What follows belongs to an exercise in optimizing a design on an open flow for a short achievable clock period and few clock cycles; a production flow would make more cautious choices. RTL that was checked went through simulation tests only; none was proved equivalent to the original. Some runs may be left out. An edit can pass the tests and still lose a function that they never use. Only the layout flow was run in runs 2 and 3; the RTL was not checked for function there. Power figures rest on the tool's default switching activity, not on a simulated workload.

## flow/run.sh

```bash
#!/bin/bash
# synth_recipe.tcl (not shown) runs the flow's synth.tcl, then flattens the netlist and writes it again
# the make line also repeats each setting of config.mk as NAME=value (left out here)
make -C /OpenROAD-flow-scripts/flow DESIGN_CONFIG=/design/flow/config.mk WORK_HOME=/design/flow/orfs CLKGATE_MAP_FILE= SYNTH_SCRIPT=/design/flow/synth_recipe.tcl finish
```

## flow/config.mk

```make
export PLATFORM = sky130hd
export DESIGN_NAME = armv4core
export DESIGN_NICKNAME = armv4core
export VERILOG_FILES = /design/flow/design.v
export SDC_FILE = /design/flow/constraint.sdc
export NUM_CORES = 8
export LEC_CHECK = 0
export CAP_MARGIN = 50
export CORE_MARGIN = 2
export CORE_UTILIZATION = 25
export GPL_TIMING_DRIVEN = 1
export SLEW_MARGIN = 50
```

## flow/constraint.sdc

```tcl
create_clock -name core_clock -period 12.5 [get_ports {clk}]
set_input_delay 2.5000 -clock core_clock [delete_from_list [all_inputs] [get_ports {clk}]]
set_output_delay 2.5000 -clock core_clock [all_outputs]
set_load 0.01 [all_outputs]
```

## flow/design.v

```verilog
module alu (
    input [3:0]         i_opcode,
    input [3:0]         i_nzcv,
    input [31:0]        i_op1,
    input [31:0]        i_op2,
    input               i_shift_carry,   
    output reg [3:0]    o_nzcv,
    output reg [31:0]   o_result
);
    reg [31:0] adc_unit_op1, adc_unit_op2;
    reg adc_unit_carryin;
    wire [31:0] adc_unit_result;
    wire adc_unit_carryout, adc_unit_overflowout;
    assign {adc_unit_carryout, adc_unit_result} = adc_unit_op1 + adc_unit_op2 + adc_unit_carryin;
    assign adc_unit_overflowout = ({adc_unit_op1[31], adc_unit_op2[31], adc_unit_result[31]}==3'b110)|({adc_unit_op1[31], adc_unit_op2[31], adc_unit_result[31]}==3'b001);
    always @(*) begin
        case (i_opcode)
            4'b0010, 4'b1010: begin
                adc_unit_op1 = i_op1;
                adc_unit_op2 = ~i_op2;
                adc_unit_carryin = 'b1;
            end
            4'b0011: begin
                adc_unit_op1 = ~i_op1;
                adc_unit_op2 = i_op2;
                adc_unit_carryin = 'b1;
            end
            4'b0100, 4'b1011: begin
                adc_unit_op1 = i_op1;
                adc_unit_op2 = i_op2;
                adc_unit_carryin = 'b0;
            end
            4'b0101: begin
                adc_unit_op1 = i_op1;
                adc_unit_op2 = i_op2;
                adc_unit_carryin = i_nzcv[1];
            end
            4'b0110: begin
                adc_unit_op1 = i_op1;
                adc_unit_op2 = ~i_op2;
                adc_unit_carryin = i_nzcv[1];
            end
            4'b0111: begin
                adc_unit_op1 = ~i_op1;
                adc_unit_op2 = i_op2;
                adc_unit_carryin = i_nzcv[1];
            end
            default: begin
                adc_unit_op1 = 'b0;
                adc_unit_op2 = 'b0;
                adc_unit_carryin = 'b0;
            end
        endcase
    end
    always @(*) begin
        case (i_opcode)
            4'b0000, 4'b1000: begin
                o_result = i_op1 & i_op2;
            end
            4'b0001, 4'b1001: begin
                o_result = i_op1 ^ i_op2;
            end
            4'b0010, 4'b0011, 4'b0100, 4'b0101, 4'b0110, 4'b0111, 4'b1010, 4'b1011: begin
                o_result = adc_unit_result;
            end
            4'b1100: begin
                o_result = i_op1 | i_op2;
            end
            4'b1101: begin
                o_result = i_op2;
            end
            4'b1110: begin
                o_result = i_op1 & (~i_op2);
            end
            4'b1111: begin
                o_result = ~i_op2;
            end
        endcase
    end
    always @(*) begin
        case (i_opcode)
            4'b0000, 4'b1000, 4'b0001, 4'b1001, 4'b1100, 4'b1101, 4'b1110, 4'b1111: begin
                o_nzcv = {o_result[31], (o_result == 'd0), i_shift_carry, i_nzcv[0]};
            end
            4'b0010, 4'b0011, 4'b0100, 4'b0101, 4'b0110, 4'b0111, 4'b1010, 4'b1011: begin
                o_nzcv = {o_result[31], (o_result == 'd0), adc_unit_carryout, adc_unit_overflowout};
            end
        endcase
    end
endmodule
module shift (
    input [1:0]     i_type,  
    input [31:0]    i_op,
    input [4:0]     i_amount,
    input           i_carry,
    output [31:0]   o_result,
    output          o_carry
);
    localparam LSL = 2'b00;
    localparam LSR = 2'b01;
    localparam ASR = 2'b10;
    localparam ROR = 2'b11;
    reg [31:0] shift1;
    reg carry1;
    always @(*) begin
        if (i_amount[0]) begin
            case (i_type)
                LSL: begin
                    shift1 = {i_op[30:0], 1'b0};
                    carry1 = i_op[31];
                end
                LSR: begin
                    shift1 = {1'b0, i_op[31:1]};
                    carry1 = i_op[0];
                end
                ASR: begin
                    shift1 = {i_op[31], i_op[31:1]};
                    carry1 = i_op[0];
                end
                ROR: begin
                    shift1 = {i_op[0], i_op[31:1]};
                    carry1 = i_op[0];
                end
            endcase
        end
        else begin
            shift1 = i_op;
            carry1 = i_carry;
        end
    end
    reg [31:0] shift2;
    reg carry2;
    always @(*) begin
        if (i_amount[1]) begin
            case (i_type)
                LSL: begin
                    shift2 = {shift1[29:0], 2'b0};
                    carry2 = shift1[30];
                end
                LSR: begin
                    shift2 = {2'b0, shift1[31:2]};
                    carry2 = shift1[1];
                end
                ASR: begin
                    shift2 = {{2{shift1[31]}}, shift1[31:2]};
                    carry2 = shift1[1];
                end
                ROR: begin
                    shift2 = {shift1[1:0], shift1[31:2]};
                    carry2 = shift1[1];
                end
            endcase
        end
        else begin
            shift2 = shift1;
            carry2 = carry1;
        end
    end
    reg [31:0] shift4;
    reg carry4;
    always @(*) begin
        if (i_amount[2]) begin
            case (i_type)
                LSL: begin
                    shift4 = {shift2[27:0], 4'b0};
                    carry4 = shift2[28];
                end
                LSR: begin
                    shift4 = {4'b0, shift2[31:4]};
                    carry4 = shift2[3];
                end
                ASR: begin
                    shift4 = {{4{shift2[31]}}, shift2[31:4]};
                    carry4 = shift2[3];
                end
                ROR: begin
                    shift4 = {shift2[3:0], shift2[31:4]};
                    carry4 = shift2[3];
                end
            endcase
        end
        else begin
            shift4 = shift2;
            carry4 = carry2;
        end
    end
    reg [31:0] shift8;
    reg carry8;
    always @(*) begin
        if (i_amount[3]) begin
            case (i_type)
                LSL: begin
                    shift8 = {shift4[23:0], 8'b0};
                    carry8 = shift4[24];
                end
                LSR: begin
                    shift8 = {8'b0, shift4[31:8]};
                    carry8 = shift4[7];
                end
                ASR: begin
                    shift8 = {{8{shift4[31]}}, shift4[31:8]};
                    carry8 = shift4[7];
                end
                ROR: begin
                    shift8 = {shift4[7:0], shift4[31:8]};
                    carry8 = shift4[7];
                end
            endcase
        end
        else begin
            shift8 = shift4;
            carry8 = carry4;
        end
    end
    reg [31:0] shift16;
    reg carry16;
    always @(*) begin
        if (i_amount[4]) begin
            case (i_type)
                LSL: begin
                    shift16 = {shift8[15:0], 16'b0};
                    carry16 = shift8[16];
                end
                LSR: begin
                    shift16 = {16'b0, shift8[31:16]};
                    carry16 = shift8[15];
                end
                ASR: begin
                    shift16 = {{16{shift8[31]}}, shift8[31:16]};
                    carry16 = shift8[15];
                end
                ROR: begin
                    shift16 = {shift8[15:0], shift8[31:16]};
                    carry16 = shift8[15];
                end
            endcase
        end
        else begin
            shift16 = shift8;
            carry16 = carry8;
        end
    end
    assign o_result = shift16;
    assign o_carry = carry16;
endmodule
module shift_unit (
    input [31:0]        i_op,
    input [2:0]         i_type,      
    input [7:0]         i_amount,    
    input               i_carry,
    output reg [31:0]   o_result,
    output reg          o_carry
);
    wire [31:0] shift_result;
    wire shift_carry;
    shift shift_0 (
        .i_type     (i_type[1:0]),
        .i_op       (i_op),
        .i_amount   (i_amount[4:0]),
        .i_carry    (i_carry),
        .o_result   (shift_result),
        .o_carry    (shift_carry)
    );
    always @(*) begin
        case (i_type)
            3'b000: begin
                if (i_amount == 8'd32) begin
                    o_result = 'b0;
                    o_carry = i_op[0];
                end
                else if ((|i_amount[7:5]) != 'b1) begin
                    o_result = shift_result;
                    o_carry = shift_carry;
                end
                else begin
                    o_result = 'b0;
                    o_carry = 'b0;
                end
            end
            3'b001: begin
                if (i_amount == 8'd32) begin
                    o_result = 'b0;
                    o_carry = i_op[31];
                end
                else if ((|i_amount[7:5]) != 'b1) begin
                    o_result = shift_result;
                    o_carry = shift_carry;
                end
                else begin
                    o_result = 'b0;
                    o_carry = 'b0;
                end
            end
            3'b010: begin
                if ((|i_amount[7:5]) != 'b1) begin
                    o_result = shift_result;
                    o_carry = shift_carry;
                end
                else begin
                    o_result = {32{i_op[31]}};
                    o_carry = i_op[31];
                end
            end
            3'b011: begin
                o_result = shift_result;
                if ((i_amount[4:0] == 5'd0) && (|i_amount[7:5])) begin
                    o_carry = i_op[31];
                end
                else begin
                    o_carry = shift_carry;
                end
            end
            3'b100: begin
                o_result = {i_carry, i_op[31:1]};
                o_carry = i_op[0];
            end
            default: begin
                o_result = i_op;
                o_carry = i_carry;
            end
        endcase
    end
endmodule
module one_detector (
    input [15:0]    i_code,
    input           i_order,     
    output [3:0]    o_index
);
    wire [15:0] code_reversal;
    genvar i;
    generate
        for (i = 0; i<16; i=i+1) begin
            assign code_reversal[i] = i_code[15-i];
        end
    endgenerate
    wire [15:0] code;
    assign code = i_order?i_code:code_reversal;
    wire [3:0] index;
    wire [7:0] cmp_result0;
    wire [3:0] cmp_result1;
    wire [1:0] cmp_result2;
    assign index[3] = ~(|code[7:0]);
    assign cmp_result0 = index[3]?code[15:8]:code[7:0];
    assign index[2] = ~(|cmp_result0[3:0]);
    assign cmp_result1 = index[2]?cmp_result0[7:4]:cmp_result0[3:0];
    assign index[1] = ~(|cmp_result1[1:0]);
    assign cmp_result2 = index[1]?cmp_result1[3:2]:cmp_result1[1:0];
    assign index[0] = ~cmp_result2[0];
    assign o_index = i_order?index:(~index);
endmodule
module cpsr (
    input clk,
    input rst_n,
    input en,
    input               i_spsr_bak,
    input               i_spsr_res,
    output              o_int_mode,
    output              o_irq_mask,
    input               i_nzcv_flag,
    input [3:0]         i_nzcv_alu,
    output [3:0]        o_nzcv,
    output [3:0]        o_nzcv_next,
    input               i_xpsr_en_ex,
    input               i_xpsr_sel,  
    input [31:0]        i_xpsr_reg,
    output [31:0]       o_xpsr_reg
);
    wire write_cpsr;
    assign write_cpsr = ({i_xpsr_en_ex, i_xpsr_sel} == 2'b10);
    wire write_spsr;
    assign write_spsr = ({i_xpsr_en_ex, i_xpsr_sel} == 2'b11);
    reg int_mode;
    always @(posedge clk or negedge rst_n) begin
        if (!rst_n) begin
            int_mode <= 'b0;
        end
        else if (en) begin
            case ({i_spsr_bak, i_spsr_res})
                2'b00: int_mode <= int_mode;
                2'b01: int_mode <= 'b0;
                2'b10: int_mode <= 'b1;
                2'b11: int_mode <= 'b1;
            endcase
        end
    end
    assign o_int_mode = int_mode;
    reg irq_mask;
    reg irq_mask_spsr;
    always @(posedge clk or negedge rst_n) begin
        if (!rst_n) begin
            irq_mask <= 'b1;
            irq_mask_spsr <= 'b1;
        end
        else if (en) begin
            if (i_spsr_res) begin
                irq_mask <= irq_mask_spsr;
            end
            else if (i_spsr_bak) begin
                irq_mask <= 'b1;
            end
            else if (write_cpsr) begin
                irq_mask <= i_xpsr_reg[7];
            end
            if (i_spsr_bak) begin
                irq_mask_spsr <= write_cpsr?i_xpsr_reg[7]:irq_mask;
            end
            else if (write_spsr) begin
                irq_mask_spsr <= i_xpsr_reg[7];
            end
        end
    end
    assign o_irq_mask = irq_mask;
    reg [3:0] nzcv;
    reg [3:0] nzcv_next;
    always @(*) begin
        case ({i_nzcv_flag, write_cpsr})
            2'b00: nzcv_next = nzcv;
            2'b01: nzcv_next = i_xpsr_reg[31:28];
            2'b10: nzcv_next = i_nzcv_alu;
            2'b11: nzcv_next = i_xpsr_reg[31:28];
        endcase
    end
    reg [3:0] nzcv_spsr;
    always @(posedge clk or negedge rst_n) begin
        if (!rst_n) begin
            nzcv <= 4'b0000;
            nzcv_spsr <= 4'b0000; 
        end
        else if (en) begin
            if (i_spsr_res) begin
                nzcv <= nzcv_spsr;
            end
            else begin
                nzcv <= nzcv_next;
            end
            if (i_spsr_bak) begin
                nzcv_spsr <= nzcv_next;
            end
            else if (write_spsr) begin
                nzcv_spsr <= i_xpsr_reg[31:28];
            end
        end
    end
    assign o_nzcv = nzcv;
    assign o_nzcv_next = nzcv_next;
    wire [31:0] cpsr_reg;
    wire [31:0] spsr_reg;
    assign cpsr_reg = {nzcv, 20'b0, irq_mask, 5'b10100, int_mode, 1'b0};
    assign spsr_reg = {nzcv_spsr, 20'b0, irq_mask_spsr, 5'b10100, int_mode, 1'b0};
    assign o_xpsr_reg = i_xpsr_sel?spsr_reg:cpsr_reg;
endmodule
module registers (
    input clk,
    input rst_n,
    input en,
    input               i_int_mode,
    input [1:0]         i_irq_bak,
    input [31:0]        i_irq_r0,
    input [3:0] i_rm_code,
    input [3:0] i_rn_code,
    input [3:0] i_rs_code,
    input [3:0] i_re_code,
    output [31:0] o_rm_reg,
    output [31:0] o_rn_reg,
    output [31:0] o_rs_reg,
    output [31:0] o_re_reg,
    output              o_pc_en,
    output [31:0]       o_pc_reg,
    input [31:0]        i_pc_next,
    input               i_rd_en_ex,
    input [3:0]         i_rd_code_ex,
    input [31:0]        i_rd_reg_ex,
    input               i_rd_en_wb,
    input [3:0]         i_rd_code_wb,
    input [31:0]        i_rd_reg_wb
);
    reg [31:0] reg_stack [14:0];
    reg [31:0] reg_stack_int [14:0];
    wire [31:0] reg_output [15:0];
    genvar i;
    generate
        for (i = 0; i<15; i=i+1) begin
            assign reg_output[i] = (!i_int_mode)?reg_stack[i]:reg_stack_int[i];
        end
        assign reg_output[15] = i_pc_next;
    endgenerate
    assign o_rm_reg = reg_output[i_rm_code];
    assign o_rn_reg = reg_output[i_rn_code];
    assign o_rs_reg = reg_output[i_rs_code];
    assign o_re_reg = reg_output[i_re_code];
    wire pc_en_ex, pc_en_wb;
    assign pc_en_ex = (i_rd_code_ex == 4'b1111)&i_rd_en_ex;
    assign pc_en_wb = (i_rd_code_wb == 4'b1111)&i_rd_en_wb;
    assign o_pc_en = pc_en_ex|pc_en_wb;
    assign o_pc_reg = pc_en_wb?(i_rd_reg_wb):(i_rd_reg_ex);
    reg [31:0] reg_next [14:0];
    generate
        for (i = 0; i<15; i=i+1) begin
            always @(*) begin
                case ({(i_rd_code_ex == i)&i_rd_en_ex, (i_rd_code_wb == i)&i_rd_en_wb})
                    2'b00: if (!i_int_mode) begin
                        reg_next[i] = reg_stack[i];
                    end
                    else begin
                        reg_next[i] = reg_stack_int[i];
                    end
                    2'b01: reg_next[i] = i_rd_reg_wb;
                    2'b10: reg_next[i] = i_rd_reg_ex;
                    2'b11: reg_next[i] = i_rd_reg_ex;
                endcase
            end
            if (0 == i) begin
                always @(posedge clk or negedge rst_n) begin
                    if (!rst_n) begin
                        reg_stack[i] <= 'b0;
                        reg_stack_int[i] <= 'b0;
                    end
                    else begin
                        if (en) begin
                            if (!i_int_mode) begin
                                reg_stack[i] <= reg_next[i];
                                case (i_irq_bak)
                                    2'b00, 2'b01: reg_stack_int[i] <= i_irq_r0;
                                    default: reg_stack_int[i] <= reg_stack_int[i];
                                endcase
                            end
                            else begin
                                reg_stack_int[i] <= reg_next[i];
                            end
                        end
                    end
                end
            end
            else if (13 == i) begin
                always @(posedge clk or negedge rst_n) begin
                    if (!rst_n) begin
                        reg_stack[i] <= 'b0;
                        reg_stack_int[i] <= 'b0;
                    end
                    else begin
                        if (en) begin
                            if (!i_int_mode) begin
                                reg_stack[i] <= reg_next[i];
                                case (i_irq_bak)
                                    2'b10, 2'b11: reg_stack_int[13] <= reg_next[13];
                                    default: reg_stack_int[13] <= reg_stack_int[13];
                                endcase
                            end
                            else begin
                                reg_stack_int[i] <= reg_next[i];
                            end
                        end
                    end
                end
            end
            else if (14 == i) begin
                always @(posedge clk or negedge rst_n) begin
                    if (!rst_n) begin
                        reg_stack[i] <= 'b0;
                        reg_stack_int[i] <= 'b0;
                    end
                    else begin
                        if (en) begin
                            if (!i_int_mode) begin
                                reg_stack[i] <= reg_next[i];
                                case (i_irq_bak)
                                    2'b10: begin
                                        reg_stack_int[14] <= i_pc_next;
                                    end
                                    2'b11: begin
                                        if (o_pc_en) begin
                                            reg_stack_int[14] <= o_pc_reg;
                                        end
                                    end
                                    default: reg_stack_int[14] <= reg_stack_int[14];
                                endcase
                            end
                            else begin
                                reg_stack_int[i] <= reg_next[i];
                            end
                        end
                    end
                end
            end
            else begin
                always @(posedge clk or negedge rst_n) begin
                    if (!rst_n) begin
                        reg_stack[i] <= 'b0;
                        reg_stack_int[i] <= 'b0;
                    end
                    else begin
                        if (en) begin
                            if (!i_int_mode) begin
                                reg_stack[i] <= reg_next[i];
                            end
                            else begin
                                reg_stack_int[i] <= reg_next[i];
                            end
                        end
                    end
                end
            end
        end
    endgenerate
endmodule
module pc (
    input clk,
    input rst_n,
    input en,
    input               i_irq_flag,
    output reg          o_irq_flag,
    input               i_pc_en,
    input [31:0]        i_pc_reg,
    input               i_pc_irq,
    output [31:0]       o_pc,
    output [31:0]       o_pc_next
);
    always @(posedge clk or negedge rst_n) begin
        if (!rst_n) begin
            o_irq_flag <= 'b0;
        end
        else if(en)begin
            o_irq_flag <= i_irq_flag;
        end
    end
    reg [31:0] pc;
    reg [31:0] pc_next;
    always @(*) begin
        if (i_pc_en) begin
            pc_next = i_pc_reg;
        end
        else begin
            pc_next = pc + 'd4;
        end
    end
    always @(posedge clk or negedge rst_n) begin
        if (!rst_n) begin
            pc <= 32'h0000_0000;
        end
        else if(en)begin
            if (i_pc_irq) begin
                pc <= 32'h0000_0004;
            end
            else begin
                pc <= pc_next;
            end
        end
    end
    assign o_pc = pc;
    assign o_pc_next = pc_next;
endmodule
module irq_ctrl (
    input clk,
    input rst_n,
    input en,
    input   i_irq,
    input   i_irq_mask,
    input   i_irq_res,
    output  o_irq_flag
);
    reg irq_flag;
    always @(posedge clk or negedge rst_n) begin
        if (!rst_n) begin
            irq_flag <= 'b0;
        end
        else if (en) begin
            if (!irq_flag) begin
                if ((!i_irq_mask) && i_irq) begin
                    irq_flag <= 'b1;
                end
                else begin
                    irq_flag <= 'b0;
                end
            end
            else begin
                if (i_irq_res) begin
                    irq_flag <= 'b0;
                end
                else begin
                    irq_flag <= 'b1;
                end
            end
        end
    end
    assign o_irq_flag = irq_flag;
endmodule
module if_id (
    input clk,
    input rst_n,
    input en,
    input       i_irq_flag,
    input       i_inst_vld,
    output reg  o_irq_flag,
    output reg  o_inst_vld
);
    always @(posedge clk or negedge rst_n) begin
        if (!rst_n) begin
            o_irq_flag <= 1'b0;
            o_inst_vld <= 1'b0;
        end
        else if (en) begin
            o_irq_flag <= i_irq_flag;
            o_inst_vld <= i_inst_vld;
        end
    end
endmodule
module id_stage (
    input               i_inst_vld,
    input [31:0]        i_inst,
    input [3:0]         i_nzcv_next,
    input [31:0]        i_pc,
    output reg [3:0]    o_rm_code,
    output reg [3:0]    o_rn_code,
    output reg [3:0]    o_rs_code,
    output reg          o_rm_code_vld,
    output reg          o_rn_code_vld,
    output reg          o_rs_code_vld,
    input [31:0]        i_rm_reg,
    input [31:0]        i_rn_reg,
    input [31:0]        i_rs_reg,
    output reg [31:0]   o_op1,
    output reg [31:0]   o_op2,
    output reg [7:0]    o_shift,
    output reg [2:0]    o_shift_type,
    output reg [31:0]   o_op3,
    output reg [3:0]    o_opcode,
    output reg          o_mem_vld,
    output reg [1:0]    o_mem_size,
    output reg          o_mem_sign,
    output reg          o_mem_addr_src,
    output reg          o_rd_vld,
    output reg [3:0]    o_rd_code,
    output reg          o_wb_rd_vld,
    output reg [3:0]    o_wb_rd_code,
    output reg          o_nzcv_flag,
    output reg          o_swp_vld,       
    output reg          o_ldm_vld,       
    output reg          o_mrs_vld,       
    output reg          o_msr_vld,       
    output              o_ldm_p,
    output              o_ldm_u,
    output              o_ldm_s,
    output              o_ldm_l,
    output [15:0]       o_ldm_reglist
);
    wire cpsr_n, cpsr_z, cpsr_c, cpsr_v;
    assign {cpsr_n, cpsr_z, cpsr_c, cpsr_v} = i_nzcv_next;
    reg cond_vld;
    always @(*) begin
        case (i_inst[31:28])
            4'h0: cond_vld = i_inst_vld & (cpsr_z==1'b1);
            4'h1: cond_vld = i_inst_vld & (cpsr_z==1'b0);
            4'h2: cond_vld = i_inst_vld & (cpsr_c==1'b1);
            4'h3: cond_vld = i_inst_vld & (cpsr_c==1'b0);
            4'h4: cond_vld = i_inst_vld & (cpsr_n==1'b1);
            4'h5: cond_vld = i_inst_vld & (cpsr_n==1'b0);
            4'h6: cond_vld = i_inst_vld & (cpsr_v==1'b1);
            4'h7: cond_vld = i_inst_vld & (cpsr_v==1'b0);
            4'h8: cond_vld = i_inst_vld & ((cpsr_c==1'b1)&(cpsr_z==1'b0));
            4'h9: cond_vld = i_inst_vld & ((cpsr_c==1'b0)|(cpsr_z==1'b1));
            4'ha: cond_vld = i_inst_vld & (cpsr_n==cpsr_v);
            4'hb: cond_vld = i_inst_vld & (cpsr_n!=cpsr_v);
            4'hc: cond_vld = i_inst_vld & ((cpsr_z==1'b0)&(cpsr_n==cpsr_v));
            4'hd: cond_vld = i_inst_vld & ((cpsr_z==1'b1)|(cpsr_n!=cpsr_v));
            4'he: cond_vld = i_inst_vld & 1'b1;
            4'hf: cond_vld = i_inst_vld & 1'b0;
        endcase
    end
    wire is_dp0,
        is_dp1,
        is_dp2,
        is_b,
        is_ldr0,
        is_ldr1,
        is_ldrh0,
        is_ldrh1,
        is_ldrsb0,
        is_ldrsb1,
        is_ldrsh0,
        is_ldrsh1,
        is_swp,
        is_ldm,
        is_mrs,
        is_msr;
    assign is_dp0 = ({i_inst[27:25],i_inst[4]}==4'b0000)&((i_inst[24:23]!=2'b10)|i_inst[20]);
    assign is_dp1 = ({i_inst[27:25],i_inst[7],i_inst[4]}==5'b00001) & ((i_inst[24:23]!=2'b10)|i_inst[20]);
    assign is_dp2 = (i_inst[27:25]==3'b001)&((i_inst[24:23]!=2'b10)|i_inst[20]);
    assign is_b = (i_inst[27:25]==3'b101);
    assign is_ldr0 = (i_inst[27:25]==3'b010);
    assign is_ldr1 = ({i_inst[27:25],i_inst[4]}==4'b0110);
    assign is_ldrh0 = ({i_inst[27:25],i_inst[22],i_inst[11:4]}==12'b000_0_00001011);
    assign is_ldrh1 = ({i_inst[27:25],i_inst[22],i_inst[7:4]}==8'b000_1_1011);
    assign is_ldrsb0 = ({i_inst[27:25],i_inst[22],i_inst[20],i_inst[11:4]}==13'b000_0_1_00001101);
    assign is_ldrsb1 = ({i_inst[27:25],i_inst[22],i_inst[20],i_inst[7:4]}==9'b000_1_1_1101);
    assign is_ldrsh0 = ({i_inst[27:25],i_inst[22],i_inst[20],i_inst[11:4]}==13'b000_0_1_00001111);
    assign is_ldrsh1 = ({i_inst[27:25],i_inst[22],i_inst[20],i_inst[7:4]}==9'b000_1_1_1111);
    assign is_swp = ({i_inst[27:23],i_inst[21:20],i_inst[11:4]}==15'b00010_00_00001001);
    assign is_ldm = (i_inst[27:25]==3'b100);
    assign is_mrs = ({i_inst[27:23],i_inst[21:20],i_inst[7],i_inst[4]}==9'b000100000);
    assign is_msr = ({i_inst[27:23],i_inst[21:20],i_inst[7],i_inst[4]}==9'b000101000);
    wire [3:0] rm_code, rn_code, rs_code, rd_code;
    assign rm_code = i_inst[3:0];
    assign rn_code = (is_b)?4'b1111:i_inst[19:16];
    assign rs_code = i_inst[11:8];
    assign rd_code = i_inst[15:12];
    reg [7:0] imm5_shift;
    reg [2:0] imm5_shift_type;
    always @(*) begin
        case (i_inst[6:5])
            2'b00: begin
                imm5_shift = {3'b000, i_inst[11:7]};
                imm5_shift_type = 3'b000;  
            end
            2'b01: begin
                if (i_inst[11:7] == 5'b00000) imm5_shift = 8'd32;
                else imm5_shift = {3'b000, i_inst[11:7]};
                imm5_shift_type = 3'b001;  
            end
            2'b10: begin
                if (i_inst[11:7] == 5'b00000) imm5_shift = 8'd32;
                else imm5_shift = {3'b000, i_inst[11:7]};
                imm5_shift_type = 3'b010;  
            end
            2'b11: begin
                imm5_shift = {3'b000, i_inst[11:7]};
                if (i_inst[11:7] == 5'b00000) imm5_shift_type = 3'b100;  
                else imm5_shift_type = 3'b011;  
            end
        endcase
    end
    wire mem_p, mem_u, mem_b, mem_w, mem_l;
    assign {mem_p, mem_u, mem_b, mem_w, mem_l} = i_inst[24:20];
    wire ldm_p, ldm_u, ldm_s, ldm_w, ldm_l;
    wire [15:0] ldm_reglist;
    assign {ldm_p, ldm_u, ldm_s, ldm_w, ldm_l} = i_inst[24:20];
    assign ldm_reglist = i_inst[15:0];
    assign {o_ldm_p, o_ldm_u, o_ldm_s, o_ldm_l, o_ldm_reglist} = {ldm_p, ldm_u, ldm_s, ldm_l, ldm_reglist};
    always @(*) begin
        if (is_ldr0||is_ldr1||is_ldrh0||is_ldrh1) begin
            o_rm_code = rm_code;
            o_rn_code = rn_code;
            o_rs_code = rd_code;
        end
        else begin
            o_rm_code = rm_code;
            o_rn_code = rn_code;
            o_rs_code = rs_code;
        end
        if (is_b) begin
            o_rd_code = 4'd15;
            o_wb_rd_code = 4'd14;  
        end
        else if (is_ldr0||is_ldr1||is_ldrh0||is_ldrh1||is_ldrsb0||is_ldrsb1||is_ldrsh0||is_ldrsh1||is_ldm) begin
            o_rd_code = rn_code;  
            o_wb_rd_code = rd_code;
        end
        else begin
            o_rd_code = rd_code;
            o_wb_rd_code = rd_code;
        end
    end
    always @(*) begin
        if (is_dp0) begin
            o_op1 = i_rn_reg;
            o_op2 = i_rm_reg;
            o_shift = imm5_shift;
            o_shift_type = imm5_shift_type;
            o_op3 = 'b0;
            o_opcode = i_inst[24:21];
            o_rm_code_vld = 'b1;
            o_rn_code_vld = ({i_inst[24:23], i_inst[21]}!=3'b111);  
            o_rs_code_vld = 'b0;
        end
        else if (is_dp1) begin
            o_op1 = i_rn_reg;
            o_op2 = i_rm_reg;
            o_shift = i_rs_reg[7:0];
            o_shift_type = {1'b0, i_inst[6:5]};
            o_op3 = 'b0;
            o_opcode = i_inst[24:21];
            o_rm_code_vld = 'b1;
            o_rn_code_vld = ({i_inst[24:23], i_inst[21]}!=3'b111);  
            o_rs_code_vld = 'b1;
        end
        else if (is_dp2) begin
            o_op1 = i_rn_reg;
            o_op2 = {24'b0, i_inst[7:0]};
            o_shift = {3'b0, i_inst[11:8], 1'b0};
            o_shift_type = 3'b011;  
            o_op3 = 'b0;
            o_opcode = i_inst[24:21];
            o_rm_code_vld = 'b0;
            o_rn_code_vld = ({i_inst[24:23], i_inst[21]}!=3'b111);  
            o_rs_code_vld = 'b0;
        end
        else if (is_b) begin
            o_op1 = i_rn_reg;
            o_op2 = {{6{i_inst[23]}}, i_inst[23:0], 2'b0};
            o_shift = 8'd0;
            o_shift_type = 3'b111;  
            o_op3 = i_pc;                
            o_opcode = 4'b0100;
            o_rm_code_vld = 'b0;
            o_rn_code_vld = 'b1;
            o_rs_code_vld = 'b0;
        end
        else if (is_ldr0) begin
            o_op1 = i_rn_reg;
            o_op2 = {20'b0, i_inst[11:0]};
            o_shift = 8'd0;
            o_shift_type = 3'b111;  
            o_op3 = i_rs_reg;  
            if (mem_u) o_opcode = 4'b0100;
            else o_opcode = 4'b0010;
            o_rm_code_vld = 'b0;
            o_rn_code_vld = 'b1;
            o_rs_code_vld = ~mem_l;  
        end
        else if (is_ldr1) begin
            o_op1 = i_rn_reg;
            o_op2 = i_rm_reg;
            o_shift = imm5_shift;
            o_shift_type = imm5_shift_type;
            o_op3 = i_rs_reg;  
            if (mem_u) o_opcode = 4'b0100;
            else o_opcode = 4'b0010;
            o_rm_code_vld = 'b1;
            o_rn_code_vld = 'b1;
            o_rs_code_vld = ~mem_l;  
        end
        else if (is_ldrh0||is_ldrsb0||is_ldrsh0) begin
            o_op1 = i_rn_reg;
            o_op2 = i_rm_reg;
            o_shift = 8'd0;
            o_shift_type = 3'b111;  
            o_op3 = i_rs_reg;  
            if (mem_u) o_opcode = 4'b0100;
            else o_opcode = 4'b0010;
            o_rm_code_vld = 'b1;
            o_rn_code_vld = 'b1;
            o_rs_code_vld = ~mem_l;  
        end
        else if (is_ldrh1||is_ldrsb1||is_ldrsh1) begin
            o_op1 = i_rn_reg;
            o_op2 = {24'b0, i_inst[11:8], i_inst[3:0]};
            o_shift = 8'd0;
            o_shift_type = 3'b111;  
            o_op3 = i_rs_reg;  
            if (mem_u) o_opcode = 4'b0100;
            else o_opcode = 4'b0010;
            o_rm_code_vld = 'b0;
            o_rn_code_vld = 'b1;
            o_rs_code_vld = ~mem_l;  
        end
        else if (is_swp) begin
            o_op1 = i_rn_reg;
            o_op2 = 32'b0;
            o_shift = 8'd0;
            o_shift_type = 3'b111;  
            o_op3 = i_rm_reg;
            o_opcode = 4'b0100;
            o_rm_code_vld = 'b1;
            o_rn_code_vld = 'b1;
            o_rs_code_vld = 'b0;
        end
        else if(is_ldm) begin
            o_op1 = i_rn_reg;
            o_op2 = 32'b0;
            o_shift = 8'd0;
            o_shift_type = 3'b111;  
            o_op3 = 'b0;
            if (ldm_u) o_opcode = 4'b0100;
            else o_opcode = 4'b0010;
            o_rm_code_vld = 'b0;
            o_rn_code_vld = 'b1;
            o_rs_code_vld = 'b0;
        end
        else if (is_msr) begin
            o_op1 = 32'b0;
            o_op2 = i_rm_reg;
            o_shift = 'b0;
            o_shift_type = 3'b111;  
            o_op3 = 'b0;
            o_opcode = 4'b1100;
            o_rm_code_vld = 'b1;
            o_rn_code_vld = 'b0;
            o_rs_code_vld = 'b0;
        end
        else begin
            o_op1 = i_rn_reg;
            o_op2 = i_rm_reg;
            o_shift = 'b0;
            o_shift_type = 3'b111;  
            o_op3 = 'b0;
            o_opcode = 4'b0000;
            o_rm_code_vld = 'b0;
            o_rn_code_vld = 'b0;
            o_rs_code_vld = 'b0;
        end
    end
    always @(*) begin
        if (cond_vld && (is_dp0||is_dp1||is_dp2)) begin
            o_mem_vld = 'b0;
            o_mem_size = 2'b10;
            o_mem_sign = 'b0;
            o_mem_addr_src = 'b1;
            o_rd_vld = (i_inst[24:23]!=2'b10);   
            o_wb_rd_vld = 'b0;
            o_nzcv_flag = i_inst[20];
        end
        else if (cond_vld && is_b) begin
            o_mem_vld = 'b0;
            o_mem_size = 2'b10;
            o_mem_sign = 'b0;
            o_mem_addr_src = 'b1;
            o_rd_vld = 'b1;
            o_wb_rd_vld = i_inst[24];  
            o_nzcv_flag = 'b0;
        end
        else if (cond_vld && (is_ldr0||is_ldr1)) begin
            o_mem_vld = 'b1;
            case (mem_b)
                1'b0: o_mem_size = 2'b10;
                1'b1: o_mem_size = 2'b00;
            endcase
            o_mem_sign = 'b0;
            o_mem_addr_src = (mem_p==1'b1);  
            o_rd_vld = ((mem_w==1'b1)||(mem_p==1'b0));  
            o_wb_rd_vld = mem_l;  
            o_nzcv_flag = 'b0;
        end
        else if (cond_vld && (is_ldrh0||is_ldrh1)) begin
            o_mem_vld = 'b1;
            o_mem_size = 2'b01;
            o_mem_sign = 'b0;
            o_mem_addr_src = (mem_p==1'b1);
            o_rd_vld = ((mem_w==1'b1)||(mem_p==1'b0));  
            o_wb_rd_vld = mem_l;  
            o_nzcv_flag = 'b0;
        end
        else if (cond_vld && (is_ldrsb0||is_ldrsb1)) begin
            o_mem_vld = 'b1;
            o_mem_size = 2'b00;
            o_mem_sign = 'b1;
            o_mem_addr_src = (mem_p==1'b1);
            o_rd_vld = ((mem_w==1'b1)||(mem_p==1'b0));  
            o_wb_rd_vld = 'b1;  
            o_nzcv_flag = 'b0;
        end
        else if (cond_vld && (is_ldrsh0||is_ldrsh1)) begin
            o_mem_vld = 'b1;
            o_mem_size = 2'b01;
            o_mem_sign = 'b1;
            o_mem_addr_src = (mem_p==1'b1);
            o_rd_vld = ((mem_w==1'b1)||(mem_p==1'b0));  
            o_wb_rd_vld = 'b1;  
            o_nzcv_flag = 'b0;
        end
        else if (cond_vld && is_swp) begin
            o_mem_vld = 'b1;
            case (mem_b)
                1'b0: o_mem_size = 2'b10;
                1'b1: o_mem_size = 2'b00;
            endcase
            o_mem_sign = 'b0;
            o_mem_addr_src = 'b1;
            o_rd_vld = 'b0;
            o_wb_rd_vld = 'b1;
            o_nzcv_flag = 'b0;
        end
        else if (cond_vld && is_ldm) begin
            o_mem_vld = 'b1;
            o_mem_size = 2'b10;
            o_mem_sign = 'b0;
            o_mem_addr_src = 'b1;
            o_rd_vld = ldm_w;
            o_wb_rd_vld = ldm_l;
            o_nzcv_flag = 'b0;
        end
        else if (cond_vld && is_mrs) begin
            o_mem_vld = 'b0;
            o_mem_size = 2'b10;
            o_mem_sign = 'b0;
            o_mem_addr_src = i_inst[22];  
            o_rd_vld = 'b1;
            o_wb_rd_vld = 'b0;
            o_nzcv_flag = 'b0;
        end
        else if (cond_vld && is_msr) begin
            o_mem_vld = 'b0;
            o_mem_size = 2'b10;
            o_mem_sign = 'b0;
            o_mem_addr_src = i_inst[22];  
            o_rd_vld = 'b0;
            o_wb_rd_vld = 'b0;
            o_nzcv_flag = 'b0;
        end
        else begin
            o_mem_vld = 'b0;
            o_mem_size = 2'b10;
            o_mem_sign = 'b0;
            o_mem_addr_src = 'b1;
            o_rd_vld = 'b0;
            o_wb_rd_vld = 'b0;
            o_nzcv_flag = 'b0;
        end
    end
    always @(*) begin
        if (cond_vld && is_swp) begin
            o_swp_vld = 'b1;
            o_ldm_vld = 'b0;
            o_mrs_vld = 'b0;
            o_msr_vld = 'b0;
        end
        else if (cond_vld && is_ldm) begin
            o_swp_vld = 'b0;
            o_ldm_vld = 'b1;
            o_mrs_vld = 'b0;
            o_msr_vld = 'b0;
        end
        else if (cond_vld && is_mrs) begin
            o_swp_vld = 'b0;
            o_ldm_vld = 'b0;
            o_mrs_vld = 'b1;
            o_msr_vld = 'b0;
        end
        else if (cond_vld && is_msr) begin
            o_swp_vld = 'b0;
            o_ldm_vld = 'b0;
            o_mrs_vld = 'b0;
            o_msr_vld = 'b1;
        end
        else begin
            o_swp_vld = 'b0;
            o_ldm_vld = 'b0;
            o_mrs_vld = 'b0;
            o_msr_vld = 'b0;
        end
    end
endmodule
module id_ex (
    input clk,
    input rst_n,
    input en,
    input               i_irq_flag,
    input [31:0]        i_op1,
    input [31:0]        i_op2,
    input [7:0]         i_shift,
    input [2:0]         i_shift_type,
    input [31:0]        i_op3,
    input [3:0]         i_opcode,
    input               i_mem_vld,
    input [1:0]         i_mem_size,
    input               i_mem_sign,
    input               i_mem_addr_src,
    input               i_rd_vld,
    input [3:0]         i_rd_code,
    input               i_wb_rd_vld,
    input [3:0]         i_wb_rd_code,
    input               i_nzcv_flag,
    input               i_swp_vld,
    input               i_ldm_vld,
    input               i_mrs_vld,
    input               i_msr_vld,
    output reg          o_irq_flag,
    output reg [31:0]   o_op1,
    output reg [31:0]   o_op2,
    output reg [7:0]    o_shift,
    output reg [2:0]    o_shift_type,
    output reg [31:0]   o_op3,
    output reg [3:0]    o_opcode,
    output reg          o_mem_vld,
    output reg [1:0]    o_mem_size,
    output reg          o_mem_sign,
    output reg          o_mem_addr_src,
    output reg          o_rd_vld,
    output reg [3:0]    o_rd_code,
    output reg          o_wb_rd_vld,
    output reg [3:0]    o_wb_rd_code,
    output reg          o_nzcv_flag,
    output reg          o_swp_vld,
    output reg          o_ldm_vld,
    output reg          o_mrs_vld,
    output reg          o_msr_vld
);
    always @(posedge clk or negedge rst_n) begin
        if (!rst_n) begin
            o_irq_flag      <= 'b0;
            o_op1           <= 'b0;
            o_op2           <= 'b0;
            o_shift         <= 'b0;
            o_shift_type    <= 'b0;
            o_op3           <= 'b0;
            o_opcode        <= 'b0;
            o_mem_vld       <= 'b0;
            o_mem_size      <= 'b0;
            o_mem_sign      <= 'b0;
            o_mem_addr_src  <= 'b0;
            o_rd_vld        <= 'b0;
            o_rd_code       <= 'b0;
            o_wb_rd_vld     <= 'b0;
            o_wb_rd_code    <= 'b0;
            o_nzcv_flag     <= 'b0;
            o_swp_vld       <= 'b0;
            o_ldm_vld       <= 'b0;
            o_mrs_vld       <= 'b0;
            o_msr_vld       <= 'b0;
        end
        else if (en) begin
            o_irq_flag      <= i_irq_flag      ;
            o_op1           <= i_op1           ;
            o_op2           <= i_op2           ;
            o_shift         <= i_shift         ;
            o_shift_type    <= i_shift_type    ;
            o_op3           <= i_op3           ;
            o_opcode        <= i_opcode        ;
            o_mem_vld       <= i_mem_vld       ;
            o_mem_size      <= i_mem_size      ;
            o_mem_sign      <= i_mem_sign      ;
            o_mem_addr_src  <= i_mem_addr_src  ;
            o_rd_vld        <= i_rd_vld        ;
            o_rd_code       <= i_rd_code       ;
            o_wb_rd_vld     <= i_wb_rd_vld     ;
            o_wb_rd_code    <= i_wb_rd_code    ;
            o_nzcv_flag     <= i_nzcv_flag     ;
            o_swp_vld       <= i_swp_vld       ;
            o_ldm_vld       <= i_ldm_vld       ;
            o_mrs_vld       <= i_mrs_vld       ;
            o_msr_vld       <= i_msr_vld       ;
        end
    end
endmodule
module ex_stage (
    input [3:0]         i_nzcv,
    output [3:0]        o_nzcv_alu,
    output              o_xpsr_en_ex,
    output              o_xpsr_sel,  
    output [31:0]       o_xpsr_reg,
    input [31:0]        i_xpsr_reg,
    output              o_rd_en_ex,
    output [3:0]        o_rd_code_ex,
    output [31:0]       o_rd_reg_ex,
    output              o_memctrl_vld,
    output              o_memctrl_wr,
    output              o_memctrl_sign,
    output [1:0]        o_memctrl_size,
    output [31:0]       o_memctrl_addr,
    output [31:0]       o_memctrl_wdata,
    input [31:0]        i_op1,
    input [31:0]        i_op2,
    input [7:0]         i_shift,
    input [2:0]         i_shift_type,
    input [31:0]        i_op3,
    input [3:0]         i_opcode,
    input               i_mem_vld,
    input [1:0]         i_mem_size,
    input               i_mem_sign,
    input               i_mem_addr_src,
    input               i_rd_vld,
    input [3:0]         i_rd_code,
    input               i_wb_rd_vld,
    input [3:0]         i_wb_rd_code,
    input               i_swp_hold,
    input [31:0]        i_ldm_offset,
    input               i_ldm_mem_vld,
    input [3:0]         i_ldm_reg_code,
    input [31:0]        i_ldm_reg,
    input               i_swp_vld,        
    input               i_ldm_vld,        
    input               i_mrs_vld,
    input               i_msr_vld,
    output [31:0]       o_wb_op,
    output              o_wb_rd_src,
    output              o_wb_rd_vld,
    output [3:0]        o_wb_rd_code
);
    reg [31:0] muxed_op2;
    always @(*) begin
        if (i_ldm_vld) begin
            muxed_op2 = i_ldm_offset;
        end
        else begin
            muxed_op2 = i_op2;
        end
    end
    reg [31:0] muxed_op3;
    always @(*) begin
        if (i_ldm_vld) begin
            muxed_op3 = i_ldm_reg;
        end
        else begin
            muxed_op3 = i_op3;
        end
    end
    reg muxed_mem_vld;
    always @(*) begin
        if (i_ldm_vld) begin
            muxed_mem_vld = i_ldm_mem_vld;
        end
        else begin
            muxed_mem_vld = i_mem_vld;
        end
    end
    reg muxed_wb_rd_vld;
    always @(*) begin
        case ({i_swp_vld, i_ldm_vld})
            'b10: muxed_wb_rd_vld = i_swp_hold;
            'b01: muxed_wb_rd_vld = i_ldm_mem_vld&i_wb_rd_vld;
            default: muxed_wb_rd_vld = i_wb_rd_vld;
        endcase
    end
    reg [3:0] muxed_wb_rd_code;
    always @(*) begin
        if (i_ldm_vld) begin
            muxed_wb_rd_code = i_ldm_reg_code;
        end
        else begin
            muxed_wb_rd_code = i_wb_rd_code;
        end
    end
    wire [31:0] shift_result;
    wire shift_carry;
    wire [31:0] alu_result;
    shift_unit shift_unit_0(
        .i_op       (muxed_op2),
        .i_type     (i_shift_type),
        .i_amount   (i_shift),
        .i_carry    (i_nzcv[1]),
        .o_result   (shift_result),
        .o_carry    (shift_carry)
    );
    alu alu_0(
        .i_opcode       (i_opcode),
        .i_nzcv         (i_nzcv),
        .i_op1          (i_op1),
        .i_op2          (shift_result),
        .i_shift_carry  (shift_carry),
        .o_nzcv         (o_nzcv_alu),
        .o_result       (alu_result)
    );
    assign o_xpsr_en_ex = i_msr_vld;
    assign o_xpsr_sel = i_mem_addr_src;  
    assign o_xpsr_reg = alu_result;
    assign o_rd_en_ex = i_rd_vld;
    assign o_rd_code_ex = i_rd_code;
    assign o_rd_reg_ex = i_mrs_vld?i_xpsr_reg:alu_result;
    assign o_memctrl_vld = muxed_mem_vld;
    assign o_memctrl_wr = (~muxed_wb_rd_vld);    
    assign o_memctrl_sign = i_mem_sign;
    assign o_memctrl_size = i_mem_size;
    assign o_memctrl_addr = i_mem_addr_src?alu_result:i_op1;     
    assign o_memctrl_wdata = muxed_op3;
    assign o_wb_op = muxed_op3;              
    assign o_wb_rd_src = muxed_mem_vld;      
    assign o_wb_rd_vld = muxed_wb_rd_vld;
    assign o_wb_rd_code = muxed_wb_rd_code;
endmodule
module ex_wb (
    input clk,
    input rst_n,
    input en,
    input [31:0]        i_wb_op,
    input               i_wb_rd_src,
    input               i_wb_rd_vld,
    input [3:0]         i_wb_rd_code,
    output reg[31:0]    o_wb_op,
    output reg          o_wb_rd_src,
    output reg          o_wb_rd_vld,
    output reg [3:0]    o_wb_rd_code
);
    always @(posedge clk or negedge rst_n) begin
        if (!rst_n) begin
            o_wb_op         <=  'b0;
            o_wb_rd_src     <=  'b0;
            o_wb_rd_vld     <=  'b0;
            o_wb_rd_code    <=  'b0;
        end
        else if (en) begin
            o_wb_op         <=  i_wb_op      ;
            o_wb_rd_src     <=  i_wb_rd_src  ;
            o_wb_rd_vld     <=  i_wb_rd_vld  ;
            o_wb_rd_code    <=  i_wb_rd_code ;
        end
    end
endmodule
module wb_stage (
    input [31:0]        i_wb_op,
    input               i_wb_rd_src,
    input               i_wb_rd_vld,
    input [3:0]         i_wb_rd_code,
    input [31:0]        i_memctrl_rdata,
    output              o_rd_en_wb,
    output [3:0]        o_rd_code_wb,
    output [31:0]       o_rd_reg_wb
);
    assign o_rd_en_wb = i_wb_rd_vld;
    assign o_rd_code_wb = i_wb_rd_code;
    assign o_rd_reg_wb = i_wb_rd_src?(i_memctrl_rdata):(i_wb_op);
endmodule
module memctrl (
    input clk,
    input rst_n,
    input en,
    input               i_memctrl_vld,
    input               i_memctrl_wr,
    input               i_memctrl_sign,
    input [1:0]         i_memctrl_size,
    input [31:0]        i_memctrl_addr,
    output reg [31:0]   o_memctrl_rdata,
    input [31:0]        i_memctrl_wdata,
    output              o_ram_en,
    output              o_ram_wr,
    output [1:0]        o_ram_size,
    output [31:0]       o_ram_addr,
    input [31:0]        i_ram_rdata,
    output [31:0]       o_ram_wdata
);
    reg memctrl_sign;
    reg [1:0] memctrl_size;
    always @(posedge clk or negedge rst_n) begin
        if (!rst_n) begin
            memctrl_sign <= 'b0;
            memctrl_size <= 'b0;
        end
        else if (en) begin
            memctrl_sign <= i_memctrl_sign;
            memctrl_size <= i_memctrl_size;
        end
    end
    assign o_ram_en = i_memctrl_vld;
    assign o_ram_wr = i_memctrl_wr;
    assign o_ram_size = i_memctrl_size;
    assign o_ram_addr = i_memctrl_addr;
    always @(*) begin
        if (memctrl_sign) begin
            case (memctrl_size)
                2'b00: o_memctrl_rdata = {{24{i_ram_rdata[7]}} ,i_ram_rdata[7:0]};
                2'b01: o_memctrl_rdata = {{16{i_ram_rdata[15]}} ,i_ram_rdata[15:0]};
                default: o_memctrl_rdata = i_ram_rdata;
            endcase
        end
        else begin
            o_memctrl_rdata = i_ram_rdata;
        end
    end
    assign o_ram_wdata = i_memctrl_wdata;
endmodule
module forward_ctrl (
    input               i_rd_en_ex,
    input [3:0]         i_rd_code_ex,
    input [31:0]        i_rd_reg_ex,
    input               i_rd_en_wb,
    input [3:0]         i_rd_code_wb,
    input [31:0]        i_rd_reg_wb,
    input [3:0]         i_rm_code,
    input [3:0]         i_rn_code,
    input [3:0]         i_rs_code,
    input [31:0]        i_rm_reg,
    input [31:0]        i_rn_reg,
    input [31:0]        i_rs_reg,
    output reg [31:0]   o_rm_reg,
    output reg [31:0]   o_rn_reg,
    output reg [31:0]   o_rs_reg,
    input [3:0]         i_re_code,
    input [31:0]        i_re_reg,
    output reg [31:0]   o_re_reg
);
    always @(*) begin
        case ({i_rd_en_ex & (i_rd_code_ex == i_rm_code), i_rd_en_wb & (i_rd_code_wb == i_rm_code)})
            2'b00: o_rm_reg = i_rm_reg;
            2'b01: o_rm_reg = i_rd_reg_wb;
            2'b10: o_rm_reg = i_rd_reg_ex;
            2'b11: o_rm_reg = i_rd_reg_ex;
        endcase
        case ({i_rd_en_ex & (i_rd_code_ex == i_rn_code), i_rd_en_wb & (i_rd_code_wb == i_rn_code)})
            2'b00: o_rn_reg = i_rn_reg;
            2'b01: o_rn_reg = i_rd_reg_wb;
            2'b10: o_rn_reg = i_rd_reg_ex;
            2'b11: o_rn_reg = i_rd_reg_ex;
        endcase
        case ({i_rd_en_ex & (i_rd_code_ex == i_rs_code), i_rd_en_wb & (i_rd_code_wb == i_rs_code)})
            2'b00: o_rs_reg = i_rs_reg;
            2'b01: o_rs_reg = i_rd_reg_wb;
            2'b10: o_rs_reg = i_rd_reg_ex;
            2'b11: o_rs_reg = i_rd_reg_ex;
        endcase
    end
    always @(*) begin
        if (i_rd_en_wb & (i_rd_code_wb == i_re_code)) begin
            o_re_reg = i_rd_reg_wb;
        end
        else begin
            o_re_reg = i_re_reg;
        end
    end
endmodule
module hazard_ctrl (
    input i_irq_flag,
    input i_pc_en,
    input       i_wb_rd_vld,
    input [3:0] i_wb_rd_code,
    input [3:0]         i_rm_code,
    input [3:0]         i_rn_code,
    input [3:0]         i_rs_code,
    input               i_rm_code_vld,
    input               i_rn_code_vld,
    input               i_rs_code_vld,
    input               i_swp_hold,
    input               i_ldm_hold,
    output o_id_flush,
    output o_ex_flush,
    output o_bubble,
    output o_pipelinehold
);
    wire hazard_data;
    assign hazard_data = i_wb_rd_vld&&(
        (i_rm_code_vld&&(i_rm_code==i_wb_rd_code))||
        (i_rn_code_vld&&(i_rn_code==i_wb_rd_code))||
        (i_rs_code_vld&&(i_rs_code==i_wb_rd_code))
    );
    wire hazard_wb_b;
    assign hazard_wb_b = i_wb_rd_vld&&(i_wb_rd_code==4'b1111);
    wire hazard_b;
    assign hazard_b = i_pc_en;
    assign o_id_flush = hazard_b;
    assign o_ex_flush = hazard_b||hazard_wb_b||hazard_data||i_irq_flag||o_pipelinehold;
    assign o_bubble = hazard_data;
    assign o_pipelinehold = i_swp_hold||i_ldm_hold;
endmodule
module swp_ctrl (
    input clk,
    input rst_n,
    input en,
    input       i_swp_vld,
    output reg  o_swp_hold
);
    always @(posedge clk or negedge rst_n) begin
        if (!rst_n) begin
            o_swp_hold <= 'b0;
        end
        else if (en) begin
            if (o_swp_hold) begin
                o_swp_hold <= 'b0;
            end
            else begin
                o_swp_hold <= i_swp_vld;
            end
        end
    end
endmodule
module ldm_ctrl (
    input clk,
    input rst_n,
    input en,
    input               i_ldm_vld,
    input               i_ldm_p,     
    input               i_ldm_u,     
    input               i_ldm_s,     
    input               i_ldm_l,     
    input [15:0]        i_reglist,
    output              o_spsr_res,
    output              o_ldm_hold,
    output              o_ldm_flushreq,
    output [31:0]       o_ldm_offset,
    output              o_ldm_mem_vld,
    output [3:0]        o_ldm_reg_code
);
    reg ldm_p;
    reg ldm_u;
    reg ldm_s;
    reg lpc_flag;
    reg [15:0] reglist_reg;
    wire [3:0] reg_code;
    reg [3:0] reg_code_past;
    one_detector one_detector_0(
        .i_code     (reglist_reg),
        .i_order    (ldm_u),
        .o_index    (reg_code)
    );
    always @(posedge clk or negedge rst_n) begin
        if (!rst_n) begin
            reg_code_past <= 'b0;
        end
        else if (en) begin
            reg_code_past <= reg_code;
        end
    end
    reg [4:0] cnt;
    assign o_spsr_res = lpc_flag & (reglist_reg=='b0) & ldm_s;
    assign o_ldm_hold = ~(reglist_reg=='b0);
    assign o_ldm_flushreq = lpc_flag & (reglist_reg=='b0);
    assign o_ldm_offset = {25'd0, cnt, 2'd0};
    assign o_ldm_mem_vld = ldm_p ? (cnt!='b0) : (reglist_reg!='b0);
    assign o_ldm_reg_code = ldm_p ? reg_code_past : reg_code;
    always @(posedge clk or negedge rst_n) begin
        if (!rst_n) begin
            cnt <= 'd0;
            ldm_p <= 'b0;
            ldm_u <= 'b0;
            ldm_s <= 'b0;
            reglist_reg <= 'b0;
            lpc_flag <= 'b0;
        end
        else if (en) begin
            if (reglist_reg=='b0) begin
                cnt <= 'd0;
                ldm_p <= i_ldm_p;
                ldm_u <= i_ldm_u;
                ldm_s <= i_ldm_s;
                if (i_ldm_vld) begin
                    reglist_reg <= i_reglist;
                    lpc_flag <= i_ldm_l & i_reglist[15];  
                end
                else begin
                    reglist_reg <= 'b0;
                    lpc_flag <= 'b0;
                end
            end
            else begin
                cnt <= cnt[3:0] + 1'd1;
                reglist_reg[reg_code] <= 'b0;
            end
        end
    end
endmodule
module armv4core (
    input clk,
    input rst_n,
    input en,
    input           i_irq,
    input [31:0]    i_irq_r0,
    output          o_rom_en,
    output [31:0]   o_rom_addr,
    input [31:0]    i_rom_data,
    output          o_ram_en,
    output          o_ram_wr,
    output [1:0]    o_ram_size,
    output [31:0]   o_ram_addr,
    input [31:0]    i_ram_rdata,
    output [31:0]   o_ram_wdata
);
    wire            irq_flag                ;
    wire            pc_en                   ;
    wire [31:0]     pc_reg                  ;
    wire [31:0]     pc                      ;
    wire [31:0]     pc_next                 ;
    wire            int_mode                ;
    wire            irq_mask                ;
    wire [3:0]      nzcv                    ;
    wire [3:0]      nzcv_alu                ;
    wire [3:0]      nzcv_next               ;
    wire            xpsr_en_ex              ;
    wire            xpsr_sel                ;
    wire [31:0]     xpsr_reg_msr            ;
    wire [31:0]     xpsr_reg_mrs            ;
    wire [3:0]      rm_code                 ;
    wire [3:0]      rn_code                 ;
    wire [3:0]      rs_code                 ;
    wire [3:0]      re_code                 ;
    wire            rm_code_vld             ;
    wire            rn_code_vld             ;
    wire            rs_code_vld             ;
    wire [31:0]     rm_reg                  ;
    wire [31:0]     rn_reg                  ;
    wire [31:0]     rs_reg                  ;
    wire [31:0]     re_reg                  ;
    wire [31:0]     rm_reg_forwarded        ;
    wire [31:0]     rn_reg_forwarded        ;
    wire [31:0]     rs_reg_forwarded        ;
    wire [31:0]     re_reg_forwarded        ;
    wire            hazard_id_flush         ;
    wire            hazard_ex_flush         ;
    wire            hazard_bubble           ;
    wire            hazard_pipelinehold     ;
    wire            if_irq_flag             ;
    wire [31:0]     inst                    ;
    wire            inst_vld                ;
    wire            id_irq_flag             ;
    wire [31:0]     id_op1                  ;
    wire [31:0]     id_op2                  ;
    wire [7:0]      id_shift                ;
    wire [2:0]      id_shift_type           ;
    wire [31:0]     id_op3                  ;
    wire [3:0]      id_opcode               ;
    wire            id_mem_vld              ;
    wire [1:0]      id_mem_size             ;
    wire            id_mem_sign             ;
    wire            id_mem_addr_src         ;
    wire            id_rd_vld               ;
    wire [3:0]      id_rd_code              ;
    wire            id_wb_rd_vld            ;
    wire [3:0]      id_wb_rd_code           ;
    wire            id_nzcv_flag            ;
    wire            id_swp_vld              ;
    wire            id_ldm_vld              ;
    wire            id_mrs_vld              ;
    wire            id_msr_vld              ;
    wire            id_ldm_p                ;
    wire            id_ldm_u                ;
    wire            id_ldm_s                ;
    wire            id_ldm_l                ;
    wire [15:0]     id_ldm_reglist          ;
    wire            ex_irq_flag             ;
    wire [31:0]     ex_op1                  ;
    wire [31:0]     ex_op2                  ;
    wire [7:0]      ex_shift                ;
    wire [2:0]      ex_shift_type           ;
    wire [31:0]     ex_op3                  ;
    wire [3:0]      ex_opcode               ;
    wire            ex_mem_vld              ;
    wire [1:0]      ex_mem_size             ;
    wire            ex_mem_sign             ;
    wire            ex_mem_addr_src         ;
    wire            ex_rd_vld               ;
    wire [3:0]      ex_rd_code              ;
    wire            ex_wb_rd_vld            ;
    wire [3:0]      ex_wb_rd_code           ;
    wire            ex_nzcv_flag            ;
    wire            ex_swp_vld              ;
    wire            ex_ldm_vld              ;
    wire            ex_mrs_vld              ;
    wire            ex_msr_vld              ;
    wire            memctrl_vld             ;
    wire            memctrl_wr              ;
    wire            memctrl_sign            ;
    wire [1:0]      memctrl_size            ;
    wire [31:0]     memctrl_addr            ;
    wire [31:0]     memctrl_wdata           ;
    wire [31:0]     memctrl_rdata           ;
    wire [31:0]     ex_next_wb_op       ;
    wire            ex_next_wb_rd_src   ;
    wire            ex_next_wb_rd_vld   ;
    wire [3:0]      ex_next_wb_rd_code  ;
    wire [31:0]     wb_op               ;
    wire            wb_rd_src           ;
    wire            wb_rd_vld           ;
    wire [3:0]      wb_rd_code          ;
    wire            rd_en_ex            ;
    wire [3:0]      rd_code_ex          ;
    wire [31:0]     rd_reg_ex           ;
    wire            rd_en_wb            ;
    wire [3:0]      rd_code_wb          ;
    wire [31:0]     rd_reg_wb           ;
    wire            swp_hold            ;
    wire            spsr_res            ;
    wire            ldm_hold            ;
    wire            ldm_flushreq        ;
    wire [31:0]     ldm_offset          ;
    wire            ldm_mem_vld         ;
    irq_ctrl irq_ctrl_0(
        .clk                (clk                                        ),
        .rst_n              (rst_n                                      ),
        .en                 (en                                         ),
        .i_irq              (i_irq                                      ),
        .i_irq_mask         (irq_mask                                   ),
        .i_irq_res          (ex_irq_flag                                ),
        .o_irq_flag         (irq_flag                                   )
    );
    pc pc_0(
        .clk                (clk                                        ),
        .rst_n              (rst_n                                      ),
        .en                 (en&(~hazard_bubble)&(~hazard_pipelinehold) ),
        .i_irq_flag         (irq_flag                                   ),
        .o_irq_flag         (if_irq_flag                                ),
        .i_pc_en            (pc_en                                      ),
        .i_pc_reg           (pc_reg                                     ),
        .i_pc_irq           (irq_flag&ex_irq_flag                       ),
        .o_pc               (pc                                         ),
        .o_pc_next          (pc_next                                    )
    );
    registers registers_0(
        .clk                (clk                                        ),
        .rst_n              (rst_n                                      ),
        .en                 (en                                         ),
        .i_int_mode         (int_mode                                   ),
        .i_irq_bak          ({irq_flag, if_irq_flag}                    ),
        .i_irq_r0           (i_irq_r0                                   ),
        .i_rm_code          (rm_code                                    ),
        .i_rn_code          (rn_code                                    ),
        .i_rs_code          (rs_code                                    ),
        .i_re_code          (re_code                                    ),
        .o_rm_reg           (rm_reg                                     ),
        .o_rn_reg           (rn_reg                                     ),
        .o_rs_reg           (rs_reg                                     ),
        .o_re_reg           (re_reg                                     ),
        .o_pc_en            (pc_en                                      ),
        .o_pc_reg           (pc_reg                                     ),
        .i_pc_next          (pc_next                                    ),
        .i_rd_en_ex         (rd_en_ex                                   ),
        .i_rd_code_ex       (rd_code_ex                                 ),
        .i_rd_reg_ex        (rd_reg_ex                                  ),
        .i_rd_en_wb         (rd_en_wb                                   ),
        .i_rd_code_wb       (rd_code_wb                                 ),
        .i_rd_reg_wb        (rd_reg_wb                                  )
    );
    cpsr cpsr_0(
        .clk                (clk                                        ),
        .rst_n              (rst_n                                      ),
        .en                 (en&(~hazard_pipelinehold)                  ),
        .i_spsr_bak         (irq_flag&ex_irq_flag                       ),
        .i_spsr_res         (spsr_res                                   ),
        .o_int_mode         (int_mode                                   ),
        .o_irq_mask         (irq_mask                                   ),
        .i_nzcv_flag        (ex_nzcv_flag                               ),
        .i_nzcv_alu         (nzcv_alu                                   ),
        .o_nzcv             (nzcv                                       ),
        .o_nzcv_next        (nzcv_next                                  ),
        .i_xpsr_en_ex       (xpsr_en_ex                                 ),
        .i_xpsr_sel         (xpsr_sel                                   ),
        .i_xpsr_reg         (xpsr_reg_msr                               ),
        .o_xpsr_reg         (xpsr_reg_mrs                               )
    );
    forward_ctrl forward_ctrl_0(
        .i_rd_en_ex         (rd_en_ex                                   ),
        .i_rd_code_ex       (rd_code_ex                                 ),
        .i_rd_reg_ex        (rd_reg_ex                                  ),
        .i_rd_en_wb         (rd_en_wb                                   ),
        .i_rd_code_wb       (rd_code_wb                                 ),
        .i_rd_reg_wb        (rd_reg_wb                                  ),
        .i_rm_code          (rm_code                                    ),
        .i_rn_code          (rn_code                                    ),
        .i_rs_code          (rs_code                                    ),
        .i_rm_reg           (rm_reg                                     ),
        .i_rn_reg           (rn_reg                                     ),
        .i_rs_reg           (rs_reg                                     ),
        .o_rm_reg           (rm_reg_forwarded                           ),
        .o_rn_reg           (rn_reg_forwarded                           ),
        .o_rs_reg           (rs_reg_forwarded                           ),
        .i_re_code          (re_code                                    ),
        .i_re_reg           (re_reg                                     ),
        .o_re_reg           (re_reg_forwarded                           )
    );
    hazard_ctrl hazard_ctrl_0(
        .i_irq_flag         (id_irq_flag                                ),
        .i_pc_en            (pc_en                                      ),
        .i_wb_rd_vld        (ex_next_wb_rd_vld                          ),
        .i_wb_rd_code       (ex_next_wb_rd_code                         ),
        .i_rm_code          (rm_code                                    ),
        .i_rn_code          (rn_code                                    ),
        .i_rs_code          (rs_code                                    ),
        .i_rm_code_vld      (rm_code_vld                                ),
        .i_rn_code_vld      (rn_code_vld                                ),
        .i_rs_code_vld      (rs_code_vld                                ),
        .i_swp_hold         (swp_hold                                   ),
        .i_ldm_hold         (ldm_hold                                   ),
        .o_id_flush         (hazard_id_flush                            ),
        .o_ex_flush         (hazard_ex_flush                            ),
        .o_bubble           (hazard_bubble                              ),
        .o_pipelinehold     (hazard_pipelinehold                        )
    );
    if_id if_id_0(
        .clk                (clk                                        ),
        .rst_n              (rst_n                                      ),
        .en                 (en&(~hazard_bubble)&(~hazard_pipelinehold) ),
        .i_irq_flag         (irq_flag&if_irq_flag                       ),
        .i_inst_vld         (~(hazard_id_flush)                         ),
        .o_irq_flag         (id_irq_flag                                ),
        .o_inst_vld         (inst_vld                                   )
    );
    assign o_rom_en = en&(~hazard_bubble)&(~hazard_pipelinehold);
    assign o_rom_addr = pc;
    assign inst = i_rom_data;
    id_stage id_stage_0(
        .i_inst_vld         (inst_vld&(~hazard_ex_flush)&(~ldm_flushreq)),
        .i_inst             (inst                                       ),
        .i_nzcv_next        (nzcv_next                                  ),
        .i_pc               (pc                                         ),
        .o_rm_code          (rm_code                                    ),
        .o_rn_code          (rn_code                                    ),
        .o_rs_code          (rs_code                                    ),
        .o_rm_code_vld      (rm_code_vld                                ),
        .o_rn_code_vld      (rn_code_vld                                ),
        .o_rs_code_vld      (rs_code_vld                                ),
        .i_rm_reg           (rm_reg_forwarded                           ),
        .i_rn_reg           (rn_reg_forwarded                           ),
        .i_rs_reg           (rs_reg_forwarded                           ),
        .o_op1              (id_op1                                     ),
        .o_op2              (id_op2                                     ),
        .o_shift            (id_shift                                   ),
        .o_shift_type       (id_shift_type                              ),
        .o_op3              (id_op3                                     ),
        .o_opcode           (id_opcode                                  ),
        .o_mem_vld          (id_mem_vld                                 ),
        .o_mem_size         (id_mem_size                                ),
        .o_mem_sign         (id_mem_sign                                ),
        .o_mem_addr_src     (id_mem_addr_src                            ),
        .o_rd_vld           (id_rd_vld                                  ),
        .o_rd_code          (id_rd_code                                 ),
        .o_wb_rd_vld        (id_wb_rd_vld                               ),
        .o_wb_rd_code       (id_wb_rd_code                              ),
        .o_nzcv_flag        (id_nzcv_flag                               ),
        .o_swp_vld          (id_swp_vld                                 ),
        .o_ldm_vld          (id_ldm_vld                                 ),
        .o_mrs_vld          (id_mrs_vld                                 ),
        .o_msr_vld          (id_msr_vld                                 ),
        .o_ldm_p            (id_ldm_p                                   ),
        .o_ldm_u            (id_ldm_u                                   ),
        .o_ldm_s            (id_ldm_s                                   ),
        .o_ldm_l            (id_ldm_l                                   ),
        .o_ldm_reglist      (id_ldm_reglist                             )
    );
    id_ex id_ex_0(
        .clk                (clk                                        ),
        .rst_n              (rst_n                                      ),
        .en                 (en&(~hazard_pipelinehold)                  ),
        .i_irq_flag         (irq_flag&id_irq_flag                       ),
        .i_op1              (id_op1                                     ),
        .i_op2              (id_op2                                     ),
        .i_shift            (id_shift                                   ),
        .i_shift_type       (id_shift_type                              ),
        .i_op3              (id_op3                                     ),
        .i_opcode           (id_opcode                                  ),
        .i_mem_vld          (id_mem_vld                                 ),
        .i_mem_size         (id_mem_size                                ),
        .i_mem_sign         (id_mem_sign                                ),
        .i_mem_addr_src     (id_mem_addr_src                            ),
        .i_rd_vld           (id_rd_vld                                  ),
        .i_rd_code          (id_rd_code                                 ),
        .i_wb_rd_vld        (id_wb_rd_vld                               ),
        .i_wb_rd_code       (id_wb_rd_code                              ),
        .i_nzcv_flag        (id_nzcv_flag                               ),
        .i_swp_vld          (id_swp_vld                                 ),
        .i_ldm_vld          (id_ldm_vld                                 ),
        .i_mrs_vld          (id_mrs_vld                                 ),
        .i_msr_vld          (id_msr_vld                                 ),
        .o_irq_flag         (ex_irq_flag                                ),
        .o_op1              (ex_op1                                     ),
        .o_op2              (ex_op2                                     ),
        .o_shift            (ex_shift                                   ),
        .o_shift_type       (ex_shift_type                              ),
        .o_op3              (ex_op3                                     ),
        .o_opcode           (ex_opcode                                  ),
        .o_mem_vld          (ex_mem_vld                                 ),
        .o_mem_size         (ex_mem_size                                ),
        .o_mem_sign         (ex_mem_sign                                ),
        .o_mem_addr_src     (ex_mem_addr_src                            ),
        .o_rd_vld           (ex_rd_vld                                  ),
        .o_rd_code          (ex_rd_code                                 ),
        .o_wb_rd_vld        (ex_wb_rd_vld                               ),
        .o_wb_rd_code       (ex_wb_rd_code                              ),
        .o_nzcv_flag        (ex_nzcv_flag                               ),
        .o_swp_vld          (ex_swp_vld                                 ),
        .o_ldm_vld          (ex_ldm_vld                                 ),
        .o_mrs_vld          (ex_mrs_vld                                 ),
        .o_msr_vld          (ex_msr_vld                                 )
    );
    swp_ctrl swp_ctrl_0(
        .clk                (clk                                        ),
        .rst_n              (rst_n                                      ),
        .en                 (en                                         ),
        .i_swp_vld          (id_swp_vld                                 ),
        .o_swp_hold         (swp_hold                                   )
    );
    ldm_ctrl ldm_ctrl_0(
        .clk                (clk                                        ),
        .rst_n              (rst_n                                      ),
        .en                 (en                                         ),
        .i_ldm_vld          (id_ldm_vld                                 ),
        .i_ldm_p            (id_ldm_p                                   ),
        .i_ldm_u            (id_ldm_u                                   ),
        .i_ldm_s            (id_ldm_s                                   ),
        .i_ldm_l            (id_ldm_l                                   ),
        .i_reglist          (id_ldm_reglist                             ),
        .o_spsr_res         (spsr_res                                    ),
        .o_ldm_hold         (ldm_hold                                   ),
        .o_ldm_flushreq     (ldm_flushreq                               ),
        .o_ldm_offset       (ldm_offset                                 ),
        .o_ldm_mem_vld      (ldm_mem_vld                                ),
        .o_ldm_reg_code     (re_code                                    )
    );
    ex_stage ex_stage_0(
        .i_nzcv             (nzcv                                       ),
        .o_nzcv_alu         (nzcv_alu                                   ),
        .o_xpsr_en_ex       (xpsr_en_ex                                 ),
        .o_xpsr_sel         (xpsr_sel                                   ),
        .o_xpsr_reg         (xpsr_reg_msr                               ),
        .i_xpsr_reg         (xpsr_reg_mrs                               ),
        .o_rd_en_ex         (rd_en_ex                                   ),
        .o_rd_code_ex       (rd_code_ex                                 ),
        .o_rd_reg_ex        (rd_reg_ex                                  ),
        .o_memctrl_vld      (memctrl_vld                                ),
        .o_memctrl_wr       (memctrl_wr                                 ),
        .o_memctrl_sign     (memctrl_sign                               ),
        .o_memctrl_size     (memctrl_size                               ),
        .o_memctrl_addr     (memctrl_addr                               ),
        .o_memctrl_wdata    (memctrl_wdata                              ),
        .i_op1              (ex_op1                                     ),
        .i_op2              (ex_op2                                     ),
        .i_shift            (ex_shift                                   ),
        .i_shift_type       (ex_shift_type                              ),
        .i_op3              (ex_op3                                     ),
        .i_opcode           (ex_opcode                                  ),
        .i_mem_vld          (ex_mem_vld                                 ),
        .i_mem_size         (ex_mem_size                                ),
        .i_mem_sign         (ex_mem_sign                                ),
        .i_mem_addr_src     (ex_mem_addr_src                            ),
        .i_rd_vld           (ex_rd_vld                                  ),
        .i_rd_code          (ex_rd_code                                 ),
        .i_wb_rd_vld        (ex_wb_rd_vld                               ),
        .i_wb_rd_code       (ex_wb_rd_code                              ),
        .i_swp_hold         (swp_hold                                   ),
        .i_ldm_offset       (ldm_offset                                 ),
        .i_ldm_mem_vld      (ldm_mem_vld                                ),
        .i_ldm_reg_code     (re_code                                    ),
        .i_ldm_reg          (re_reg_forwarded                           ),
        .i_swp_vld          (ex_swp_vld                                 ),
        .i_ldm_vld          (ex_ldm_vld                                 ),
        .i_mrs_vld          (ex_mrs_vld                                 ),
        .i_msr_vld          (ex_msr_vld                                 ),
        .o_wb_op            (ex_next_wb_op                              ),
        .o_wb_rd_src        (ex_next_wb_rd_src                          ),
        .o_wb_rd_vld        (ex_next_wb_rd_vld                          ),
        .o_wb_rd_code       (ex_next_wb_rd_code                         )
    );
    memctrl memctrl_0(
        .clk                (clk                                        ),
        .rst_n              (rst_n                                      ),
        .en                 (en                                         ),
        .i_memctrl_vld      (memctrl_vld                                ),
        .i_memctrl_wr       (memctrl_wr                                 ),
        .i_memctrl_sign     (memctrl_sign                               ),
        .i_memctrl_size     (memctrl_size                               ),
        .i_memctrl_addr     (memctrl_addr                               ),
        .o_memctrl_rdata    (memctrl_rdata                              ),
        .i_memctrl_wdata    (memctrl_wdata                              ),
        .o_ram_en           (o_ram_en                                   ),
        .o_ram_wr           (o_ram_wr                                   ),
        .o_ram_size         (o_ram_size                                 ),
        .o_ram_addr         (o_ram_addr                                 ),
        .i_ram_rdata        (i_ram_rdata                                ),
        .o_ram_wdata        (o_ram_wdata                                )
    );
    ex_wb ex_wb_0(
        .clk                (clk                                        ),
        .rst_n              (rst_n                                      ),
        .en                 (en                                         ),
        .i_wb_op            (ex_next_wb_op                              ),
        .i_wb_rd_src        (ex_next_wb_rd_src                          ),
        .i_wb_rd_vld        (ex_next_wb_rd_vld                          ),
        .i_wb_rd_code       (ex_next_wb_rd_code                         ),
        .o_wb_op            (wb_op                                      ),
        .o_wb_rd_src        (wb_rd_src                                  ),
        .o_wb_rd_vld        (wb_rd_vld                                  ),
        .o_wb_rd_code       (wb_rd_code                                 )
    );
    wb_stage wb_stage_0(
        .i_wb_op            (wb_op                                      ),
        .i_wb_rd_src        (wb_rd_src                                  ),
        .i_wb_rd_vld        (wb_rd_vld                                  ),
        .i_wb_rd_code       (wb_rd_code                                 ),
        .i_memctrl_rdata    (memctrl_rdata                              ),
        .o_rd_en_wb         (rd_en_wb                                   ),
        .o_rd_code_wb       (rd_code_wb                                 ),
        .o_rd_reg_wb        (rd_reg_wb                                  )
    );
endmodule
```

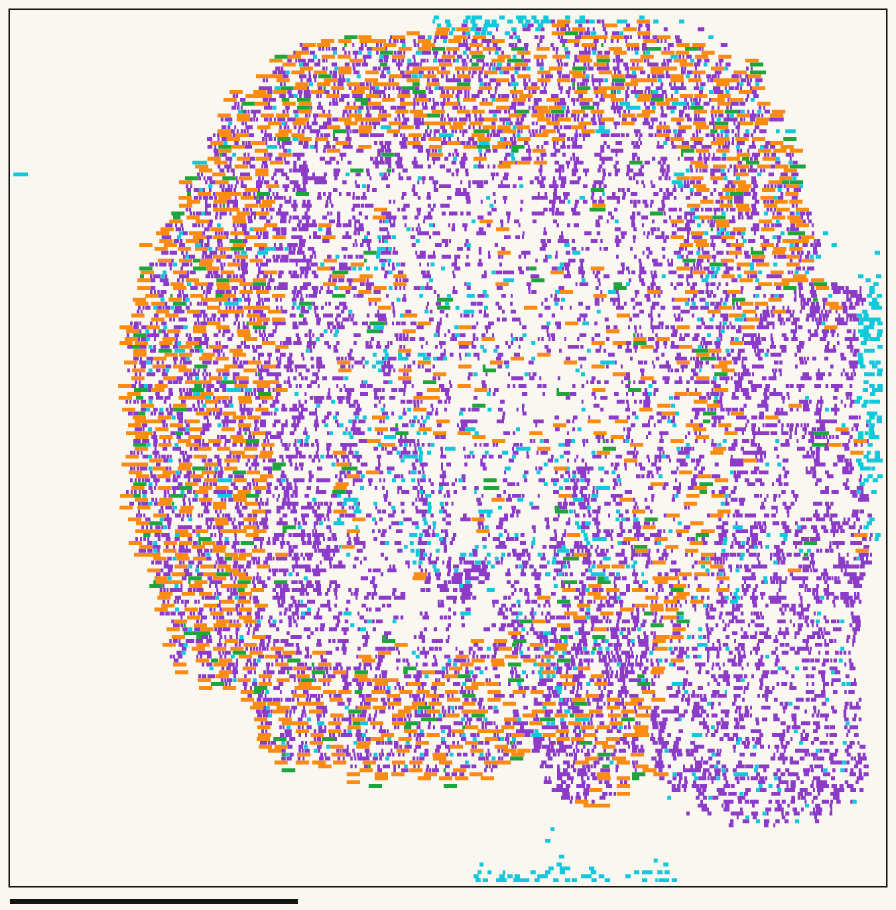
*Cells colored by class, run 1*
Bar = 200 um.
clock drivers and dummy loads -> green  # cells 279, share of their area 5.2%
sequential cells -> orange  # cells 1210, share of their area 29%
combinational and other logic -> purple  # cells 9757, share of their area 56%
remaining buffers and delay cells -> cyan  # cells 1070, share of their area 9.0%

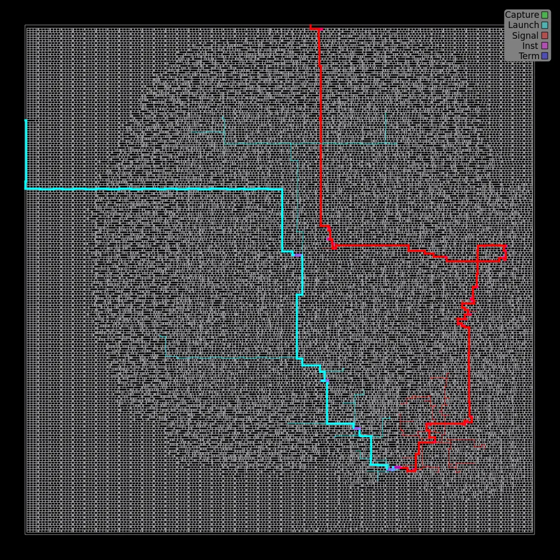
*Critical path on the layout, run 1*
setup TNS: 0 ps
Finished Core Util: 30.2%
Final Critical Period: 12200 ps
Cell Count, Final, Fillers Out: 17.2k
fin worst setup slack: 303 ps

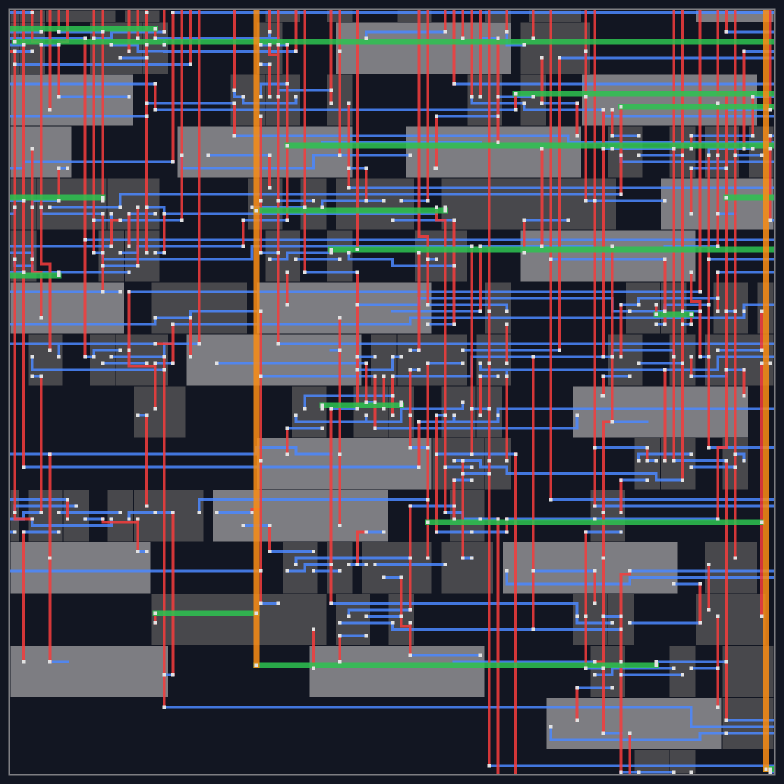
*Close-up of the layout, run 1*
Region (132, 132) to (172, 172) um. Cells in gray, sequential cells in the stronger gray; small squares are vias.
metal 4 -> orange
metal 2 -> red
metal 3 -> green
metal 1 -> blue
most frequent = nand2_1 (21), o21ai_0 (21), dfrtp_1 (18)
cells with their middle in the window = 90
sequential cells in the window = 18
netlist names of flops here include = registers_0.reg_stack (9), registers_0.reg_stack_int (9)

==> run 1: worst paths after layout <==
kind	slack (ps)	endpoint
worst max-delay path	300	o_ram_wdata[29]
worst min-delay path	470	registers_0.reg_stack[0][25]$_DFFE_PN0P_
worst max register to register	3260	id_ex_0.o_swp_vld$_DFFE_PN0P_
worst min register to register	470	registers_0.reg_stack[0][25]$_DFFE_PN0P_
max in group asynchronous	8900	registers_0.reg_stack_int[7][12]$_DFFE_PN0P_
min in group asynchronous	1490	registers_0.reg_stack_int[6][7]$_DFFE_PN0P_
==> run 1: per-stage QoR <==
stage | hold slack [ps] | instances | utilization [%] | area, um^2
floorplan | 438 | 12100 | - | 91100
global placement | 455 | 16800 | 28.1 | 102000
detailed placement | 464 | 16800 | 28.5 | 103000
CTS | 476 | 17100 | 30.0 | 109000
global route | 493 | 17100 | 30.2 | 109000
finish | 474 | 17200 | 30.2 | 110000
==> run 1: metal layers <==
layer | vias to the layer above | routed length [um] | track usage, %
met5 | - | 661 | 0.522
met4 | 42 | 70100 | 28.8
met2 | 9640 | 266000 | 48.5
met3 | 2995 | 92600 | 14.7
met1 | 54600 | 254000 | 42.8
li1 | 45000 | - | -
==> run 1: area by class of cell <==
type	instances	area, um^2
Antenna cell	79	198
Clock buffer	226	4640
Clock inverter	53	714
Fill cell	39000	253000
Inverter	126	477
Multi-Input combinational cell	9631	58000
Sequential cell	1210	30300
Tap cell	4794	6000
Timing Repair Buffer	1070	9340
==> run 1: report_power, final <==
part	internal [W]	total (W)	leakage [nW]	switching, W
sequential	0.00537	0.00670	16.1	0.00133
combinational	0.00809	0.0306	26.0	0.0225
clock	0.00289	0.00489	2.63	0.00200
==> run 1: cell usage after synthesis (47+ instances only) <==
cell type and n:
o31ai_1 66, ha_1 73, nand3_1 186, a31oi_1 89
o221ai_1 83, a21o_1 73, nand4_1 72, inv_1 120
a22oi_1 77, nor2b_1 64, a21oi_1 861, o22ai_1 551
o21ai_1 56, mux2i_1 508, mux2_2 222, o2111ai_1 64
a221oi_1 100, o211ai_1 151, a211oi_1 373, nor3b_1 47
nor3_1 169, dfrtp_1 1208, o21a_1 63, xnor2_1 48
or3_1 50, nand2_1 1939, buf_1 92, buf_2 65
clkbuf_1 955, o21ai_0 1783, nor4_1 134, nor2_1 1036
==> run 1: worst min-delay path: stages, from the launching register on <==
cell and delay, ps:
dfrtp_1 340, nand2_1 40, o21ai_0 60
==> results.sh, run 1 <==
export IMPL_synth_compound_gate_area_share_pct=32.7
export IMPL_drv_slew=0
export IMPL_cts_made_buffers=159
export IMPL_post_synth_num_cell_types=110
export IMPL_synthMuxAreaShare_pct=8.38
export IMPL_layout_drive_gt1_share_pct=14.4
export IMPL_setup_viol=0
export IMPL_grt_overflow_total=0
export IMPL_p_per_area_nw_per_um2=385
export IMPL_fp_dieH_um=608
export IMPL_nets=12400
export IMPL_routed_via_count=112000
export IMPL_fmax_mhz=82.0
export IMPL_finalClockSkew_ps=62.6
export IMPL_drc=0
export IMPL_cp_start_kind="flip-flop"
export IMPL_total_power_w=0.0422
export IMPL_synth_simple_area_share_pct=18.5
export IMPL_syn_area_um2=91100
export IMPL_die_area_um2=369000
export IMPL_synthCells=12100
export IMPL_cp_end_kind="output port"
export IMPL_hold_buffers=0
export IMPL_async_flop_share_pct=100
export IMPL_grt_pass1_wl_um=911000
export IMPL_slew_headroom_pct=30.8
export IMPL_path_delay_family="compound AO/OA/AOI/OAI gates"
export IMPL_drt_iter0_markers=20200
export IMPL_crit_top_cell="o21ai_0"
export IMPL_reg_top3="registers_0.reg_stack: 480 flops, registers_0.reg_stack_int: 480 flops"
export IMPL_place_ws_ps=1210
export IMPL_ys_seq_area_share_pct=33.2
export IMPL_start_util_pct=25.1
export IMPL_cp_num_buf_inv=3
export IMPL_peakVddDrop_mv=0.334
export IMPL_grt_pass1_vias=101000
export IMPL_final_common_cell="nand2_1"
export IMPL_portBuffers=200
export IMPL_avgViaCountPerCell=6.54
export IMPL_path_max_fanout=27
export IMPL_post_cts_resize_count=0
export IMPL_yosys_warnings=19
export IMPL_core_um2=363000
export IMPL_post_cts_setup_buffers=0
export IMPL_outcome="no timing/DRC/antenna violations"
export IMPL_grt_max_degree=195
export IMPL_hold_path_class="flip-flop to flip-flop"
export IMPL_synth_xor_area_share_pct=0.835
export IMPL_wl_per_cell_um=39.7
export IMPL_crit_cells=26
export IMPL_clock_path_buffers=4
Testbench counts for the RTL of run 1, summed over its fixed seeds: cycles 243,306.
==> run 2: a larger rewrite; changed files in full <==
==> flow/design.v <==
module armv4core (
    input clk,
    input rst_n,
    input en,
    input           i_irq,
    input [31:0]    i_irq_r0,
    output          o_rom_en,
    output [31:0]   o_rom_addr,
    input [31:0]    i_rom_data,
    output          o_ram_en,
    output          o_ram_wr,
    output [1:0]    o_ram_size,
    output [31:0]   o_ram_addr,
    input [31:0]    i_ram_rdata,
    output [31:0]   o_ram_wdata
);
    integer k;
    reg [3:0]  nzcv;
    reg        ibit;
    reg        mode;         
    reg [3:0]  spsr_nzcv;
    reg        spsr_i;
    reg        irq_q;
    function cpass;
        input [3:0] c;
        input [3:0] f;
        reg n, z, cc, v;
        begin
            {n, z, cc, v} = f;
            case (c)
                4'h0: cpass = z;
                4'h1: cpass = ~z;
                4'h2: cpass = cc;
                4'h3: cpass = ~cc;
                4'h4: cpass = n;
                4'h5: cpass = ~n;
                4'h6: cpass = v;
                4'h7: cpass = ~v;
                4'h8: cpass = cc & ~z;
                4'h9: cpass = ~cc | z;
                4'ha: cpass = (n == v);
                4'hb: cpass = (n != v);
                4'hc: cpass = ~z & (n == v);
                4'hd: cpass = z | (n != v);
                4'he: cpass = 1'b1;
                default: cpass = 1'b0;
            endcase
        end
    endfunction
    reg [31:0] ru [0:14];
    reg [31:0] ri [0:14];
    reg [31:0] pc_f;
    reg        v_d;
    reg [31:0] pc_d;
    reg        pd_taken;
    reg [31:0] pd_tgt;
    reg        v_r;
    reg [31:0] ins_r;
    reg [31:0] pc_r, pc4_r, pc8_r;
    reg        pr_taken;
    reg [31:0] pr_tgt;
    reg        r_irq;
    reg        r_dp_i, r_dp_rs, r_dp_rr, r_mrs, r_msr, r_b, r_bl, r_ldr, r_hw, r_swp, r_blk;
    reg        r_ret, r_dppc, r_memreg, r_fastoff, r_needpre, r_load, r_store;
    reg [3:0]  ra_idx, rb_idx, rc_idx;
    reg        ra_use, ra_early, rb_use, rb_early, rc_use, rc_early;
    reg        r_lsl0;           
    reg [4:0]  sh_k;             
    reg [4:0]  sh_amt;           
    reg [1:0]  sh_type;
    reg        sh_zero, sh_big, sh_eq32, sh_rrx;
    reg [31:0] r_imm;            
    reg        r_immc_flag;      
    reg [4:0]  r_blk_n;
    reg [3:0]  r_first_k;
    reg [15:0] r_rest;
    reg        r_blk_pc;
    reg        r_pre;            
    reg [7:0]  rs_amt_q;
    reg [31:0] off_q;
    reg        v_e;
    reg        e_new;
    reg [4:0]  e_left;
    reg [4:0]  acc_left;
    reg        k_dp, k_b, k_ret, k_dppc, k_mem, k_blk, k_swp, k_mrs, k_msr, k_irq;
    reg [3:0]  cond_e;
    reg [31:0] op1_e, op2_e;
    reg        shc_e, shcf_e, rrx_e, inv_a_e, inv_b_e;
    reg [1:0]  cin_e;            
    reg [1:0]  lsel_e;           
    reg        setf_e, arith_e;
    reg [3:0]  rd_e;
    reg        rdwe_e, early_e;
    reg [31:0] early_val_e;
    reg        spsr_sel_e;
    reg        path_e;
    reg [31:0] alt_e, tgt_e, ptgt_e, pc_e;
    reg [31:0] sum_e, rn_e, seq_e;
    reg        p_e, first_e, st_e, ld_e, sign_e, u_e, blk_l_e, blk_pc_e, blk_s_e;
    reg [1:0]  size_e;
    reg [3:0]  ldrd_e;
    reg [3:0]  cur_k_e;
    reg [15:0] rest_e;
    reg [31:0] wdata_e;
    reg        bl_e;
    reg        w_v;
    reg [3:0]  w_rd;
    reg        w_sign;
    reg [1:0]  w_size;
    reg [31:0] pcld_q;
    reg [31:0] w_data;
    always @(*) begin
        w_data = i_ram_rdata;
        if (w_sign) begin
            if (w_size == 2'b00) w_data = {{24{i_ram_rdata[7]}}, i_ram_rdata[7:0]};
            else if (w_size == 2'b01) w_data = {{16{i_ram_rdata[15]}}, i_ram_rdata[15:0]};
        end
    end
    wire w_we = w_v & (w_rd != 4'd15);
    wire cp = cpass(cond_e, nzcv);
    wire cflag = nzcv[1];
    wire [31:0] b_in = {rrx_e ? cflag : op2_e[31], op2_e[30:0]};
    wire [31:0] ax = op1_e ^ {32{inv_a_e}};
    wire [31:0] bx = b_in ^ {32{inv_b_e}};
    wire        cin = (cin_e == 2'd2) ? cflag : cin_e[0];
    wire [32:0] sum33 = {1'b0, ax} + {1'b0, bx} + {32'd0, cin};
    reg  [31:0] alu_res;
    always @(*) begin
        case (lsel_e)
            2'd0: alu_res = sum33[31:0];
            2'd1: alu_res = op1_e & bx;
            2'd2: alu_res = op1_e ^ bx;
            default: alu_res = op1_e | bx;
        endcase
    end
    wire alu_v = (ax[31] == bx[31]) & (sum33[31] != ax[31]);
    wire shc_fin = shcf_e ? cflag : shc_e;
    wire [3:0] alu_nzcv = {alu_res[31], (alu_res == 32'd0),
                           arith_e ? sum33[32] : shc_fin,
                           arith_e ? alu_v : nzcv[0]};
    wire irq_ok = irq_q & ~ibit;
    wire [31:0] cpsr_val = {nzcv, 20'd0, ibit, 5'b10100, mode, 1'b0};
    wire [31:0] spsr_val = {spsr_nzcv, 20'd0, spsr_i, 5'b10100, mode, 1'b0};
    wire [31:0] e_data = k_mrs ? (spsr_sel_e ? spsr_val : cpsr_val) :
                         early_e ? early_val_e : alu_res;
    wire e_we = v_e & e_new & cp & rdwe_e & (rd_e != 4'd15) & (~k_irq | irq_ok);
    wire e_wbank = mode | k_irq;
    wire swp_rd_cyc = k_swp & (e_left == 5'd2);
    wire swp_wr_cyc = k_swp & (e_left == 5'd1);
    wire blk_acc = k_blk & (acc_left != 5'd0);
    wire e_acc = k_mem | k_swp | blk_acc;
    wire e_wr = (k_mem & st_e) | swp_wr_cyc | (k_blk & ~blk_l_e);
    wire e_ld = (k_mem & ld_e) | swp_rd_cyc | (k_blk & blk_l_e);
    wire [31:0] addr_cur = first_e ? (p_e ? sum_e : rn_e) : seq_e;
    assign o_ram_en    = v_e & cp & e_acc;
    assign o_ram_wr    = e_wr;
    assign o_ram_size  = size_e;
    assign o_ram_addr  = addr_cur;
    assign o_ram_wdata = wdata_e;
    wire       eld_any = v_e & e_ld & (k_mem | swp_rd_cyc | blk_acc);
    wire [3:0] eld_rd = k_blk ? cur_k_e : ldrd_e;
    reg [3:0]  nk;
    wire [15:0] nk_oh = 16'd1 << nk;
    always @(*) begin
        nk = 4'd0;
        if (u_e) begin
            for (k = 15; k >= 0; k = k - 1)
                if (rest_e[k]) begin nk = k; end
        end else begin
            for (k = 0; k < 16; k = k + 1)
                if (rest_e[k]) begin nk = k; end
        end
    end
    wire irq_take = v_e & k_irq & irq_ok;
    wire blk_final = k_blk & blk_pc_e & (e_left == 5'd1);
    wire ret_hit = path_e & (op2_e == ptgt_e);
    reg        redir_e;
    reg [31:0] tgt_re;
    always @(*) begin
        redir_e = 1'b0;
        tgt_re = alt_e;
        if (v_e) begin
            if (k_irq) begin
                redir_e = 1'b1;
                tgt_re = irq_ok ? 32'h0000_0004 : pc_e;
            end else if (k_b) begin
                redir_e = (cp != path_e);
                tgt_re = alt_e;
            end else if (k_ret) begin
                if (cp) begin
                    redir_e = ~ret_hit;
                    tgt_re = op2_e;
                end else begin
                    redir_e = path_e;
                    tgt_re = alt_e;
                end
            end else if (k_dppc) begin
                redir_e = cp | path_e;
                tgt_re = cp ? alu_res : alt_e;
            end else if (blk_final) begin
                redir_e = cp;
                tgt_re = pcld_q;
            end
        end
    end
    wire e_busy = v_e & (e_left > 5'd1);
    wire [31:0] cur [0:15];
    genvar gi;
    generate
        for (gi = 0; gi < 15; gi = gi + 1) begin : g_cur
            assign cur[gi] = mode ? ri[gi] : ru[gi];
        end
    endgenerate
    assign cur[15] = pc8_r;
    wire [3:0] rc_sel = e_busy ? nk : rc_idx;
    wire [31:0] rfa = cur[ra_idx];
    wire [31:0] rfb = cur[rb_idx];
    wire [31:0] rfc = cur[rc_sel];
    wire efa = e_we & (rd_e == ra_idx) & (ra_idx != 4'd15);
    wire efb = e_we & (rd_e == rb_idx) & (rb_idx != 4'd15);
    wire efc = e_we & (rd_e == rc_sel) & (rc_sel != 4'd15);
    wire wfa = w_we & (w_rd == ra_idx) & (ra_idx != 4'd15);
    wire wfb = w_we & (w_rd == rb_idx) & (rb_idx != 4'd15);
    wire wfc = w_we & (w_rd == rc_sel) & (rc_sel != 4'd15);
    wire [31:0] ra_p = efa ? e_data : wfa ? w_data : rfa;
    wire [31:0] rb_p = efb ? e_data : wfb ? w_data : rfb;
    wire [31:0] rc_p = efc ? e_data : wfc ? w_data : rfc;
    wire [31:0] ra_x = efa ? early_val_e : rfa;
    wire [31:0] rb_x = efb ? early_val_e : rfb;
    wire e_late_wr = v_e & e_new & rdwe_e & ~early_e;
    wire hz_a = ra_use & (ra_idx != 4'd15) & ((eld_any & (eld_rd == ra_idx)) |
                (ra_early & e_late_wr & (rd_e == ra_idx)) | (ra_early & w_v & (w_rd == ra_idx)));
    wire hz_b = rb_use & (rb_idx != 4'd15) & ((eld_any & (eld_rd == rb_idx)) |
                (rb_early & e_late_wr & (rd_e == rb_idx)) | (rb_early & w_v & (w_rd == rb_idx)));
    wire hz_c = rc_use & (rc_idx != 4'd15) & ((eld_any & (eld_rd == rc_idx)) |
                (rc_early & e_late_wr & (rd_e == rc_idx)) | (rc_early & w_v & (w_rd == rc_idx)));
    wire stm_hz = r_blk & ~r_load & eld_any & (|(ins_r[15:0] & (16'd1 << eld_rd)));
    wire rrx_hz = r_memreg & sh_rrx & v_e & (setf_e | k_msr);
    wire hazard = hz_a | hz_b | hz_c | stm_hz | rrx_hz;
    wire stall_r = e_busy | hazard | (r_needpre & ~r_pre);
    wire adv = ~(v_r & stall_r);
    wire [4:0]  shk = sh_k;
    wire [31:0] sh_in = rb_x;
    wire [63:0] sh_dbl = {sh_in, sh_in} >> shk;
    wire [31:0] sh_rot = sh_dbl[31:0];
    reg  [31:0] sh_mask;
    always @(*) begin
        for (k = 0; k < 32; k = k + 1) begin
            if (sh_zero) sh_mask[k] = 1'b1;
            else if (sh_big) sh_mask[k] = (sh_type == 2'd3);
            else case (sh_type)
                2'd0: sh_mask[k] = (k >= sh_amt);
                2'd1, 2'd2: sh_mask[k] = (k < (32 - sh_amt));
                default: sh_mask[k] = 1'b1;
            endcase
        end
    end
    wire sh_fill = (sh_type == 2'd2) & sh_in[31];
    wire [31:0] sh_res0 = (sh_rot & sh_mask) | (~sh_mask & {32{sh_fill}});
    wire [31:0] sh_res = sh_rrx ? {1'b0, sh_in[31:1]} : sh_res0;
    reg sh_c;
    always @(*) begin
        if (sh_rrx) sh_c = sh_in[0];
        else case (sh_type)
            2'd0: sh_c = (sh_big & ~sh_eq32) ? 1'b0 : sh_rot[0];    
            2'd1: sh_c = (sh_big & ~sh_eq32) ? 1'b0 : sh_rot[31];
            2'd2: sh_c = sh_big ? sh_in[31] : sh_rot[31];
            default: sh_c = sh_rot[31];
        endcase
    end
    reg [31:0] offv;
    always @(*) begin
        if (r_memreg) begin
            if (r_fastoff) begin
                case (sh_amt[1:0])
                    2'd0: offv = rb_x;
                    2'd1: offv = {rb_x[30:0], 1'b0};
                    2'd2: offv = {rb_x[29:0], 2'b0};
                    default: offv = {rb_x[28:0], 3'b0};
                endcase
            end else offv = off_q;
        end else offv = r_imm;
    end
    wire r_u = ins_r[23];
    wire [31:0] addr_sum = r_u ? (ra_x + offv) : (ra_x - offv);
    wire [31:0] b_tgt = pc8_r + {{6{ins_r[23]}}, ins_r[23:0], 2'b00};
    reg [13:0] ras [0:7];
    reg [3:0]  ras_n;
    wire       ras_ne = (ras_n != 4'd0);
    wire [31:0] ras_top = {16'd0, ras[0], 2'b00};
    reg        redir_r;
    reg [31:0] tgt_rr;
    reg        path_r;
    reg [31:0] alt_r;
    reg [31:0] ptgt_r;
    always @(*) begin
        redir_r = 1'b0;
        tgt_rr = b_tgt;
        path_r = 1'b0;
        alt_r = pc4_r;
        ptgt_r = pr_tgt;
        if (r_irq) begin
            redir_r = 1'b0;
        end else if (r_b) begin
            if (pr_taken & (pr_tgt == b_tgt)) begin
                path_r = 1'b1;
            end else if ((ins_r[31:28] == 4'he) | ins_r[23]) begin
                path_r = 1'b1;
                redir_r = 1'b1;
                tgt_rr = b_tgt;
            end else if (pr_taken) begin
                redir_r = 1'b1;
                tgt_rr = pc4_r;
            end
            alt_r = path_r ? pc4_r : b_tgt;
        end else if (r_ret) begin
            if (pr_taken) begin
                path_r = 1'b1;
                ptgt_r = pr_tgt;
            end else if ((ins_r[31:28] == 4'he) & ras_ne) begin
                path_r = 1'b1;
                redir_r = 1'b1;
                tgt_rr = ras_top;
                ptgt_r = ras_top;
            end
            alt_r = pc4_r;
        end else if (pr_taken) begin
            redir_r = 1'b1;
            tgt_rr = pc4_r;
        end
    end
    wire r_go = v_r & adv & ~redir_e;            
    wire redir_rg = r_go & redir_r;
    localparam NB = 8;
    reg        btb_v   [0:NB-1];
    reg [13:0] btb_tag [0:NB-1];
    reg [13:0] btb_tgt [0:NB-1];
    reg [1:0]  btb_ctr [0:NB-1];
    reg        btb_ret [0:NB-1];
    reg [2:0]  btb_rr;
    reg        bp_taken;
    reg [31:0] bp_tgt;
    always @(*) begin
        bp_taken = 1'b0;
        bp_tgt = 32'd0;
        for (k = 0; k < NB; k = k + 1) begin
            if (btb_v[k] & (btb_tag[k] == pc_f[15:2]) & btb_ctr[k][1]) begin
                bp_taken = 1'b1;
                bp_tgt = bp_tgt | (btb_ret[k] ? ras_top : {16'd0, btb_tgt[k], 2'b00});
            end
        end
    end
    wire [31:0] pc_f4 = pc_f + 32'd4;
    reg       bu_hit;
    reg [2:0] bu_idx;
    always @(*) begin
        bu_hit = 1'b0;
        bu_idx = 3'd0;
        for (k = 0; k < NB; k = k + 1)
            if (btb_v[k] & (btb_tag[k] == pc_e[15:2])) begin
                bu_hit = 1'b1;
                bu_idx = k;
            end
    end
    wire bu_en = v_e & e_new & (k_b | k_ret);
    assign o_rom_en = adv;
    assign o_rom_addr = pc_f;
    wire [31:0] ins = i_rom_data;
    wire irq_inj = irq_q & ~ibit & ~(v_r & r_irq) & ~(v_e & k_irq);
    wire d_misc   = (ins[24:23] == 2'b10) & ~ins[20];
    wire d_dp_i   = (ins[27:25] == 3'b001) & ~d_misc;
    wire d_dp_rs  = (ins[27:25] == 3'b000) & ~ins[4] & ~d_misc;
    wire d_dp_rr  = (ins[27:25] == 3'b000) & ~ins[7] & ins[4] & ~d_misc;
    wire d_dp     = d_dp_i | d_dp_rs | d_dp_rr;
    wire d_mrs    = (ins[27:23] == 5'b00010) & (ins[21:20] == 2'b00) & ~ins[7] & ~ins[4];
    wire d_msr    = (ins[27:23] == 5'b00010) & (ins[21:20] == 2'b10) & ~ins[7] & ~ins[4];
    wire d_b      = (ins[27:25] == 3'b101);
    wire d_ldr_i  = (ins[27:25] == 3'b010);
    wire d_ldr_r  = (ins[27:25] == 3'b011) & ~ins[4];
    wire d_ldr    = d_ldr_i | d_ldr_r;
    wire d_hw     = (ins[27:25] == 3'b000) & ins[7] & ins[4] & (ins[6:5] != 2'b00) &
                    ((ins[6:5] == 2'b01) | ins[20]) & (ins[22] | (ins[11:8] == 4'd0));
    wire d_hw_r   = d_hw & ~ins[22];
    wire d_swp    = (ins[27:23] == 5'b00010) & (ins[21:20] == 2'b00) & (ins[11:4] == 8'b0000_1001);
    wire d_blk    = (ins[27:25] == 3'b100);
    wire d_mem    = d_ldr | d_hw;
    wire d_load   = ins[20];
    wire [3:0] d_opc = ins[24:21];
    wire d_mov    = (d_opc == 4'b1101) | (d_opc == 4'b1111);
    wire d_test   = (d_opc[3:2] == 2'b10);
    wire d_lsl0   = (ins[11:4] == 8'd0);
    wire d_ret    = d_dp_rs & (d_opc == 4'b1101) & ~ins[20] & d_lsl0 & (ins[3:0] == 4'd14) & (ins[15:12] == 4'd15);
    wire d_dppc   = d_dp & ~d_test & (ins[15:12] == 4'd15) & ~d_ret;
    wire d_fast   = d_ldr_r & (ins[6:5] == 2'b00) & (ins[11:9] == 3'd0);    
    wire d_memreg = d_ldr_r | d_hw_r;
    wire [4:0] d_si = ins[11:7];
    wire [1:0] d_st = ins[6:5];
    wire d_izero  = (d_st == 2'd0) & (d_si == 5'd0);
    wire d_ibig   = (d_st == 2'd1 || d_st == 2'd2) & (d_si == 5'd0);    
    wire d_irrx   = (d_st == 2'd3) & (d_si == 5'd0);
    wire [4:0] d_ik = (d_st == 2'd0) ? (5'd0 - d_si) : d_si;
    wire [63:0] d_imm_dbl = {24'd0, ins[7:0], 24'd0, ins[7:0]} >> {ins[11:8], 1'b0};
    wire [31:0] d_imm_rot = d_imm_dbl[31:0];
    wire [31:0] d_imm = d_dp_i ? d_imm_rot :
                        d_ldr_i ? {20'd0, ins[11:0]} :
                        d_hw ? {24'd0, ins[11:8], ins[3:0]} :
                        d_blk ? 32'd4 : 32'd0;
    wire [15:0] d_list = ins[15:0];
    reg [4:0]  d_cnt;
    reg [3:0]  d_fk;
    always @(*) begin
        d_cnt = 5'd0;
        for (k = 0; k < 16; k = k + 1) d_cnt = d_cnt + {4'd0, d_list[k]};
        d_fk = 4'd0;
        if (ins[23]) begin
            for (k = 15; k >= 0; k = k - 1) if (d_list[k]) d_fk = k;
        end else begin
            for (k = 0; k < 16; k = k + 1) if (d_list[k]) d_fk = k;
        end
    end
    wire [15:0] d_rest = d_list & ~(16'd1 << d_fk);
    reg        x_inv_a, x_inv_b, x_arith, x_rdwe, x_op1z;
    reg [1:0]  x_cin, x_lsel;
    always @(*) begin
        x_inv_a = 1'b0; x_inv_b = 1'b0; x_arith = 1'b0; x_rdwe = 1'b1; x_op1z = 1'b0;
        x_cin = 2'd0; x_lsel = 2'd0;
        case (ins_r[24:21])
            4'b0000: x_lsel = 2'd1;
            4'b0001: x_lsel = 2'd2;
            4'b0010: begin x_arith = 1'b1; x_inv_b = 1'b1; x_cin = 2'd1; end
            4'b0011: begin x_arith = 1'b1; x_inv_a = 1'b1; x_cin = 2'd1; end
            4'b0100: begin x_arith = 1'b1; end
            4'b0101: begin x_arith = 1'b1; x_cin = 2'd2; end
            4'b0110: begin x_arith = 1'b1; x_inv_b = 1'b1; x_cin = 2'd2; end
            4'b0111: begin x_arith = 1'b1; x_inv_a = 1'b1; x_cin = 2'd2; end
            4'b1000: begin x_lsel = 2'd1; x_rdwe = 1'b0; end
            4'b1001: begin x_lsel = 2'd2; x_rdwe = 1'b0; end
            4'b1010: begin x_arith = 1'b1; x_inv_b = 1'b1; x_cin = 2'd1; x_rdwe = 1'b0; end
            4'b1011: begin x_arith = 1'b1; x_rdwe = 1'b0; end
            4'b1100: x_lsel = 2'd3;
            4'b1101: begin x_lsel = 2'd3; x_op1z = 1'b1; end
            4'b1110: begin x_lsel = 2'd1; x_inv_b = 1'b1; end
            default:  begin x_lsel = 2'd3; x_op1z = 1'b1; x_inv_b = 1'b1; end   
        endcase
    end
    wire [31:0] dp_op2 = r_dp_i ? r_imm : (r_dp_rs & r_lsl0) ? rb_p : sh_res;
    always @(posedge clk or negedge rst_n) begin
        if (!rst_n) begin
            nzcv <= 4'd0; ibit <= 1'b1; mode <= 1'b0; spsr_nzcv <= 4'd0; spsr_i <= 1'b1; irq_q <= 1'b0;
            pc_f <= 32'd0; v_d <= 1'b0; pc_d <= 32'd0; pd_taken <= 1'b0; pd_tgt <= 32'd0;
            v_r <= 1'b0; ins_r <= 32'd0; pc_r <= 32'd0; pc4_r <= 32'd0; pc8_r <= 32'd0;
            pr_taken <= 1'b0; pr_tgt <= 32'd0; r_irq <= 1'b0;
            r_dp_i <= 1'b0; r_dp_rs <= 1'b0; r_dp_rr <= 1'b0; r_mrs <= 1'b0; r_msr <= 1'b0;
            r_b <= 1'b0; r_bl <= 1'b0; r_ldr <= 1'b0; r_hw <= 1'b0; r_swp <= 1'b0; r_blk <= 1'b0;
            r_ret <= 1'b0; r_dppc <= 1'b0; r_memreg <= 1'b0; r_fastoff <= 1'b0; r_needpre <= 1'b0;
            r_load <= 1'b0; r_store <= 1'b0;
            ra_idx <= 4'd0; rb_idx <= 4'd0; rc_idx <= 4'd0;
            ra_use <= 1'b0; ra_early <= 1'b0; rb_use <= 1'b0; rb_early <= 1'b0; rc_use <= 1'b0; rc_early <= 1'b0;
            r_lsl0 <= 1'b0; sh_k <= 5'd0; sh_amt <= 5'd0; sh_type <= 2'd0; sh_zero <= 1'b0; sh_big <= 1'b0; sh_eq32 <= 1'b0; sh_rrx <= 1'b0;
            r_imm <= 32'd0; r_immc_flag <= 1'b0; r_blk_n <= 5'd0; r_first_k <= 4'd0; r_rest <= 16'd0; r_blk_pc <= 1'b0;
            r_pre <= 1'b0; rs_amt_q <= 8'd0; off_q <= 32'd0;
            v_e <= 1'b0; e_new <= 1'b0; e_left <= 5'd0; acc_left <= 5'd0;
            k_dp <= 1'b0; k_b <= 1'b0; k_ret <= 1'b0; k_dppc <= 1'b0; k_mem <= 1'b0; k_blk <= 1'b0;
            k_swp <= 1'b0; k_mrs <= 1'b0; k_msr <= 1'b0; k_irq <= 1'b0;
            cond_e <= 4'd0; op1_e <= 32'd0; op2_e <= 32'd0; shc_e <= 1'b0; shcf_e <= 1'b0; rrx_e <= 1'b0;
            inv_a_e <= 1'b0; inv_b_e <= 1'b0; cin_e <= 2'd0; lsel_e <= 2'd0; setf_e <= 1'b0; arith_e <= 1'b0;
            rd_e <= 4'd0; rdwe_e <= 1'b0; early_e <= 1'b0; early_val_e <= 32'd0; spsr_sel_e <= 1'b0;
            path_e <= 1'b0; alt_e <= 32'd0; tgt_e <= 32'd0; ptgt_e <= 32'd0; pc_e <= 32'd0;
            sum_e <= 32'd0; rn_e <= 32'd0; seq_e <= 32'd0; p_e <= 1'b0; first_e <= 1'b0; st_e <= 1'b0; ld_e <= 1'b0;
            sign_e <= 1'b0; u_e <= 1'b0; blk_l_e <= 1'b0; blk_pc_e <= 1'b0; blk_s_e <= 1'b0; size_e <= 2'd0;
            ldrd_e <= 4'd0; cur_k_e <= 4'd0; rest_e <= 16'd0; wdata_e <= 32'd0; bl_e <= 1'b0;
            w_v <= 1'b0; w_rd <= 4'd0; w_sign <= 1'b0; w_size <= 2'd0; pcld_q <= 32'd0;
            ras_n <= 4'd0;
            btb_rr <= 3'd0;
            for (k = 0; k < 8; k = k + 1) ras[k] <= 14'd0;
            for (k = 0; k < NB; k = k + 1) begin
                btb_v[k] <= 1'b0; btb_tag[k] <= 14'd0; btb_tgt[k] <= 14'd0; btb_ctr[k] <= 2'd0; btb_ret[k] <= 1'b0;
            end
        end else if (en) begin
            irq_q <= i_irq;
            w_v <= eld_any & cp;
            w_rd <= eld_rd;
            w_sign <= sign_e & ~k_blk;
            w_size <= size_e;
            if (w_v & (w_rd == 4'd15)) pcld_q <= w_data;
            if (v_e & e_new & cp & setf_e) nzcv <= alu_nzcv;
            if (v_e & cp & k_msr) begin
                if (spsr_sel_e) begin
                    spsr_nzcv <= op2_e[31:28];
                    spsr_i <= op2_e[7];
                end else begin
                    nzcv <= op2_e[31:28];
                    ibit <= op2_e[7];
                end
            end
            if (irq_take) begin
                spsr_nzcv <= nzcv;
                spsr_i <= ibit;
                ibit <= 1'b1;
                mode <= 1'b1;
            end
            if (v_e & blk_final & cp & blk_s_e) begin
                nzcv <= spsr_nzcv;
                ibit <= spsr_i;
                mode <= 1'b0;
            end
            if (bu_en) begin
                if (bu_hit) begin
                    if (cp) btb_ctr[bu_idx] <= (btb_ctr[bu_idx] == 2'd3) ? 2'd3 : btb_ctr[bu_idx] + 2'd1;
                    else    btb_ctr[bu_idx] <= (btb_ctr[bu_idx] == 2'd0) ? 2'd0 : btb_ctr[bu_idx] - 2'd1;
                    if (cp & k_b) btb_tgt[bu_idx] <= tgt_e[15:2];
                end else if (cp) begin
                    btb_v[btb_rr] <= 1'b1;
                    btb_tag[btb_rr] <= pc_e[15:2];
                    btb_tgt[btb_rr] <= tgt_e[15:2];
                    btb_ctr[btb_rr] <= 2'd2;
                    btb_ret[btb_rr] <= k_ret;
                    btb_rr <= btb_rr + 3'd1;
                end
            end
            if (e_busy) begin
                e_left <= e_left - 5'd1;
                e_new <= 1'b0;
                if (blk_acc) begin
                    acc_left <= acc_left - 5'd1;
                    cur_k_e <= nk;
                    rest_e <= rest_e & ~nk_oh;
                    seq_e <= u_e ? (addr_cur + 32'd4) : (addr_cur - 32'd4);
                    first_e <= 1'b0;
                    wdata_e <= rc_p;
                end
            end else if (r_go) begin
                v_e <= 1'b1;
                e_new <= 1'b1;
                pc_e <= pc_r;
                cond_e <= r_irq ? 4'he : ins_r[31:28];
                k_dp <= ~r_irq & (r_dp_i | r_dp_rs | r_dp_rr);
                k_b <= ~r_irq & r_b;
                bl_e <= ~r_irq & r_bl;
                k_ret <= ~r_irq & r_ret;
                k_dppc <= ~r_irq & r_dppc;
                k_mem <= ~r_irq & (r_ldr | r_hw);
                k_blk <= ~r_irq & r_blk;
                k_swp <= ~r_irq & r_swp;
                k_mrs <= ~r_irq & r_mrs;
                k_msr <= ~r_irq & r_msr;
                k_irq <= r_irq;
                path_e <= path_r;
                alt_e <= alt_r;
                tgt_e <= b_tgt;
                ptgt_e <= ptgt_r;
                op1_e <= (x_op1z & ~r_blk) | r_irq | r_msr ? 32'd0 : ra_p;
                if (r_irq | r_msr) op2_e <= rb_p;
                else if (r_blk) op2_e <= {25'd0, r_blk_n, 2'b00};
                else op2_e <= dp_op2;
                shc_e <= r_dp_i ? r_imm[31] : sh_c;
                shcf_e <= r_dp_i ? r_immc_flag : (sh_zero | (r_dp_rs & r_lsl0));
                rrx_e <= r_dp_rs & sh_rrx;
                if (r_irq | r_msr) begin
                    inv_a_e <= 1'b0; inv_b_e <= 1'b0; cin_e <= 2'd0; lsel_e <= 2'd3; arith_e <= 1'b0;
                end else if (r_blk) begin
                    inv_a_e <= 1'b0; inv_b_e <= ~ins_r[23]; cin_e <= {1'b0, ~ins_r[23]}; lsel_e <= 2'd0; arith_e <= 1'b1;
                end else begin
                    inv_a_e <= x_inv_a; inv_b_e <= x_inv_b; cin_e <= x_cin; lsel_e <= x_lsel; arith_e <= x_arith;
                end
                setf_e <= ~r_irq & (r_dp_i | r_dp_rs | r_dp_rr) & ins_r[20];
                if (r_irq) begin
                    rd_e <= 4'd13; rdwe_e <= 1'b1; early_e <= 1'b0;
                end else if (r_dp_i | r_dp_rs | r_dp_rr) begin
                    rd_e <= ins_r[15:12]; rdwe_e <= x_rdwe; early_e <= 1'b0;
                end else if (r_mrs) begin
                    rd_e <= ins_r[15:12]; rdwe_e <= 1'b1; early_e <= 1'b0;
                end else if (r_b) begin
                    rd_e <= 4'd14; rdwe_e <= r_bl; early_e <= 1'b1;
                end else if (r_ldr | r_hw) begin
                    rd_e <= ins_r[19:16]; rdwe_e <= ins_r[21] | ~ins_r[24]; early_e <= 1'b1;
                end else if (r_blk) begin
                    rd_e <= ins_r[19:16]; rdwe_e <= ins_r[21]; early_e <= 1'b0;
                end else begin
                    rd_e <= 4'd0; rdwe_e <= 1'b0; early_e <= 1'b0;
                end
                early_val_e <= r_b ? pc4_r : addr_sum;
                spsr_sel_e <= ins_r[22];
                sum_e <= addr_sum;
                rn_e <= ra_x;
                p_e <= ins_r[24] & ~r_swp;
                first_e <= 1'b1;
                st_e <= r_store;
                ld_e <= r_load;
                u_e <= ins_r[23];
                sign_e <= r_hw & ins_r[6];
                size_e <= r_blk ? 2'b10 :
                          r_hw ? (ins_r[5] ? 2'b01 : 2'b00) :
                          ins_r[22] ? 2'b00 : 2'b10;
                ldrd_e <= ins_r[15:12];
                blk_l_e <= ins_r[20];
                blk_pc_e <= r_blk_pc;
                blk_s_e <= ins_r[22];
                cur_k_e <= r_first_k;
                rest_e <= r_rest;
                acc_left <= r_blk ? r_blk_n : 5'd0;
                e_left <= r_irq ? 5'd1 : r_blk ? (r_blk_n + (r_blk_pc ? 5'd2 : 5'd0)) : r_swp ? 5'd2 : 5'd1;
                wdata_e <= r_swp ? rb_p : rc_p;
            end else begin
                v_e <= 1'b0;
                e_new <= 1'b0;
                e_left <= 5'd1;
                acc_left <= 5'd0;
            end
            if (v_r & ~adv & ~e_busy & ~hazard & r_needpre & ~r_pre) begin
                r_pre <= 1'b1;
                off_q <= {sh_rrx ? nzcv[1] : sh_res[31], sh_res[30:0]};
            end
            if (v_r & r_dp_rr & ~r_pre & ~e_busy & ~hazard) begin
                rs_amt_q <= rc_p[7:0];
                sh_amt <= rc_p[4:0];
                sh_zero <= (rc_p[7:0] == 8'd0);
                sh_big <= (rc_p[7:5] != 3'd0);
                sh_eq32 <= (rc_p[7:0] == 8'd32);
                sh_k <= (ins_r[6:5] == 2'd0) ? (5'd0 - rc_p[4:0]) : rc_p[4:0];
            end
            if (redir_e) begin
                pc_f <= tgt_re;
                v_d <= 1'b0;
                v_r <= 1'b0;
                r_pre <= 1'b0;
            end else if (adv) begin
                v_r <= v_d & ~redir_rg;
                r_pre <= 1'b0;
                ins_r <= ins;
                pc_r <= pc_d;
                pc4_r <= pc_d + 32'd4;
                pc8_r <= pc_d + 32'd8;
                pr_taken <= pd_taken & ~irq_inj;
                pr_tgt <= pd_tgt;
                r_irq <= irq_inj;
                r_dp_i <= d_dp_i & ~irq_inj; r_dp_rs <= d_dp_rs & ~irq_inj; r_dp_rr <= d_dp_rr & ~irq_inj;
                r_mrs <= d_mrs & ~irq_inj; r_msr <= d_msr & ~irq_inj; r_b <= d_b & ~irq_inj; r_bl <= d_b & ins[24] & ~irq_inj;
                r_ldr <= d_ldr & ~irq_inj; r_hw <= d_hw & ~irq_inj; r_swp <= d_swp & ~irq_inj; r_blk <= d_blk & ~irq_inj;
                r_ret <= d_ret & ~irq_inj; r_dppc <= d_dppc & ~irq_inj;
                r_memreg <= d_memreg & ~irq_inj; r_fastoff <= d_fast | d_hw_r; r_needpre <= ~irq_inj & (d_dp_rr | (d_ldr_r & ~d_fast));
                r_load <= d_load; r_store <= ~d_load;
                ra_idx <= irq_inj ? 4'd0 : ins[19:16];
                rb_idx <= irq_inj ? 4'd13 : ins[3:0];
                rc_idx <= d_blk ? d_fk : d_dp_rr ? ins[11:8] : ins[15:12];
                ra_use <= ~irq_inj & ((d_dp & ~d_mov) | d_mem | d_swp | d_blk);
                ra_early <= ~irq_inj & (d_mem | d_swp | d_blk);
                rb_use <= irq_inj | d_dp_rs | d_dp_rr | d_memreg | d_swp | d_msr;
                rb_early <= ~irq_inj & ((d_dp_rs & ~d_lsl0) | d_dp_rr | d_memreg);
                rc_use <= ~irq_inj & (d_dp_rr | ((d_mem | d_blk) & ~d_load));
                rc_early <= ~irq_inj & d_dp_rr;
                r_lsl0 <= d_lsl0;
                sh_k <= d_ik;
                sh_amt <= d_hw ? 5'd0 : d_si;
                sh_type <= d_st;
                sh_zero <= d_izero | d_hw_r;
                sh_big <= d_ibig;
                sh_eq32 <= d_ibig;
                sh_rrx <= d_irrx & (d_dp_rs | d_ldr_r);
                r_imm <= d_imm;
                r_immc_flag <= (ins[11:8] == 4'd0);
                r_blk_n <= d_cnt;
                r_first_k <= d_fk;
                r_rest <= d_rest;
                r_blk_pc <= d_blk & ins[20] & ins[15];
                if (redir_rg) begin
                    pc_f <= tgt_rr;
                    v_d <= 1'b0;
                end else begin
                    v_d <= 1'b1;
                    pc_d <= pc_f;
                    pd_taken <= bp_taken;
                    pd_tgt <= bp_tgt;
                    pc_f <= bp_taken ? bp_tgt : pc_f4;
                end
            end
            if (r_go & ~r_irq & path_r & r_bl) begin
                for (k = 7; k > 0; k = k - 1) ras[k] <= ras[k-1];
                ras[0] <= pc4_r[15:2];
                ras_n <= (ras_n == 4'd8) ? 4'd8 : ras_n + 4'd1;
            end else if (r_go & ~r_irq & path_r & r_ret) begin
                for (k = 0; k < 7; k = k + 1) ras[k] <= ras[k+1];
                ras_n <= (ras_n == 4'd0) ? 4'd0 : ras_n - 4'd1;
            end
        end
    end
    generate
        for (gi = 0; gi < 15; gi = gi + 1) begin : g_rf
            always @(posedge clk or negedge rst_n) begin
                if (!rst_n) begin
                    ru[gi] <= 32'd0;
                    ri[gi] <= 32'd0;
                end else if (en) begin
                    if (e_we & ~e_wbank & (rd_e == gi)) ru[gi] <= e_data;
                    else if (w_we & ~mode & (w_rd == gi)) ru[gi] <= w_data;
                    if (e_we & e_wbank & (rd_e == gi)) ri[gi] <= e_data;
                    else if (w_we & mode & (w_rd == gi)) ri[gi] <= w_data;
                    else if (irq_take & (gi == 0)) ri[gi] <= i_irq_r0;
                    else if (irq_take & (gi == 14)) ri[gi] <= pc_e;
                end
            end
        end
    endgenerate
endmodule
==> flow/config.mk <==
export PLATFORM = sky130hd
export DESIGN_NAME = armv4core
export DESIGN_NICKNAME = armv4core
export VERILOG_FILES = /design/flow/design.v
export SDC_FILE = /design/flow/constraint.sdc
export NUM_CORES = 8
export LEC_CHECK = 0
export ABC_CLOCK_PERIOD_IN_PS = 4000
export CAP_MARGIN = 50
export CORE_MARGIN = 2
export CORE_UTILIZATION = 25
export GPL_TIMING_DRIVEN = 1
export SETUP_SLACK_MARGIN = 5
export SLEW_MARGIN = 50
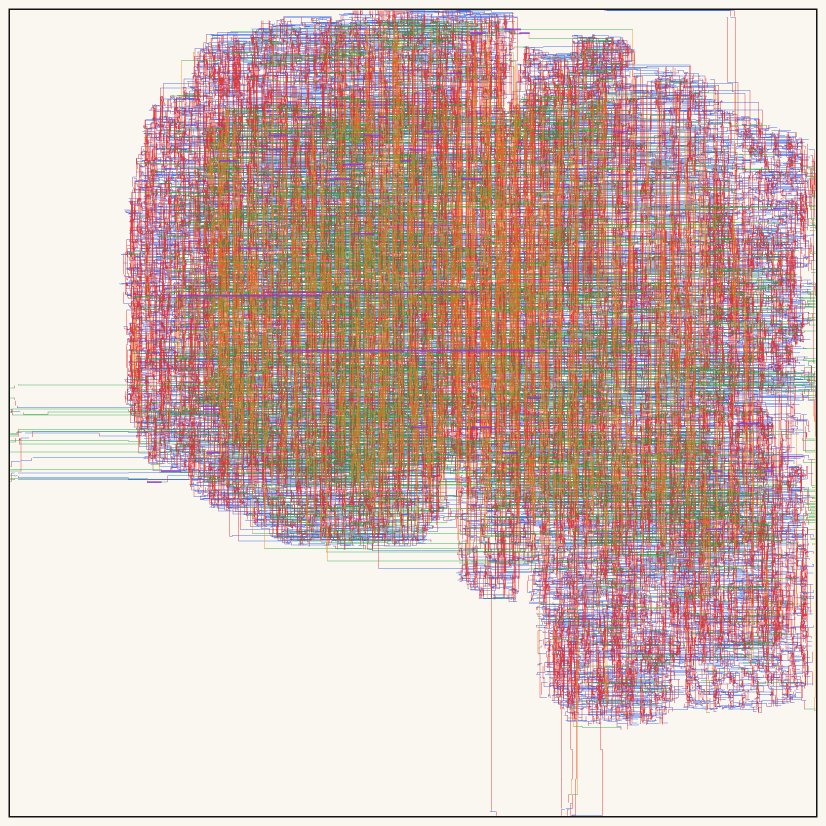
*Wiring by layer, run 2*
metal 3 -> green  # wire length 127 mm
metal 1 -> blue  # wire length 327 mm
metal 2 -> red  # wire length 332 mm
metal 4 -> orange  # wire length 83.4 mm
metal 5 -> purple  # wire length 1030 um

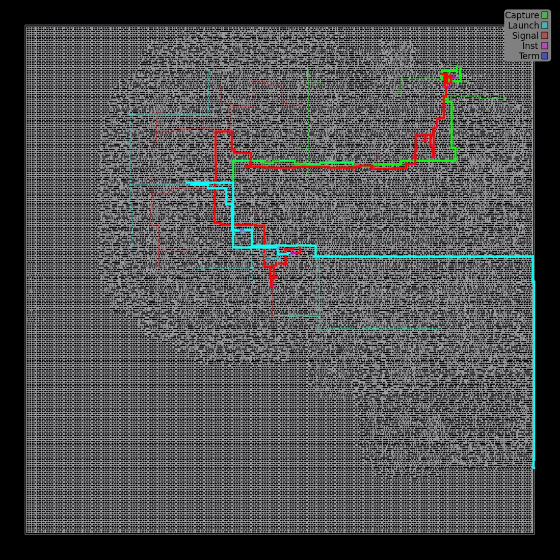
*Critical path on the layout, run 2*
Final Critical Period: 7460 ps
Finished Core Util: 29.8%
fin worst setup slack: 5040 ps

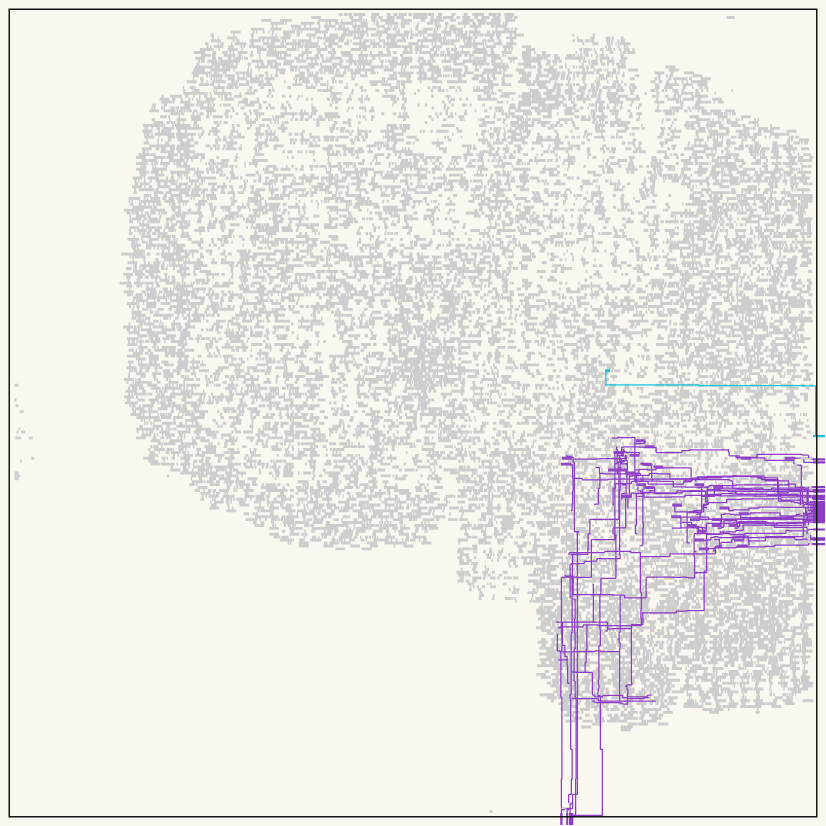
*Port wiring, run 2*
i_irq -> cyan  # bits 1, direction input, end cells 1, wire 264 um
o_rom_addr -> purple  # bits 32, direction output, end cells 32, wire 7930 um

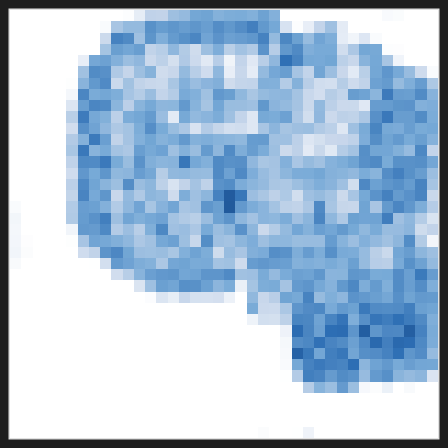
*Cell area per tile, run 2*
The die is cut into 38 by 38 equal tiles; white is low, dark blue is high, 0 to 100% covered.
nearly empty tiles = 38%
emptiest ninth of the die = bottom left
mean over tiles = 28%

==> results.sh, run 2 <==
export IMPL_outcome="no timing/DRC/antenna violations"
export IMPL_hold_path_class="flip-flop to flip-flop"
export IMPL_synth_commonest_cells="nand2_1, dfrtp_1, o21ai_0"
export IMPL_core_um2=556000
export IMPL_fp_dieH_um=751
export IMPL_path_delay_family="compound AO/OA/AOI/OAI gates"
export IMPL_post_cts_setup_buffers=27
export IMPL_portBuffers=200
export IMPL_seq_share_pct=32.3
export IMPL_wl_per_cell_um=35.0
export IMPL_slew_headroom_pct=41.8
export IMPL_drv_slew=0
export IMPL_post_synth_num_cell_types=115
export IMPL_fillerInstances=59000
export IMPL_hold_buffers=0
export IMPL_dr_wl_met2_um=332000
export IMPL_routed_via_count=150000
export IMPL_taps=7452
export IMPL_bufAreaShareNonClock_pct=6.26
export IMPL_top_layer="met5"
export IMPL_dominant_cells="multi-input gates"
export IMPL_yosys_warnings=9
export IMPL_final_common_cell="nand2_1"
export IMPL_clock_path_buffers=4
export IMPL_nets=17500
export IMPL_cp_start_kind="flip-flop"
export IMPL_finalSetupTns_ps=0
export IMPL_cp_num_buf_inv=4
export IMPL_grt_overflow_total=0
export IMPL_nNonClkInverters=230
export IMPL_antenna_cells=128
export IMPL_grt_pass1_vias=133000
export IMPL_start_util_pct=25.1
run 2: changes by cell type after synthesis, moves of 103 or more:
cell / change
a211oi_1: -234
a21oi_1: +645
a31oi_1: +125
clkbuf_1: +320
dfrtp_1: +928
ha_1: +153
inv_1: +103
mux2_2: +175
mux2i_1: +252
nand2_1: +1104
nor2_1: +789
o21ai_0: +239
xnor2_1: +261
xor2_1: +226
run 2: cell families (layout without fill, tap and decap cells):
logic type      Yosys count  count (layout)  share of synthesized area (%)
compound gates         5379            5379                           22.5
xor+xnor                575             575                           3.64
fa+ha+maj               242             242                           2.25
buf+inv                1777            1748                           5.08
flops                  2138            2138                           38.4
mux                    1251            1251                           10.2
other cells               0             128                              0
simple gates           5980            5982                           18.0
run 2: final timing paths:
path	startpoint	end	slack (ps)	cells after the start
max reg2reg	rb_idx[3]$_DFFE_PN0P_	early_val_e[30]$_DFFE_PN0P_	5040	29
min reg2reg	pd_tgt[2]$_DFFE_PN0P_	pr_tgt[2]$_DFFE_PN0P_	450	2
min in group asynchronous	rst_n	ras[1][8]$_DFFE_PN0P_	1380	1
max in group asynchronous	rst_n	ri[1][26]$_DFFE_PN0P_	8650	6
min	pd_tgt[2]$_DFFE_PN0P_	pr_tgt[2]$_DFFE_PN0P_	450	2
max	rb_idx[3]$_DFFE_PN0P_	early_val_e[30]$_DFFE_PN0P_	5040	29
run 2: metrics by stage:
stage / util (%) / power, W / hold slack (ps) / cell area, um^2 / worst slack (ps)
2_1_floorplan: - / 0.0232 / 439 / 139000 / 6020
3_3_place_gp: 27.1 / 0.0357 / 443 / 151000 / 3210
3_5_place_dp: 27.5 / 0.0361 / 449 / 153000 / 3550
4_1_cts: 29.3 / 0.0449 / 453 / 163000 / 4930
5_1_grt: 29.8 / 0.0482 / 487 / 166000 / 4800
6_report: 29.8 / 0.0476 / 449 / 166000 / 5040
run 2: metal layers:
layer / vias to the layer above / GRT usage (%)
li1: 61000 / -
met1: 72900 / 36.6
met2: 12200 / 39.3
met3: 3383 / 13.5
met4: 72 / 22.7
met5: - / 0.581
run 2: worst min-delay path: cells and delay by family (launching register included):
family / cells / cell delay (ps)
DFF: 1 / 340
and+or+nand+nor: 2 / 100
run 2: where the power goes:
group	switching, W	internal [W]
logic	0.0201	0.00823
clock network	0.00357	0.00486
registers	0.00259	0.00822
--- run 3 (changed files replaced; the others as in run 2) ---
removed: flow/run.sh
==> flow/design.v <==
module armv4core (
    input clk,
    input rst_n,
    input en,
    input           i_irq,
    input [31:0]    i_irq_r0,
    output          o_rom_en,
    output [31:0]   o_rom_addr,
    input [31:0]    i_rom_data,
    output          o_ram_en,
    output          o_ram_wr,
    output [1:0]    o_ram_size,
    output [31:0]   o_ram_addr,
    input [31:0]    i_ram_rdata,
    output [31:0]   o_ram_wdata
);
    integer k;
    reg [3:0]  nzcv;
    reg        ibit;
    reg        mode;         
    reg [3:0]  spsr_nzcv;
    reg        spsr_i;
    reg        irq_q;
    function cpass;
        input [3:0] c;
        input [3:0] f;
        reg n, z, cc, v;
        begin
            {n, z, cc, v} = f;
            case (c)
                4'h0: cpass = z;
                4'h1: cpass = ~z;
                4'h2: cpass = cc;
                4'h3: cpass = ~cc;
                4'h4: cpass = n;
                4'h5: cpass = ~n;
                4'h6: cpass = v;
                4'h7: cpass = ~v;
                4'h8: cpass = cc & ~z;
                4'h9: cpass = ~cc | z;
                4'ha: cpass = (n == v);
                4'hb: cpass = (n != v);
                4'hc: cpass = ~z & (n == v);
                4'hd: cpass = z | (n != v);
                4'he: cpass = 1'b1;
                default: cpass = 1'b0;
            endcase
        end
    endfunction
    reg [31:0] rcur [0:14];
    reg [31:0] rsh  [0:14];
    reg [31:0] pc_f;
    reg        v_d;
    reg [31:0] pc_d;
    reg        pd_taken;
    reg [31:0] pd_tgt;
    reg        pd_hit;           
    reg [7:0]  pd_idx;           
    reg        rom_en_q;
    reg        hold_v;
    reg [31:0] hold_ins, hold_pc, hold_tgt;
    reg [31:0] pd_pc4, pd_pc8, hold_pc4, hold_pc8;
    reg        hold_taken, hold_hit;
    reg [7:0]  hold_idx;
    reg        v_r;
    reg [31:0] ins_r;
    reg [31:0] pc_r, pc4_r, pc8_r;
    reg        pr_taken;
    reg        pr_hit;
    reg [7:0]  pr_idx;
    reg [31:0] pr_tgt;
    reg        r_irq;
    reg        r_dp_i, r_dp_rs, r_dp_rr, r_mrs, r_msr, r_b, r_bl, r_ldr, r_hw, r_swp, r_blk;
    reg        r_ret, r_dppc, r_memreg, r_fastoff, r_needpre, r_load, r_store;
    reg [3:0]  ra_idx, rb_idx, rc_idx;
    reg [14:0] ra_sel, rb_sel, rc_sel1h;    
    reg        ra_pc, rb_pc, rc_pc;
    reg        ra_use, ra_early, rb_use, rb_early, rc_use, rc_early;
    reg        r_lsl0;           
    reg [4:0]  sh_k;             
    reg [4:0]  sh_amt;           
    reg [1:0]  sh_type;
    reg        sh_zero, sh_big, sh_eq32, sh_rrx;
    reg [31:0] r_imm;            
    reg [31:0] r_immx;           
    reg [5:0]  r_osel;           
    reg        r_immc_flag;      
    reg [4:0]  r_blk_n_unused;
    reg [3:0]  r_first_k_unused;
    reg [15:0] r_rest_unused;
    reg        r_blk_pc;
    reg        r_pre;            
    reg [7:0]  rs_amt_q;
    reg [31:0] off_q;
    reg        v_e;
    reg        e_new;
    reg [4:0]  e_left;
    reg [4:0]  acc_left;
    reg        k_dp, k_b, k_ret, k_dppc, k_mem, k_blk, k_swp, k_mrs, k_msr, k_irq;
    reg [3:0]  cond_e;
    reg [31:0] op1_e, op2_e;
    reg        shc_e, shcf_e, rrx_e, inv_a_e, inv_b_e;
    reg [1:0]  cin_e;            
    reg [1:0]  lsel_e;           
    reg        setf_e, arith_e;
    reg [3:0]  rd_e;
    reg        rdwe_e, early_e;
    reg [31:0] early_val_e;
    reg        spsr_sel_e;
    reg        path_e;
    reg [31:0] alt_e, tgt_e, ptgt_e, pc_e;
    reg [31:0] addr_e;           
    reg        ram_en_q, ram_wr_q;
    reg        tmis_e;           
    reg        ret_late_e;       
    reg        st_e, ld_e, sign_e, u_e, blk_l_e, blk_pc_e, blk_s_e;
    reg [1:0]  size_e;
    reg [3:0]  ldrd_e;
    reg [3:0]  cur_k_e;
    reg [15:0] rest_e;
    reg [31:0] wdata_e;
    reg        bl_e, bwd_e;
    reg        cpm_e;
    reg [7:0]  idx_e;            
    reg        busy_q;           
    reg        eld_q;            
    reg [3:0]  eld_rd_q;
    reg [15:0] eld_oh_q;
    reg        e_late_q;         
    reg        e_early_q;        
    reg        e_earlyc_q;       
    reg        w_v;
    reg [3:0]  w_rd;
    reg        w_sign;
    reg [1:0]  w_size;
    reg [31:0] pcld_q;
    reg [31:0] w_data;
    always @(*) begin
        w_data = i_ram_rdata;
        if (w_sign) begin
            if (w_size == 2'b00) w_data = {{24{i_ram_rdata[7]}}, i_ram_rdata[7:0]};
            else if (w_size == 2'b01) w_data = {{16{i_ram_rdata[15]}}, i_ram_rdata[15:0]};
        end
    end
    wire w_we = w_v & (w_rd != 4'd15);
    wire cp = cpass(cond_e, nzcv);
    wire cflag = nzcv[1];
    wire [31:0] ax = op1_e;
    wire [31:0] bx = {rrx_e ? (cflag ^ inv_b_e) : op2_e[31], op2_e[30:0]};
    wire        cin = (cin_e == 2'd2) ? cflag : cin_e[0];
    wire [32:0] sum33;
    ks_add32 u_alu_add (.a(ax), .b(bx), .cin(cin), .sum(sum33[31:0]), .cout(sum33[32]));
    reg  [31:0] alu_res;
    always @(*) begin
        case (lsel_e)
            2'd0: alu_res = sum33[31:0];
            2'd1: alu_res = op1_e & bx;
            2'd2: alu_res = op1_e ^ bx;
            default: alu_res = op1_e | bx;
        endcase
    end
    wire alu_v = (ax[31] == bx[31]) & (sum33[31] != ax[31]);
    wire shc_fin = shcf_e ? cflag : shc_e;
    wire [31:0] zt = {ax[30:0] | bx[30:0], cin};
    wire        z_add = &(~(ax ^ bx ^ zt));
    wire        z_log = (lsel_e == 2'd1) ? ((op1_e & bx) == 32'd0) :
                        (lsel_e == 2'd2) ? ((op1_e ^ bx) == 32'd0) : ((op1_e | bx) == 32'd0);
    wire        z_res = arith_e ? z_add : z_log;
    wire [3:0] alu_nzcv = {alu_res[31], z_res,
                           arith_e ? sum33[32] : shc_fin,
                           arith_e ? alu_v : nzcv[0]};
    wire irq_ok = irq_q & ~ibit;
    wire [31:0] cpsr_val = {nzcv, 20'd0, ibit, 5'b10100, mode, 1'b0};
    wire [31:0] spsr_val = {spsr_nzcv, 20'd0, spsr_i, 5'b10100, mode, 1'b0};
    wire [31:0] e_data = k_mrs ? (spsr_sel_e ? spsr_val : cpsr_val) :
                         early_e ? early_val_e : alu_res;
    wire e_we = v_e & e_new & cp & rdwe_e & (rd_e != 4'd15) & ~k_irq;
    wire swp_rd_cyc = k_swp & (e_left == 5'd2);
    wire swp_wr_cyc = k_swp & (e_left == 5'd1);
    wire blk_acc = k_blk & (acc_left != 5'd0);
    wire e_acc = k_mem | k_swp | blk_acc;
    wire e_wr = (k_mem & st_e) | swp_wr_cyc | (k_blk & ~blk_l_e);
    wire e_ld = (k_mem & ld_e) | swp_rd_cyc | (k_blk & blk_l_e);
    assign o_ram_en    = ram_en_q;
    assign o_ram_wr    = ram_wr_q;
    assign o_ram_size  = size_e;
    assign o_ram_addr  = addr_e;
    assign o_ram_wdata = wdata_e;
    wire       eld_any = eld_q;
    wire [3:0] eld_rd = eld_rd_q;
    reg [3:0]  nk;
    wire [15:0] nk_oh = 16'd1 << nk;
    always @(*) begin
        nk = 4'd0;
        if (u_e) begin
            for (k = 15; k >= 0; k = k - 1)
                if (rest_e[k]) begin nk = k; end
        end else begin
            for (k = 0; k < 16; k = k + 1)
                if (rest_e[k]) begin nk = k; end
        end
    end
    wire irq_take = v_e & k_irq & irq_ok;
    wire blk_final = k_blk & blk_pc_e & (e_left == 5'd1);
    wire swap_ret = v_e & blk_final & cp & blk_s_e;
    wire [31:0] ret_val = (ret_late_e & w_v) ? w_data : op2_e;
    wire ret_hit = path_e & (ret_val == ptgt_e);
    reg        redir_e;
    reg [31:0] tgt_re;
    always @(*) begin
        redir_e = 1'b0;
        tgt_re = alt_e;
        if (v_e) begin
            if (k_irq) begin
                redir_e = 1'b1;
                tgt_re = irq_ok ? 32'h0000_0004 : pc_e;
            end else if (k_b) begin
                redir_e = (cp != path_e) | (cp & tmis_e);
                tgt_re = (cp & tmis_e) ? tgt_e : alt_e;
            end else if (k_ret) begin
                if (cp) begin
                    redir_e = ~ret_hit;
                    tgt_re = ret_val;
                end else begin
                    redir_e = path_e;
                    tgt_re = alt_e;
                end
            end else if (k_dppc) begin
                redir_e = cp | path_e;
                tgt_re = cp ? alu_res : alt_e;
            end else if (blk_final) begin
                redir_e = cp;
                tgt_re = pcld_q;
            end
        end
    end
    wire e_busy = busy_q;
    wire [31:0] cur [0:15];
    genvar gi;
    generate
        for (gi = 0; gi < 15; gi = gi + 1) begin : g_cur
            assign cur[gi] = rcur[gi];
        end
    endgenerate
    assign cur[15] = pc8_r;
    wire [3:0] rc_sel = r_blk ? r_first_k : rc_idx;
    reg [31:0] rfa, rfb, rfc;
    wire [14:0] rc_sel1h_x = r_blk ? sel1h(r_first_k) : rc_sel1h;
    always @(*) begin
        rfa = ra_pc ? pc8_r : 32'd0;
        rfb = rb_pc ? pc8_r : 32'd0;
        rfc = rc_pc ? pc8_r : 32'd0;
        for (k = 0; k < 15; k = k + 1) begin
            rfa = rfa | ({32{ra_sel[k]}} & rcur[k]);
            rfb = rfb | ({32{rb_sel[k]}} & rcur[k]);
            rfc = rfc | ({32{rc_sel1h_x[k]}} & rcur[k]);
        end
    end
    wire efa = e_we & (rd_e == ra_idx) & (ra_idx != 4'd15);
    wire efb = e_we & (rd_e == rb_idx) & (rb_idx != 4'd15);
    wire efc = e_we & (rd_e == rc_sel) & (rc_sel != 4'd15);
    wire wfa = w_we & (w_rd == ra_idx) & (ra_idx != 4'd15);
    wire wfb = w_we & (w_rd == rb_idx) & (rb_idx != 4'd15);
    wire wfc = w_we & (w_rd == rc_sel) & (rc_sel != 4'd15);
    wire [31:0] ra_p = efa ? e_data : wfa ? w_data : rfa;
    wire [31:0] rb_p = efb ? e_data : wfb ? w_data : rfb;
    wire [31:0] rc_p = efc ? e_data : wfc ? w_data : rfc;
    wire [31:0] rfd = cur[nk];
    wire        wfd = w_we & (w_rd == nk) & (nk != 4'd15);
    wire [31:0] rd_p = wfd ? w_data : rfd;
    wire exa = e_early_q & (rd_e == ra_idx) & (ra_idx != 4'd15);
    wire exb = e_early_q & (rd_e == rb_idx) & (rb_idx != 4'd15);
    wire [31:0] ra_x = exa ? early_val_e : rfa;
    wire [31:0] rb_x = exb ? early_val_e : rfb;
    wire e_late_wr = e_late_q | e_earlyc_q;
    wire hz_a = ra_use & (ra_idx != 4'd15) & ((eld_any & (eld_rd == ra_idx)) |
                (ra_early & e_late_wr & (rd_e == ra_idx)) | (ra_early & w_v & (w_rd == ra_idx)));
    wire ret_skip = r_ret & pr_taken;    
    wire hz_b = rb_use & (rb_idx != 4'd15) & ((eld_any & (eld_rd == rb_idx) & ~ret_skip) |
                (rb_early & e_late_wr & (rd_e == rb_idx)) | (rb_early & w_v & (w_rd == rb_idx)));
    wire hz_c = rc_use & (rc_idx != 4'd15) & ((eld_any & (eld_rd == rc_idx)) |
                (rc_early & e_late_wr & (rd_e == rc_idx)) | (rc_early & w_v & (w_rd == rc_idx)));
    wire stm_hz = r_blk & ~r_load & eld_any & (|(ins_r[15:0] & eld_oh_q));
    wire rrx_hz = r_memreg & sh_rrx & v_e & (setf_e | k_msr);
    wire r_memop = r_ldr | r_hw | r_swp | r_blk;
    wire cond_hz = r_memop & (ins_r[31:28] != 4'he) & v_e & (setf_e | k_msr);
    wire hazard = hz_a | hz_b | hz_c | stm_hz | rrx_hz | cond_hz;
    wire stall_r = e_busy | hazard | (r_needpre & ~r_pre);
    wire adv = ~(v_r & stall_r);
    wire [4:0]  shk = sh_k;
    wire [31:0] sh_in = rb_x;
    wire [63:0] sh_dbl = {sh_in, sh_in} >> shk;
    wire [31:0] sh_rot = sh_dbl[31:0];
    reg  [31:0] sh_mask;
    always @(*) begin
        for (k = 0; k < 32; k = k + 1) begin
            if (sh_zero) sh_mask[k] = 1'b1;
            else if (sh_big) sh_mask[k] = (sh_type == 2'd3);
            else case (sh_type)
                2'd0: sh_mask[k] = (k >= sh_amt);
                2'd1, 2'd2: sh_mask[k] = (k < (32 - sh_amt));
                default: sh_mask[k] = 1'b1;
            endcase
        end
    end
    wire sh_fill = (sh_type == 2'd2) & sh_in[31];
    wire [31:0] sh_res0 = (sh_rot & sh_mask) | (~sh_mask & {32{sh_fill}});
    wire [31:0] sh_res = sh_rrx ? {1'b0, sh_in[31:1]} : sh_res0;
    reg sh_c;
    always @(*) begin
        if (sh_rrx) sh_c = sh_in[0];
        else case (sh_type)
            2'd0: sh_c = (sh_big & ~sh_eq32) ? 1'b0 : sh_rot[0];    
            2'd1: sh_c = (sh_big & ~sh_eq32) ? 1'b0 : sh_rot[31];
            2'd2: sh_c = sh_big ? sh_in[31] : sh_rot[31];
            default: sh_c = sh_rot[31];
        endcase
    end
    reg [3:0] r_first_k;
    always @(*) begin
        r_first_k = 4'd0;
        if (ins_r[23]) begin
            for (k = 15; k >= 0; k = k - 1) if (ins_r[k]) r_first_k = k;
        end else begin
            for (k = 0; k < 16; k = k + 1) if (ins_r[k]) r_first_k = k;
        end
    end
    wire [15:0] r_rest = ins_r[15:0] & ~(16'd1 << r_first_k);
    reg [4:0] r_blk_n;
    always @(*) begin
        r_blk_n = 5'd0;
        for (k = 0; k < 16; k = k + 1) r_blk_n = r_blk_n + {4'd0, ins_r[k]};
    end
    wire [31:0] b_tgt = pc8_r + {{6{ins_r[23]}}, ins_r[23:0], 2'b00};
    wire r_u = ins_r[23];
    wire [31:0] offx = ({32{r_osel[0]}} & r_immx) |
                       ({32{r_osel[1]}} & rb_x) |
                       ({32{r_osel[2]}} & {rb_x[30:0], 1'b0}) |
                       ({32{r_osel[3]}} & {rb_x[29:0], 2'b0}) |
                       ({32{r_osel[4]}} & {rb_x[28:0], 3'b0}) |
                       ({32{r_osel[5]}} & off_q);
    wire [31:0] addr_sum;
    wire        addr_co_unused;
    ks_add32 u_addr_add (.a(ra_x), .b(offx), .cin(~r_u), .sum(addr_sum), .cout(addr_co_unused));
    reg [13:0] ras [0:7];
    reg [3:0]  ras_n;
    wire       ras_ne = (ras_n != 4'd0);
    wire [31:0] ras_top = {16'd0, ras[0], 2'b00};
    reg        redir_r;
    reg [31:0] tgt_rr;
    reg        path_r;
    reg [31:0] alt_r;
    reg [31:0] ptgt_r;
    always @(*) begin
        redir_r = 1'b0;
        tgt_rr = b_tgt;
        path_r = 1'b0;
        alt_r = pc4_r;
        ptgt_r = pr_tgt;
        if (r_irq) begin
            redir_r = 1'b0;
        end else if (r_b) begin
            if (pr_taken) begin
                path_r = 1'b1;
            end else if (pr_hit & (ins_r[31:28] != 4'he)) begin
                path_r = 1'b0;
            end else if ((ins_r[31:28] == 4'he) | ins_r[23]) begin
                path_r = 1'b1;
                redir_r = 1'b1;
                tgt_rr = b_tgt;
            end
            alt_r = path_r ? pc4_r : b_tgt;
        end else if (r_ret) begin
            if (pr_taken) begin
                path_r = 1'b1;
                ptgt_r = pr_tgt;
            end else if (pr_hit) begin
                path_r = 1'b0;
            end else if ((ins_r[31:28] == 4'he) & ras_ne) begin
                path_r = 1'b1;
                redir_r = 1'b1;
                tgt_rr = ras_top;
                ptgt_r = ras_top;
            end
            alt_r = pc4_r;
        end else if (pr_taken) begin
            redir_r = 1'b1;
            tgt_rr = pc4_r;
        end
    end
    wire r_go = v_r & adv & ~redir_e;            
    wire redir_rg = r_go & redir_r;
    localparam NB = 8;
    reg        btb_v   [0:NB-1];
    reg [13:0] btb_tag [0:NB-1];
    reg [13:0] btb_tgt [0:NB-1];
    reg        btb_cnd [0:NB-1];    
    reg        btb_ret [0:NB-1];
    reg [2:0]  btb_rr;
    reg [7:0]  ghr;
    reg [1:0]  pht [0:255];
    wire [7:0] pidx_f = pc_f[9:2] ^ ghr;
    wire       pht_t = pht[pidx_f][1];
    reg        bp_hit, bp_cnd;
    reg [31:0] bp_tgt;
    always @(*) begin
        bp_hit = 1'b0;
        bp_cnd = 1'b0;
        bp_tgt = 32'd0;
        for (k = 0; k < NB; k = k + 1) begin
            if (btb_v[k] & (btb_tag[k] == pc_f[15:2])) begin
                bp_hit = 1'b1;
                bp_cnd = bp_cnd | btb_cnd[k];
                bp_tgt = bp_tgt | (btb_ret[k] ? ras_top : {16'd0, btb_tgt[k], 2'b00});
            end
        end
    end
    wire bp_taken = bp_hit & (~bp_cnd | pht_t);
    wire [31:0] pc_f4 = pc_f + 32'd4;
    reg       bu_hit;
    reg [2:0] bu_idx;
    always @(*) begin
        bu_hit = 1'b0;
        bu_idx = 3'd0;
        for (k = 0; k < NB; k = k + 1)
            if (btb_v[k] & (btb_tag[k] == pc_e[15:2])) begin
                bu_hit = 1'b1;
                bu_idx = k;
            end
    end
    wire bu_en = v_e & e_new & (k_b | k_ret);
    assign o_rom_en = rom_en_q;
    assign o_rom_addr = pc_f;
    wire        dv = hold_v | v_d;
    wire [31:0] ins = hold_v ? hold_ins : i_rom_data;
    wire [31:0] dpc = hold_v ? hold_pc : pc_d;
    wire [31:0] dpc4 = hold_v ? hold_pc4 : pd_pc4;
    wire [31:0] dpc8 = hold_v ? hold_pc8 : pd_pc8;
    wire        dtaken = hold_v ? hold_taken : pd_taken;
    wire        dhit = hold_v ? hold_hit : pd_hit;
    wire [7:0]  didx = hold_v ? hold_idx : pd_idx;
    wire [31:0] dtgt = hold_v ? hold_tgt : pd_tgt;
    wire irq_inj = irq_q & ~ibit & ~(v_r & r_irq) & ~(v_e & k_irq);
    wire d_misc   = (ins[24:23] == 2'b10) & ~ins[20];
    wire d_dp_i   = (ins[27:25] == 3'b001) & ~d_misc;
    wire d_dp_rs  = (ins[27:25] == 3'b000) & ~ins[4] & ~d_misc;
    wire d_dp_rr  = (ins[27:25] == 3'b000) & ~ins[7] & ins[4] & ~d_misc;
    wire d_dp     = d_dp_i | d_dp_rs | d_dp_rr;
    wire d_mrs    = (ins[27:23] == 5'b00010) & (ins[21:20] == 2'b00) & ~ins[7] & ~ins[4];
    wire d_msr    = (ins[27:23] == 5'b00010) & (ins[21:20] == 2'b10) & ~ins[7] & ~ins[4];
    wire d_b      = (ins[27:25] == 3'b101);
    wire d_ldr_i  = (ins[27:25] == 3'b010);
    wire d_ldr_r  = (ins[27:25] == 3'b011) & ~ins[4];
    wire d_ldr    = d_ldr_i | d_ldr_r;
    wire d_hw     = (ins[27:25] == 3'b000) & ins[7] & ins[4] & (ins[6:5] != 2'b00) &
                    ((ins[6:5] == 2'b01) | ins[20]) & (ins[22] | (ins[11:8] == 4'd0));
    wire d_hw_r   = d_hw & ~ins[22];
    wire d_swp    = (ins[27:23] == 5'b00010) & (ins[21:20] == 2'b00) & (ins[11:4] == 8'b0000_1001);
    wire d_blk    = (ins[27:25] == 3'b100);
    wire d_mem    = d_ldr | d_hw;
    wire d_load   = ins[20];
    wire [3:0] d_opc = ins[24:21];
    wire d_mov    = (d_opc == 4'b1101) | (d_opc == 4'b1111);
    wire d_test   = (d_opc[3:2] == 2'b10);
    wire d_lsl0   = (ins[11:4] == 8'd0);
    wire d_ret    = d_dp_rs & (d_opc == 4'b1101) & ~ins[20] & d_lsl0 & (ins[3:0] == 4'd14) & (ins[15:12] == 4'd15);
    wire d_dppc   = d_dp & ~d_test & (ins[15:12] == 4'd15) & ~d_ret;
    wire d_fast   = d_ldr_r & (ins[6:5] == 2'b00) & (ins[11:9] == 3'd0);    
    wire d_memreg = d_ldr_r | d_hw_r;
    wire [4:0] d_si = ins[11:7];
    wire [1:0] d_st = ins[6:5];
    wire d_izero  = (d_st == 2'd0) & (d_si == 5'd0);
    wire d_ibig   = (d_st == 2'd1 || d_st == 2'd2) & (d_si == 5'd0);    
    wire d_irrx   = (d_st == 2'd3) & (d_si == 5'd0);
    wire [4:0] d_ik = (d_st == 2'd0) ? (5'd0 - d_si) : d_si;
    wire [63:0] d_imm_dbl = {24'd0, ins[7:0], 24'd0, ins[7:0]} >> {ins[11:8], 1'b0};
    wire [31:0] d_imm_rot = d_imm_dbl[31:0];
    wire [31:0] d_imm = d_dp_i ? d_imm_rot :
                        d_ldr_i ? {20'd0, ins[11:0]} :
                        d_hw ? {24'd0, ins[11:8], ins[3:0]} :
                        d_blk ? {29'd0, ins[24], 2'b00} : 32'd0;
    wire d_P = ins[24];
    wire d_U = ins[23];
    wire [31:0] d_offv = (d_ldr_i & d_P) ? {20'd0, ins[11:0]} :
                         (d_hw & ins[22] & d_P) ? {24'd0, ins[11:8], ins[3:0]} :
                         d_blk ? {29'd0, d_P, 2'b00} : 32'd0;
    wire d_oreg = (d_memreg & d_P);
    wire d_ofast = d_U & (d_fast | d_hw_r);
    wire [5:0] d_osel = {d_oreg & ~d_ofast,
                         d_oreg & d_ofast & d_fast & (ins[8:7] == 2'd3),
                         d_oreg & d_ofast & d_fast & (ins[8:7] == 2'd2),
                         d_oreg & d_ofast & d_fast & (ins[8:7] == 2'd1),
                         d_oreg & d_ofast & ((d_fast & (ins[8:7] == 2'd0)) | d_hw_r),
                         ~d_oreg};
    wire [15:0] d_list = ins[15:0];
    wire [3:0] d_ra = irq_inj ? 4'd0 : ins[19:16];
    wire [3:0] d_rb = irq_inj ? 4'd13 : ins[3:0];
    wire [3:0] d_rc = d_dp_rr ? ins[11:8] : ins[15:12];
    function [14:0] sel1h;
        input [3:0] idx;
        reg [15:0] oh;
        begin
            oh = 16'd1 << idx;
            sel1h = oh[14:0];
        end
    endfunction
    reg        x_inv_a, x_inv_b, x_arith, x_rdwe, x_op1z;
    reg [1:0]  x_cin, x_lsel;
    always @(*) begin
        x_inv_a = 1'b0; x_inv_b = 1'b0; x_arith = 1'b0; x_rdwe = 1'b1; x_op1z = 1'b0;
        x_cin = 2'd0; x_lsel = 2'd0;
        case (ins_r[24:21])
            4'b0000: x_lsel = 2'd1;
            4'b0001: x_lsel = 2'd2;
            4'b0010: begin x_arith = 1'b1; x_inv_b = 1'b1; x_cin = 2'd1; end
            4'b0011: begin x_arith = 1'b1; x_inv_a = 1'b1; x_cin = 2'd1; end
            4'b0100: begin x_arith = 1'b1; end
            4'b0101: begin x_arith = 1'b1; x_cin = 2'd2; end
            4'b0110: begin x_arith = 1'b1; x_inv_b = 1'b1; x_cin = 2'd2; end
            4'b0111: begin x_arith = 1'b1; x_inv_a = 1'b1; x_cin = 2'd2; end
            4'b1000: begin x_lsel = 2'd1; x_rdwe = 1'b0; end
            4'b1001: begin x_lsel = 2'd2; x_rdwe = 1'b0; end
            4'b1010: begin x_arith = 1'b1; x_inv_b = 1'b1; x_cin = 2'd1; x_rdwe = 1'b0; end
            4'b1011: begin x_arith = 1'b1; x_rdwe = 1'b0; end
            4'b1100: x_lsel = 2'd3;
            4'b1101: begin x_lsel = 2'd3; x_op1z = 1'b1; end
            4'b1110: begin x_lsel = 2'd1; x_inv_b = 1'b1; end
            default:  begin x_lsel = 2'd3; x_op1z = 1'b1; x_inv_b = 1'b1; end   
        endcase
    end
    wire [31:0] dp_op2 = r_dp_i ? r_imm : (r_dp_rs & r_lsl0) ? rb_p : sh_res;
    always @(posedge clk or negedge rst_n) begin
        if (!rst_n) begin
            nzcv <= 4'd0; ibit <= 1'b1; mode <= 1'b0; spsr_nzcv <= 4'd0; spsr_i <= 1'b1; irq_q <= 1'b0;
            pc_f <= 32'd0; v_d <= 1'b0; pc_d <= 32'd0; pd_taken <= 1'b0; pd_tgt <= 32'd0; pd_hit <= 1'b0; pd_idx <= 8'd0;
            rom_en_q <= 1'b1; hold_v <= 1'b0; hold_ins <= 32'd0; hold_pc <= 32'd0; hold_tgt <= 32'd0;
            pd_pc4 <= 32'd0; pd_pc8 <= 32'd0; hold_pc4 <= 32'd0; hold_pc8 <= 32'd0;
            hold_taken <= 1'b0; hold_hit <= 1'b0; hold_idx <= 8'd0;
            v_r <= 1'b0; ins_r <= 32'd0; pc_r <= 32'd0; pc4_r <= 32'd0; pc8_r <= 32'd0;
            pr_taken <= 1'b0; pr_tgt <= 32'd0; pr_hit <= 1'b0; pr_idx <= 8'd0; r_irq <= 1'b0;
            r_dp_i <= 1'b0; r_dp_rs <= 1'b0; r_dp_rr <= 1'b0; r_mrs <= 1'b0; r_msr <= 1'b0;
            r_b <= 1'b0; r_bl <= 1'b0; r_ldr <= 1'b0; r_hw <= 1'b0; r_swp <= 1'b0; r_blk <= 1'b0;
            r_ret <= 1'b0; r_dppc <= 1'b0; r_memreg <= 1'b0; r_fastoff <= 1'b0; r_needpre <= 1'b0;
            r_load <= 1'b0; r_store <= 1'b0;
            ra_idx <= 4'd0; rb_idx <= 4'd0; rc_idx <= 4'd0;
            ra_sel <= 15'd0; rb_sel <= 15'd0; rc_sel1h <= 15'd0; ra_pc <= 1'b0; rb_pc <= 1'b0; rc_pc <= 1'b0;
            ra_use <= 1'b0; ra_early <= 1'b0; rb_use <= 1'b0; rb_early <= 1'b0; rc_use <= 1'b0; rc_early <= 1'b0;
            r_lsl0 <= 1'b0; sh_k <= 5'd0; sh_amt <= 5'd0; sh_type <= 2'd0; sh_zero <= 1'b0; sh_big <= 1'b0; sh_eq32 <= 1'b0; sh_rrx <= 1'b0;
            r_imm <= 32'd0; r_immc_flag <= 1'b0; r_blk_n_unused <= 5'd0; r_first_k_unused <= 4'd0; r_rest_unused <= 16'd0; r_blk_pc <= 1'b0;
            r_pre <= 1'b0; rs_amt_q <= 8'd0; off_q <= 32'd0;
            v_e <= 1'b0; e_new <= 1'b0; e_left <= 5'd0; acc_left <= 5'd0;
            k_dp <= 1'b0; k_b <= 1'b0; k_ret <= 1'b0; k_dppc <= 1'b0; k_mem <= 1'b0; k_blk <= 1'b0;
            k_swp <= 1'b0; k_mrs <= 1'b0; k_msr <= 1'b0; k_irq <= 1'b0;
            cond_e <= 4'd0; op1_e <= 32'd0; op2_e <= 32'd0; shc_e <= 1'b0; shcf_e <= 1'b0; rrx_e <= 1'b0;
            inv_a_e <= 1'b0; inv_b_e <= 1'b0; cin_e <= 2'd0; lsel_e <= 2'd0; setf_e <= 1'b0; arith_e <= 1'b0;
            rd_e <= 4'd0; rdwe_e <= 1'b0; early_e <= 1'b0; early_val_e <= 32'd0; spsr_sel_e <= 1'b0;
            path_e <= 1'b0; alt_e <= 32'd0; tgt_e <= 32'd0; ptgt_e <= 32'd0; pc_e <= 32'd0;
            addr_e <= 32'd0; ram_en_q <= 1'b0; ram_wr_q <= 1'b0; tmis_e <= 1'b0; ret_late_e <= 1'b0; st_e <= 1'b0; ld_e <= 1'b0;
            r_immx <= 32'd0; r_osel <= 6'd0;
            sign_e <= 1'b0; u_e <= 1'b0; blk_l_e <= 1'b0; blk_pc_e <= 1'b0; blk_s_e <= 1'b0; size_e <= 2'd0;
            ldrd_e <= 4'd0; bwd_e <= 1'b0; cpm_e <= 1'b0; idx_e <= 8'd0; cur_k_e <= 4'd0; rest_e <= 16'd0; wdata_e <= 32'd0; bl_e <= 1'b0;
            busy_q <= 1'b0; eld_q <= 1'b0; eld_rd_q <= 4'd0; eld_oh_q <= 16'd0; e_late_q <= 1'b0; e_early_q <= 1'b0; e_earlyc_q <= 1'b0;
            w_v <= 1'b0; w_rd <= 4'd0; w_sign <= 1'b0; w_size <= 2'd0; pcld_q <= 32'd0;
            ras_n <= 4'd0;
            btb_rr <= 3'd0;
            ghr <= 8'd0;
            for (k = 0; k < 256; k = k + 1) pht[k] <= 2'd2;
            for (k = 0; k < 8; k = k + 1) ras[k] <= 14'd0;
            for (k = 0; k < NB; k = k + 1) begin
                btb_v[k] <= 1'b0; btb_tag[k] <= 14'd0; btb_tgt[k] <= 14'd0; btb_cnd[k] <= 1'b0; btb_ret[k] <= 1'b0;
            end
        end else if (en) begin
            irq_q <= i_irq;
            w_v <= eld_q & cpm_e;
            w_rd <= eld_rd;
            w_sign <= sign_e & ~k_blk;
            w_size <= size_e;
            if (w_v & (w_rd == 4'd15)) pcld_q <= w_data;
            if (v_e & e_new & cp & setf_e) nzcv <= alu_nzcv;
            if (v_e & cp & k_msr) begin
                if (spsr_sel_e) begin
                    spsr_nzcv <= op2_e[31:28];
                    spsr_i <= op2_e[7];
                end else begin
                    nzcv <= op2_e[31:28];
                    ibit <= op2_e[7];
                end
            end
            if (irq_take) begin
                spsr_nzcv <= nzcv;
                spsr_i <= ibit;
                ibit <= 1'b1;
                mode <= 1'b1;
            end
            if (v_e & blk_final & cp & blk_s_e) begin
                nzcv <= spsr_nzcv;
                ibit <= spsr_i;
                mode <= 1'b0;
            end
            if (bu_en) begin
                if (bu_hit) begin
                    if (cp & k_b) btb_tgt[bu_idx] <= tgt_e[15:2];
                end else if (cp) begin
                    btb_v[btb_rr] <= 1'b1;
                    btb_tag[btb_rr] <= pc_e[15:2];
                    btb_tgt[btb_rr] <= tgt_e[15:2];
                    btb_cnd[btb_rr] <= (cond_e != 4'he);
                    btb_ret[btb_rr] <= k_ret;
                    btb_rr <= btb_rr + 3'd1;
                end
                if (cond_e != 4'he) begin
                    ghr <= {ghr[6:0], cp};
                    if (cp) pht[idx_e] <= (pht[idx_e] == 2'd3) ? 2'd3 : pht[idx_e] + 2'd1;
                    else    pht[idx_e] <= (pht[idx_e] == 2'd0) ? 2'd0 : pht[idx_e] - 2'd1;
                end
            end
            if (e_busy) begin
                e_left <= e_left - 5'd1;
                e_new <= 1'b0;
                busy_q <= (e_left > 5'd2);
                eld_q <= k_blk & blk_l_e & (acc_left > 5'd1);
                eld_rd_q <= nk;
                eld_oh_q <= nk_oh;
                e_late_q <= 1'b0;
                e_early_q <= 1'b0;
                e_earlyc_q <= 1'b0;
                ram_en_q <= cpm_e & ((k_blk & (acc_left > 5'd1)) | k_swp);
                if (k_swp) ram_wr_q <= 1'b1;
                if (blk_acc) begin
                    acc_left <= acc_left - 5'd1;
                    cur_k_e <= nk;
                    rest_e <= rest_e & ~nk_oh;
                    addr_e <= u_e ? addr_e + 32'd4 : addr_e - 32'd4;
                    wdata_e <= rd_p;
                end
            end else begin
                v_e <= r_go;
                e_new <= r_go;
                pc_e <= pc_r;
                cond_e <= r_irq ? 4'he : ins_r[31:28];
                cpm_e <= cpass(ins_r[31:28], nzcv);
                idx_e <= pr_idx;
                k_dp <= ~r_irq & (r_dp_i | r_dp_rs | r_dp_rr);
                k_b <= ~r_irq & r_b;
                bl_e <= ~r_irq & r_bl;
                bwd_e <= r_b & ins_r[23];
                k_ret <= ~r_irq & r_ret;
                k_dppc <= ~r_irq & r_dppc;
                k_mem <= ~r_irq & (r_ldr | r_hw);
                k_blk <= ~r_irq & r_blk;
                k_swp <= ~r_irq & r_swp;
                k_mrs <= ~r_irq & r_mrs;
                k_msr <= ~r_irq & r_msr;
                k_irq <= r_irq;
                path_e <= path_r;
                tmis_e <= pr_taken & r_b & (pr_tgt != b_tgt);
                ret_late_e <= ret_skip & eld_q & (eld_rd_q == 4'd14);
                alt_e <= alt_r;
                tgt_e <= b_tgt;
                ptgt_e <= ptgt_r;
                op1_e <= ((x_op1z & ~r_memop) | r_irq | r_msr) ? 32'd0 :
                         (x_inv_a & ~r_memop) ? ~ra_p : ra_p;
                if (r_irq | r_msr) op2_e <= rb_p;
                else if (r_blk) op2_e <= ins_r[23] ? {25'd0, r_blk_n, 2'b00} : ~{25'd0, r_blk_n, 2'b00};
                else if (r_ldr | r_hw) op2_e <= (r_memreg ? sh_res : r_imm) ^ {32{~ins_r[23]}};
                else op2_e <= x_inv_b ? ~dp_op2 : dp_op2;
                shc_e <= r_dp_i ? r_imm[31] : sh_c;
                shcf_e <= r_dp_i ? r_immc_flag : (sh_zero | (r_dp_rs & r_lsl0));
                rrx_e <= r_dp_rs & sh_rrx;
                if (r_irq | r_msr) begin
                    inv_a_e <= 1'b0; inv_b_e <= 1'b0; cin_e <= 2'd0; lsel_e <= 2'd3; arith_e <= 1'b0;
                end else if (r_memop) begin
                    inv_a_e <= 1'b0; inv_b_e <= ~ins_r[23]; cin_e <= {1'b0, ~ins_r[23]}; lsel_e <= 2'd0; arith_e <= 1'b1;
                end else begin
                    inv_a_e <= x_inv_a; inv_b_e <= x_inv_b; cin_e <= x_cin; lsel_e <= x_lsel; arith_e <= x_arith;
                end
                setf_e <= ~r_irq & (r_dp_i | r_dp_rs | r_dp_rr) & ins_r[20];
                if (r_irq) begin
                    rd_e <= 4'd13; rdwe_e <= 1'b1; early_e <= 1'b0;
                end else if (r_dp_i | r_dp_rs | r_dp_rr) begin
                    rd_e <= ins_r[15:12]; rdwe_e <= x_rdwe; early_e <= 1'b0;
                end else if (r_mrs) begin
                    rd_e <= ins_r[15:12]; rdwe_e <= 1'b1; early_e <= 1'b0;
                end else if (r_b) begin
                    rd_e <= 4'd14; rdwe_e <= r_bl; early_e <= 1'b1;
                end else if (r_ldr | r_hw) begin
                    rd_e <= ins_r[19:16]; rdwe_e <= ins_r[21] | ~ins_r[24]; early_e <= ins_r[24];
                end else if (r_blk) begin
                    rd_e <= ins_r[19:16]; rdwe_e <= ins_r[21]; early_e <= 1'b0;
                end else begin
                    rd_e <= 4'd0; rdwe_e <= 1'b0; early_e <= 1'b0;
                end
                early_val_e <= r_b ? pc4_r : addr_sum;
                spsr_sel_e <= ins_r[22];
                addr_e <= addr_sum;
                ram_en_q <= r_go & ~r_irq & r_memop & cpass(ins_r[31:28], nzcv);
                ram_wr_q <= ~r_swp & r_store;
                st_e <= r_store;
                ld_e <= r_load;
                u_e <= ins_r[23];
                sign_e <= r_hw & ins_r[6];
                size_e <= r_blk ? 2'b10 :
                          r_hw ? (ins_r[5] ? 2'b01 : 2'b00) :
                          ins_r[22] ? 2'b00 : 2'b10;
                ldrd_e <= ins_r[15:12];
                blk_l_e <= ins_r[20];
                blk_pc_e <= r_blk_pc;
                blk_s_e <= ins_r[22];
                cur_k_e <= r_first_k;
                rest_e <= r_rest;
                acc_left <= r_blk ? r_blk_n : 5'd0;
                e_left <= r_irq ? 5'd1 : r_blk ? (r_blk_n + (r_blk_pc ? 5'd2 : 5'd0)) : r_swp ? 5'd2 : 5'd1;
                busy_q <= r_go & ~r_irq & ((r_blk & ((r_blk_n > 5'd1) | r_blk_pc)) | r_swp);
                eld_q <= r_go & ~r_irq & (((r_ldr | r_hw) & r_load) | r_swp | (r_blk & r_load));
                eld_rd_q <= r_blk ? r_first_k : ins_r[15:12];
                eld_oh_q <= 16'd1 << (r_blk ? r_first_k : ins_r[15:12]);
                e_late_q <= r_go & (r_irq | ((r_dp_i | r_dp_rs | r_dp_rr) & x_rdwe) | r_mrs | (r_blk & ins_r[21]) |
                            ((r_ldr | r_hw) & ~ins_r[24]));
                e_early_q <= r_go & ~r_irq & (ins_r[31:28] == 4'he) & ((r_b & r_bl) | ((r_ldr | r_hw) & ins_r[21] & ins_r[24]));
                e_earlyc_q <= r_go & ~r_irq & (ins_r[31:28] != 4'he) & ((r_b & r_bl) | ((r_ldr | r_hw) & ins_r[21] & ins_r[24]));
                wdata_e <= r_swp ? rb_p : rc_p;
            end
            if (v_r & ~adv & ~e_busy & ~hazard & r_needpre & ~r_pre) begin
                r_pre <= 1'b1;
                off_q <= {sh_rrx ? nzcv[1] : sh_res[31], sh_res[30:0]} ^ {32{~ins_r[23]}};
            end
            if (v_r & r_dp_rr & ~r_pre & ~e_busy & ~hazard) begin
                rs_amt_q <= rc_p[7:0];
                sh_amt <= rc_p[4:0];
                sh_zero <= (rc_p[7:0] == 8'd0);
                sh_big <= (rc_p[7:5] != 3'd0);
                sh_eq32 <= (rc_p[7:0] == 8'd32);
                sh_k <= (ins_r[6:5] == 2'd0) ? (5'd0 - rc_p[4:0]) : rc_p[4:0];
            end
            if (redir_e | (adv & v_r & redir_r)) begin
                pc_f <= redir_e ? tgt_re : tgt_rr;
                v_d <= 1'b0;
                hold_v <= 1'b0;
                rom_en_q <= 1'b1;
            end else begin
                if (rom_en_q) pc_f <= bp_taken ? bp_tgt : pc_f4;
                hold_v <= hold_v ? ~adv : (v_d & ~adv & rom_en_q);
                v_d <= rom_en_q | (v_d & ~(adv & ~hold_v));
                rom_en_q <= ~((hold_v ? ~adv : (v_d & ~adv & rom_en_q)) &
                              (rom_en_q | (v_d & ~(adv & ~hold_v))));
            end
            if (rom_en_q) begin
                pc_d <= pc_f;
                pd_pc4 <= pc_f4;
                pd_pc8 <= pc_f + 32'd8;
                pd_taken <= bp_taken;
                pd_hit <= bp_hit;
                pd_idx <= pidx_f;
                pd_tgt <= bp_tgt;
            end
            if (~hold_v & ~adv & rom_en_q) begin
                hold_ins <= i_rom_data;
                hold_pc <= pc_d;
                hold_pc4 <= pd_pc4;
                hold_pc8 <= pd_pc8;
                hold_taken <= pd_taken;
                hold_hit <= pd_hit;
                hold_idx <= pd_idx;
                hold_tgt <= pd_tgt;
            end
            if (redir_e) begin
                v_r <= 1'b0;
                r_pre <= 1'b0;
            end else if (adv) begin
                v_r <= dv & ~(v_r & redir_r);
                r_pre <= 1'b0;
            end
            if (adv) begin
                ins_r <= ins;
                pc_r <= dpc;
                pc4_r <= dpc4;
                pc8_r <= dpc8;
                pr_taken <= dtaken & ~irq_inj;
                pr_hit <= dhit & ~irq_inj;
                pr_idx <= didx;
                pr_tgt <= dtgt;
                r_irq <= irq_inj;
                r_dp_i <= d_dp_i & ~irq_inj; r_dp_rs <= d_dp_rs & ~irq_inj; r_dp_rr <= d_dp_rr & ~irq_inj;
                r_mrs <= d_mrs & ~irq_inj; r_msr <= d_msr & ~irq_inj; r_b <= d_b & ~irq_inj; r_bl <= d_b & ins[24] & ~irq_inj;
                r_ldr <= d_ldr & ~irq_inj; r_hw <= d_hw & ~irq_inj; r_swp <= d_swp & ~irq_inj; r_blk <= d_blk & ~irq_inj;
                r_ret <= d_ret & ~irq_inj; r_dppc <= d_dppc & ~irq_inj;
                r_memreg <= d_memreg & ~irq_inj; r_fastoff <= d_fast | d_hw_r; r_needpre <= ~irq_inj & (d_dp_rr | (d_oreg & ~d_ofast));
                r_load <= d_load; r_store <= ~d_load;
                ra_idx <= d_ra;
                rb_idx <= d_rb;
                rc_idx <= d_rc;
                ra_sel <= sel1h(d_ra);
                rb_sel <= sel1h(d_rb);
                rc_sel1h <= d_dp_rr ? sel1h(ins[11:8]) : sel1h(ins[15:12]);
                ra_pc <= (d_ra == 4'd15);
                rb_pc <= (d_rb == 4'd15);
                rc_pc <= (d_dp_rr ? (ins[11:8] == 4'd15) : (ins[15:12] == 4'd15)) & ~d_blk;
                ra_use <= ~irq_inj & ((d_dp & ~d_mov) | d_mem | d_swp | d_blk);
                ra_early <= ~irq_inj & (d_mem | d_swp | d_blk);
                rb_use <= irq_inj | d_dp_rs | d_dp_rr | d_memreg | d_swp | d_msr;
                rb_early <= ~irq_inj & ((d_dp_rs & ~d_lsl0) | d_dp_rr | d_memreg);
                rc_use <= ~irq_inj & (d_dp_rr | (d_mem & ~d_load));
                rc_early <= ~irq_inj & d_dp_rr;
                r_lsl0 <= d_lsl0;
                sh_k <= d_hw_r ? 5'd0 : d_ik;
                sh_amt <= d_hw ? 5'd0 : d_si;
                sh_type <= d_st;
                sh_zero <= d_izero | d_hw_r;
                sh_big <= d_ibig;
                sh_eq32 <= d_ibig;
                sh_rrx <= d_irrx & (d_dp_rs | d_ldr_r);
                r_imm <= d_imm;
                r_immx <= d_U ? d_offv : ~d_offv;
                r_osel <= d_osel;
                r_immc_flag <= (ins[11:8] == 4'd0);
                r_blk_pc <= d_blk & ins[20] & ins[15];
            end
            if (v_r & adv & path_r & r_bl) begin
                for (k = 7; k > 0; k = k - 1) ras[k] <= ras[k-1];
                ras[0] <= pc4_r[15:2];
                ras_n <= (ras_n == 4'd8) ? 4'd8 : ras_n + 4'd1;
            end else if (v_r & adv & path_r & r_ret) begin
                for (k = 0; k < 7; k = k + 1) ras[k] <= ras[k+1];
                ras_n <= (ras_n == 4'd0) ? 4'd0 : ras_n - 4'd1;
            end
        end
    end
    generate
        for (gi = 0; gi < 15; gi = gi + 1) begin : g_rf
            always @(posedge clk or negedge rst_n) begin
                if (!rst_n) begin
                    rcur[gi] <= 32'd0;
                    rsh[gi] <= 32'd0;
                end else if (en) begin
                    if (irq_take) begin
                        if (gi == 0) rcur[gi] <= i_irq_r0;
                        else if (gi == 13) rcur[gi] <= mode ? rsh[gi] : op2_e;
                        else if (gi == 14) rcur[gi] <= pc_e;
                        else if (~mode) rcur[gi] <= rsh[gi];
                    end else if (swap_ret) begin
                        rcur[gi] <= rsh[gi];
                    end else if (e_we & (rd_e == gi)) begin
                        rcur[gi] <= e_data;
                    end else if (w_we & (w_rd == gi)) begin
                        rcur[gi] <= w_data;
                    end
                    if ((irq_take & ~mode) | swap_ret) begin
                        rsh[gi] <= (w_we & (w_rd == gi)) ? w_data : rcur[gi];
                    end
                end
            end
        end
    endgenerate
endmodule
module ks_add32 (
    input  [31:0] a,
    input  [31:0] b,
    input         cin,
    output [31:0] sum,
    output        cout
);
    wire [31:0] p0 = a ^ b;
    wire [31:0] g0 = a & b;
    wire [32:0] g [0:6];
    wire [32:0] p [0:6];
    assign g[0] = {g0, cin};
    assign p[0] = {p0, 1'b0};
    genvar l, i;
    generate
        for (l = 0; l < 6; l = l + 1) begin : g_lvl
            for (i = 0; i < 33; i = i + 1) begin : g_bit
                if (i >= (1 << l)) begin : g_op
                    assign g[l+1][i] = g[l][i] | (p[l][i] & g[l][i - (1 << l)]);
                    assign p[l+1][i] = p[l][i] & p[l][i - (1 << l)];
                end else begin : g_pass
                    assign g[l+1][i] = g[l][i];
                    assign p[l+1][i] = p[l][i];
                end
            end
        end
    endgenerate
    assign sum = p0 ^ g[6][31:0];
    assign cout = g[6][32];
endmodule
==> flow/flow/run.sh <==
#!/bin/bash
set -uo pipefail
MARGIN=$(cat flow/margin.txt 2>/dev/null || echo 8)
bash standard.sh SETUP_SLACK_MARGIN=$MARGIN "BUFFER_PORTS_ARGS=-buffer_cell sky130_fd_sc_hd__buf_4" finish > standard.log 2>&1
st=$?
cp -f orfs/logs/*/armv4core/base/*.log . 2>/dev/null || true
exit $st
==> flow/flow/margin.txt <==
8
==> flow/standard.sh <==
#!/bin/bash
# synth_recipe.tcl (not shown) runs the flow's synth.tcl, then flattens the netlist and writes it again
# the make line also repeats each setting of config.mk as NAME=value (left out here)
make -C /OpenROAD-flow-scripts/flow DESIGN_CONFIG=/design/flow/config.mk WORK_HOME=/design/flow/orfs CLKGATE_MAP_FILE= SYNTH_SCRIPT=/design/flow/synth_recipe.tcl "${@:-finish}"
==> flow/config.mk <==
export PLATFORM = sky130hd
export DESIGN_NAME = armv4core
export DESIGN_NICKNAME = armv4core
export VERILOG_FILES = /design/flow/design.v
export SDC_FILE = /design/flow/constraint.sdc
export NUM_CORES = 8
export LEC_CHECK = 0
export CAP_MARGIN = 50
export CORE_MARGIN = 2
export CORE_UTILIZATION = 30
export GPL_TIMING_DRIVEN = 1
export MIN_ROUTING_LAYER = met2
export SLEW_MARGIN = 50
export SYNTH_HIERARCHICAL = 1
export TNS_END_PERCENT = 10
==> results.sh, run 3 <==
export IMPL_syn_area_um2=182000
export IMPL_clock_path_buffers=4
export IMPL_rows=285
export IMPL_fp_dieH_um=782
export IMPL_synthCells=21200
export IMPL_clock_root_buffer="clkbuf_16"
export IMPL_grt_overflow_total=2288
export IMPL_grt_max_degree=177
export IMPL_cts_sinks=2894
export IMPL_syn_nets=21600
export IMPL_gp_congestion=1.23
export IMPL_dp_cells=28700
export IMPL_error="[ERROR GRT-0116] Global routing finished with congestion. Check the congestion regions in the DRC Viewer."
export IMPL_dieWidth_um=782
export IMPL_track_usage_pct=86.9
export IMPL_grt_pass1_wl_um=2460000
export IMPL_hpwl_um=1130000
export IMPL_grt_pass1_vias=315000
export IMPL_ios=201
export IMPL_cts_made_buffers=372
export IMPL_postPlaceCellArea_um2=201000
export IMPL_outcome="aborted with a tool error"
export IMPL_syn_avg_cell_area_um2=8.56
export IMPL_start_util_pct=30.1
export IMPL_portBuffers=200
export IMPL_htreeDepth=5
export IMPL_flow_stopped_at="global routing (5_1_grt)"
export IMPL_yosys_warnings=17
-- run 3: through the flow --
stage / hold WS (ps) / setup WS (ps)
after detailed placement: 451 / 4570
after floorplan: 438 / 7410
after global placement: 455 / 3980
after CTS: 465 / 6730
-- run 3: per-layer routing --
metal  global-route usage (%)  overflow
met1                        -         -
met2                     89.2       374
met4                     74.0       220
met3                     92.8      1428
met5                     79.2       266
-- run 3: power groups by stage --
| stage | Combinational, W | Clock [W] | Sequential (W) |
|---|---|---|---|
| floorplan | 0.0189 | 0 | 0.0136 |
| global placement | 0.0432 | 0 | 0.0164 |
| CTS | 0.0477 | 0.0122 | 0.0162 |
| detailed placement | 0.0440 | 0 | 0.0164 |
-- run 3: timing repair --
item / 4_1_cts
hold buffers: 0
cloned: 52
pin swaps: 170
gates resized for setup: 956
setup buffers: 282
endpoints found under the setup margin: 2326
-- run 3: how the worst min path moves through the flow --
stage                                     from                   end  slack, ps  cells past startpoint
after global placement    pc_r[24]$_DFFE_PN0P_  pc_e[24]$_DFFE_PN0P_        450                      2
after detailed placement   pc_r[5]$_DFFE_PN0P_   pc_e[5]$_DFFE_PN0P_        450                      2
after floorplan           blk_pc_e$_DFFE_PN0P_  blk_pc_e$_DFFE_PN0P_        440                      2
after CTS                  pc_r[5]$_DFFE_PN0P_   pc_e[5]$_DFFE_PN0P_        460                      2
## Run 4: what changed since run 3
--- a/flow/design.v
+++ b/flow/design.v
@@ -112,7 +112,6 @@
     reg [31:0] addr_e;           
     reg        ram_en_q, ram_wr_q;
     reg        tmis_e;           
-    reg        ret_late_e;       
     reg        st_e, ld_e, sign_e, u_e, blk_l_e, blk_pc_e, blk_s_e;
     reg [1:0]  size_e;
     reg [3:0]  ldrd_e;
@@ -203,8 +202,7 @@
     wire irq_take = v_e & k_irq & irq_ok;
     wire blk_final = k_blk & blk_pc_e & (e_left == 5'd1);
     wire swap_ret = v_e & blk_final & cp & blk_s_e;
-    wire [31:0] ret_val = (ret_late_e & w_v) ? w_data : op2_e;
-    wire ret_hit = path_e & (ret_val == ptgt_e);
+    wire ret_hit = path_e & (op2_e == ptgt_e);
     reg        redir_e;
     reg [31:0] tgt_re;
     always @(*) begin
@@ -220,7 +218,7 @@
             end else if (k_ret) begin
                 if (cp) begin
                     redir_e = ~ret_hit;
-                    tgt_re = ret_val;
+                    tgt_re = op2_e;
                 end else begin
                     redir_e = path_e;
                     tgt_re = alt_e;
@@ -275,8 +273,7 @@
     wire e_late_wr = e_late_q | e_earlyc_q;
     wire hz_a = ra_use & (ra_idx != 4'd15) & ((eld_any & (eld_rd == ra_idx)) |
                 (ra_early & e_late_wr & (rd_e == ra_idx)) | (ra_early & w_v & (w_rd == ra_idx)));
-    wire ret_skip = r_ret & pr_taken;    
-    wire hz_b = rb_use & (rb_idx != 4'd15) & ((eld_any & (eld_rd == rb_idx) & ~ret_skip) |
+    wire hz_b = rb_use & (rb_idx != 4'd15) & ((eld_any & (eld_rd == rb_idx)) |
                 (rb_early & e_late_wr & (rd_e == rb_idx)) | (rb_early & w_v & (w_rd == rb_idx)));
     wire hz_c = rc_use & (rc_idx != 4'd15) & ((eld_any & (eld_rd == rc_idx)) |
                 (rc_early & e_late_wr & (rd_e == rc_idx)) | (rc_early & w_v & (w_rd == rc_idx)));
@@ -555,7 +552,7 @@
             inv_a_e <= 1'b0; inv_b_e <= 1'b0; cin_e <= 2'd0; lsel_e <= 2'd0; setf_e <= 1'b0; arith_e <= 1'b0;
             rd_e <= 4'd0; rdwe_e <= 1'b0; early_e <= 1'b0; early_val_e <= 32'd0; spsr_sel_e <= 1'b0;
             path_e <= 1'b0; alt_e <= 32'd0; tgt_e <= 32'd0; ptgt_e <= 32'd0; pc_e <= 32'd0;
-            addr_e <= 32'd0; ram_en_q <= 1'b0; ram_wr_q <= 1'b0; tmis_e <= 1'b0; ret_late_e <= 1'b0; st_e <= 1'b0; ld_e <= 1'b0;
+            addr_e <= 32'd0; ram_en_q <= 1'b0; ram_wr_q <= 1'b0; tmis_e <= 1'b0; st_e <= 1'b0; ld_e <= 1'b0;
             r_immx <= 32'd0; r_osel <= 6'd0;
             sign_e <= 1'b0; u_e <= 1'b0; blk_l_e <= 1'b0; blk_pc_e <= 1'b0; blk_s_e <= 1'b0; size_e <= 2'd0;
             ldrd_e <= 4'd0; bwd_e <= 1'b0; cpm_e <= 1'b0; idx_e <= 8'd0; cur_k_e <= 4'd0; rest_e <= 16'd0; wdata_e <= 32'd0; bl_e <= 1'b0;
@@ -654,7 +651,6 @@
                 k_irq <= r_irq;
                 path_e <= path_r;
                 tmis_e <= pr_taken & r_b & (pr_tgt != b_tgt);
-                ret_late_e <= ret_skip & eld_q & (eld_rd_q == 4'd14);
                 alt_e <= alt_r;
                 tgt_e <= b_tgt;
                 ptgt_e <= ptgt_r;
--- a/flow/config.mk
+++ b/flow/config.mk
@@ -9,7 +9,6 @@
 export CORE_MARGIN = 2
 export CORE_UTILIZATION = 30
 export GPL_TIMING_DRIVEN = 1
-export MIN_ROUTING_LAYER = met2
 export SLEW_MARGIN = 50
 export SYNTH_HIERARCHICAL = 1
 export TNS_END_PERCENT = 10
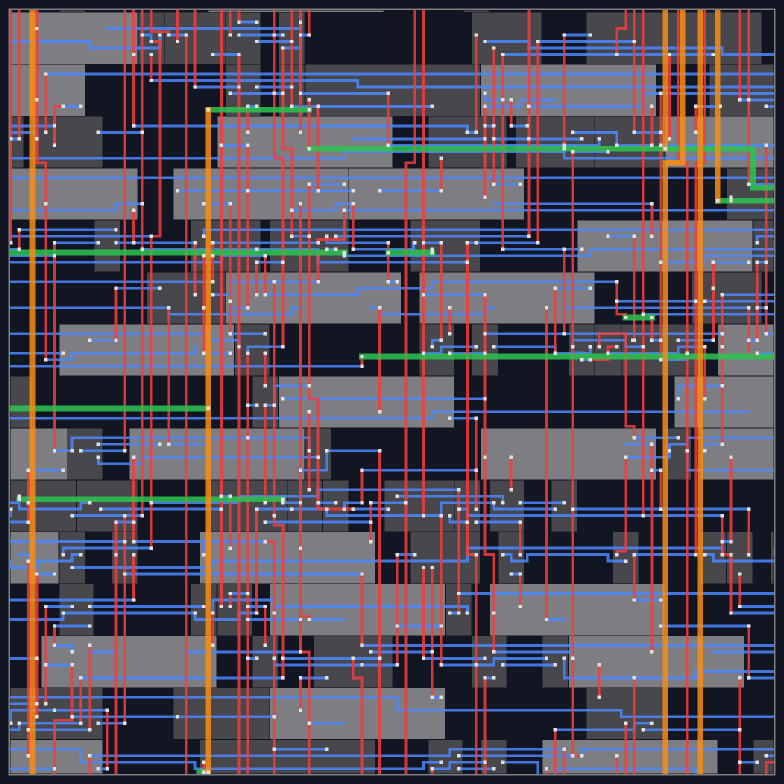
*Close-up of the layout, run 4*
Region (175, 175) to (215, 215) um. Cells in gray, sequential cells in the stronger gray; small squares are vias.
metal 3 -> green
metal 1 -> blue
metal 4 -> orange
metal 2 -> red
sequential cells in the window = 23
most frequent = nand2_1 (25), dfrtp_1 (23), o21ai_0 (11)
netlist names of flops here include = hold_pc8 (5), pd_pc8 (5), hold_pc (4)
cells with their middle in the window = 84

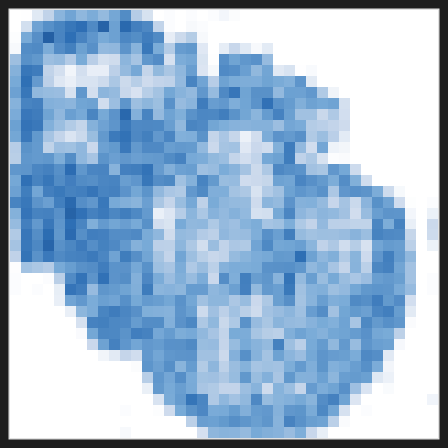
*Cell area per tile, run 4*
The die is cut into 39 by 39 equal tiles; white is low, dark blue is high, 0 to 100% covered.
fullest tile = 81%
nearly empty tiles = 28%
tiles over 75% full = 0.70%

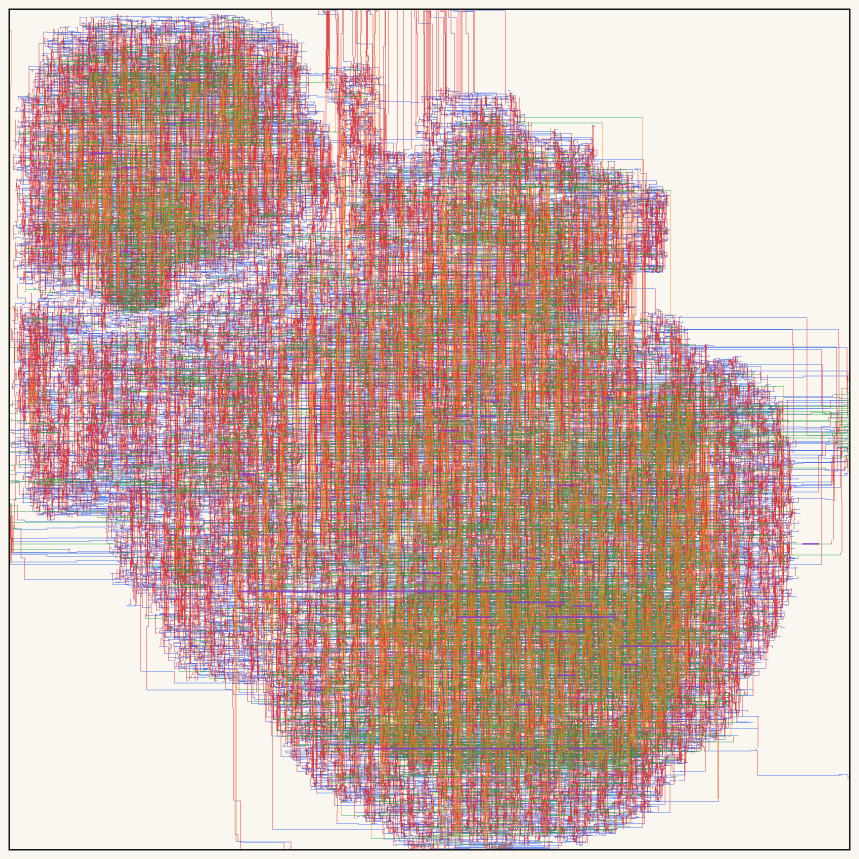
*Wiring by layer, run 4*
metal 1 -> blue  # wire length 409 mm
metal 2 -> red  # wire length 431 mm
metal 3 -> green  # wire length 152 mm
metal 4 -> orange  # wire length 111 mm
metal 5 -> purple  # wire length 1130 um

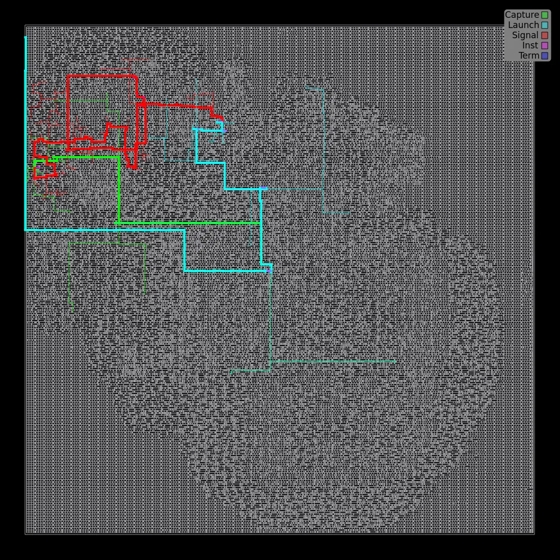
*Critical path on the layout, run 4*
Cell Count, Final, Fillers Out: 29.2k
Final Critical Period: 5130 ps
Finished Core Util: 36.1%
fin worst setup slack: 7370 ps

==> results.sh, run 4 <==
export IMPL_holdWs_ps=463
export IMPL_hpwl_um=751000
export IMPL_path_max_fanout=94
export IMPL_grt_max_degree=131
export IMPL_hold_buffers=0
export IMPL_portBuffers=200
export IMPL_rows=285
export IMPL_clock_path_buffers=4
export IMPL_final_cell_mix="nand2_1, dfrtp_1, o21ai_0, nor2_1, a21oi_1"
export IMPL_outcome="no timing/DRC/antenna violations"
export IMPL_fp_dieH_um=781
export IMPL_cts_clk_slew_worst_paths_ps=60
export IMPL_yosys_warnings=17
export IMPL_syn_nets=21200
export IMPL_setup_viol=0
export IMPL_cts_sinks=2893
export IMPL_synthCells=20900
export IMPL_grt_overflow_total=0
export IMPL_start_util_pct=30.1
export IMPL_syn_area_um2=181000
export IMPL_cts_made_buffers=342
export IMPL_grt_pass1_wl_um=1480000
export IMPL_clock_root_buffer="clkbuf_16"
export IMPL_grt_pass1_vias=172000
export IMPL_htreeDepth=5
export IMPL_gp_congestion=1.08
export IMPL_postPlaceCellArea_um2=194000
export IMPL_cp_start_kind="flip-flop"
export IMPL_p_leak_nw=88.4
export IMPL_syn_avg_cell_area_um2=8.68
export IMPL_ios=201
export IMPL_track_usage_pct=34.2
export IMPL_dieWidth_um=781
Testbench counts for the RTL of run 4, summed over its fixed seeds: cycles 198,351.
-- run 4: worst paths after layout --
check	end	slack, ps	cells after the start
worst max-delay path	pht[1][1]$_DFFE_PN1P_	7370	14
worst min-delay path	pc_e[8]$_DFFE_PN0P_	460	2
worst max register to register	pht[1][1]$_DFFE_PN1P_	7370	14
worst min register to register	pc_e[8]$_DFFE_PN0P_	460	2
max in group asynchronous	pc8_r[28]$_DFFE_PN0P_	8880	6
min in group asynchronous	rsh[1][21]$_DFFE_PN0P_	1340	1
-- run 4: layer usage --
layer | track usage [%] | vias to the layer above | routed length, um
met1 | 42.5 | 94500 | 409000
li1 | - | 76100 | -
met2 | 46.7 | 15400 | 431000
met3 | 14.1 | 4666 | 152000
met4 | 26.6 | 93 | 111000
met5 | 0.689 | - | 1130
-- run 4: worst min-delay path: stages (launching register included) --
cell	delay [ps]
dfrtp_1	340
nand2_1	50
nand2_1	40
-- run 4: metrics by stage --
stage | setup slack (ps) | total power (W) | util (%) | cells
after floorplan | 7920 | 0.0323 | - | 20900
after global placement | 5710 | 0.0504 | 31.9 | 27900
after detailed placement | 6060 | 0.0503 | 32.3 | 28000
after CTS | 7660 | 0.0647 | 35.4 | 28900
after global routing | 7390 | 0.0703 | 36.1 | 29100
final | 7370 | 0.0697 | 36.1 | 29200
-- run 4: what timing repair did --
| action | in CTS | in global routing |
|---|---|---|
| pin swaps | 124 | 189 |
| setup endpoints to repair | 1779 | 1737 |
| cloned | 55 | 18 |
| hold endpoints to repair | 0 | 0 |
| buffers inserted | 224 | 150 |
| gates resized for setup | 737 | 462 |
-- run 4: cell type report --
class | count | area (um^2) | share of cell area [%]
Multi-Input combinational cell | 15700 | 105000 | 48.4
Tap cell | 8036 | 10100 | 4.63
Timing Repair Buffer | 1463 | 15900 | 7.33
Antenna cell | 100 | 250 | 0.115
Sequential cell | 2893 | 72800 | 33.5
Inverter | 304 | 1170 | 0.538
Clock buffer | 486 | 9790 | 4.51
Clock inverter | 143 | 2060 | 0.949
-- run 4: where the power goes --
part           switching (W)  leakage, nW  total (W)  internal (W)
registers            0.00478         37.8     0.0165        0.0117
clock network        0.00463         5.80     0.0109       0.00623
logic                 0.0284         44.8     0.0424        0.0140
total                 0.0378         88.4     0.0697        0.0320
--- run 5: outline of the changes from run 4 ---
flow/design.v: 880 -> 1102 lines; modules unchanged: 1
  armv4core: edited, 850 -> 1072 lines
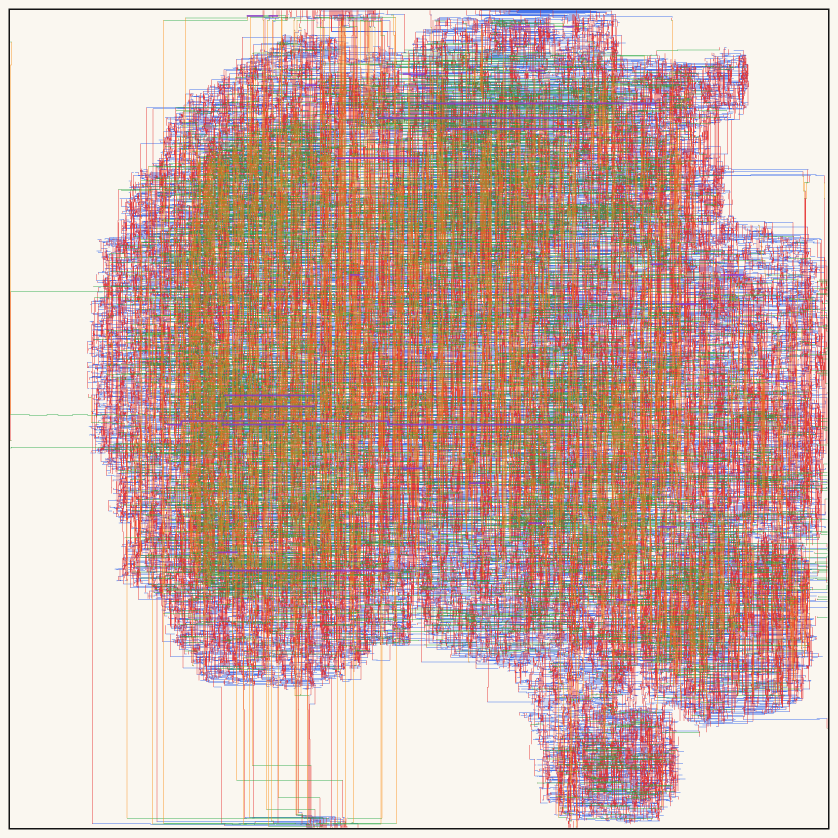
*Wiring by layer, run 5*
metal 1 -> blue  # wire length 391 mm
metal 5 -> purple  # wire length 1660 um
metal 2 -> red  # wire length 418 mm
metal 3 -> green  # wire length 162 mm
metal 4 -> orange  # wire length 120 mm

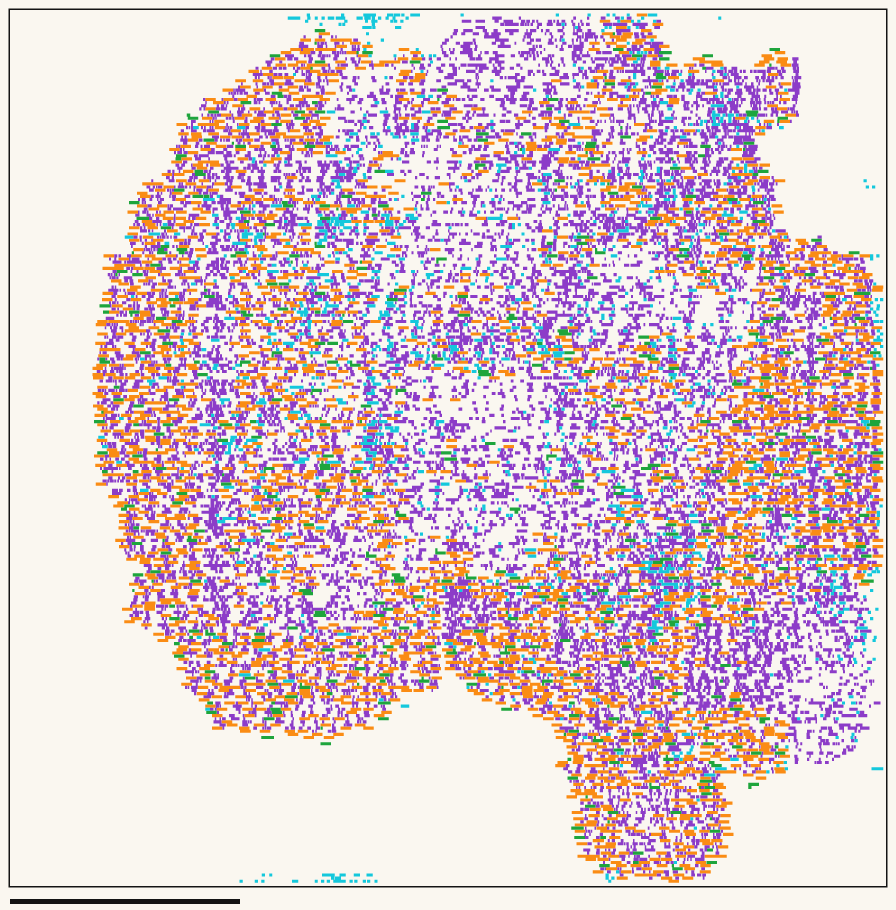
*Cells colored by class, run 5*
Bar = 200 um.
remaining buffers and delay cells -> cyan  # cells 1511, share of their area 7.6%
combinational and other logic -> purple  # cells 16034, share of their area 54%
clock drivers and dummy loads -> green  # cells 569, share of their area 5.5%
sequential cells -> orange  # cells 2617, share of their area 33%

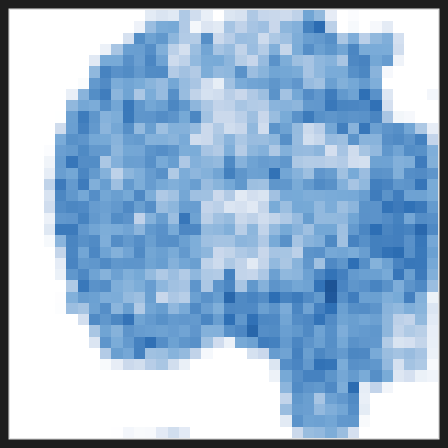
*Cell area per tile, run 5*
The die is cut into 38 by 38 equal tiles; white is low, dark blue is high, 0 to 100% covered.
fullest tile = 86%
mean over tiles = 34%
nearly empty tiles = 27%
tiles over 75% full = 0.60%
emptiest ninth of the die = bottom left
densest ninth of the die = right middle

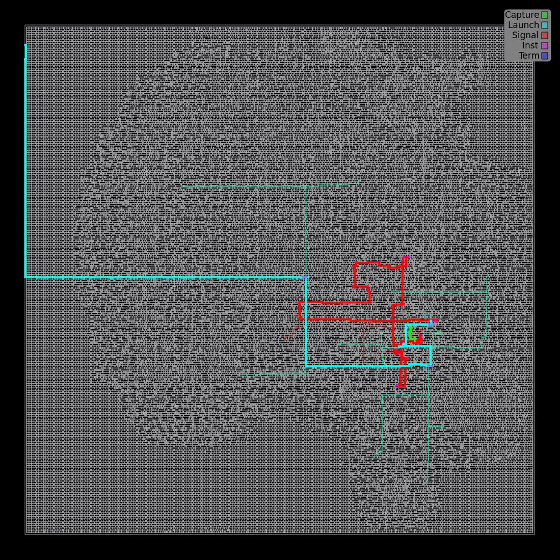
*Critical path on the layout, run 5*
Cell Count, Final, Fillers Out: 28.4k
Finished Core Util: 36.4%
Final Critical Period: 5130 ps
fin worst setup slack: 7370 ps

==> results.sh, run 5 <==
export IMPL_outcome="no timing/DRC/antenna violations"
export IMPL_synthCells=20600
export IMPL_hold_buffers=0
export IMPL_top_layer="met5"
export IMPL_cts_sinks=2617
export IMPL_dr_wl_met2_um=418000
export IMPL_grt_max_degree=144
export IMPL_cts_made_buffers=314
export IMPL_p_leak_nw=85.0
export IMPL_power_internal_w=0.0310
export IMPL_power_frac_seq_pct=22.4
export IMPL_pwr_share_clk_pct=14.3
export IMPL_yosys_warnings=19
export IMPL_cts_clk_slew_worst_paths_ps=60
export IMPL_gp_congestion=1.14
export IMPL_htreeDepth=5
export IMPL_grt_pass1_vias=167000
export IMPL_path_max_fanout=7
export IMPL_place_ws_ps=5770
export IMPL_portBuffers=200
export IMPL_grt_overflow_total=0
export IMPL_fp_dieH_um=762
export IMPL_p_sw_share_pct=55.9
export IMPL_syn_avg_cell_area_um2=8.38
export IMPL_syn_area_um2=172000
export IMPL_final_cell_mix="nand2_1, dfrtp_1, o21ai_0, a21oi_1, nor2_1"
export IMPL_top_usage_layer="met2"
export IMPL_clock_root_buffer="clkbuf_16"
export IMPL_switching_power_w=0.0392
export IMPL_rows=278
export IMPL_setup_viol=0
export IMPL_hpwl_um=778000
export IMPL_cp_start_kind="flip-flop"
export IMPL_use_met1_pct=43.0
export IMPL_wl_met1_um=391000
export IMPL_wl_met3_um=162000
export IMPL_ios=201
export IMPL_met2_usage_pct=48.0
export IMPL_grt_pass1_wl_um=1460000
export IMPL_track_usage_pct=35.9
Testbench counts for the RTL of run 5, summed over its fixed seeds: cycles 181,439.
## run 5: area by class of cell
cell class | count | area, um^2
clock inverters | 131 | 1880
repair buffers | 1511 | 15100
clock buffers | 438 | 9050
flip-flops and latches | 2617 | 65700
well taps | 7560 | 9460
fillers | 58200 | 364000
multi-input cells | 15800 | 106000
inverters | 273 | 1110
diodes | 129 | 323
## run 5: repair_timing
| action | CTS | global route |
|---|---|---|
| setup endpoints to repair | 1415 | 950 |
| hold endpoints to repair | 0 | 0 |
| pin swaps | 149 | 193 |
| resized for setup | 693 | 539 |
| cloned | 22 | 15 |
| buffers inserted | 207 | 255 |
## run 5: path summary, 6_finish.rpt
check	startpoint	endpoint	slack [ps]	cells after the start
worst max-delay path	ptgt_e[10]$_DFFE_PN0P_	pc_f[7]$_DFFE_PN0P_	7370	18
worst min-delay path	pc_r[31]$_DFFE_PN0P_	pc_e[31]$_DFFE_PN0P_	410	2
worst max register to register	ptgt_e[10]$_DFFE_PN0P_	pc_f[7]$_DFFE_PN0P_	7370	18
worst min register to register	pc_r[31]$_DFFE_PN0P_	pc_e[31]$_DFFE_PN0P_	410	2
max in group asynchronous	rst_n	rcur[9][5]$_DFFE_PN0P_	8600	6
min in group asynchronous	rst_n	btb_tag[3][6]$_DFFE_PN0P_	1260	1
## run 5: power groups by stage
stage | sequential [W] | clock, W | combinational, W
2_1_floorplan | 0.0125 | 0 | 0.0199
3_3_place_gp | 0.0153 | 0 | 0.0360
3_5_place_dp | 0.0154 | 0 | 0.0368
4_1_cts | 0.0152 | 0.0101 | 0.0391
5_1_grt | 0.0156 | 0.0104 | 0.0447
6_report | 0.0158 | 0.0101 | 0.0444
## run 5: per-stage QoR
stage / hold WS, ps / util, % / area, um^2 / power (W) / instances
after floorplan: 438 / - / 173000 / 0.0324 / 20600
after global placement: 448 / 32.0 / 183000 / 0.0514 / 27100
after detailed placement: 452 / 32.5 / 186000 / 0.0522 / 27200
after CTS: 393 / 35.4 / 203000 / 0.0644 / 28000
after global routing: 473 / 36.3 / 208000 / 0.0707 / 28300
final: 406 / 36.4 / 208000 / 0.0702 / 28400
## run 5: worst register-to-register path, delay by kind of cell (launching register included)
kind | cells | cell delay [ps]
AO/OA/AOI/OAI | 5 | 990
AND/OR/NAND/NOR | 7 | 2030
buffers and inverters | 5 | 910
flip-flops | 1 | 760
XOR/XNOR | 1 | 370
## Run 6: what changed since run 5
--- a/flow/design.v
+++ b/flow/design.v
@@ -123,6 +123,7 @@
     reg        ret_late_e;       
     reg        fold_e;           
     reg        dfr_e;            
+    reg        lc_a_e, lc_b_e;   
     reg        kill_q;           
     reg [31:0] kalt_q;           
     reg [7:0]  kill_g_q;
@@ -185,6 +186,16 @@
     wire        z_log = (lsel_e == 2'd1) ? ((op1_e & bx) == 32'd0) :
                         (lsel_e == 2'd2) ? ((op1_e ^ bx) == 32'd0) : ((op1_e | bx) == 32'd0);
     wire        z_res = arith_e ? z_add : z_log;
+    wire [31:0] lca = lc_a_e ? i_ram_rdata : op1_e;
+    wire [31:0] lcb = lc_b_e ? (i_ram_rdata ^ {32{inv_b_e}}) : op2_e;
+    wire [31:0] lc_sum;
+    wire        lc_co;
+    ks_add32 u_lc_add (.a(lca), .b(lcb), .cin(cin_e[0]), .sum(lc_sum), .cout(lc_co));
+    wire [31:0] lc_zt = {lca[30:0] | lcb[30:0], cin_e[0]};
+    wire        lc_z = &(~(lca ^ lcb ^ lc_zt));
+    wire        lc_v = (lca[31] == lcb[31]) & (lc_sum[31] != lca[31]);
+    wire [3:0]  lc_nzcv = {lc_sum[31], lc_z, lc_co, lc_v};
+    wire lc_upd = ev & e_new & cp & setf_e & (lc_a_e | lc_b_e);
     wire [3:0] alu_nzcv = {alu_res[31], z_res,
                            arith_e ? sum33[32] : shc_fin,
                            arith_e ? alu_v : nzcv[0]};
@@ -226,6 +237,9 @@
     wire irq_take = ev & k_irq & irq_ok;
     wire blk_final = k_blk & blk_pc_e & (e_left == 5'd1);
     wire swap_ret = ev & blk_final & cp & blk_s_e;
+    wire [3:0] nzcv_oth = swap_ret ? spsr_nzcv :
+                          (ev & cp & k_msr & ~spsr_sel_e) ? op2_e[31:28] :
+                          (ev & e_new & cp & setf_e) ? alu_nzcv : nzcv;
     wire [31:0] ret_val = (ret_late_e & w_v) ? w_data : op2_e;
     wire ret_hit = path_e & (ret_val == ptgt_e);         
     wire ret_hit_e = path_e & (op2_e == ptgt_e);         
@@ -311,11 +325,14 @@
     wire [31:0] rb_x = exb ? early_val_e : rfb;
     wire e_late_wr = e_late_q | e_earlyc_q;
     wire ra_early_x = ra_early & ~((r_ldr | r_hw) & r_store & ins_r[24]);
-    wire hz_a = ra_use & (ra_idx != 4'd15) & ((eld_any & (eld_rd == ra_idx)) |
+    wire r_lcmp = ~r_irq & (r_dp_i | (r_dp_rs & r_lsl0)) & ((ins_r[24:21] == 4'b1010) | (ins_r[24:21] == 4'b1011));
+    wire e_ld_sx = sign_e & ~k_blk;      
+    wire r_lcmp_ok = r_lcmp & ~e_ld_sx;
+    wire hz_a = ra_use & (ra_idx != 4'd15) & ((eld_any & (eld_rd == ra_idx) & ~r_lcmp_ok) |
                 (ra_early_x & e_late_wr & (rd_e == ra_idx)) | (ra_early_x & w_v & (w_rd == ra_idx))) |
                 (r_memop & v_e & dfr_e);
     wire ret_skip = r_ret & pr_taken;    
-    wire hz_b = rb_use & (rb_idx != 4'd15) & ((eld_any & (eld_rd == rb_idx) & ~ret_skip) |
+    wire hz_b = rb_use & (rb_idx != 4'd15) & ((eld_any & (eld_rd == rb_idx) & ~ret_skip & ~r_lcmp_ok) |
                 (rb_early & e_late_wr & (rd_e == rb_idx)) | (rb_early & w_v & (w_rd == rb_idx)));
     wire hz_c = rc_use & (rc_idx != 4'd15) & ((eld_any & (eld_rd == rc_idx)) |
                 (rc_early & e_late_wr & (rd_e == rc_idx)) | (rc_early & w_v & (w_rd == rc_idx)));
@@ -654,18 +671,20 @@
     wire dq_rc_use = ~irq_inj & (d_dp_rr | (d_mem & ~d_load));
     wire dq_rc_early = ~irq_inj & d_dp_rr;
     wire dq_skip = ~irq_inj & d_ret & dtaken;
+    wire dq_lcmp = ~irq_inj & (d_dp_i | (d_dp_rs & d_lsl0)) & ((d_opc == 4'b1010) | (d_opc == 4'b1011));
     wire dq_stm = ~irq_inj & d_blk & ~d_load;
     wire dq_rrx = ~irq_inj & d_memreg & d_irrx & d_ldr_r;
     wire dq_cnd = ~irq_inj & (d_mem | d_swp | d_blk) & (ins[31:28] != 4'he);
-    wire hz_d = hzf(d_ra, dq_ra_use, dq_ra_early, 1'b0, n_eld, n_eld_rd, n_late, n_rd, n_wv, n_wrd) |
-                hzf(d_rb, dq_rb_use, dq_rb_early, dq_skip, n_eld, n_eld_rd, n_late, n_rd, n_wv, n_wrd) |
+    wire n_eld_sx = ~e_busy & go_n & ~r_irq & r_hw & ins_r[6] & r_load;
+    wire hz_d = hzf(d_ra, dq_ra_use, dq_ra_early, dq_lcmp & ~n_eld_sx, n_eld, n_eld_rd, n_late, n_rd, n_wv, n_wrd) |
+                hzf(d_rb, dq_rb_use, dq_rb_early, dq_skip | (dq_lcmp & ~n_eld_sx), n_eld, n_eld_rd, n_late, n_rd, n_wv, n_wrd) |
                 hzf(d_rc, dq_rc_use, dq_rc_early, 1'b0, n_eld, n_eld_rd, n_late, n_rd, n_wv, n_wrd) |
                 (dq_stm & n_eld & (|(ins[15:0] & n_eld_oh))) |
                 ((dq_rrx | dq_cnd) & n_flagw) |
                 (~irq_inj & (d_mem | d_swp | d_blk) & n_dfr) |
                 (~irq_inj & (d_swp | d_blk) & n_lr);
-    wire hz_r = hzf(ra_idx, ra_use, ra_early_x, 1'b0, n_eld, n_eld_rd, n_late, n_rd, n_wv, n_wrd) |
-                hzf(rb_idx, rb_use, rb_early, ret_skip, n_eld, n_eld_rd, n_late, n_rd, n_wv, n_wrd) |
+    wire hz_r = hzf(ra_idx, ra_use, ra_early_x, r_lcmp & ~n_eld_sx, n_eld, n_eld_rd, n_late, n_rd, n_wv, n_wrd) |
+                hzf(rb_idx, rb_use, rb_early, ret_skip | (r_lcmp & ~n_eld_sx), n_eld, n_eld_rd, n_late, n_rd, n_wv, n_wrd) |
                 hzf(rc_idx, rc_use, rc_early, 1'b0, n_eld, n_eld_rd, n_late, n_rd, n_wv, n_wrd) |
                 (r_blk & ~r_load & n_eld & (|(ins_r[15:0] & n_eld_oh))) |
                 (((r_memreg & sh_rrx) | (r_memop & (ins_r[31:28] != 4'he))) & n_flagw) |
@@ -735,7 +754,7 @@
             inv_a_e <= 1'b0; inv_b_e <= 1'b0; cin_e <= 2'd0; lsel_e <= 2'd0; setf_e <= 1'b0; arith_e <= 1'b0;
             rd_e <= 4'd0; rdwe_e <= 1'b0; early_e <= 1'b0; early_val_e <= 32'd0; spsr_sel_e <= 1'b0;
             path_e <= 1'b0; alt_e <= 32'd0; tgt_e <= 32'd0; ptgt_e <= 32'd0; pc_e <= 32'd0;
-            addr_e <= 32'd0; ram_en_q <= 1'b0; ram_wr_q <= 1'b0; tmis_e <= 1'b0; ret_late_e <= 1'b0; fold_e <= 1'b0; fcond_e <= 4'd0; dfr_e <= 1'b0; dfr_pc <= 32'd0; kill_q <= 1'b0; kalt_q <= 32'd0; kill_g_q <= 8'd0; host_e <= 1'b0;
+            addr_e <= 32'd0; ram_en_q <= 1'b0; ram_wr_q <= 1'b0; tmis_e <= 1'b0; ret_late_e <= 1'b0; fold_e <= 1'b0; fcond_e <= 4'd0; dfr_e <= 1'b0; dfr_pc <= 32'd0; lc_a_e <= 1'b0; lc_b_e <= 1'b0; kill_q <= 1'b0; kalt_q <= 32'd0; kill_g_q <= 8'd0; host_e <= 1'b0;
             prev_v <= 1'b0; prev_host <= 1'b0; prev_setf <= 1'b0; prev_pc <= 32'd0; st_e <= 1'b0; ld_e <= 1'b0;
             r_immx <= 32'd0; r_osel <= 6'd0;
             sign_e <= 1'b0; u_e <= 1'b0; blk_l_e <= 1'b0; blk_pc_e <= 1'b0; blk_s_e <= 1'b0; size_e <= 2'd0;
@@ -762,13 +781,12 @@
             w_sign <= sign_e & ~k_blk;
             w_size <= size_e;
             if (w_v & (w_rd == 4'd15)) pcld_q <= w_data;
-            if (ev & e_new & cp & setf_e) nzcv <= alu_nzcv;
+            nzcv <= lc_upd ? lc_nzcv : nzcv_oth;
             if (ev & cp & k_msr) begin
                 if (spsr_sel_e) begin
                     spsr_nzcv <= op2_e[31:28];
                     spsr_i <= op2_e[7];
                 end else begin
-                    nzcv <= op2_e[31:28];
                     ibit <= op2_e[7];
                 end
             end
@@ -779,7 +797,6 @@
                 mode <= 1'b1;
             end
             if (swap_ret) begin
-                nzcv <= spsr_nzcv;
                 ibit <= spsr_i;
                 mode <= 1'b0;
             end
@@ -863,6 +880,8 @@
                 k_irq <= r_irq;
                 path_e <= path_r;
                 tmis_e <= pr_taken & r_b & (pr_tgt != b_tgt);
+                lc_a_e <= r_lcmp_ok & ra_use & eld_q & cpm_e & ~kill_q & (eld_rd_q == ra_idx) & (ra_idx != 4'd15);
+                lc_b_e <= r_lcmp_ok & rb_use & eld_q & cpm_e & ~kill_q & (eld_rd_q == rb_idx) & (rb_idx != 4'd15);
                 fold_e <= pr_fold & r_hostok;
                 fcond_e <= pr_fcond;
                 host_e <= r_hostable;
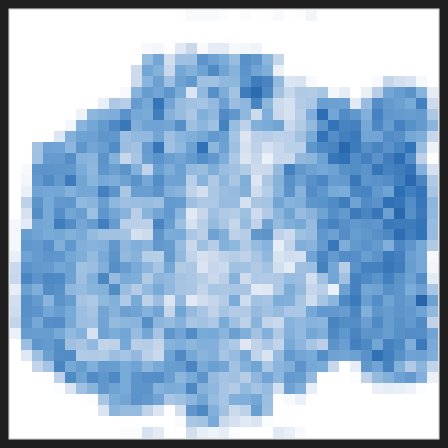
*Cell area per tile, run 6*
The die is cut into 39 by 39 equal tiles; white is low, dark blue is high, 0 to 100% covered.
emptiest ninth of the die = top left
fullest tile = 79%
nearly empty tiles = 25%
densest ninth of the die = right middle
tiles over 75% full = 0.50%
mean over tiles = 34%

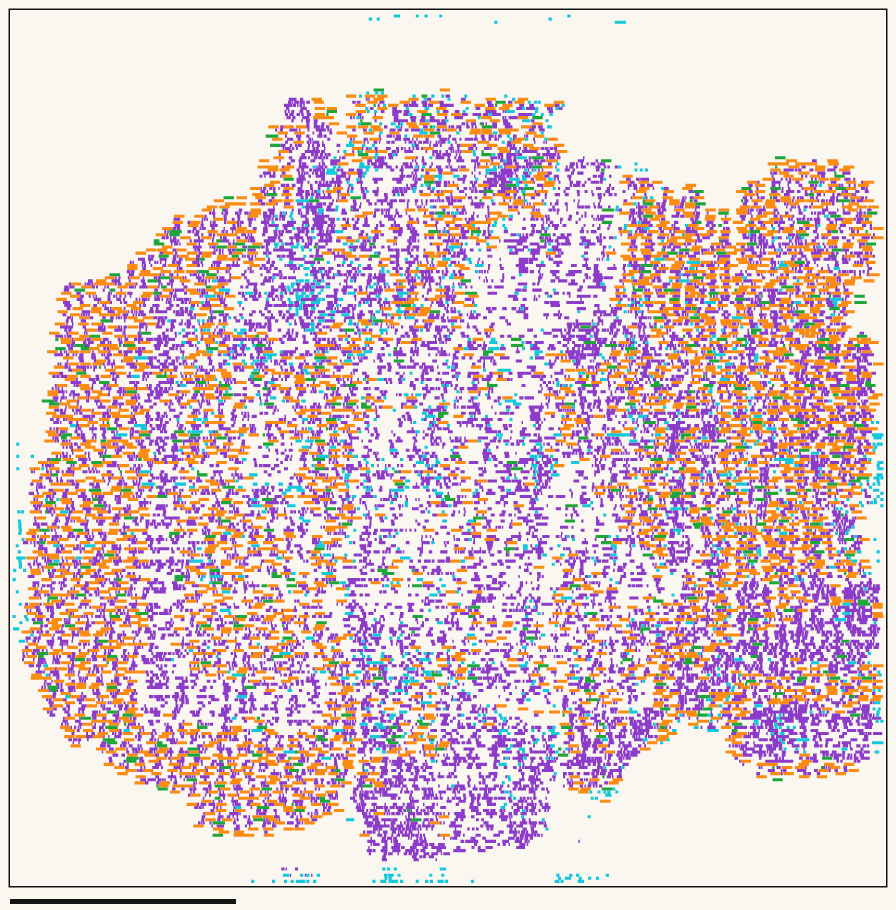
*Cells colored by class, run 6*
Bar = 200 um.
clock drivers and dummy loads -> green  # cells 574, share of their area 5.4%
sequential cells -> orange  # cells 2619, share of their area 33%
remaining buffers and delay cells -> cyan  # cells 1405, share of their area 6.8%
combinational and other logic -> purple  # cells 16832, share of their area 55%

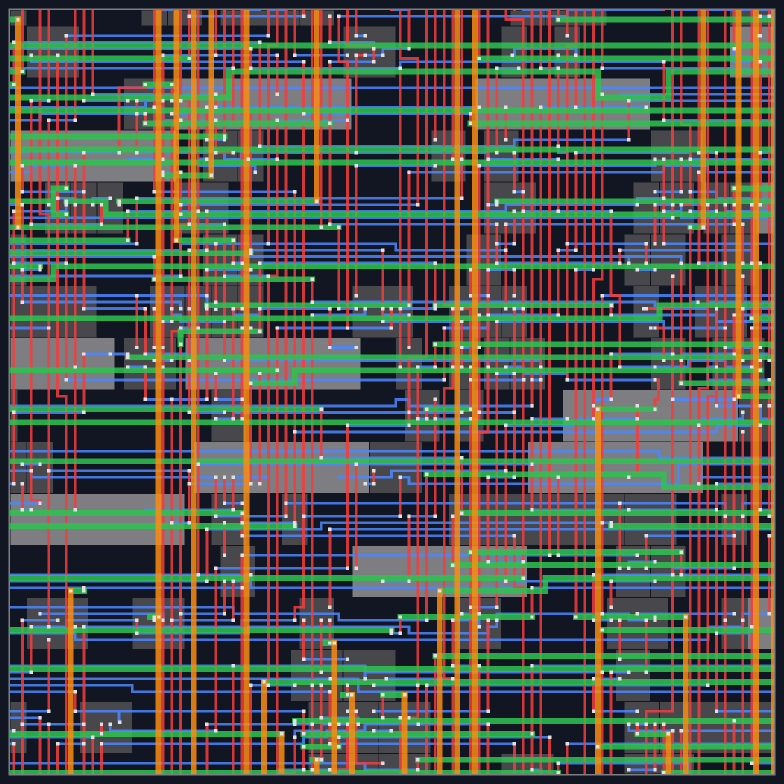
*Close-up of the layout, run 6*
Region (173, 173) to (213, 213) um. Cells in gray, sequential cells in the stronger gray; small squares are vias.
metal 1 -> blue
metal 3 -> green
metal 2 -> red
metal 4 -> orange
most frequent = nand2_1 (20), o21ai_0 (8), dfrtp_1 (8)
netlist names of flops here include = rb_val (4), rcur (3), rsh (2)
cells with their middle in the window = 81
sequential cells in the window = 10

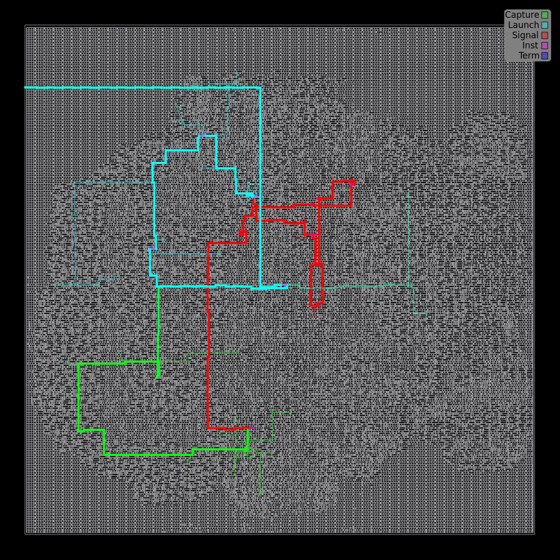
*Critical path on the layout, run 6*
Cell Count, Final, Fillers Out: 29.3k
fin worst setup slack: 7460 ps
Final Critical Period: 5040 ps

==> results.sh, run 6 <==
export IMPL_outcome="no timing/DRC/antenna violations"
export IMPL_holdWs_ps=469
export IMPL_syn_avg_cell_area_um2=8.27
export IMPL_drc=0
export IMPL_dieWidth_um=774
export IMPL_track_usage_pct=34.5
export IMPL_postPlaceCellArea_um2=192000
export IMPL_finalInstanceArea_um2=211000
export IMPL_cts_made_buffers=316
export IMPL_path_max_fanout=7
export IMPL_synthCells=21500
export IMPL_crit_start="exb_q$_DFFE_PN0P_"
export IMPL_cp_start_kind="flip-flop"
export IMPL_hpwl_um=779000
export IMPL_setup_viol=0
export IMPL_syn_area_um2=178000
export IMPL_portBuffers=200
export IMPL_yosys_warnings=19
export IMPL_fp_dieH_um=774
export IMPL_gp_congestion=1.09
export IMPL_final_cell_mix="nand2_1, dfrtp_1, o21ai_0, a21oi_1, nor2_1"
export IMPL_p_leak_nw=85.7
export IMPL_grt_overflow_total=0
export IMPL_cts_sinks=2619
export IMPL_total_power_w=0.0689
export IMPL_grt_max_degree=166
export IMPL_htreeDepth=5
export IMPL_rows=282
export IMPL_place_ws_ps=6060
export IMPL_fillerInstances=60300
export IMPL_grt_pass1_wl_um=1460000
export IMPL_grt_pass1_vias=171000
export IMPL_rr_startpoint="exb_q$_DFFE_PN0P_"
Testbench counts for the RTL of run 6, summed over its fixed seeds: cycles 179,045.
==> run 6: changes by cell type in the layout (fill, tap and decap cells not counted), moves of 52 or more <==
cell and delta:
o211ai_1 +141, o21ai_0 -52, nand3_1 +77, mux2_2 +82, xnor2_1 +111, o22a_1 -59
nand2_1 +212, mux2i_1 -354, nor2_1 -59, a211oi_1 +142, a21oi_1 +271, ha_1 +65
a221oi_1 -65, inv_1 +80
==> run 6: worst register-to-register path: stages, from the launching register on <==
cell,delay [ps]
dfrtp_4,530
bufbuf_16,320
buf_4,180
mux2_2,420
mux2_2,390
mux2_2,340
o21ai_0,460
mux4_2,330
mux2i_1,180
mux2i_2,530
a221oi_1,180
xnor2_1,190
a221oi_1,120
nor2_2,700
==> run 6: final timing paths <==
| path | end | slack, ps | cells past startpoint |
|---|---|---|---|
| max | op2_e[9]$_DFFE_PN0P_ | 7460 | 13 |
| min | k_swp$_DFFE_PN0P_ | 470 | 2 |
| max reg2reg | op2_e[9]$_DFFE_PN0P_ | 7460 | 13 |
| min reg2reg | k_swp$_DFFE_PN0P_ | 470 | 2 |
| max in group asynchronous | rsh[7][25]$_DFFE_PN0P_ | 8370 | 6 |
| min in group asynchronous | btb_tag[7][7]$_DFFE_PN0P_ | 1300 | 1 |
==> run 6: cell type report <==
cell class	instances	area, um^2	area share, %
Tap cell	7810	9770	4.62
Antenna cell	88	220	0.104
Sequential cell	2619	65800	31.1
Inverter	340	1330	0.627
Clock buffer	444	9060	4.29
Clock inverter	130	1860	0.879
Multi-Input combinational cell	16500	110000	51.8
Timing Repair Buffer	1405	13800	6.51
==> run 6: what timing repair did <==
item	in CTS	in global routing
resized for setup	637	366
pin swaps	143	92
cloned	20	12
hold buffers	0	0
setup buffers	172	127
setup endpoints to repair	1796	1355
==> run 6: layer usage <==
layer | wire length, um | GRT usage, %
met1 | 399000 | 41.9
met4 | 109000 | 27.3
met5 | 585 | 0.215
met3 | 141000 | 13.1
met2 | 438000 | 48.8
==> run 6: power by group <==
part           internal (W)  total, W  switching, W
sequential           0.0108    0.0156       0.00480
clock               0.00574    0.0101       0.00435
combinational        0.0140    0.0432        0.0292
total                0.0305    0.0689        0.0383
## Run 7: what changed since run 6
--- a/flow/design.v
+++ b/flow/design.v
@@ -123,6 +123,9 @@
     reg        ret_late_e;       
     reg        fold_e;           
     reg        dfr_e;            
+    reg        eq_v;             
+    reg [3:0]  eq_idx;
+    reg [31:0] eq_data;
     reg        lc_a_e, lc_b_e;   
     reg        kill_q;           
     reg [31:0] kalt_q;           
@@ -243,7 +246,7 @@
     wire [31:0] ret_val = (ret_late_e & w_v) ? w_data : op2_e;
     wire ret_hit = path_e & (ret_val == ptgt_e);         
     wire ret_hit_e = path_e & (op2_e == ptgt_e);         
-    wire kill_n = ev & e_new & k_ret & ret_late_e & cp & ~ret_hit;
+    wire kill_n = (ev & e_new & k_ret & ret_late_e & cp & ~ret_hit) | st_inval;
     reg        redir_e;
     reg [31:0] tgt_re;
     always @(*) begin
@@ -275,10 +278,6 @@
                 tgt_re = alt_e;
             end
         end
-        if (st_inval) begin
-            redir_e = 1'b1;
-            tgt_re = v_e ? pc_e + 32'd4 : dfr_pc + 32'd4;
-        end
         if (kill_q) begin
             redir_e = 1'b1;
             tgt_re = kalt_q;
@@ -316,13 +315,11 @@
     wire wfc = w_we & (w_rd == rc_sel) & (rc_sel != 4'd15);
     wire [31:0] ra_p = efa ? e_data : wfa ? w_data : rfa;
     wire [31:0] rb_p = efb ? e_data : wfb ? w_data : rfb;
-    wire [31:0] rc_p = efc ? e_data : wfc ? w_data : rfc;
+    wire qfc = eq_v & (eq_idx == rc_sel) & (rc_sel != 4'd15);
+    wire [31:0] rc_p = efc ? e_data : wfc ? w_data : qfc ? eq_data : rfc;
     wire [31:0] rd_p = rc_p;
-    reg  exa_q, exb_q;
-    wire exa = exa_q;
-    wire exb = exb_q;
-    wire [31:0] ra_x = exa ? early_val_e : rfa;
-    wire [31:0] rb_x = exb ? early_val_e : rfb;
+    wire [31:0] ra_x = rfa;
+    wire [31:0] rb_x = rfb;
     wire e_late_wr = e_late_q | e_earlyc_q;
     wire ra_early_x = ra_early & ~((r_ldr | r_hw) & r_store & ins_r[24]);
     wire r_lcmp = ~r_irq & (r_dp_i | (r_dp_rs & r_lsl0)) & ((ins_r[24:21] == 4'b1010) | (ins_r[24:21] == 4'b1011));
@@ -414,9 +411,11 @@
     wire        addr_co_unused;
     ks_add32 u_addr_add (.a(ra_x), .b(offx), .cin(~r_u), .sum(addr_sum), .cout(addr_co_unused));
     reg [13:0] ras [0:7];
+    reg [2:0]  ras_sp;           
     reg [3:0]  ras_n;
+    reg [13:0] ras_tq;
     wire       ras_ne = (ras_n != 4'd0);
-    wire [31:0] ras_top = {16'd0, ras[0], 2'b00};
+    wire [31:0] ras_top = {16'd0, ras_tq, 2'b00};
     wire r_hostable = ~(r_b | r_ret | r_dppc | r_blk | r_swp | r_msr | r_irq);
     wire r_setf = (r_dp_i | r_dp_rs | r_dp_rr) & ins_r[20];
     wire r_hostok = r_hostable & (~r_setf | (pr_fcond == 4'he));
@@ -476,6 +475,7 @@
     reg        btb_ret [0:NB-1];
     reg        btb_fold [0:NB-1];   
     reg [3:0]  btb_fcond [0:NB-1];
+    reg [13:0] btb_baddr [0:NB-1];  
     reg [2:0]  btb_rr;
     reg [7:0]  ghr;              
     reg [1:0]  pht [0:63];
@@ -527,11 +527,10 @@
     wire fold_alloc = k_b & prev_v & prev_host & (prev_pc + 32'd4 == pc_e) & (~prev_setf | (cond_e == 4'he)) &
                       ~bl_e & ~hu_hit & (prev_pc[31:16] == 16'd0);
     reg  st_fold_hit;
-    wire [13:0] st_bm1 = addr_e[15:2] - 14'd1;
     always @(*) begin
         st_fold_hit = 1'b0;
         for (k = 0; k < NB; k = k + 1)
-            if (btb_v[k] & btb_fold[k] & (btb_tag[k] == st_bm1)) st_fold_hit = 1'b1;
+            if (btb_v[k] & btb_fold[k] & (btb_baddr[k] == addr_e[15:2])) st_fold_hit = 1'b1;
     end
     wire st_inval = ram_en_q & ram_wr_q & (addr_e[31:16] == 16'd0) & st_fold_hit;
     assign o_rom_en = rom_en_q;
@@ -629,6 +628,8 @@
     wire pa_w = w_we & (w_rd == pa_idx) & (pa_idx != 4'd15);
     wire pb_e = e_we & (rd_e == pb_idx) & (pb_idx != 4'd15);
     wire pb_w = w_we & (w_rd == pb_idx) & (pb_idx != 4'd15);
+    wire pa_q = eq_v & (eq_idx == pa_idx) & (pa_idx != 4'd15);
+    wire pb_q = eq_v & (eq_idx == pb_idx) & (pb_idx != 4'd15);
     wire go_n = v_r & adv;
     wire r_movx = ~r_irq & (r_dp_i | (r_dp_rs & r_lsl0)) & (ins_r[24:21] == 4'b1101 || ins_r[24:21] == 4'b1111);
     wire [31:0] mov_val = (r_dp_i ? r_imm : rb_p) ^ {32{ins_r[22]}};
@@ -645,6 +646,7 @@
                       (r_dp_i | r_dp_rs | r_dp_rr | r_mrs) ? ins_r[15:12] :
                       r_b ? 4'd14 : ins_r[19:16];
     wire n_wv = eld_q & cpm_e;
+    wire [31:0] ev_next = r_b ? pc4_r : r_movx ? mov_val : addr_sum;
     wire n_early = ~e_busy & go_n & ~r_irq & (ins_r[31:28] == 4'he) & ((r_b & r_bl) | (r_wbP & ~defer_r) | r_movx);
     wire [3:0] n_wrd = eld_rd_q;
     wire n_flagw = ~e_busy & go_n & ~r_irq & (((r_dp_i | r_dp_rs | r_dp_rr) & ins_r[20]) | r_msr);
@@ -742,7 +744,7 @@
             r_ret <= 1'b0; r_dppc <= 1'b0; r_memreg <= 1'b0; r_fastoff <= 1'b0; r_needpre <= 1'b0;
             r_load <= 1'b0; r_store <= 1'b0;
             ra_idx <= 4'd0; rb_idx <= 4'd0; rc_idx <= 4'd0;
-            rc_sel1h <= 15'd0; rc_pc <= 1'b0; ra_val <= 32'd0; rb_val <= 32'd0; exa_q <= 1'b0; exb_q <= 1'b0;
+            rc_sel1h <= 15'd0; rc_pc <= 1'b0; ra_val <= 32'd0; rb_val <= 32'd0;
             ra_use <= 1'b0; ra_early <= 1'b0; rb_use <= 1'b0; rb_early <= 1'b0; rc_use <= 1'b0; rc_early <= 1'b0;
             r_lsl0 <= 1'b0; sh_k <= 5'd0; sh_amt <= 5'd0; sh_type <= 2'd0; sh_zero <= 1'b0; sh_big <= 1'b0; sh_eq32 <= 1'b0; sh_rrx <= 1'b0;
             r_imm <= 32'd0; r_immc_flag <= 1'b0; r_blk_n_unused <= 5'd0; r_first_k_unused <= 4'd0; r_rest_unused <= 16'd0; r_blk_pc <= 1'b0;
@@ -754,27 +756,30 @@
             inv_a_e <= 1'b0; inv_b_e <= 1'b0; cin_e <= 2'd0; lsel_e <= 2'd0; setf_e <= 1'b0; arith_e <= 1'b0;
             rd_e <= 4'd0; rdwe_e <= 1'b0; early_e <= 1'b0; early_val_e <= 32'd0; spsr_sel_e <= 1'b0;
             path_e <= 1'b0; alt_e <= 32'd0; tgt_e <= 32'd0; ptgt_e <= 32'd0; pc_e <= 32'd0;
-            addr_e <= 32'd0; ram_en_q <= 1'b0; ram_wr_q <= 1'b0; tmis_e <= 1'b0; ret_late_e <= 1'b0; fold_e <= 1'b0; fcond_e <= 4'd0; dfr_e <= 1'b0; dfr_pc <= 32'd0; lc_a_e <= 1'b0; lc_b_e <= 1'b0; kill_q <= 1'b0; kalt_q <= 32'd0; kill_g_q <= 8'd0; host_e <= 1'b0;
+            addr_e <= 32'd0; ram_en_q <= 1'b0; ram_wr_q <= 1'b0; tmis_e <= 1'b0; ret_late_e <= 1'b0; fold_e <= 1'b0; fcond_e <= 4'd0; dfr_e <= 1'b0; dfr_pc <= 32'd0; eq_v <= 1'b0; eq_idx <= 4'd0; eq_data <= 32'd0; lc_a_e <= 1'b0; lc_b_e <= 1'b0; kill_q <= 1'b0; kalt_q <= 32'd0; kill_g_q <= 8'd0; host_e <= 1'b0;
             prev_v <= 1'b0; prev_host <= 1'b0; prev_setf <= 1'b0; prev_pc <= 32'd0; st_e <= 1'b0; ld_e <= 1'b0;
             r_immx <= 32'd0; r_osel <= 6'd0;
             sign_e <= 1'b0; u_e <= 1'b0; blk_l_e <= 1'b0; blk_pc_e <= 1'b0; blk_s_e <= 1'b0; size_e <= 2'd0;
             ldrd_e <= 4'd0; bwd_e <= 1'b0; cpm_e <= 1'b0; idx_e <= 10'd0; g_e <= 8'd0; cur_k_e <= 4'd0; nk_e <= 4'd0; rest2_e <= 16'd0; wdata_e <= 32'd0; bl_e <= 1'b0;
             hazard_q <= 1'b0; busy_q <= 1'b0; eld_q <= 1'b0; eld_rd_q <= 4'd0; eld_oh_q <= 16'd0; e_late_q <= 1'b0; e_early_q <= 1'b0; e_earlyc_q <= 1'b0;
             w_v <= 1'b0; w_rd <= 4'd0; w_sign <= 1'b0; w_size <= 2'd0; pcld_q <= 32'd0;
-            ras_n <= 4'd0;
+            ras_n <= 4'd0; ras_sp <= 3'd0; ras_tq <= 14'd0;
             btb_rr <= 3'd0;
             ghr <= 8'd0;
             for (k = 0; k < 64; k = k + 1) pht[k] <= 2'd2;
             for (k = 0; k < 8; k = k + 1) ras[k] <= 14'd0;
             for (k = 0; k < NB; k = k + 1) begin
-                btb_v[k] <= 1'b0; btb_tag[k] <= 14'd0; btb_tgt[k] <= 14'd0; btb_cnd[k] <= 1'b0; btb_ret[k] <= 1'b0; btb_fold[k] <= 1'b0; btb_fcond[k] <= 4'd0;
+                btb_v[k] <= 1'b0; btb_tag[k] <= 14'd0; btb_tgt[k] <= 14'd0; btb_cnd[k] <= 1'b0; btb_ret[k] <= 1'b0; btb_fold[k] <= 1'b0; btb_fcond[k] <= 4'd0; btb_baddr[k] <= 14'd0;
             end
         end else if (en) begin
             irq_q <= i_irq;
-            ra_val <= pa_e ? e_data : pa_w ? w_data : pa_base;
-            exa_q <= n_early & (pa_idx == n_rd) & (pa_idx != 4'd15);
-            exb_q <= n_early & (pb_idx == n_rd) & (pb_idx != 4'd15);
-            rb_val <= pb_e ? e_data : pb_w ? w_data : pb_base;
+            eq_v <= e_we;
+            eq_idx <= rd_e;
+            eq_data <= e_data;
+            ra_val <= (n_early & (pa_idx == n_rd) & (pa_idx != 4'd15)) ? ev_next :
+                      pa_e ? e_data : pa_w ? w_data : pa_q ? eq_data : pa_base;
+            rb_val <= (n_early & (pb_idx == n_rd) & (pb_idx != 4'd15)) ? ev_next :
+                      pb_e ? e_data : pb_w ? w_data : pb_q ? eq_data : pb_base;
             hazard_q <= adv ? hz_d : hz_r;
             w_v <= eld_q & cpm_e & ~kill_q;
             w_rd <= eld_rd;
@@ -818,6 +823,7 @@
                     btb_ret[btb_rr] <= k_ret;
                     btb_fold[btb_rr] <= fold_alloc;
                     btb_fcond[btb_rr] <= cond_e;
+                    btb_baddr[btb_rr] <= pc_e[15:2];
                     btb_rr <= btb_rr + 3'd1;
                 end
                 if (cond_e != 4'he) begin
@@ -833,7 +839,7 @@
                 for (k = 0; k < NB; k = k + 1) if (btb_fold[k]) btb_v[k] <= 1'b0;
             end
             kill_q <= kill_n;
-            kalt_q <= ret_val;
+            kalt_q <= st_inval ? (v_e ? pc_e + 32'd4 : dfr_pc + 32'd4) : ret_val;
             kill_g_q <= (cond_e != 4'he) ? {g_e[6:0], 1'b1} : g_e;
             if (kill_q) ghr <= kill_g_q;
             else if (redir_e) ghr <= ghr_re;
@@ -917,7 +923,7 @@
                 end else begin
                     rd_e <= 4'd0; rdwe_e <= 1'b0; early_e <= 1'b0;
                 end
-                early_val_e <= r_b ? pc4_r : r_movx ? mov_val : addr_sum;
+                early_val_e <= ev_next;
                 spsr_sel_e <= ins_r[22];
                 ram_en_q <= r_go & ~r_irq & r_memop & ~defer_r & cpass(ins_r[31:28], nzcv) & ~kill_n;
                 ram_wr_q <= ~r_swp & r_store;
@@ -953,6 +959,13 @@
                 e_earlyc_q <= r_go & ~r_irq & (ins_r[31:28] != 4'he) & ((r_b & r_bl) | (r_wbP & ~defer_r) | r_movx);
                 if (~dfr_e) wdata_e <= r_swp ? rb_p : rc_p;
             end
+            if (kill_q) begin
+                v_e <= 1'b0;
+                e_new <= 1'b0;
+                busy_q <= 1'b0;
+                eld_q <= 1'b0;
+                ram_en_q <= 1'b0;
+            end
             addr_e <= (~e_busy & ~dfr_e) ? addr_sum :
                       dfr_e ? alu_res :
                       blk_acc ? (u_e ? addr_e + 32'd4 : addr_e - 32'd4) : addr_e;
@@ -1053,11 +1066,15 @@
                 r_blk_pc <= d_blk & ins[20] & ins[15];
             end
             if (v_r & adv & path_r & r_bl) begin
-                for (k = 7; k > 0; k = k - 1) ras[k] <= ras[k-1];
-                ras[0] <= pc4_r[15:2];
+                ras[ras_sp] <= pc4_r[15:2];
+                ras_sp <= ras_sp + 3'd1;
+                ras_tq <= pc4_r[15:2];
                 ras_n <= (ras_n == 4'd8) ? 4'd8 : ras_n + 4'd1;
             end else if (v_r & adv & path_r & r_ret) begin
-                for (k = 0; k < 7; k = k + 1) ras[k] <= ras[k+1];
+                if (ras_ne) begin
+                    ras_sp <= ras_sp - 3'd1;
+                    ras_tq <= ras[ras_sp - 3'd2];
+                end
                 ras_n <= (ras_n == 4'd0) ? 4'd0 : ras_n - 4'd1;
             end
         end
@@ -1076,13 +1093,13 @@
                         else if (~mode) rcur[gi] <= rsh[gi];
                     end else if (swap_ret) begin
                         rcur[gi] <= rsh[gi];
-                    end else if (e_we & (rd_e == gi)) begin
-                        rcur[gi] <= e_data;
                     end else if (w_we & (w_rd == gi)) begin
                         rcur[gi] <= w_data;
+                    end else if (eq_v & (eq_idx == gi)) begin
+                        rcur[gi] <= eq_data;
                     end
                     if ((irq_take & ~mode) | swap_ret) begin
-                        rsh[gi] <= (w_we & (w_rd == gi)) ? w_data : rcur[gi];
+                        rsh[gi] <= (w_we & (w_rd == gi)) ? w_data : (eq_v & (eq_idx == gi)) ? eq_data : rcur[gi];
                     end
                 end
             end
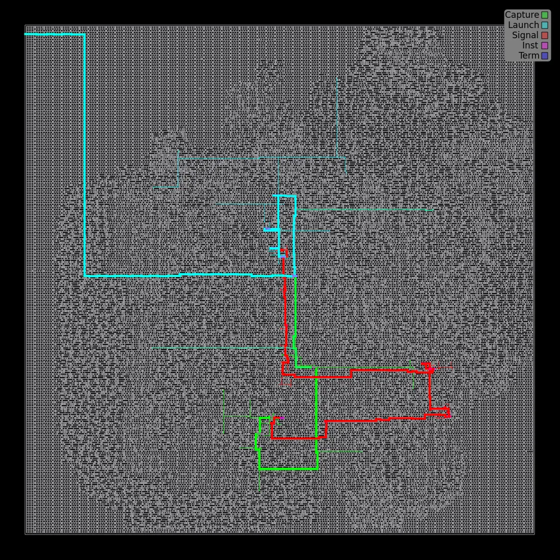
*Critical path on the layout, run 7*
fin worst setup slack: 7210 ps
Final Critical Period: 5290 ps
Finished Core Util: 36.1%

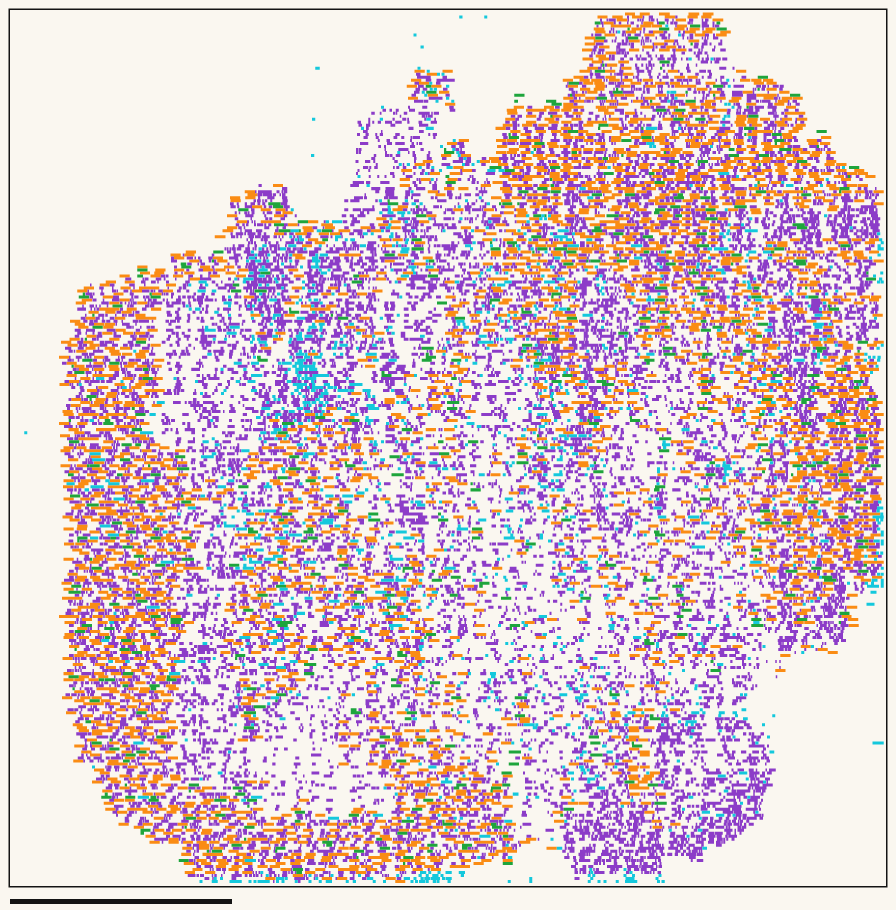
*Cells colored by class, run 7*
Bar = 200 um.
sequential cells -> orange  # cells 2783, share of their area 33%
remaining buffers and delay cells -> cyan  # cells 1584, share of their area 7.6%
clock drivers and dummy loads -> green  # cells 624, share of their area 5.6%
combinational and other logic -> purple  # cells 16788, share of their area 54%

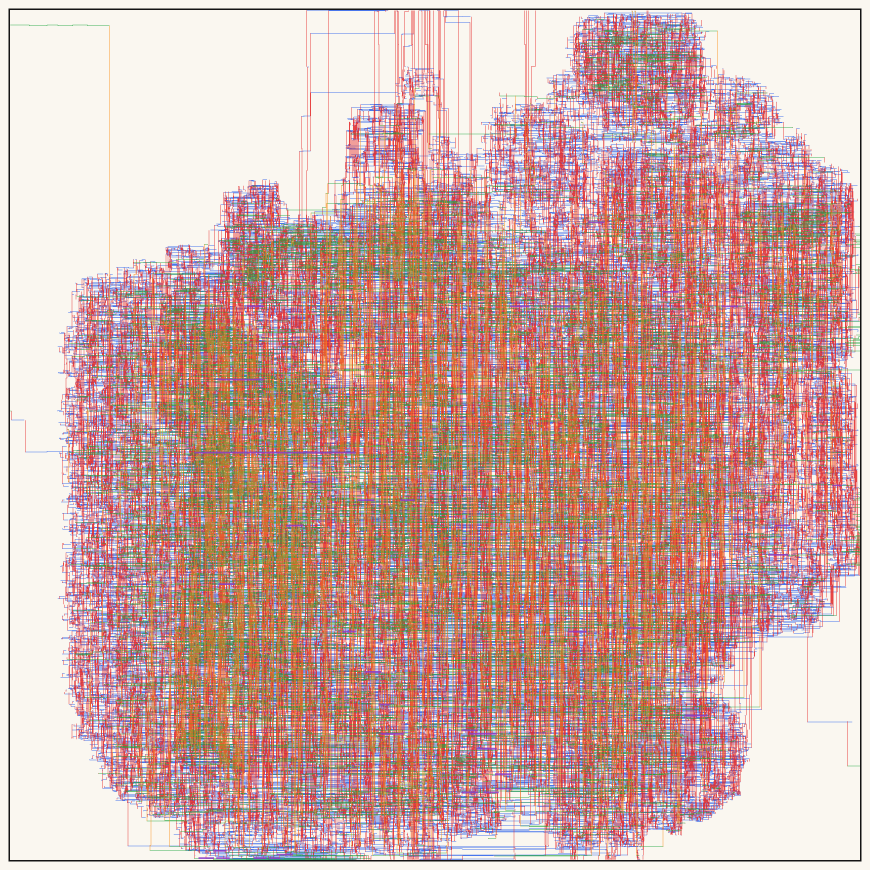
*Wiring by layer, run 7*
metal 3 -> green  # wire length 142 mm
metal 1 -> blue  # wire length 449 mm
metal 4 -> orange  # wire length 124 mm
metal 5 -> purple  # wire length 674 um
metal 2 -> red  # wire length 485 mm

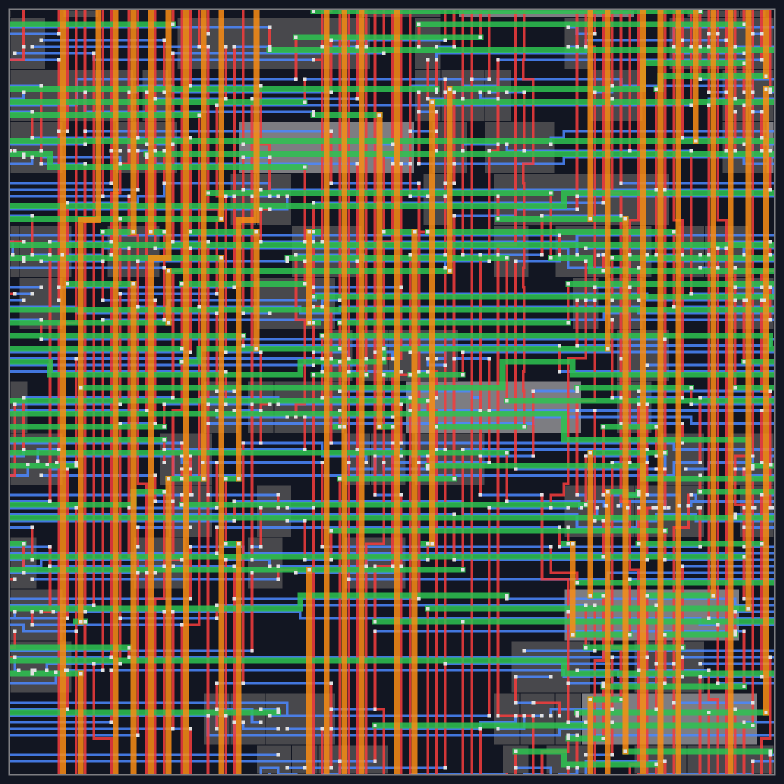
*Close-up of the layout, run 7*
Region (178, 178) to (218, 218) um. Cells in gray, sequential cells in the stronger gray; small squares are vias.
metal 2 -> red
metal 3 -> green
metal 1 -> blue
metal 4 -> orange
most frequent = nand2_1 (15), mux2i_1 (8), nor2_1 (8)
cells with their middle in the window = 81
sequential cells in the window = 4
netlist names of flops here include = rcur (2), rsh (2)

==> results.sh, run 7 <==
export IMPL_rows=289
export IMPL_reg2reg_setup_slack_ps=7210
export IMPL_postPlaceCellArea_um2=202000
export IMPL_portBuffers=200
export IMPL_total_power_w=0.0760
export IMPL_min_to="idx_e[0]$_DFFE_PN0P_"
export IMPL_holdWs_ps=423
export IMPL_syn_avg_cell_area_um2=8.63
export IMPL_fp_dieH_um=791
export IMPL_drc=0
export IMPL_syn_area_um2=186000
export IMPL_p_leak_nw=93.0
export IMPL_cts_made_buffers=338
export IMPL_reg2reg_to="rb_val[24]$_DFFE_PN0P_"
export IMPL_dieWidth_um=791
export IMPL_peakVddDrop_mv=0.408
export IMPL_synthCells=21500
export IMPL_pwr_share_comb_pct=62.6
export IMPL_grt_overflow_total=0
export IMPL_gp_congestion=1.09
export IMPL_switching_power_w=0.0419
export IMPL_fmax_mhz=189
export IMPL_ff2ff_path_depth=15
export IMPL_outcome="no timing/DRC/antenna violations"
export IMPL_setup_viol=0
export IMPL_yosys_warnings=20
export IMPL_hpwl_um=860000
export IMPL_grt_pass1_wl_um=1590000
export IMPL_fillerInstances=62900
export IMPL_htreeDepth=5
export IMPL_hold_depth=2
export IMPL_finalInstanceArea_um2=223000
export IMPL_pwr_share_clk_pct=14.3
export IMPL_p_sw_share_pct=55.0
export IMPL_path_max_fanout=20
export IMPL_place_ws_ps=5420
export IMPL_track_usage_pct=36.5
export IMPL_grt_pass1_vias=176000
export IMPL_final_cells=30000
export IMPL_cp_start_kind="flip-flop"
export IMPL_final_cell_mix="nand2_1, dfrtp_1, nor2_1, o21ai_0, mux2_2"
export IMPL_rr_startpoint="r_osel[0]$_DFFE_PN0P_"
export IMPL_grt_max_degree=108
Testbench counts for the RTL of run 7, summed over its fixed seeds: cycles 179,045.
## run 7: timing repair
item / in CTS / in global routing
endpoints found under the setup margin: 1848 / 1050
resized for setup: 602 / 349
hold buffers: 0 / 0
cloned: 24 / 15
hold endpoints to repair: 0 / 0
buffers inserted: 195 / 144
pin swaps: 100 / 99
## run 7: how the worst max path moves through the flow
stage | start | end | slack, ps
2_1_floorplan | i_ram_rdata[0] | nzcv[0]$_DFFE_PN0P_ | 7470
3_3_place_gp | i_rom_data[0] | rb_val[15]$_DFFE_PN0P_ | 4680
3_5_place_dp | i_rom_data[0] | rb_val[2]$_DFFE_PN0P_ | 5420
4_1_cts | ins_r[23]$_DFFE_PN0P_ | wdata_e[4]$_DFFE_PN0P_ | 7450
5_1_grt | op2_e[14]$_DFFE_PN0P_ | ra_val[30]$_DFFE_PN0P_ | 7300
6_report | r_osel[0]$_DFFE_PN0P_ | rb_val[24]$_DFFE_PN0P_ | 7210
## run 7: power groups by stage
stage               Sequential (W)  Combinational [W]  Clock (W)
finish                      0.0176             0.0476     0.0108
global placement            0.0172             0.0402          0
CTS                         0.0171             0.0436     0.0109
global route                0.0175             0.0481     0.0112
floorplan                   0.0139             0.0221          0
detailed placement          0.0173             0.0411          0
## run 7: layout make-up
type / count / area, um^2 / area share, %
Multi-Input combinational cell: 16500 / 114000 / 50.9
Sequential cell: 2783 / 69900 / 31.3
Timing Repair Buffer: 1584 / 16200 / 7.27
Tap cell: 8148 / 10200 / 4.57
Clock buffer: 476 / 9750 / 4.37
Clock inverter: 148 / 2170 / 0.971
Inverter: 314 / 1240 / 0.557
Antenna cell: 91 / 228 / 0.102
## run 7: routing by layer
| layer | routed length, um | global-route usage (%) | share of wire, % | up-vias |
|---|---|---|---|---|
| met5 | 674 | 0.603 | 0.056 | - |
| met4 | 124000 | 29.7 | 10 | 76 |
| met1 | 449000 | 45.1 | 37 | 96700 |
| met3 | 142000 | 11.8 | 12 | 4028 |
| met2 | 485000 | 51.9 | 40 | 13900 |
| li1 | - | - | - | 77500 |
## run 7: critical path: cells and delay by family (launching register included)
kind                     cells  cell delay (ps)
buffers and inverters        1              280
adder cells (fa/ha/maj)      1              610
flip-flops                   1              570
multiplexers                 1              130
XOR/XNOR                     1              350
AO/OA/AOI/OAI                5             1380
AND/OR/NAND/NOR              6             1840
## Run 8: what changed since run 7
--- a/flow/design.v
+++ b/flow/design.v
@@ -123,6 +123,7 @@
     reg        ret_late_e;       
     reg        fold_e;           
     reg        dfr_e;            
+    reg        ret_hit_q;        
     reg        eq_v;             
     reg [3:0]  eq_idx;
     reg [31:0] eq_data;
@@ -245,7 +246,7 @@
                           (ev & e_new & cp & setf_e) ? alu_nzcv : nzcv;
     wire [31:0] ret_val = (ret_late_e & w_v) ? w_data : op2_e;
     wire ret_hit = path_e & (ret_val == ptgt_e);         
-    wire ret_hit_e = path_e & (op2_e == ptgt_e);         
+    wire ret_hit_e = path_e & ret_hit_q;                 
     wire kill_n = (ev & e_new & k_ret & ret_late_e & cp & ~ret_hit) | st_inval;
     reg        redir_e;
     reg [31:0] tgt_re;
@@ -338,7 +339,8 @@
     wire r_memop = r_ldr | r_hw | r_swp | r_blk;
     wire cond_hz = r_memop & (ins_r[31:28] != 4'he) & v_e & (setf_e | k_msr);
     wire lr_hz = (r_blk | r_swp) & v_e & e_new & k_ret & ret_late_e;
-    wire hazard_c = hz_a | hz_b | hz_c | stm_hz | rrx_hz | cond_hz | lr_hz;    
+    wire rt_hz = r_ret & e_late_wr & (rd_e == 4'd14);
+    wire hazard_c = hz_a | hz_b | hz_c | stm_hz | rrx_hz | cond_hz | lr_hz | rt_hz;    
     wire r_dstore = (r_ldr | r_hw) & r_store & ins_r[24];
     wire defer_r = r_dstore & (ra_idx != 4'd15) &
                    ((e_late_wr & (rd_e == ra_idx)) | (w_v & (w_rd == ra_idx)));
@@ -684,14 +686,16 @@
                 (dq_stm & n_eld & (|(ins[15:0] & n_eld_oh))) |
                 ((dq_rrx | dq_cnd) & n_flagw) |
                 (~irq_inj & (d_mem | d_swp | d_blk) & n_dfr) |
-                (~irq_inj & (d_swp | d_blk) & n_lr);
+                (~irq_inj & (d_swp | d_blk) & n_lr) |
+                (~irq_inj & d_ret & n_late & (n_rd == 4'd14));
     wire hz_r = hzf(ra_idx, ra_use, ra_early_x, r_lcmp & ~n_eld_sx, n_eld, n_eld_rd, n_late, n_rd, n_wv, n_wrd) |
                 hzf(rb_idx, rb_use, rb_early, ret_skip | (r_lcmp & ~n_eld_sx), n_eld, n_eld_rd, n_late, n_rd, n_wv, n_wrd) |
                 hzf(rc_idx, rc_use, rc_early, 1'b0, n_eld, n_eld_rd, n_late, n_rd, n_wv, n_wrd) |
                 (r_blk & ~r_load & n_eld & (|(ins_r[15:0] & n_eld_oh))) |
                 (((r_memreg & sh_rrx) | (r_memop & (ins_r[31:28] != 4'he))) & n_flagw) |
                 (r_memop & n_dfr) |
-                ((r_blk | r_swp) & n_lr);
+                ((r_blk | r_swp) & n_lr) |
+                (r_ret & n_late & (n_rd == 4'd14));
     reg        x_inv_a, x_inv_b, x_arith, x_rdwe, x_op1z;
     reg [1:0]  x_cin, x_lsel;
     always @(*) begin
@@ -756,7 +760,7 @@
             inv_a_e <= 1'b0; inv_b_e <= 1'b0; cin_e <= 2'd0; lsel_e <= 2'd0; setf_e <= 1'b0; arith_e <= 1'b0;
             rd_e <= 4'd0; rdwe_e <= 1'b0; early_e <= 1'b0; early_val_e <= 32'd0; spsr_sel_e <= 1'b0;
             path_e <= 1'b0; alt_e <= 32'd0; tgt_e <= 32'd0; ptgt_e <= 32'd0; pc_e <= 32'd0;
-            addr_e <= 32'd0; ram_en_q <= 1'b0; ram_wr_q <= 1'b0; tmis_e <= 1'b0; ret_late_e <= 1'b0; fold_e <= 1'b0; fcond_e <= 4'd0; dfr_e <= 1'b0; dfr_pc <= 32'd0; eq_v <= 1'b0; eq_idx <= 4'd0; eq_data <= 32'd0; lc_a_e <= 1'b0; lc_b_e <= 1'b0; kill_q <= 1'b0; kalt_q <= 32'd0; kill_g_q <= 8'd0; host_e <= 1'b0;
+            addr_e <= 32'd0; ram_en_q <= 1'b0; ram_wr_q <= 1'b0; tmis_e <= 1'b0; ret_late_e <= 1'b0; fold_e <= 1'b0; fcond_e <= 4'd0; dfr_e <= 1'b0; dfr_pc <= 32'd0; ret_hit_q <= 1'b0; eq_v <= 1'b0; eq_idx <= 4'd0; eq_data <= 32'd0; lc_a_e <= 1'b0; lc_b_e <= 1'b0; kill_q <= 1'b0; kalt_q <= 32'd0; kill_g_q <= 8'd0; host_e <= 1'b0;
             prev_v <= 1'b0; prev_host <= 1'b0; prev_setf <= 1'b0; prev_pc <= 32'd0; st_e <= 1'b0; ld_e <= 1'b0;
             r_immx <= 32'd0; r_osel <= 6'd0;
             sign_e <= 1'b0; u_e <= 1'b0; blk_l_e <= 1'b0; blk_pc_e <= 1'b0; blk_s_e <= 1'b0; size_e <= 2'd0;
@@ -886,6 +890,7 @@
                 k_irq <= r_irq;
                 path_e <= path_r;
                 tmis_e <= pr_taken & r_b & (pr_tgt != b_tgt);
+                ret_hit_q <= ((wfb ? w_data : rb_val) == ptgt_r);
                 lc_a_e <= r_lcmp_ok & ra_use & eld_q & cpm_e & ~kill_q & (eld_rd_q == ra_idx) & (ra_idx != 4'd15);
                 lc_b_e <= r_lcmp_ok & rb_use & eld_q & cpm_e & ~kill_q & (eld_rd_q == rb_idx) & (rb_idx != 4'd15);
                 fold_e <= pr_fold & r_hostok;
--- a/flow/config.mk
+++ b/flow/config.mk
@@ -11,4 +11,4 @@
 export GPL_TIMING_DRIVEN = 1
 export SLEW_MARGIN = 50
 export SYNTH_HIERARCHICAL = 1
-export TNS_END_PERCENT = 10
+export TNS_END_PERCENT = 100
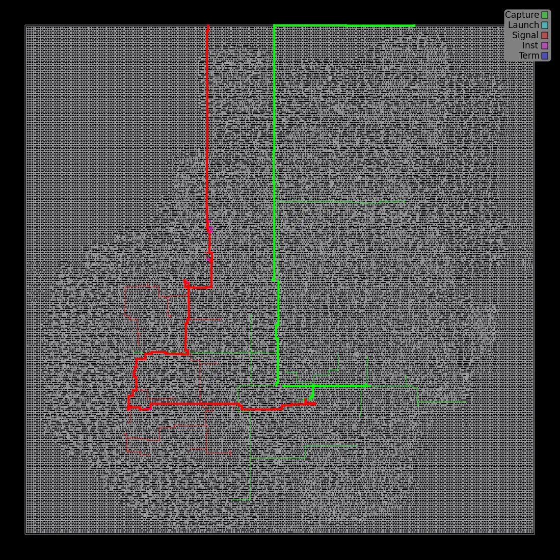
*Critical path on the layout, run 8*
Finished Core Util: 36.6%
Final Critical Period: 4800 ps
Cell Count, Final, Fillers Out: 30.3k
fin worst setup slack: 7700 ps

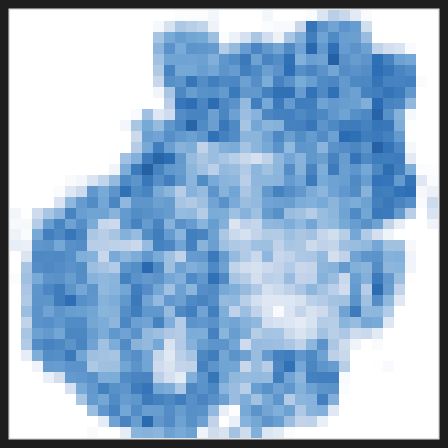
*Cell area per tile, run 8*
The die is cut into 39 by 39 equal tiles; white is low, dark blue is high, 0 to 100% covered.
nearly empty tiles = 28%
emptiest ninth of the die = top left
tiles over 75% full = 1.1%
mean over tiles = 34%
fullest tile = 81%

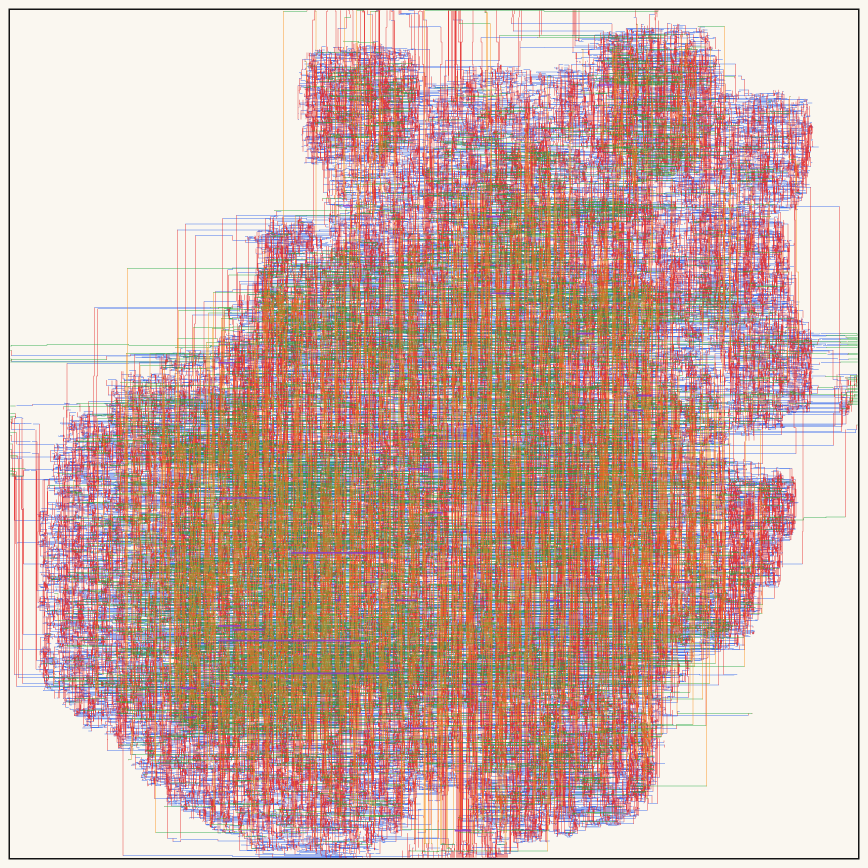
*Wiring by layer, run 8*
metal 4 -> orange  # wire length 125 mm
metal 1 -> blue  # wire length 415 mm
metal 3 -> green  # wire length 165 mm
metal 2 -> red  # wire length 447 mm
metal 5 -> purple  # wire length 789 um

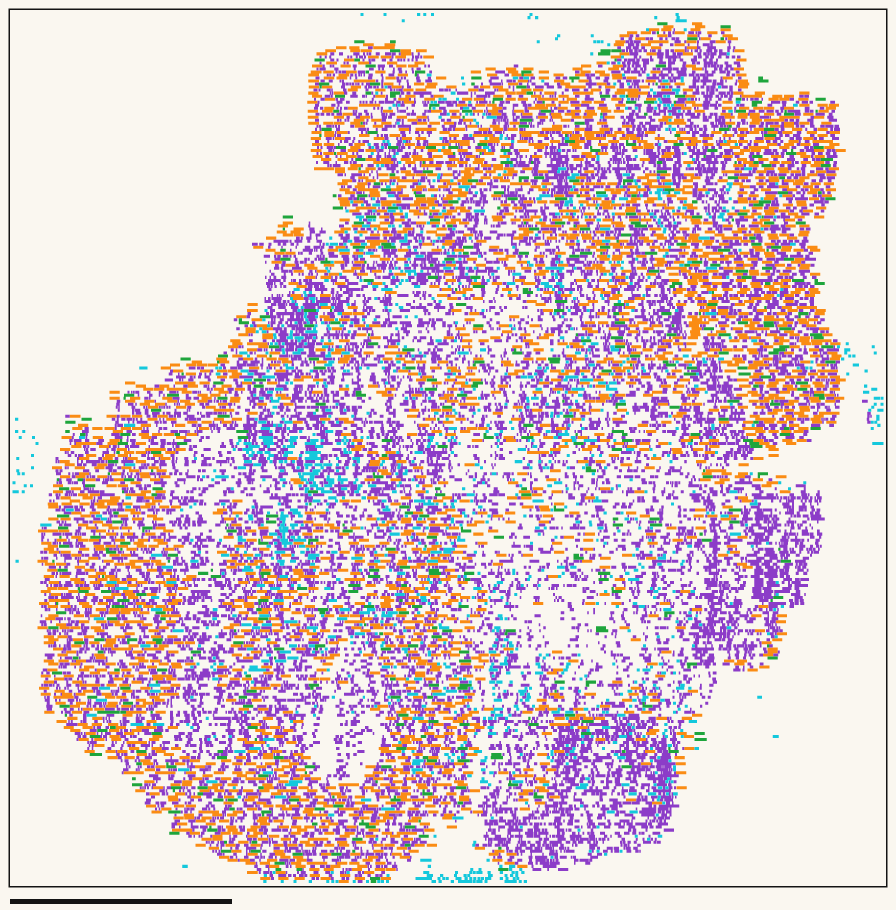
*Cells colored by class, run 8*
Bar = 200 um.
remaining buffers and delay cells -> cyan  # cells 1679, share of their area 8.1%
combinational and other logic -> purple  # cells 16892, share of their area 54%
sequential cells -> orange  # cells 2784, share of their area 33%
clock drivers and dummy loads -> green  # cells 638, share of their area 5.7%

==> results.sh, run 8 <==
export IMPL_outcome="no timing/DRC/antenna violations"
export IMPL_holdWs_ps=475
export IMPL_syn_avg_cell_area_um2=8.54
export IMPL_fp_dieH_um=789
export IMPL_ant_nets=0
export IMPL_synthCells=21600
export IMPL_total_power_w=0.0694
export IMPL_postPlaceCellArea_um2=200000
export IMPL_path_max_fanout=32
export IMPL_hpwl_um=803000
export IMPL_fmax_mhz=208
export IMPL_grt_pass1_vias=177000
export IMPL_p_leak_nw=93.1
export IMPL_rows=288
export IMPL_yosys_warnings=20
export IMPL_critical_path_class="primary input to flip-flop"
export IMPL_grt_max_degree=126
export IMPL_drt_first_pass_iters=19
export IMPL_cts_made_buffers=342
export IMPL_place_ws_ps=5920
export IMPL_crit_start="i_rom_data[19]"
export IMPL_syn_area_um2=185000
export IMPL_clock_root_buffer="clkbuf_16"
export IMPL_final_cell_mix="nand2_1, dfrtp_1, nor2_1, a21oi_1, o21ai_0"
export IMPL_syn_nets=22100
export IMPL_cp_start_kind="primary input"
export IMPL_rr_startpoint="nzcv[1]$_DFFE_PN0P_"
export IMPL_finalInstanceArea_um2=225000
export IMPL_area_growth_pct=21.6
export IMPL_wl_per_cell_um=38.1
export IMPL_peakVddDrop_mv=0.604
export IMPL_hold_buffers=0
export IMPL_dieWidth_um=789
export IMPL_htreeDepth=5
export IMPL_fillerInstances=61700
export IMPL_grt_pass1_wl_um=1530000
export IMPL_track_usage_pct=34.9
export IMPL_drc=0
export IMPL_nets=22100
export IMPL_grt_overflow_total=0
Testbench counts for the RTL of run 8, summed over its fixed seeds: cycles 179,045.
run 8: cell count changes in the layout (fill, tap and decap cells not counted), moves of 36 or more:
cell	previous run	this run
o211ai_1	161	310
nand2_1	3278	2994
a22o_1	132	168
nand3_1	285	352
mux2i_1	963	897
mux2_2	1297	957
diode_2	91	152
a31oi_1	575	336
a21oi_1	1264	1698
buf_4	1143	1198
inv_1	284	351
a22oi_1	407	491
o21ai_0	1298	1457
o21ai_1	109	161
run 8: path summary, 6_finish.rpt:
check / end / slack [ps] / cells after the start
hold reg to reg: idx_e[4]$_DFFE_PN0P_ / 470 / 2
max in group asynchronous: rcur[0][1]$_DFFE_PN0P_ / 8360 / 7
min in group asynchronous: pc_d[13]$_DFFE_PN0P_ / 1360 / 1
setup reg to reg: pc_f[25]$_DFFE_PN0P_ / 7770 / 21
hold / removal: idx_e[4]$_DFFE_PN0P_ / 470 / 2
setup / recovery: ra_val[28]$_DFFE_PN0P_ / 7700 / 14
run 8: final cells by class:
| cell class | instances | area, um^2 | area share, % |
|---|---|---|---|
| diodes | 152 | 380 | 0.169 |
| repair buffers | 1679 | 17300 | 7.70 |
| clock buffers | 487 | 9790 | 4.36 |
| clock inverters | 151 | 2390 | 1.06 |
| well taps | 8120 | 10200 | 4.52 |
| inverters | 397 | 1560 | 0.693 |
| multi-input cells | 16500 | 113000 | 50.3 |
| flip-flops and latches | 2784 | 70000 | 31.2 |
run 8: what timing repair did:
item | in CTS | in global routing
pin swaps | 125 | 259
cloned | 27 | 31
setup buffers | 208 | 264
gates resized for setup | 653 | 621
endpoints found under the setup margin | 1342 | 669
run 8: power by group:
group          internal (W)  switching, W
sequential           0.0115       0.00507
combinational        0.0139        0.0279
clock               0.00639       0.00468
run 8: worst max-delay path, stage by stage:
cell,delay [ps]
buf_8,110
mux2i_4,160
buf_12,150
buf_4,110
a211oi_4,50
and2_2,240
clkbuf_8,350
a222oi_1,640
o2111ai_4,320
o211ai_1,280
o211ai_1,150
o211ai_1,190
o21ai_1,130
mux2_2,280
run 8: metal layers:
layer | vias up | track usage (%) | wire length [um]
met2 | 16200 | 47.0 | 447000
li1 | 78200 | - | -
met1 | 96600 | 42.1 | 415000
met3 | 4814 | 15.2 | 165000
met5 | - | 0.320 | 789
met4 | 66 | 29.8 | 125000

[what the ideal ports hide]
The results above use ideal ports. As a check the final layouts listed here were re-extracted and re-timed, cells and wires unchanged. Step 1 sets driving cells, clkbuf_16 on the clock port and buf_2 on the other inputs (assumed; they add their load-dependent delay and slew). Step 2 times the ports against the registers' clock, not the clock port: input delays grow and output delays shrink by t, the midpoint of the rising clock arrivals with the driver on. a / b / c = ideal / step 1 / step 2; a / b = the first two.
| run | t, ns | slack for setup (ns) | cell pins on the clock port's net |
|---|---|---|---|
| run 1 | 0.976 | 0.303 / 0.200 / 1.176 | 1 |
| run 2 | 1.109 | 5.045 / 5.045 / 5.045 | 1 |
| run 4 | 1.150 | 7.372 / 7.372 / 6.322 | 1 |
| run 5 | 1.169 | 7.366 / 7.366 / 6.387 | 1 |
| run 6 | 1.163 | 7.456 / 7.456 / 6.413 | 1 |
| run 7 | 1.178 | 7.207 / 7.207 / 6.203 | 1 |
| run 8 | 1.145 | 7.699 / 7.567 / 6.423 | 1 |
After both steps setup and hold are still met in every run listed. The setup slack of run 8, which loses most, moves by -0.132 ns with the drivers and by -1.276 ns with both steps.
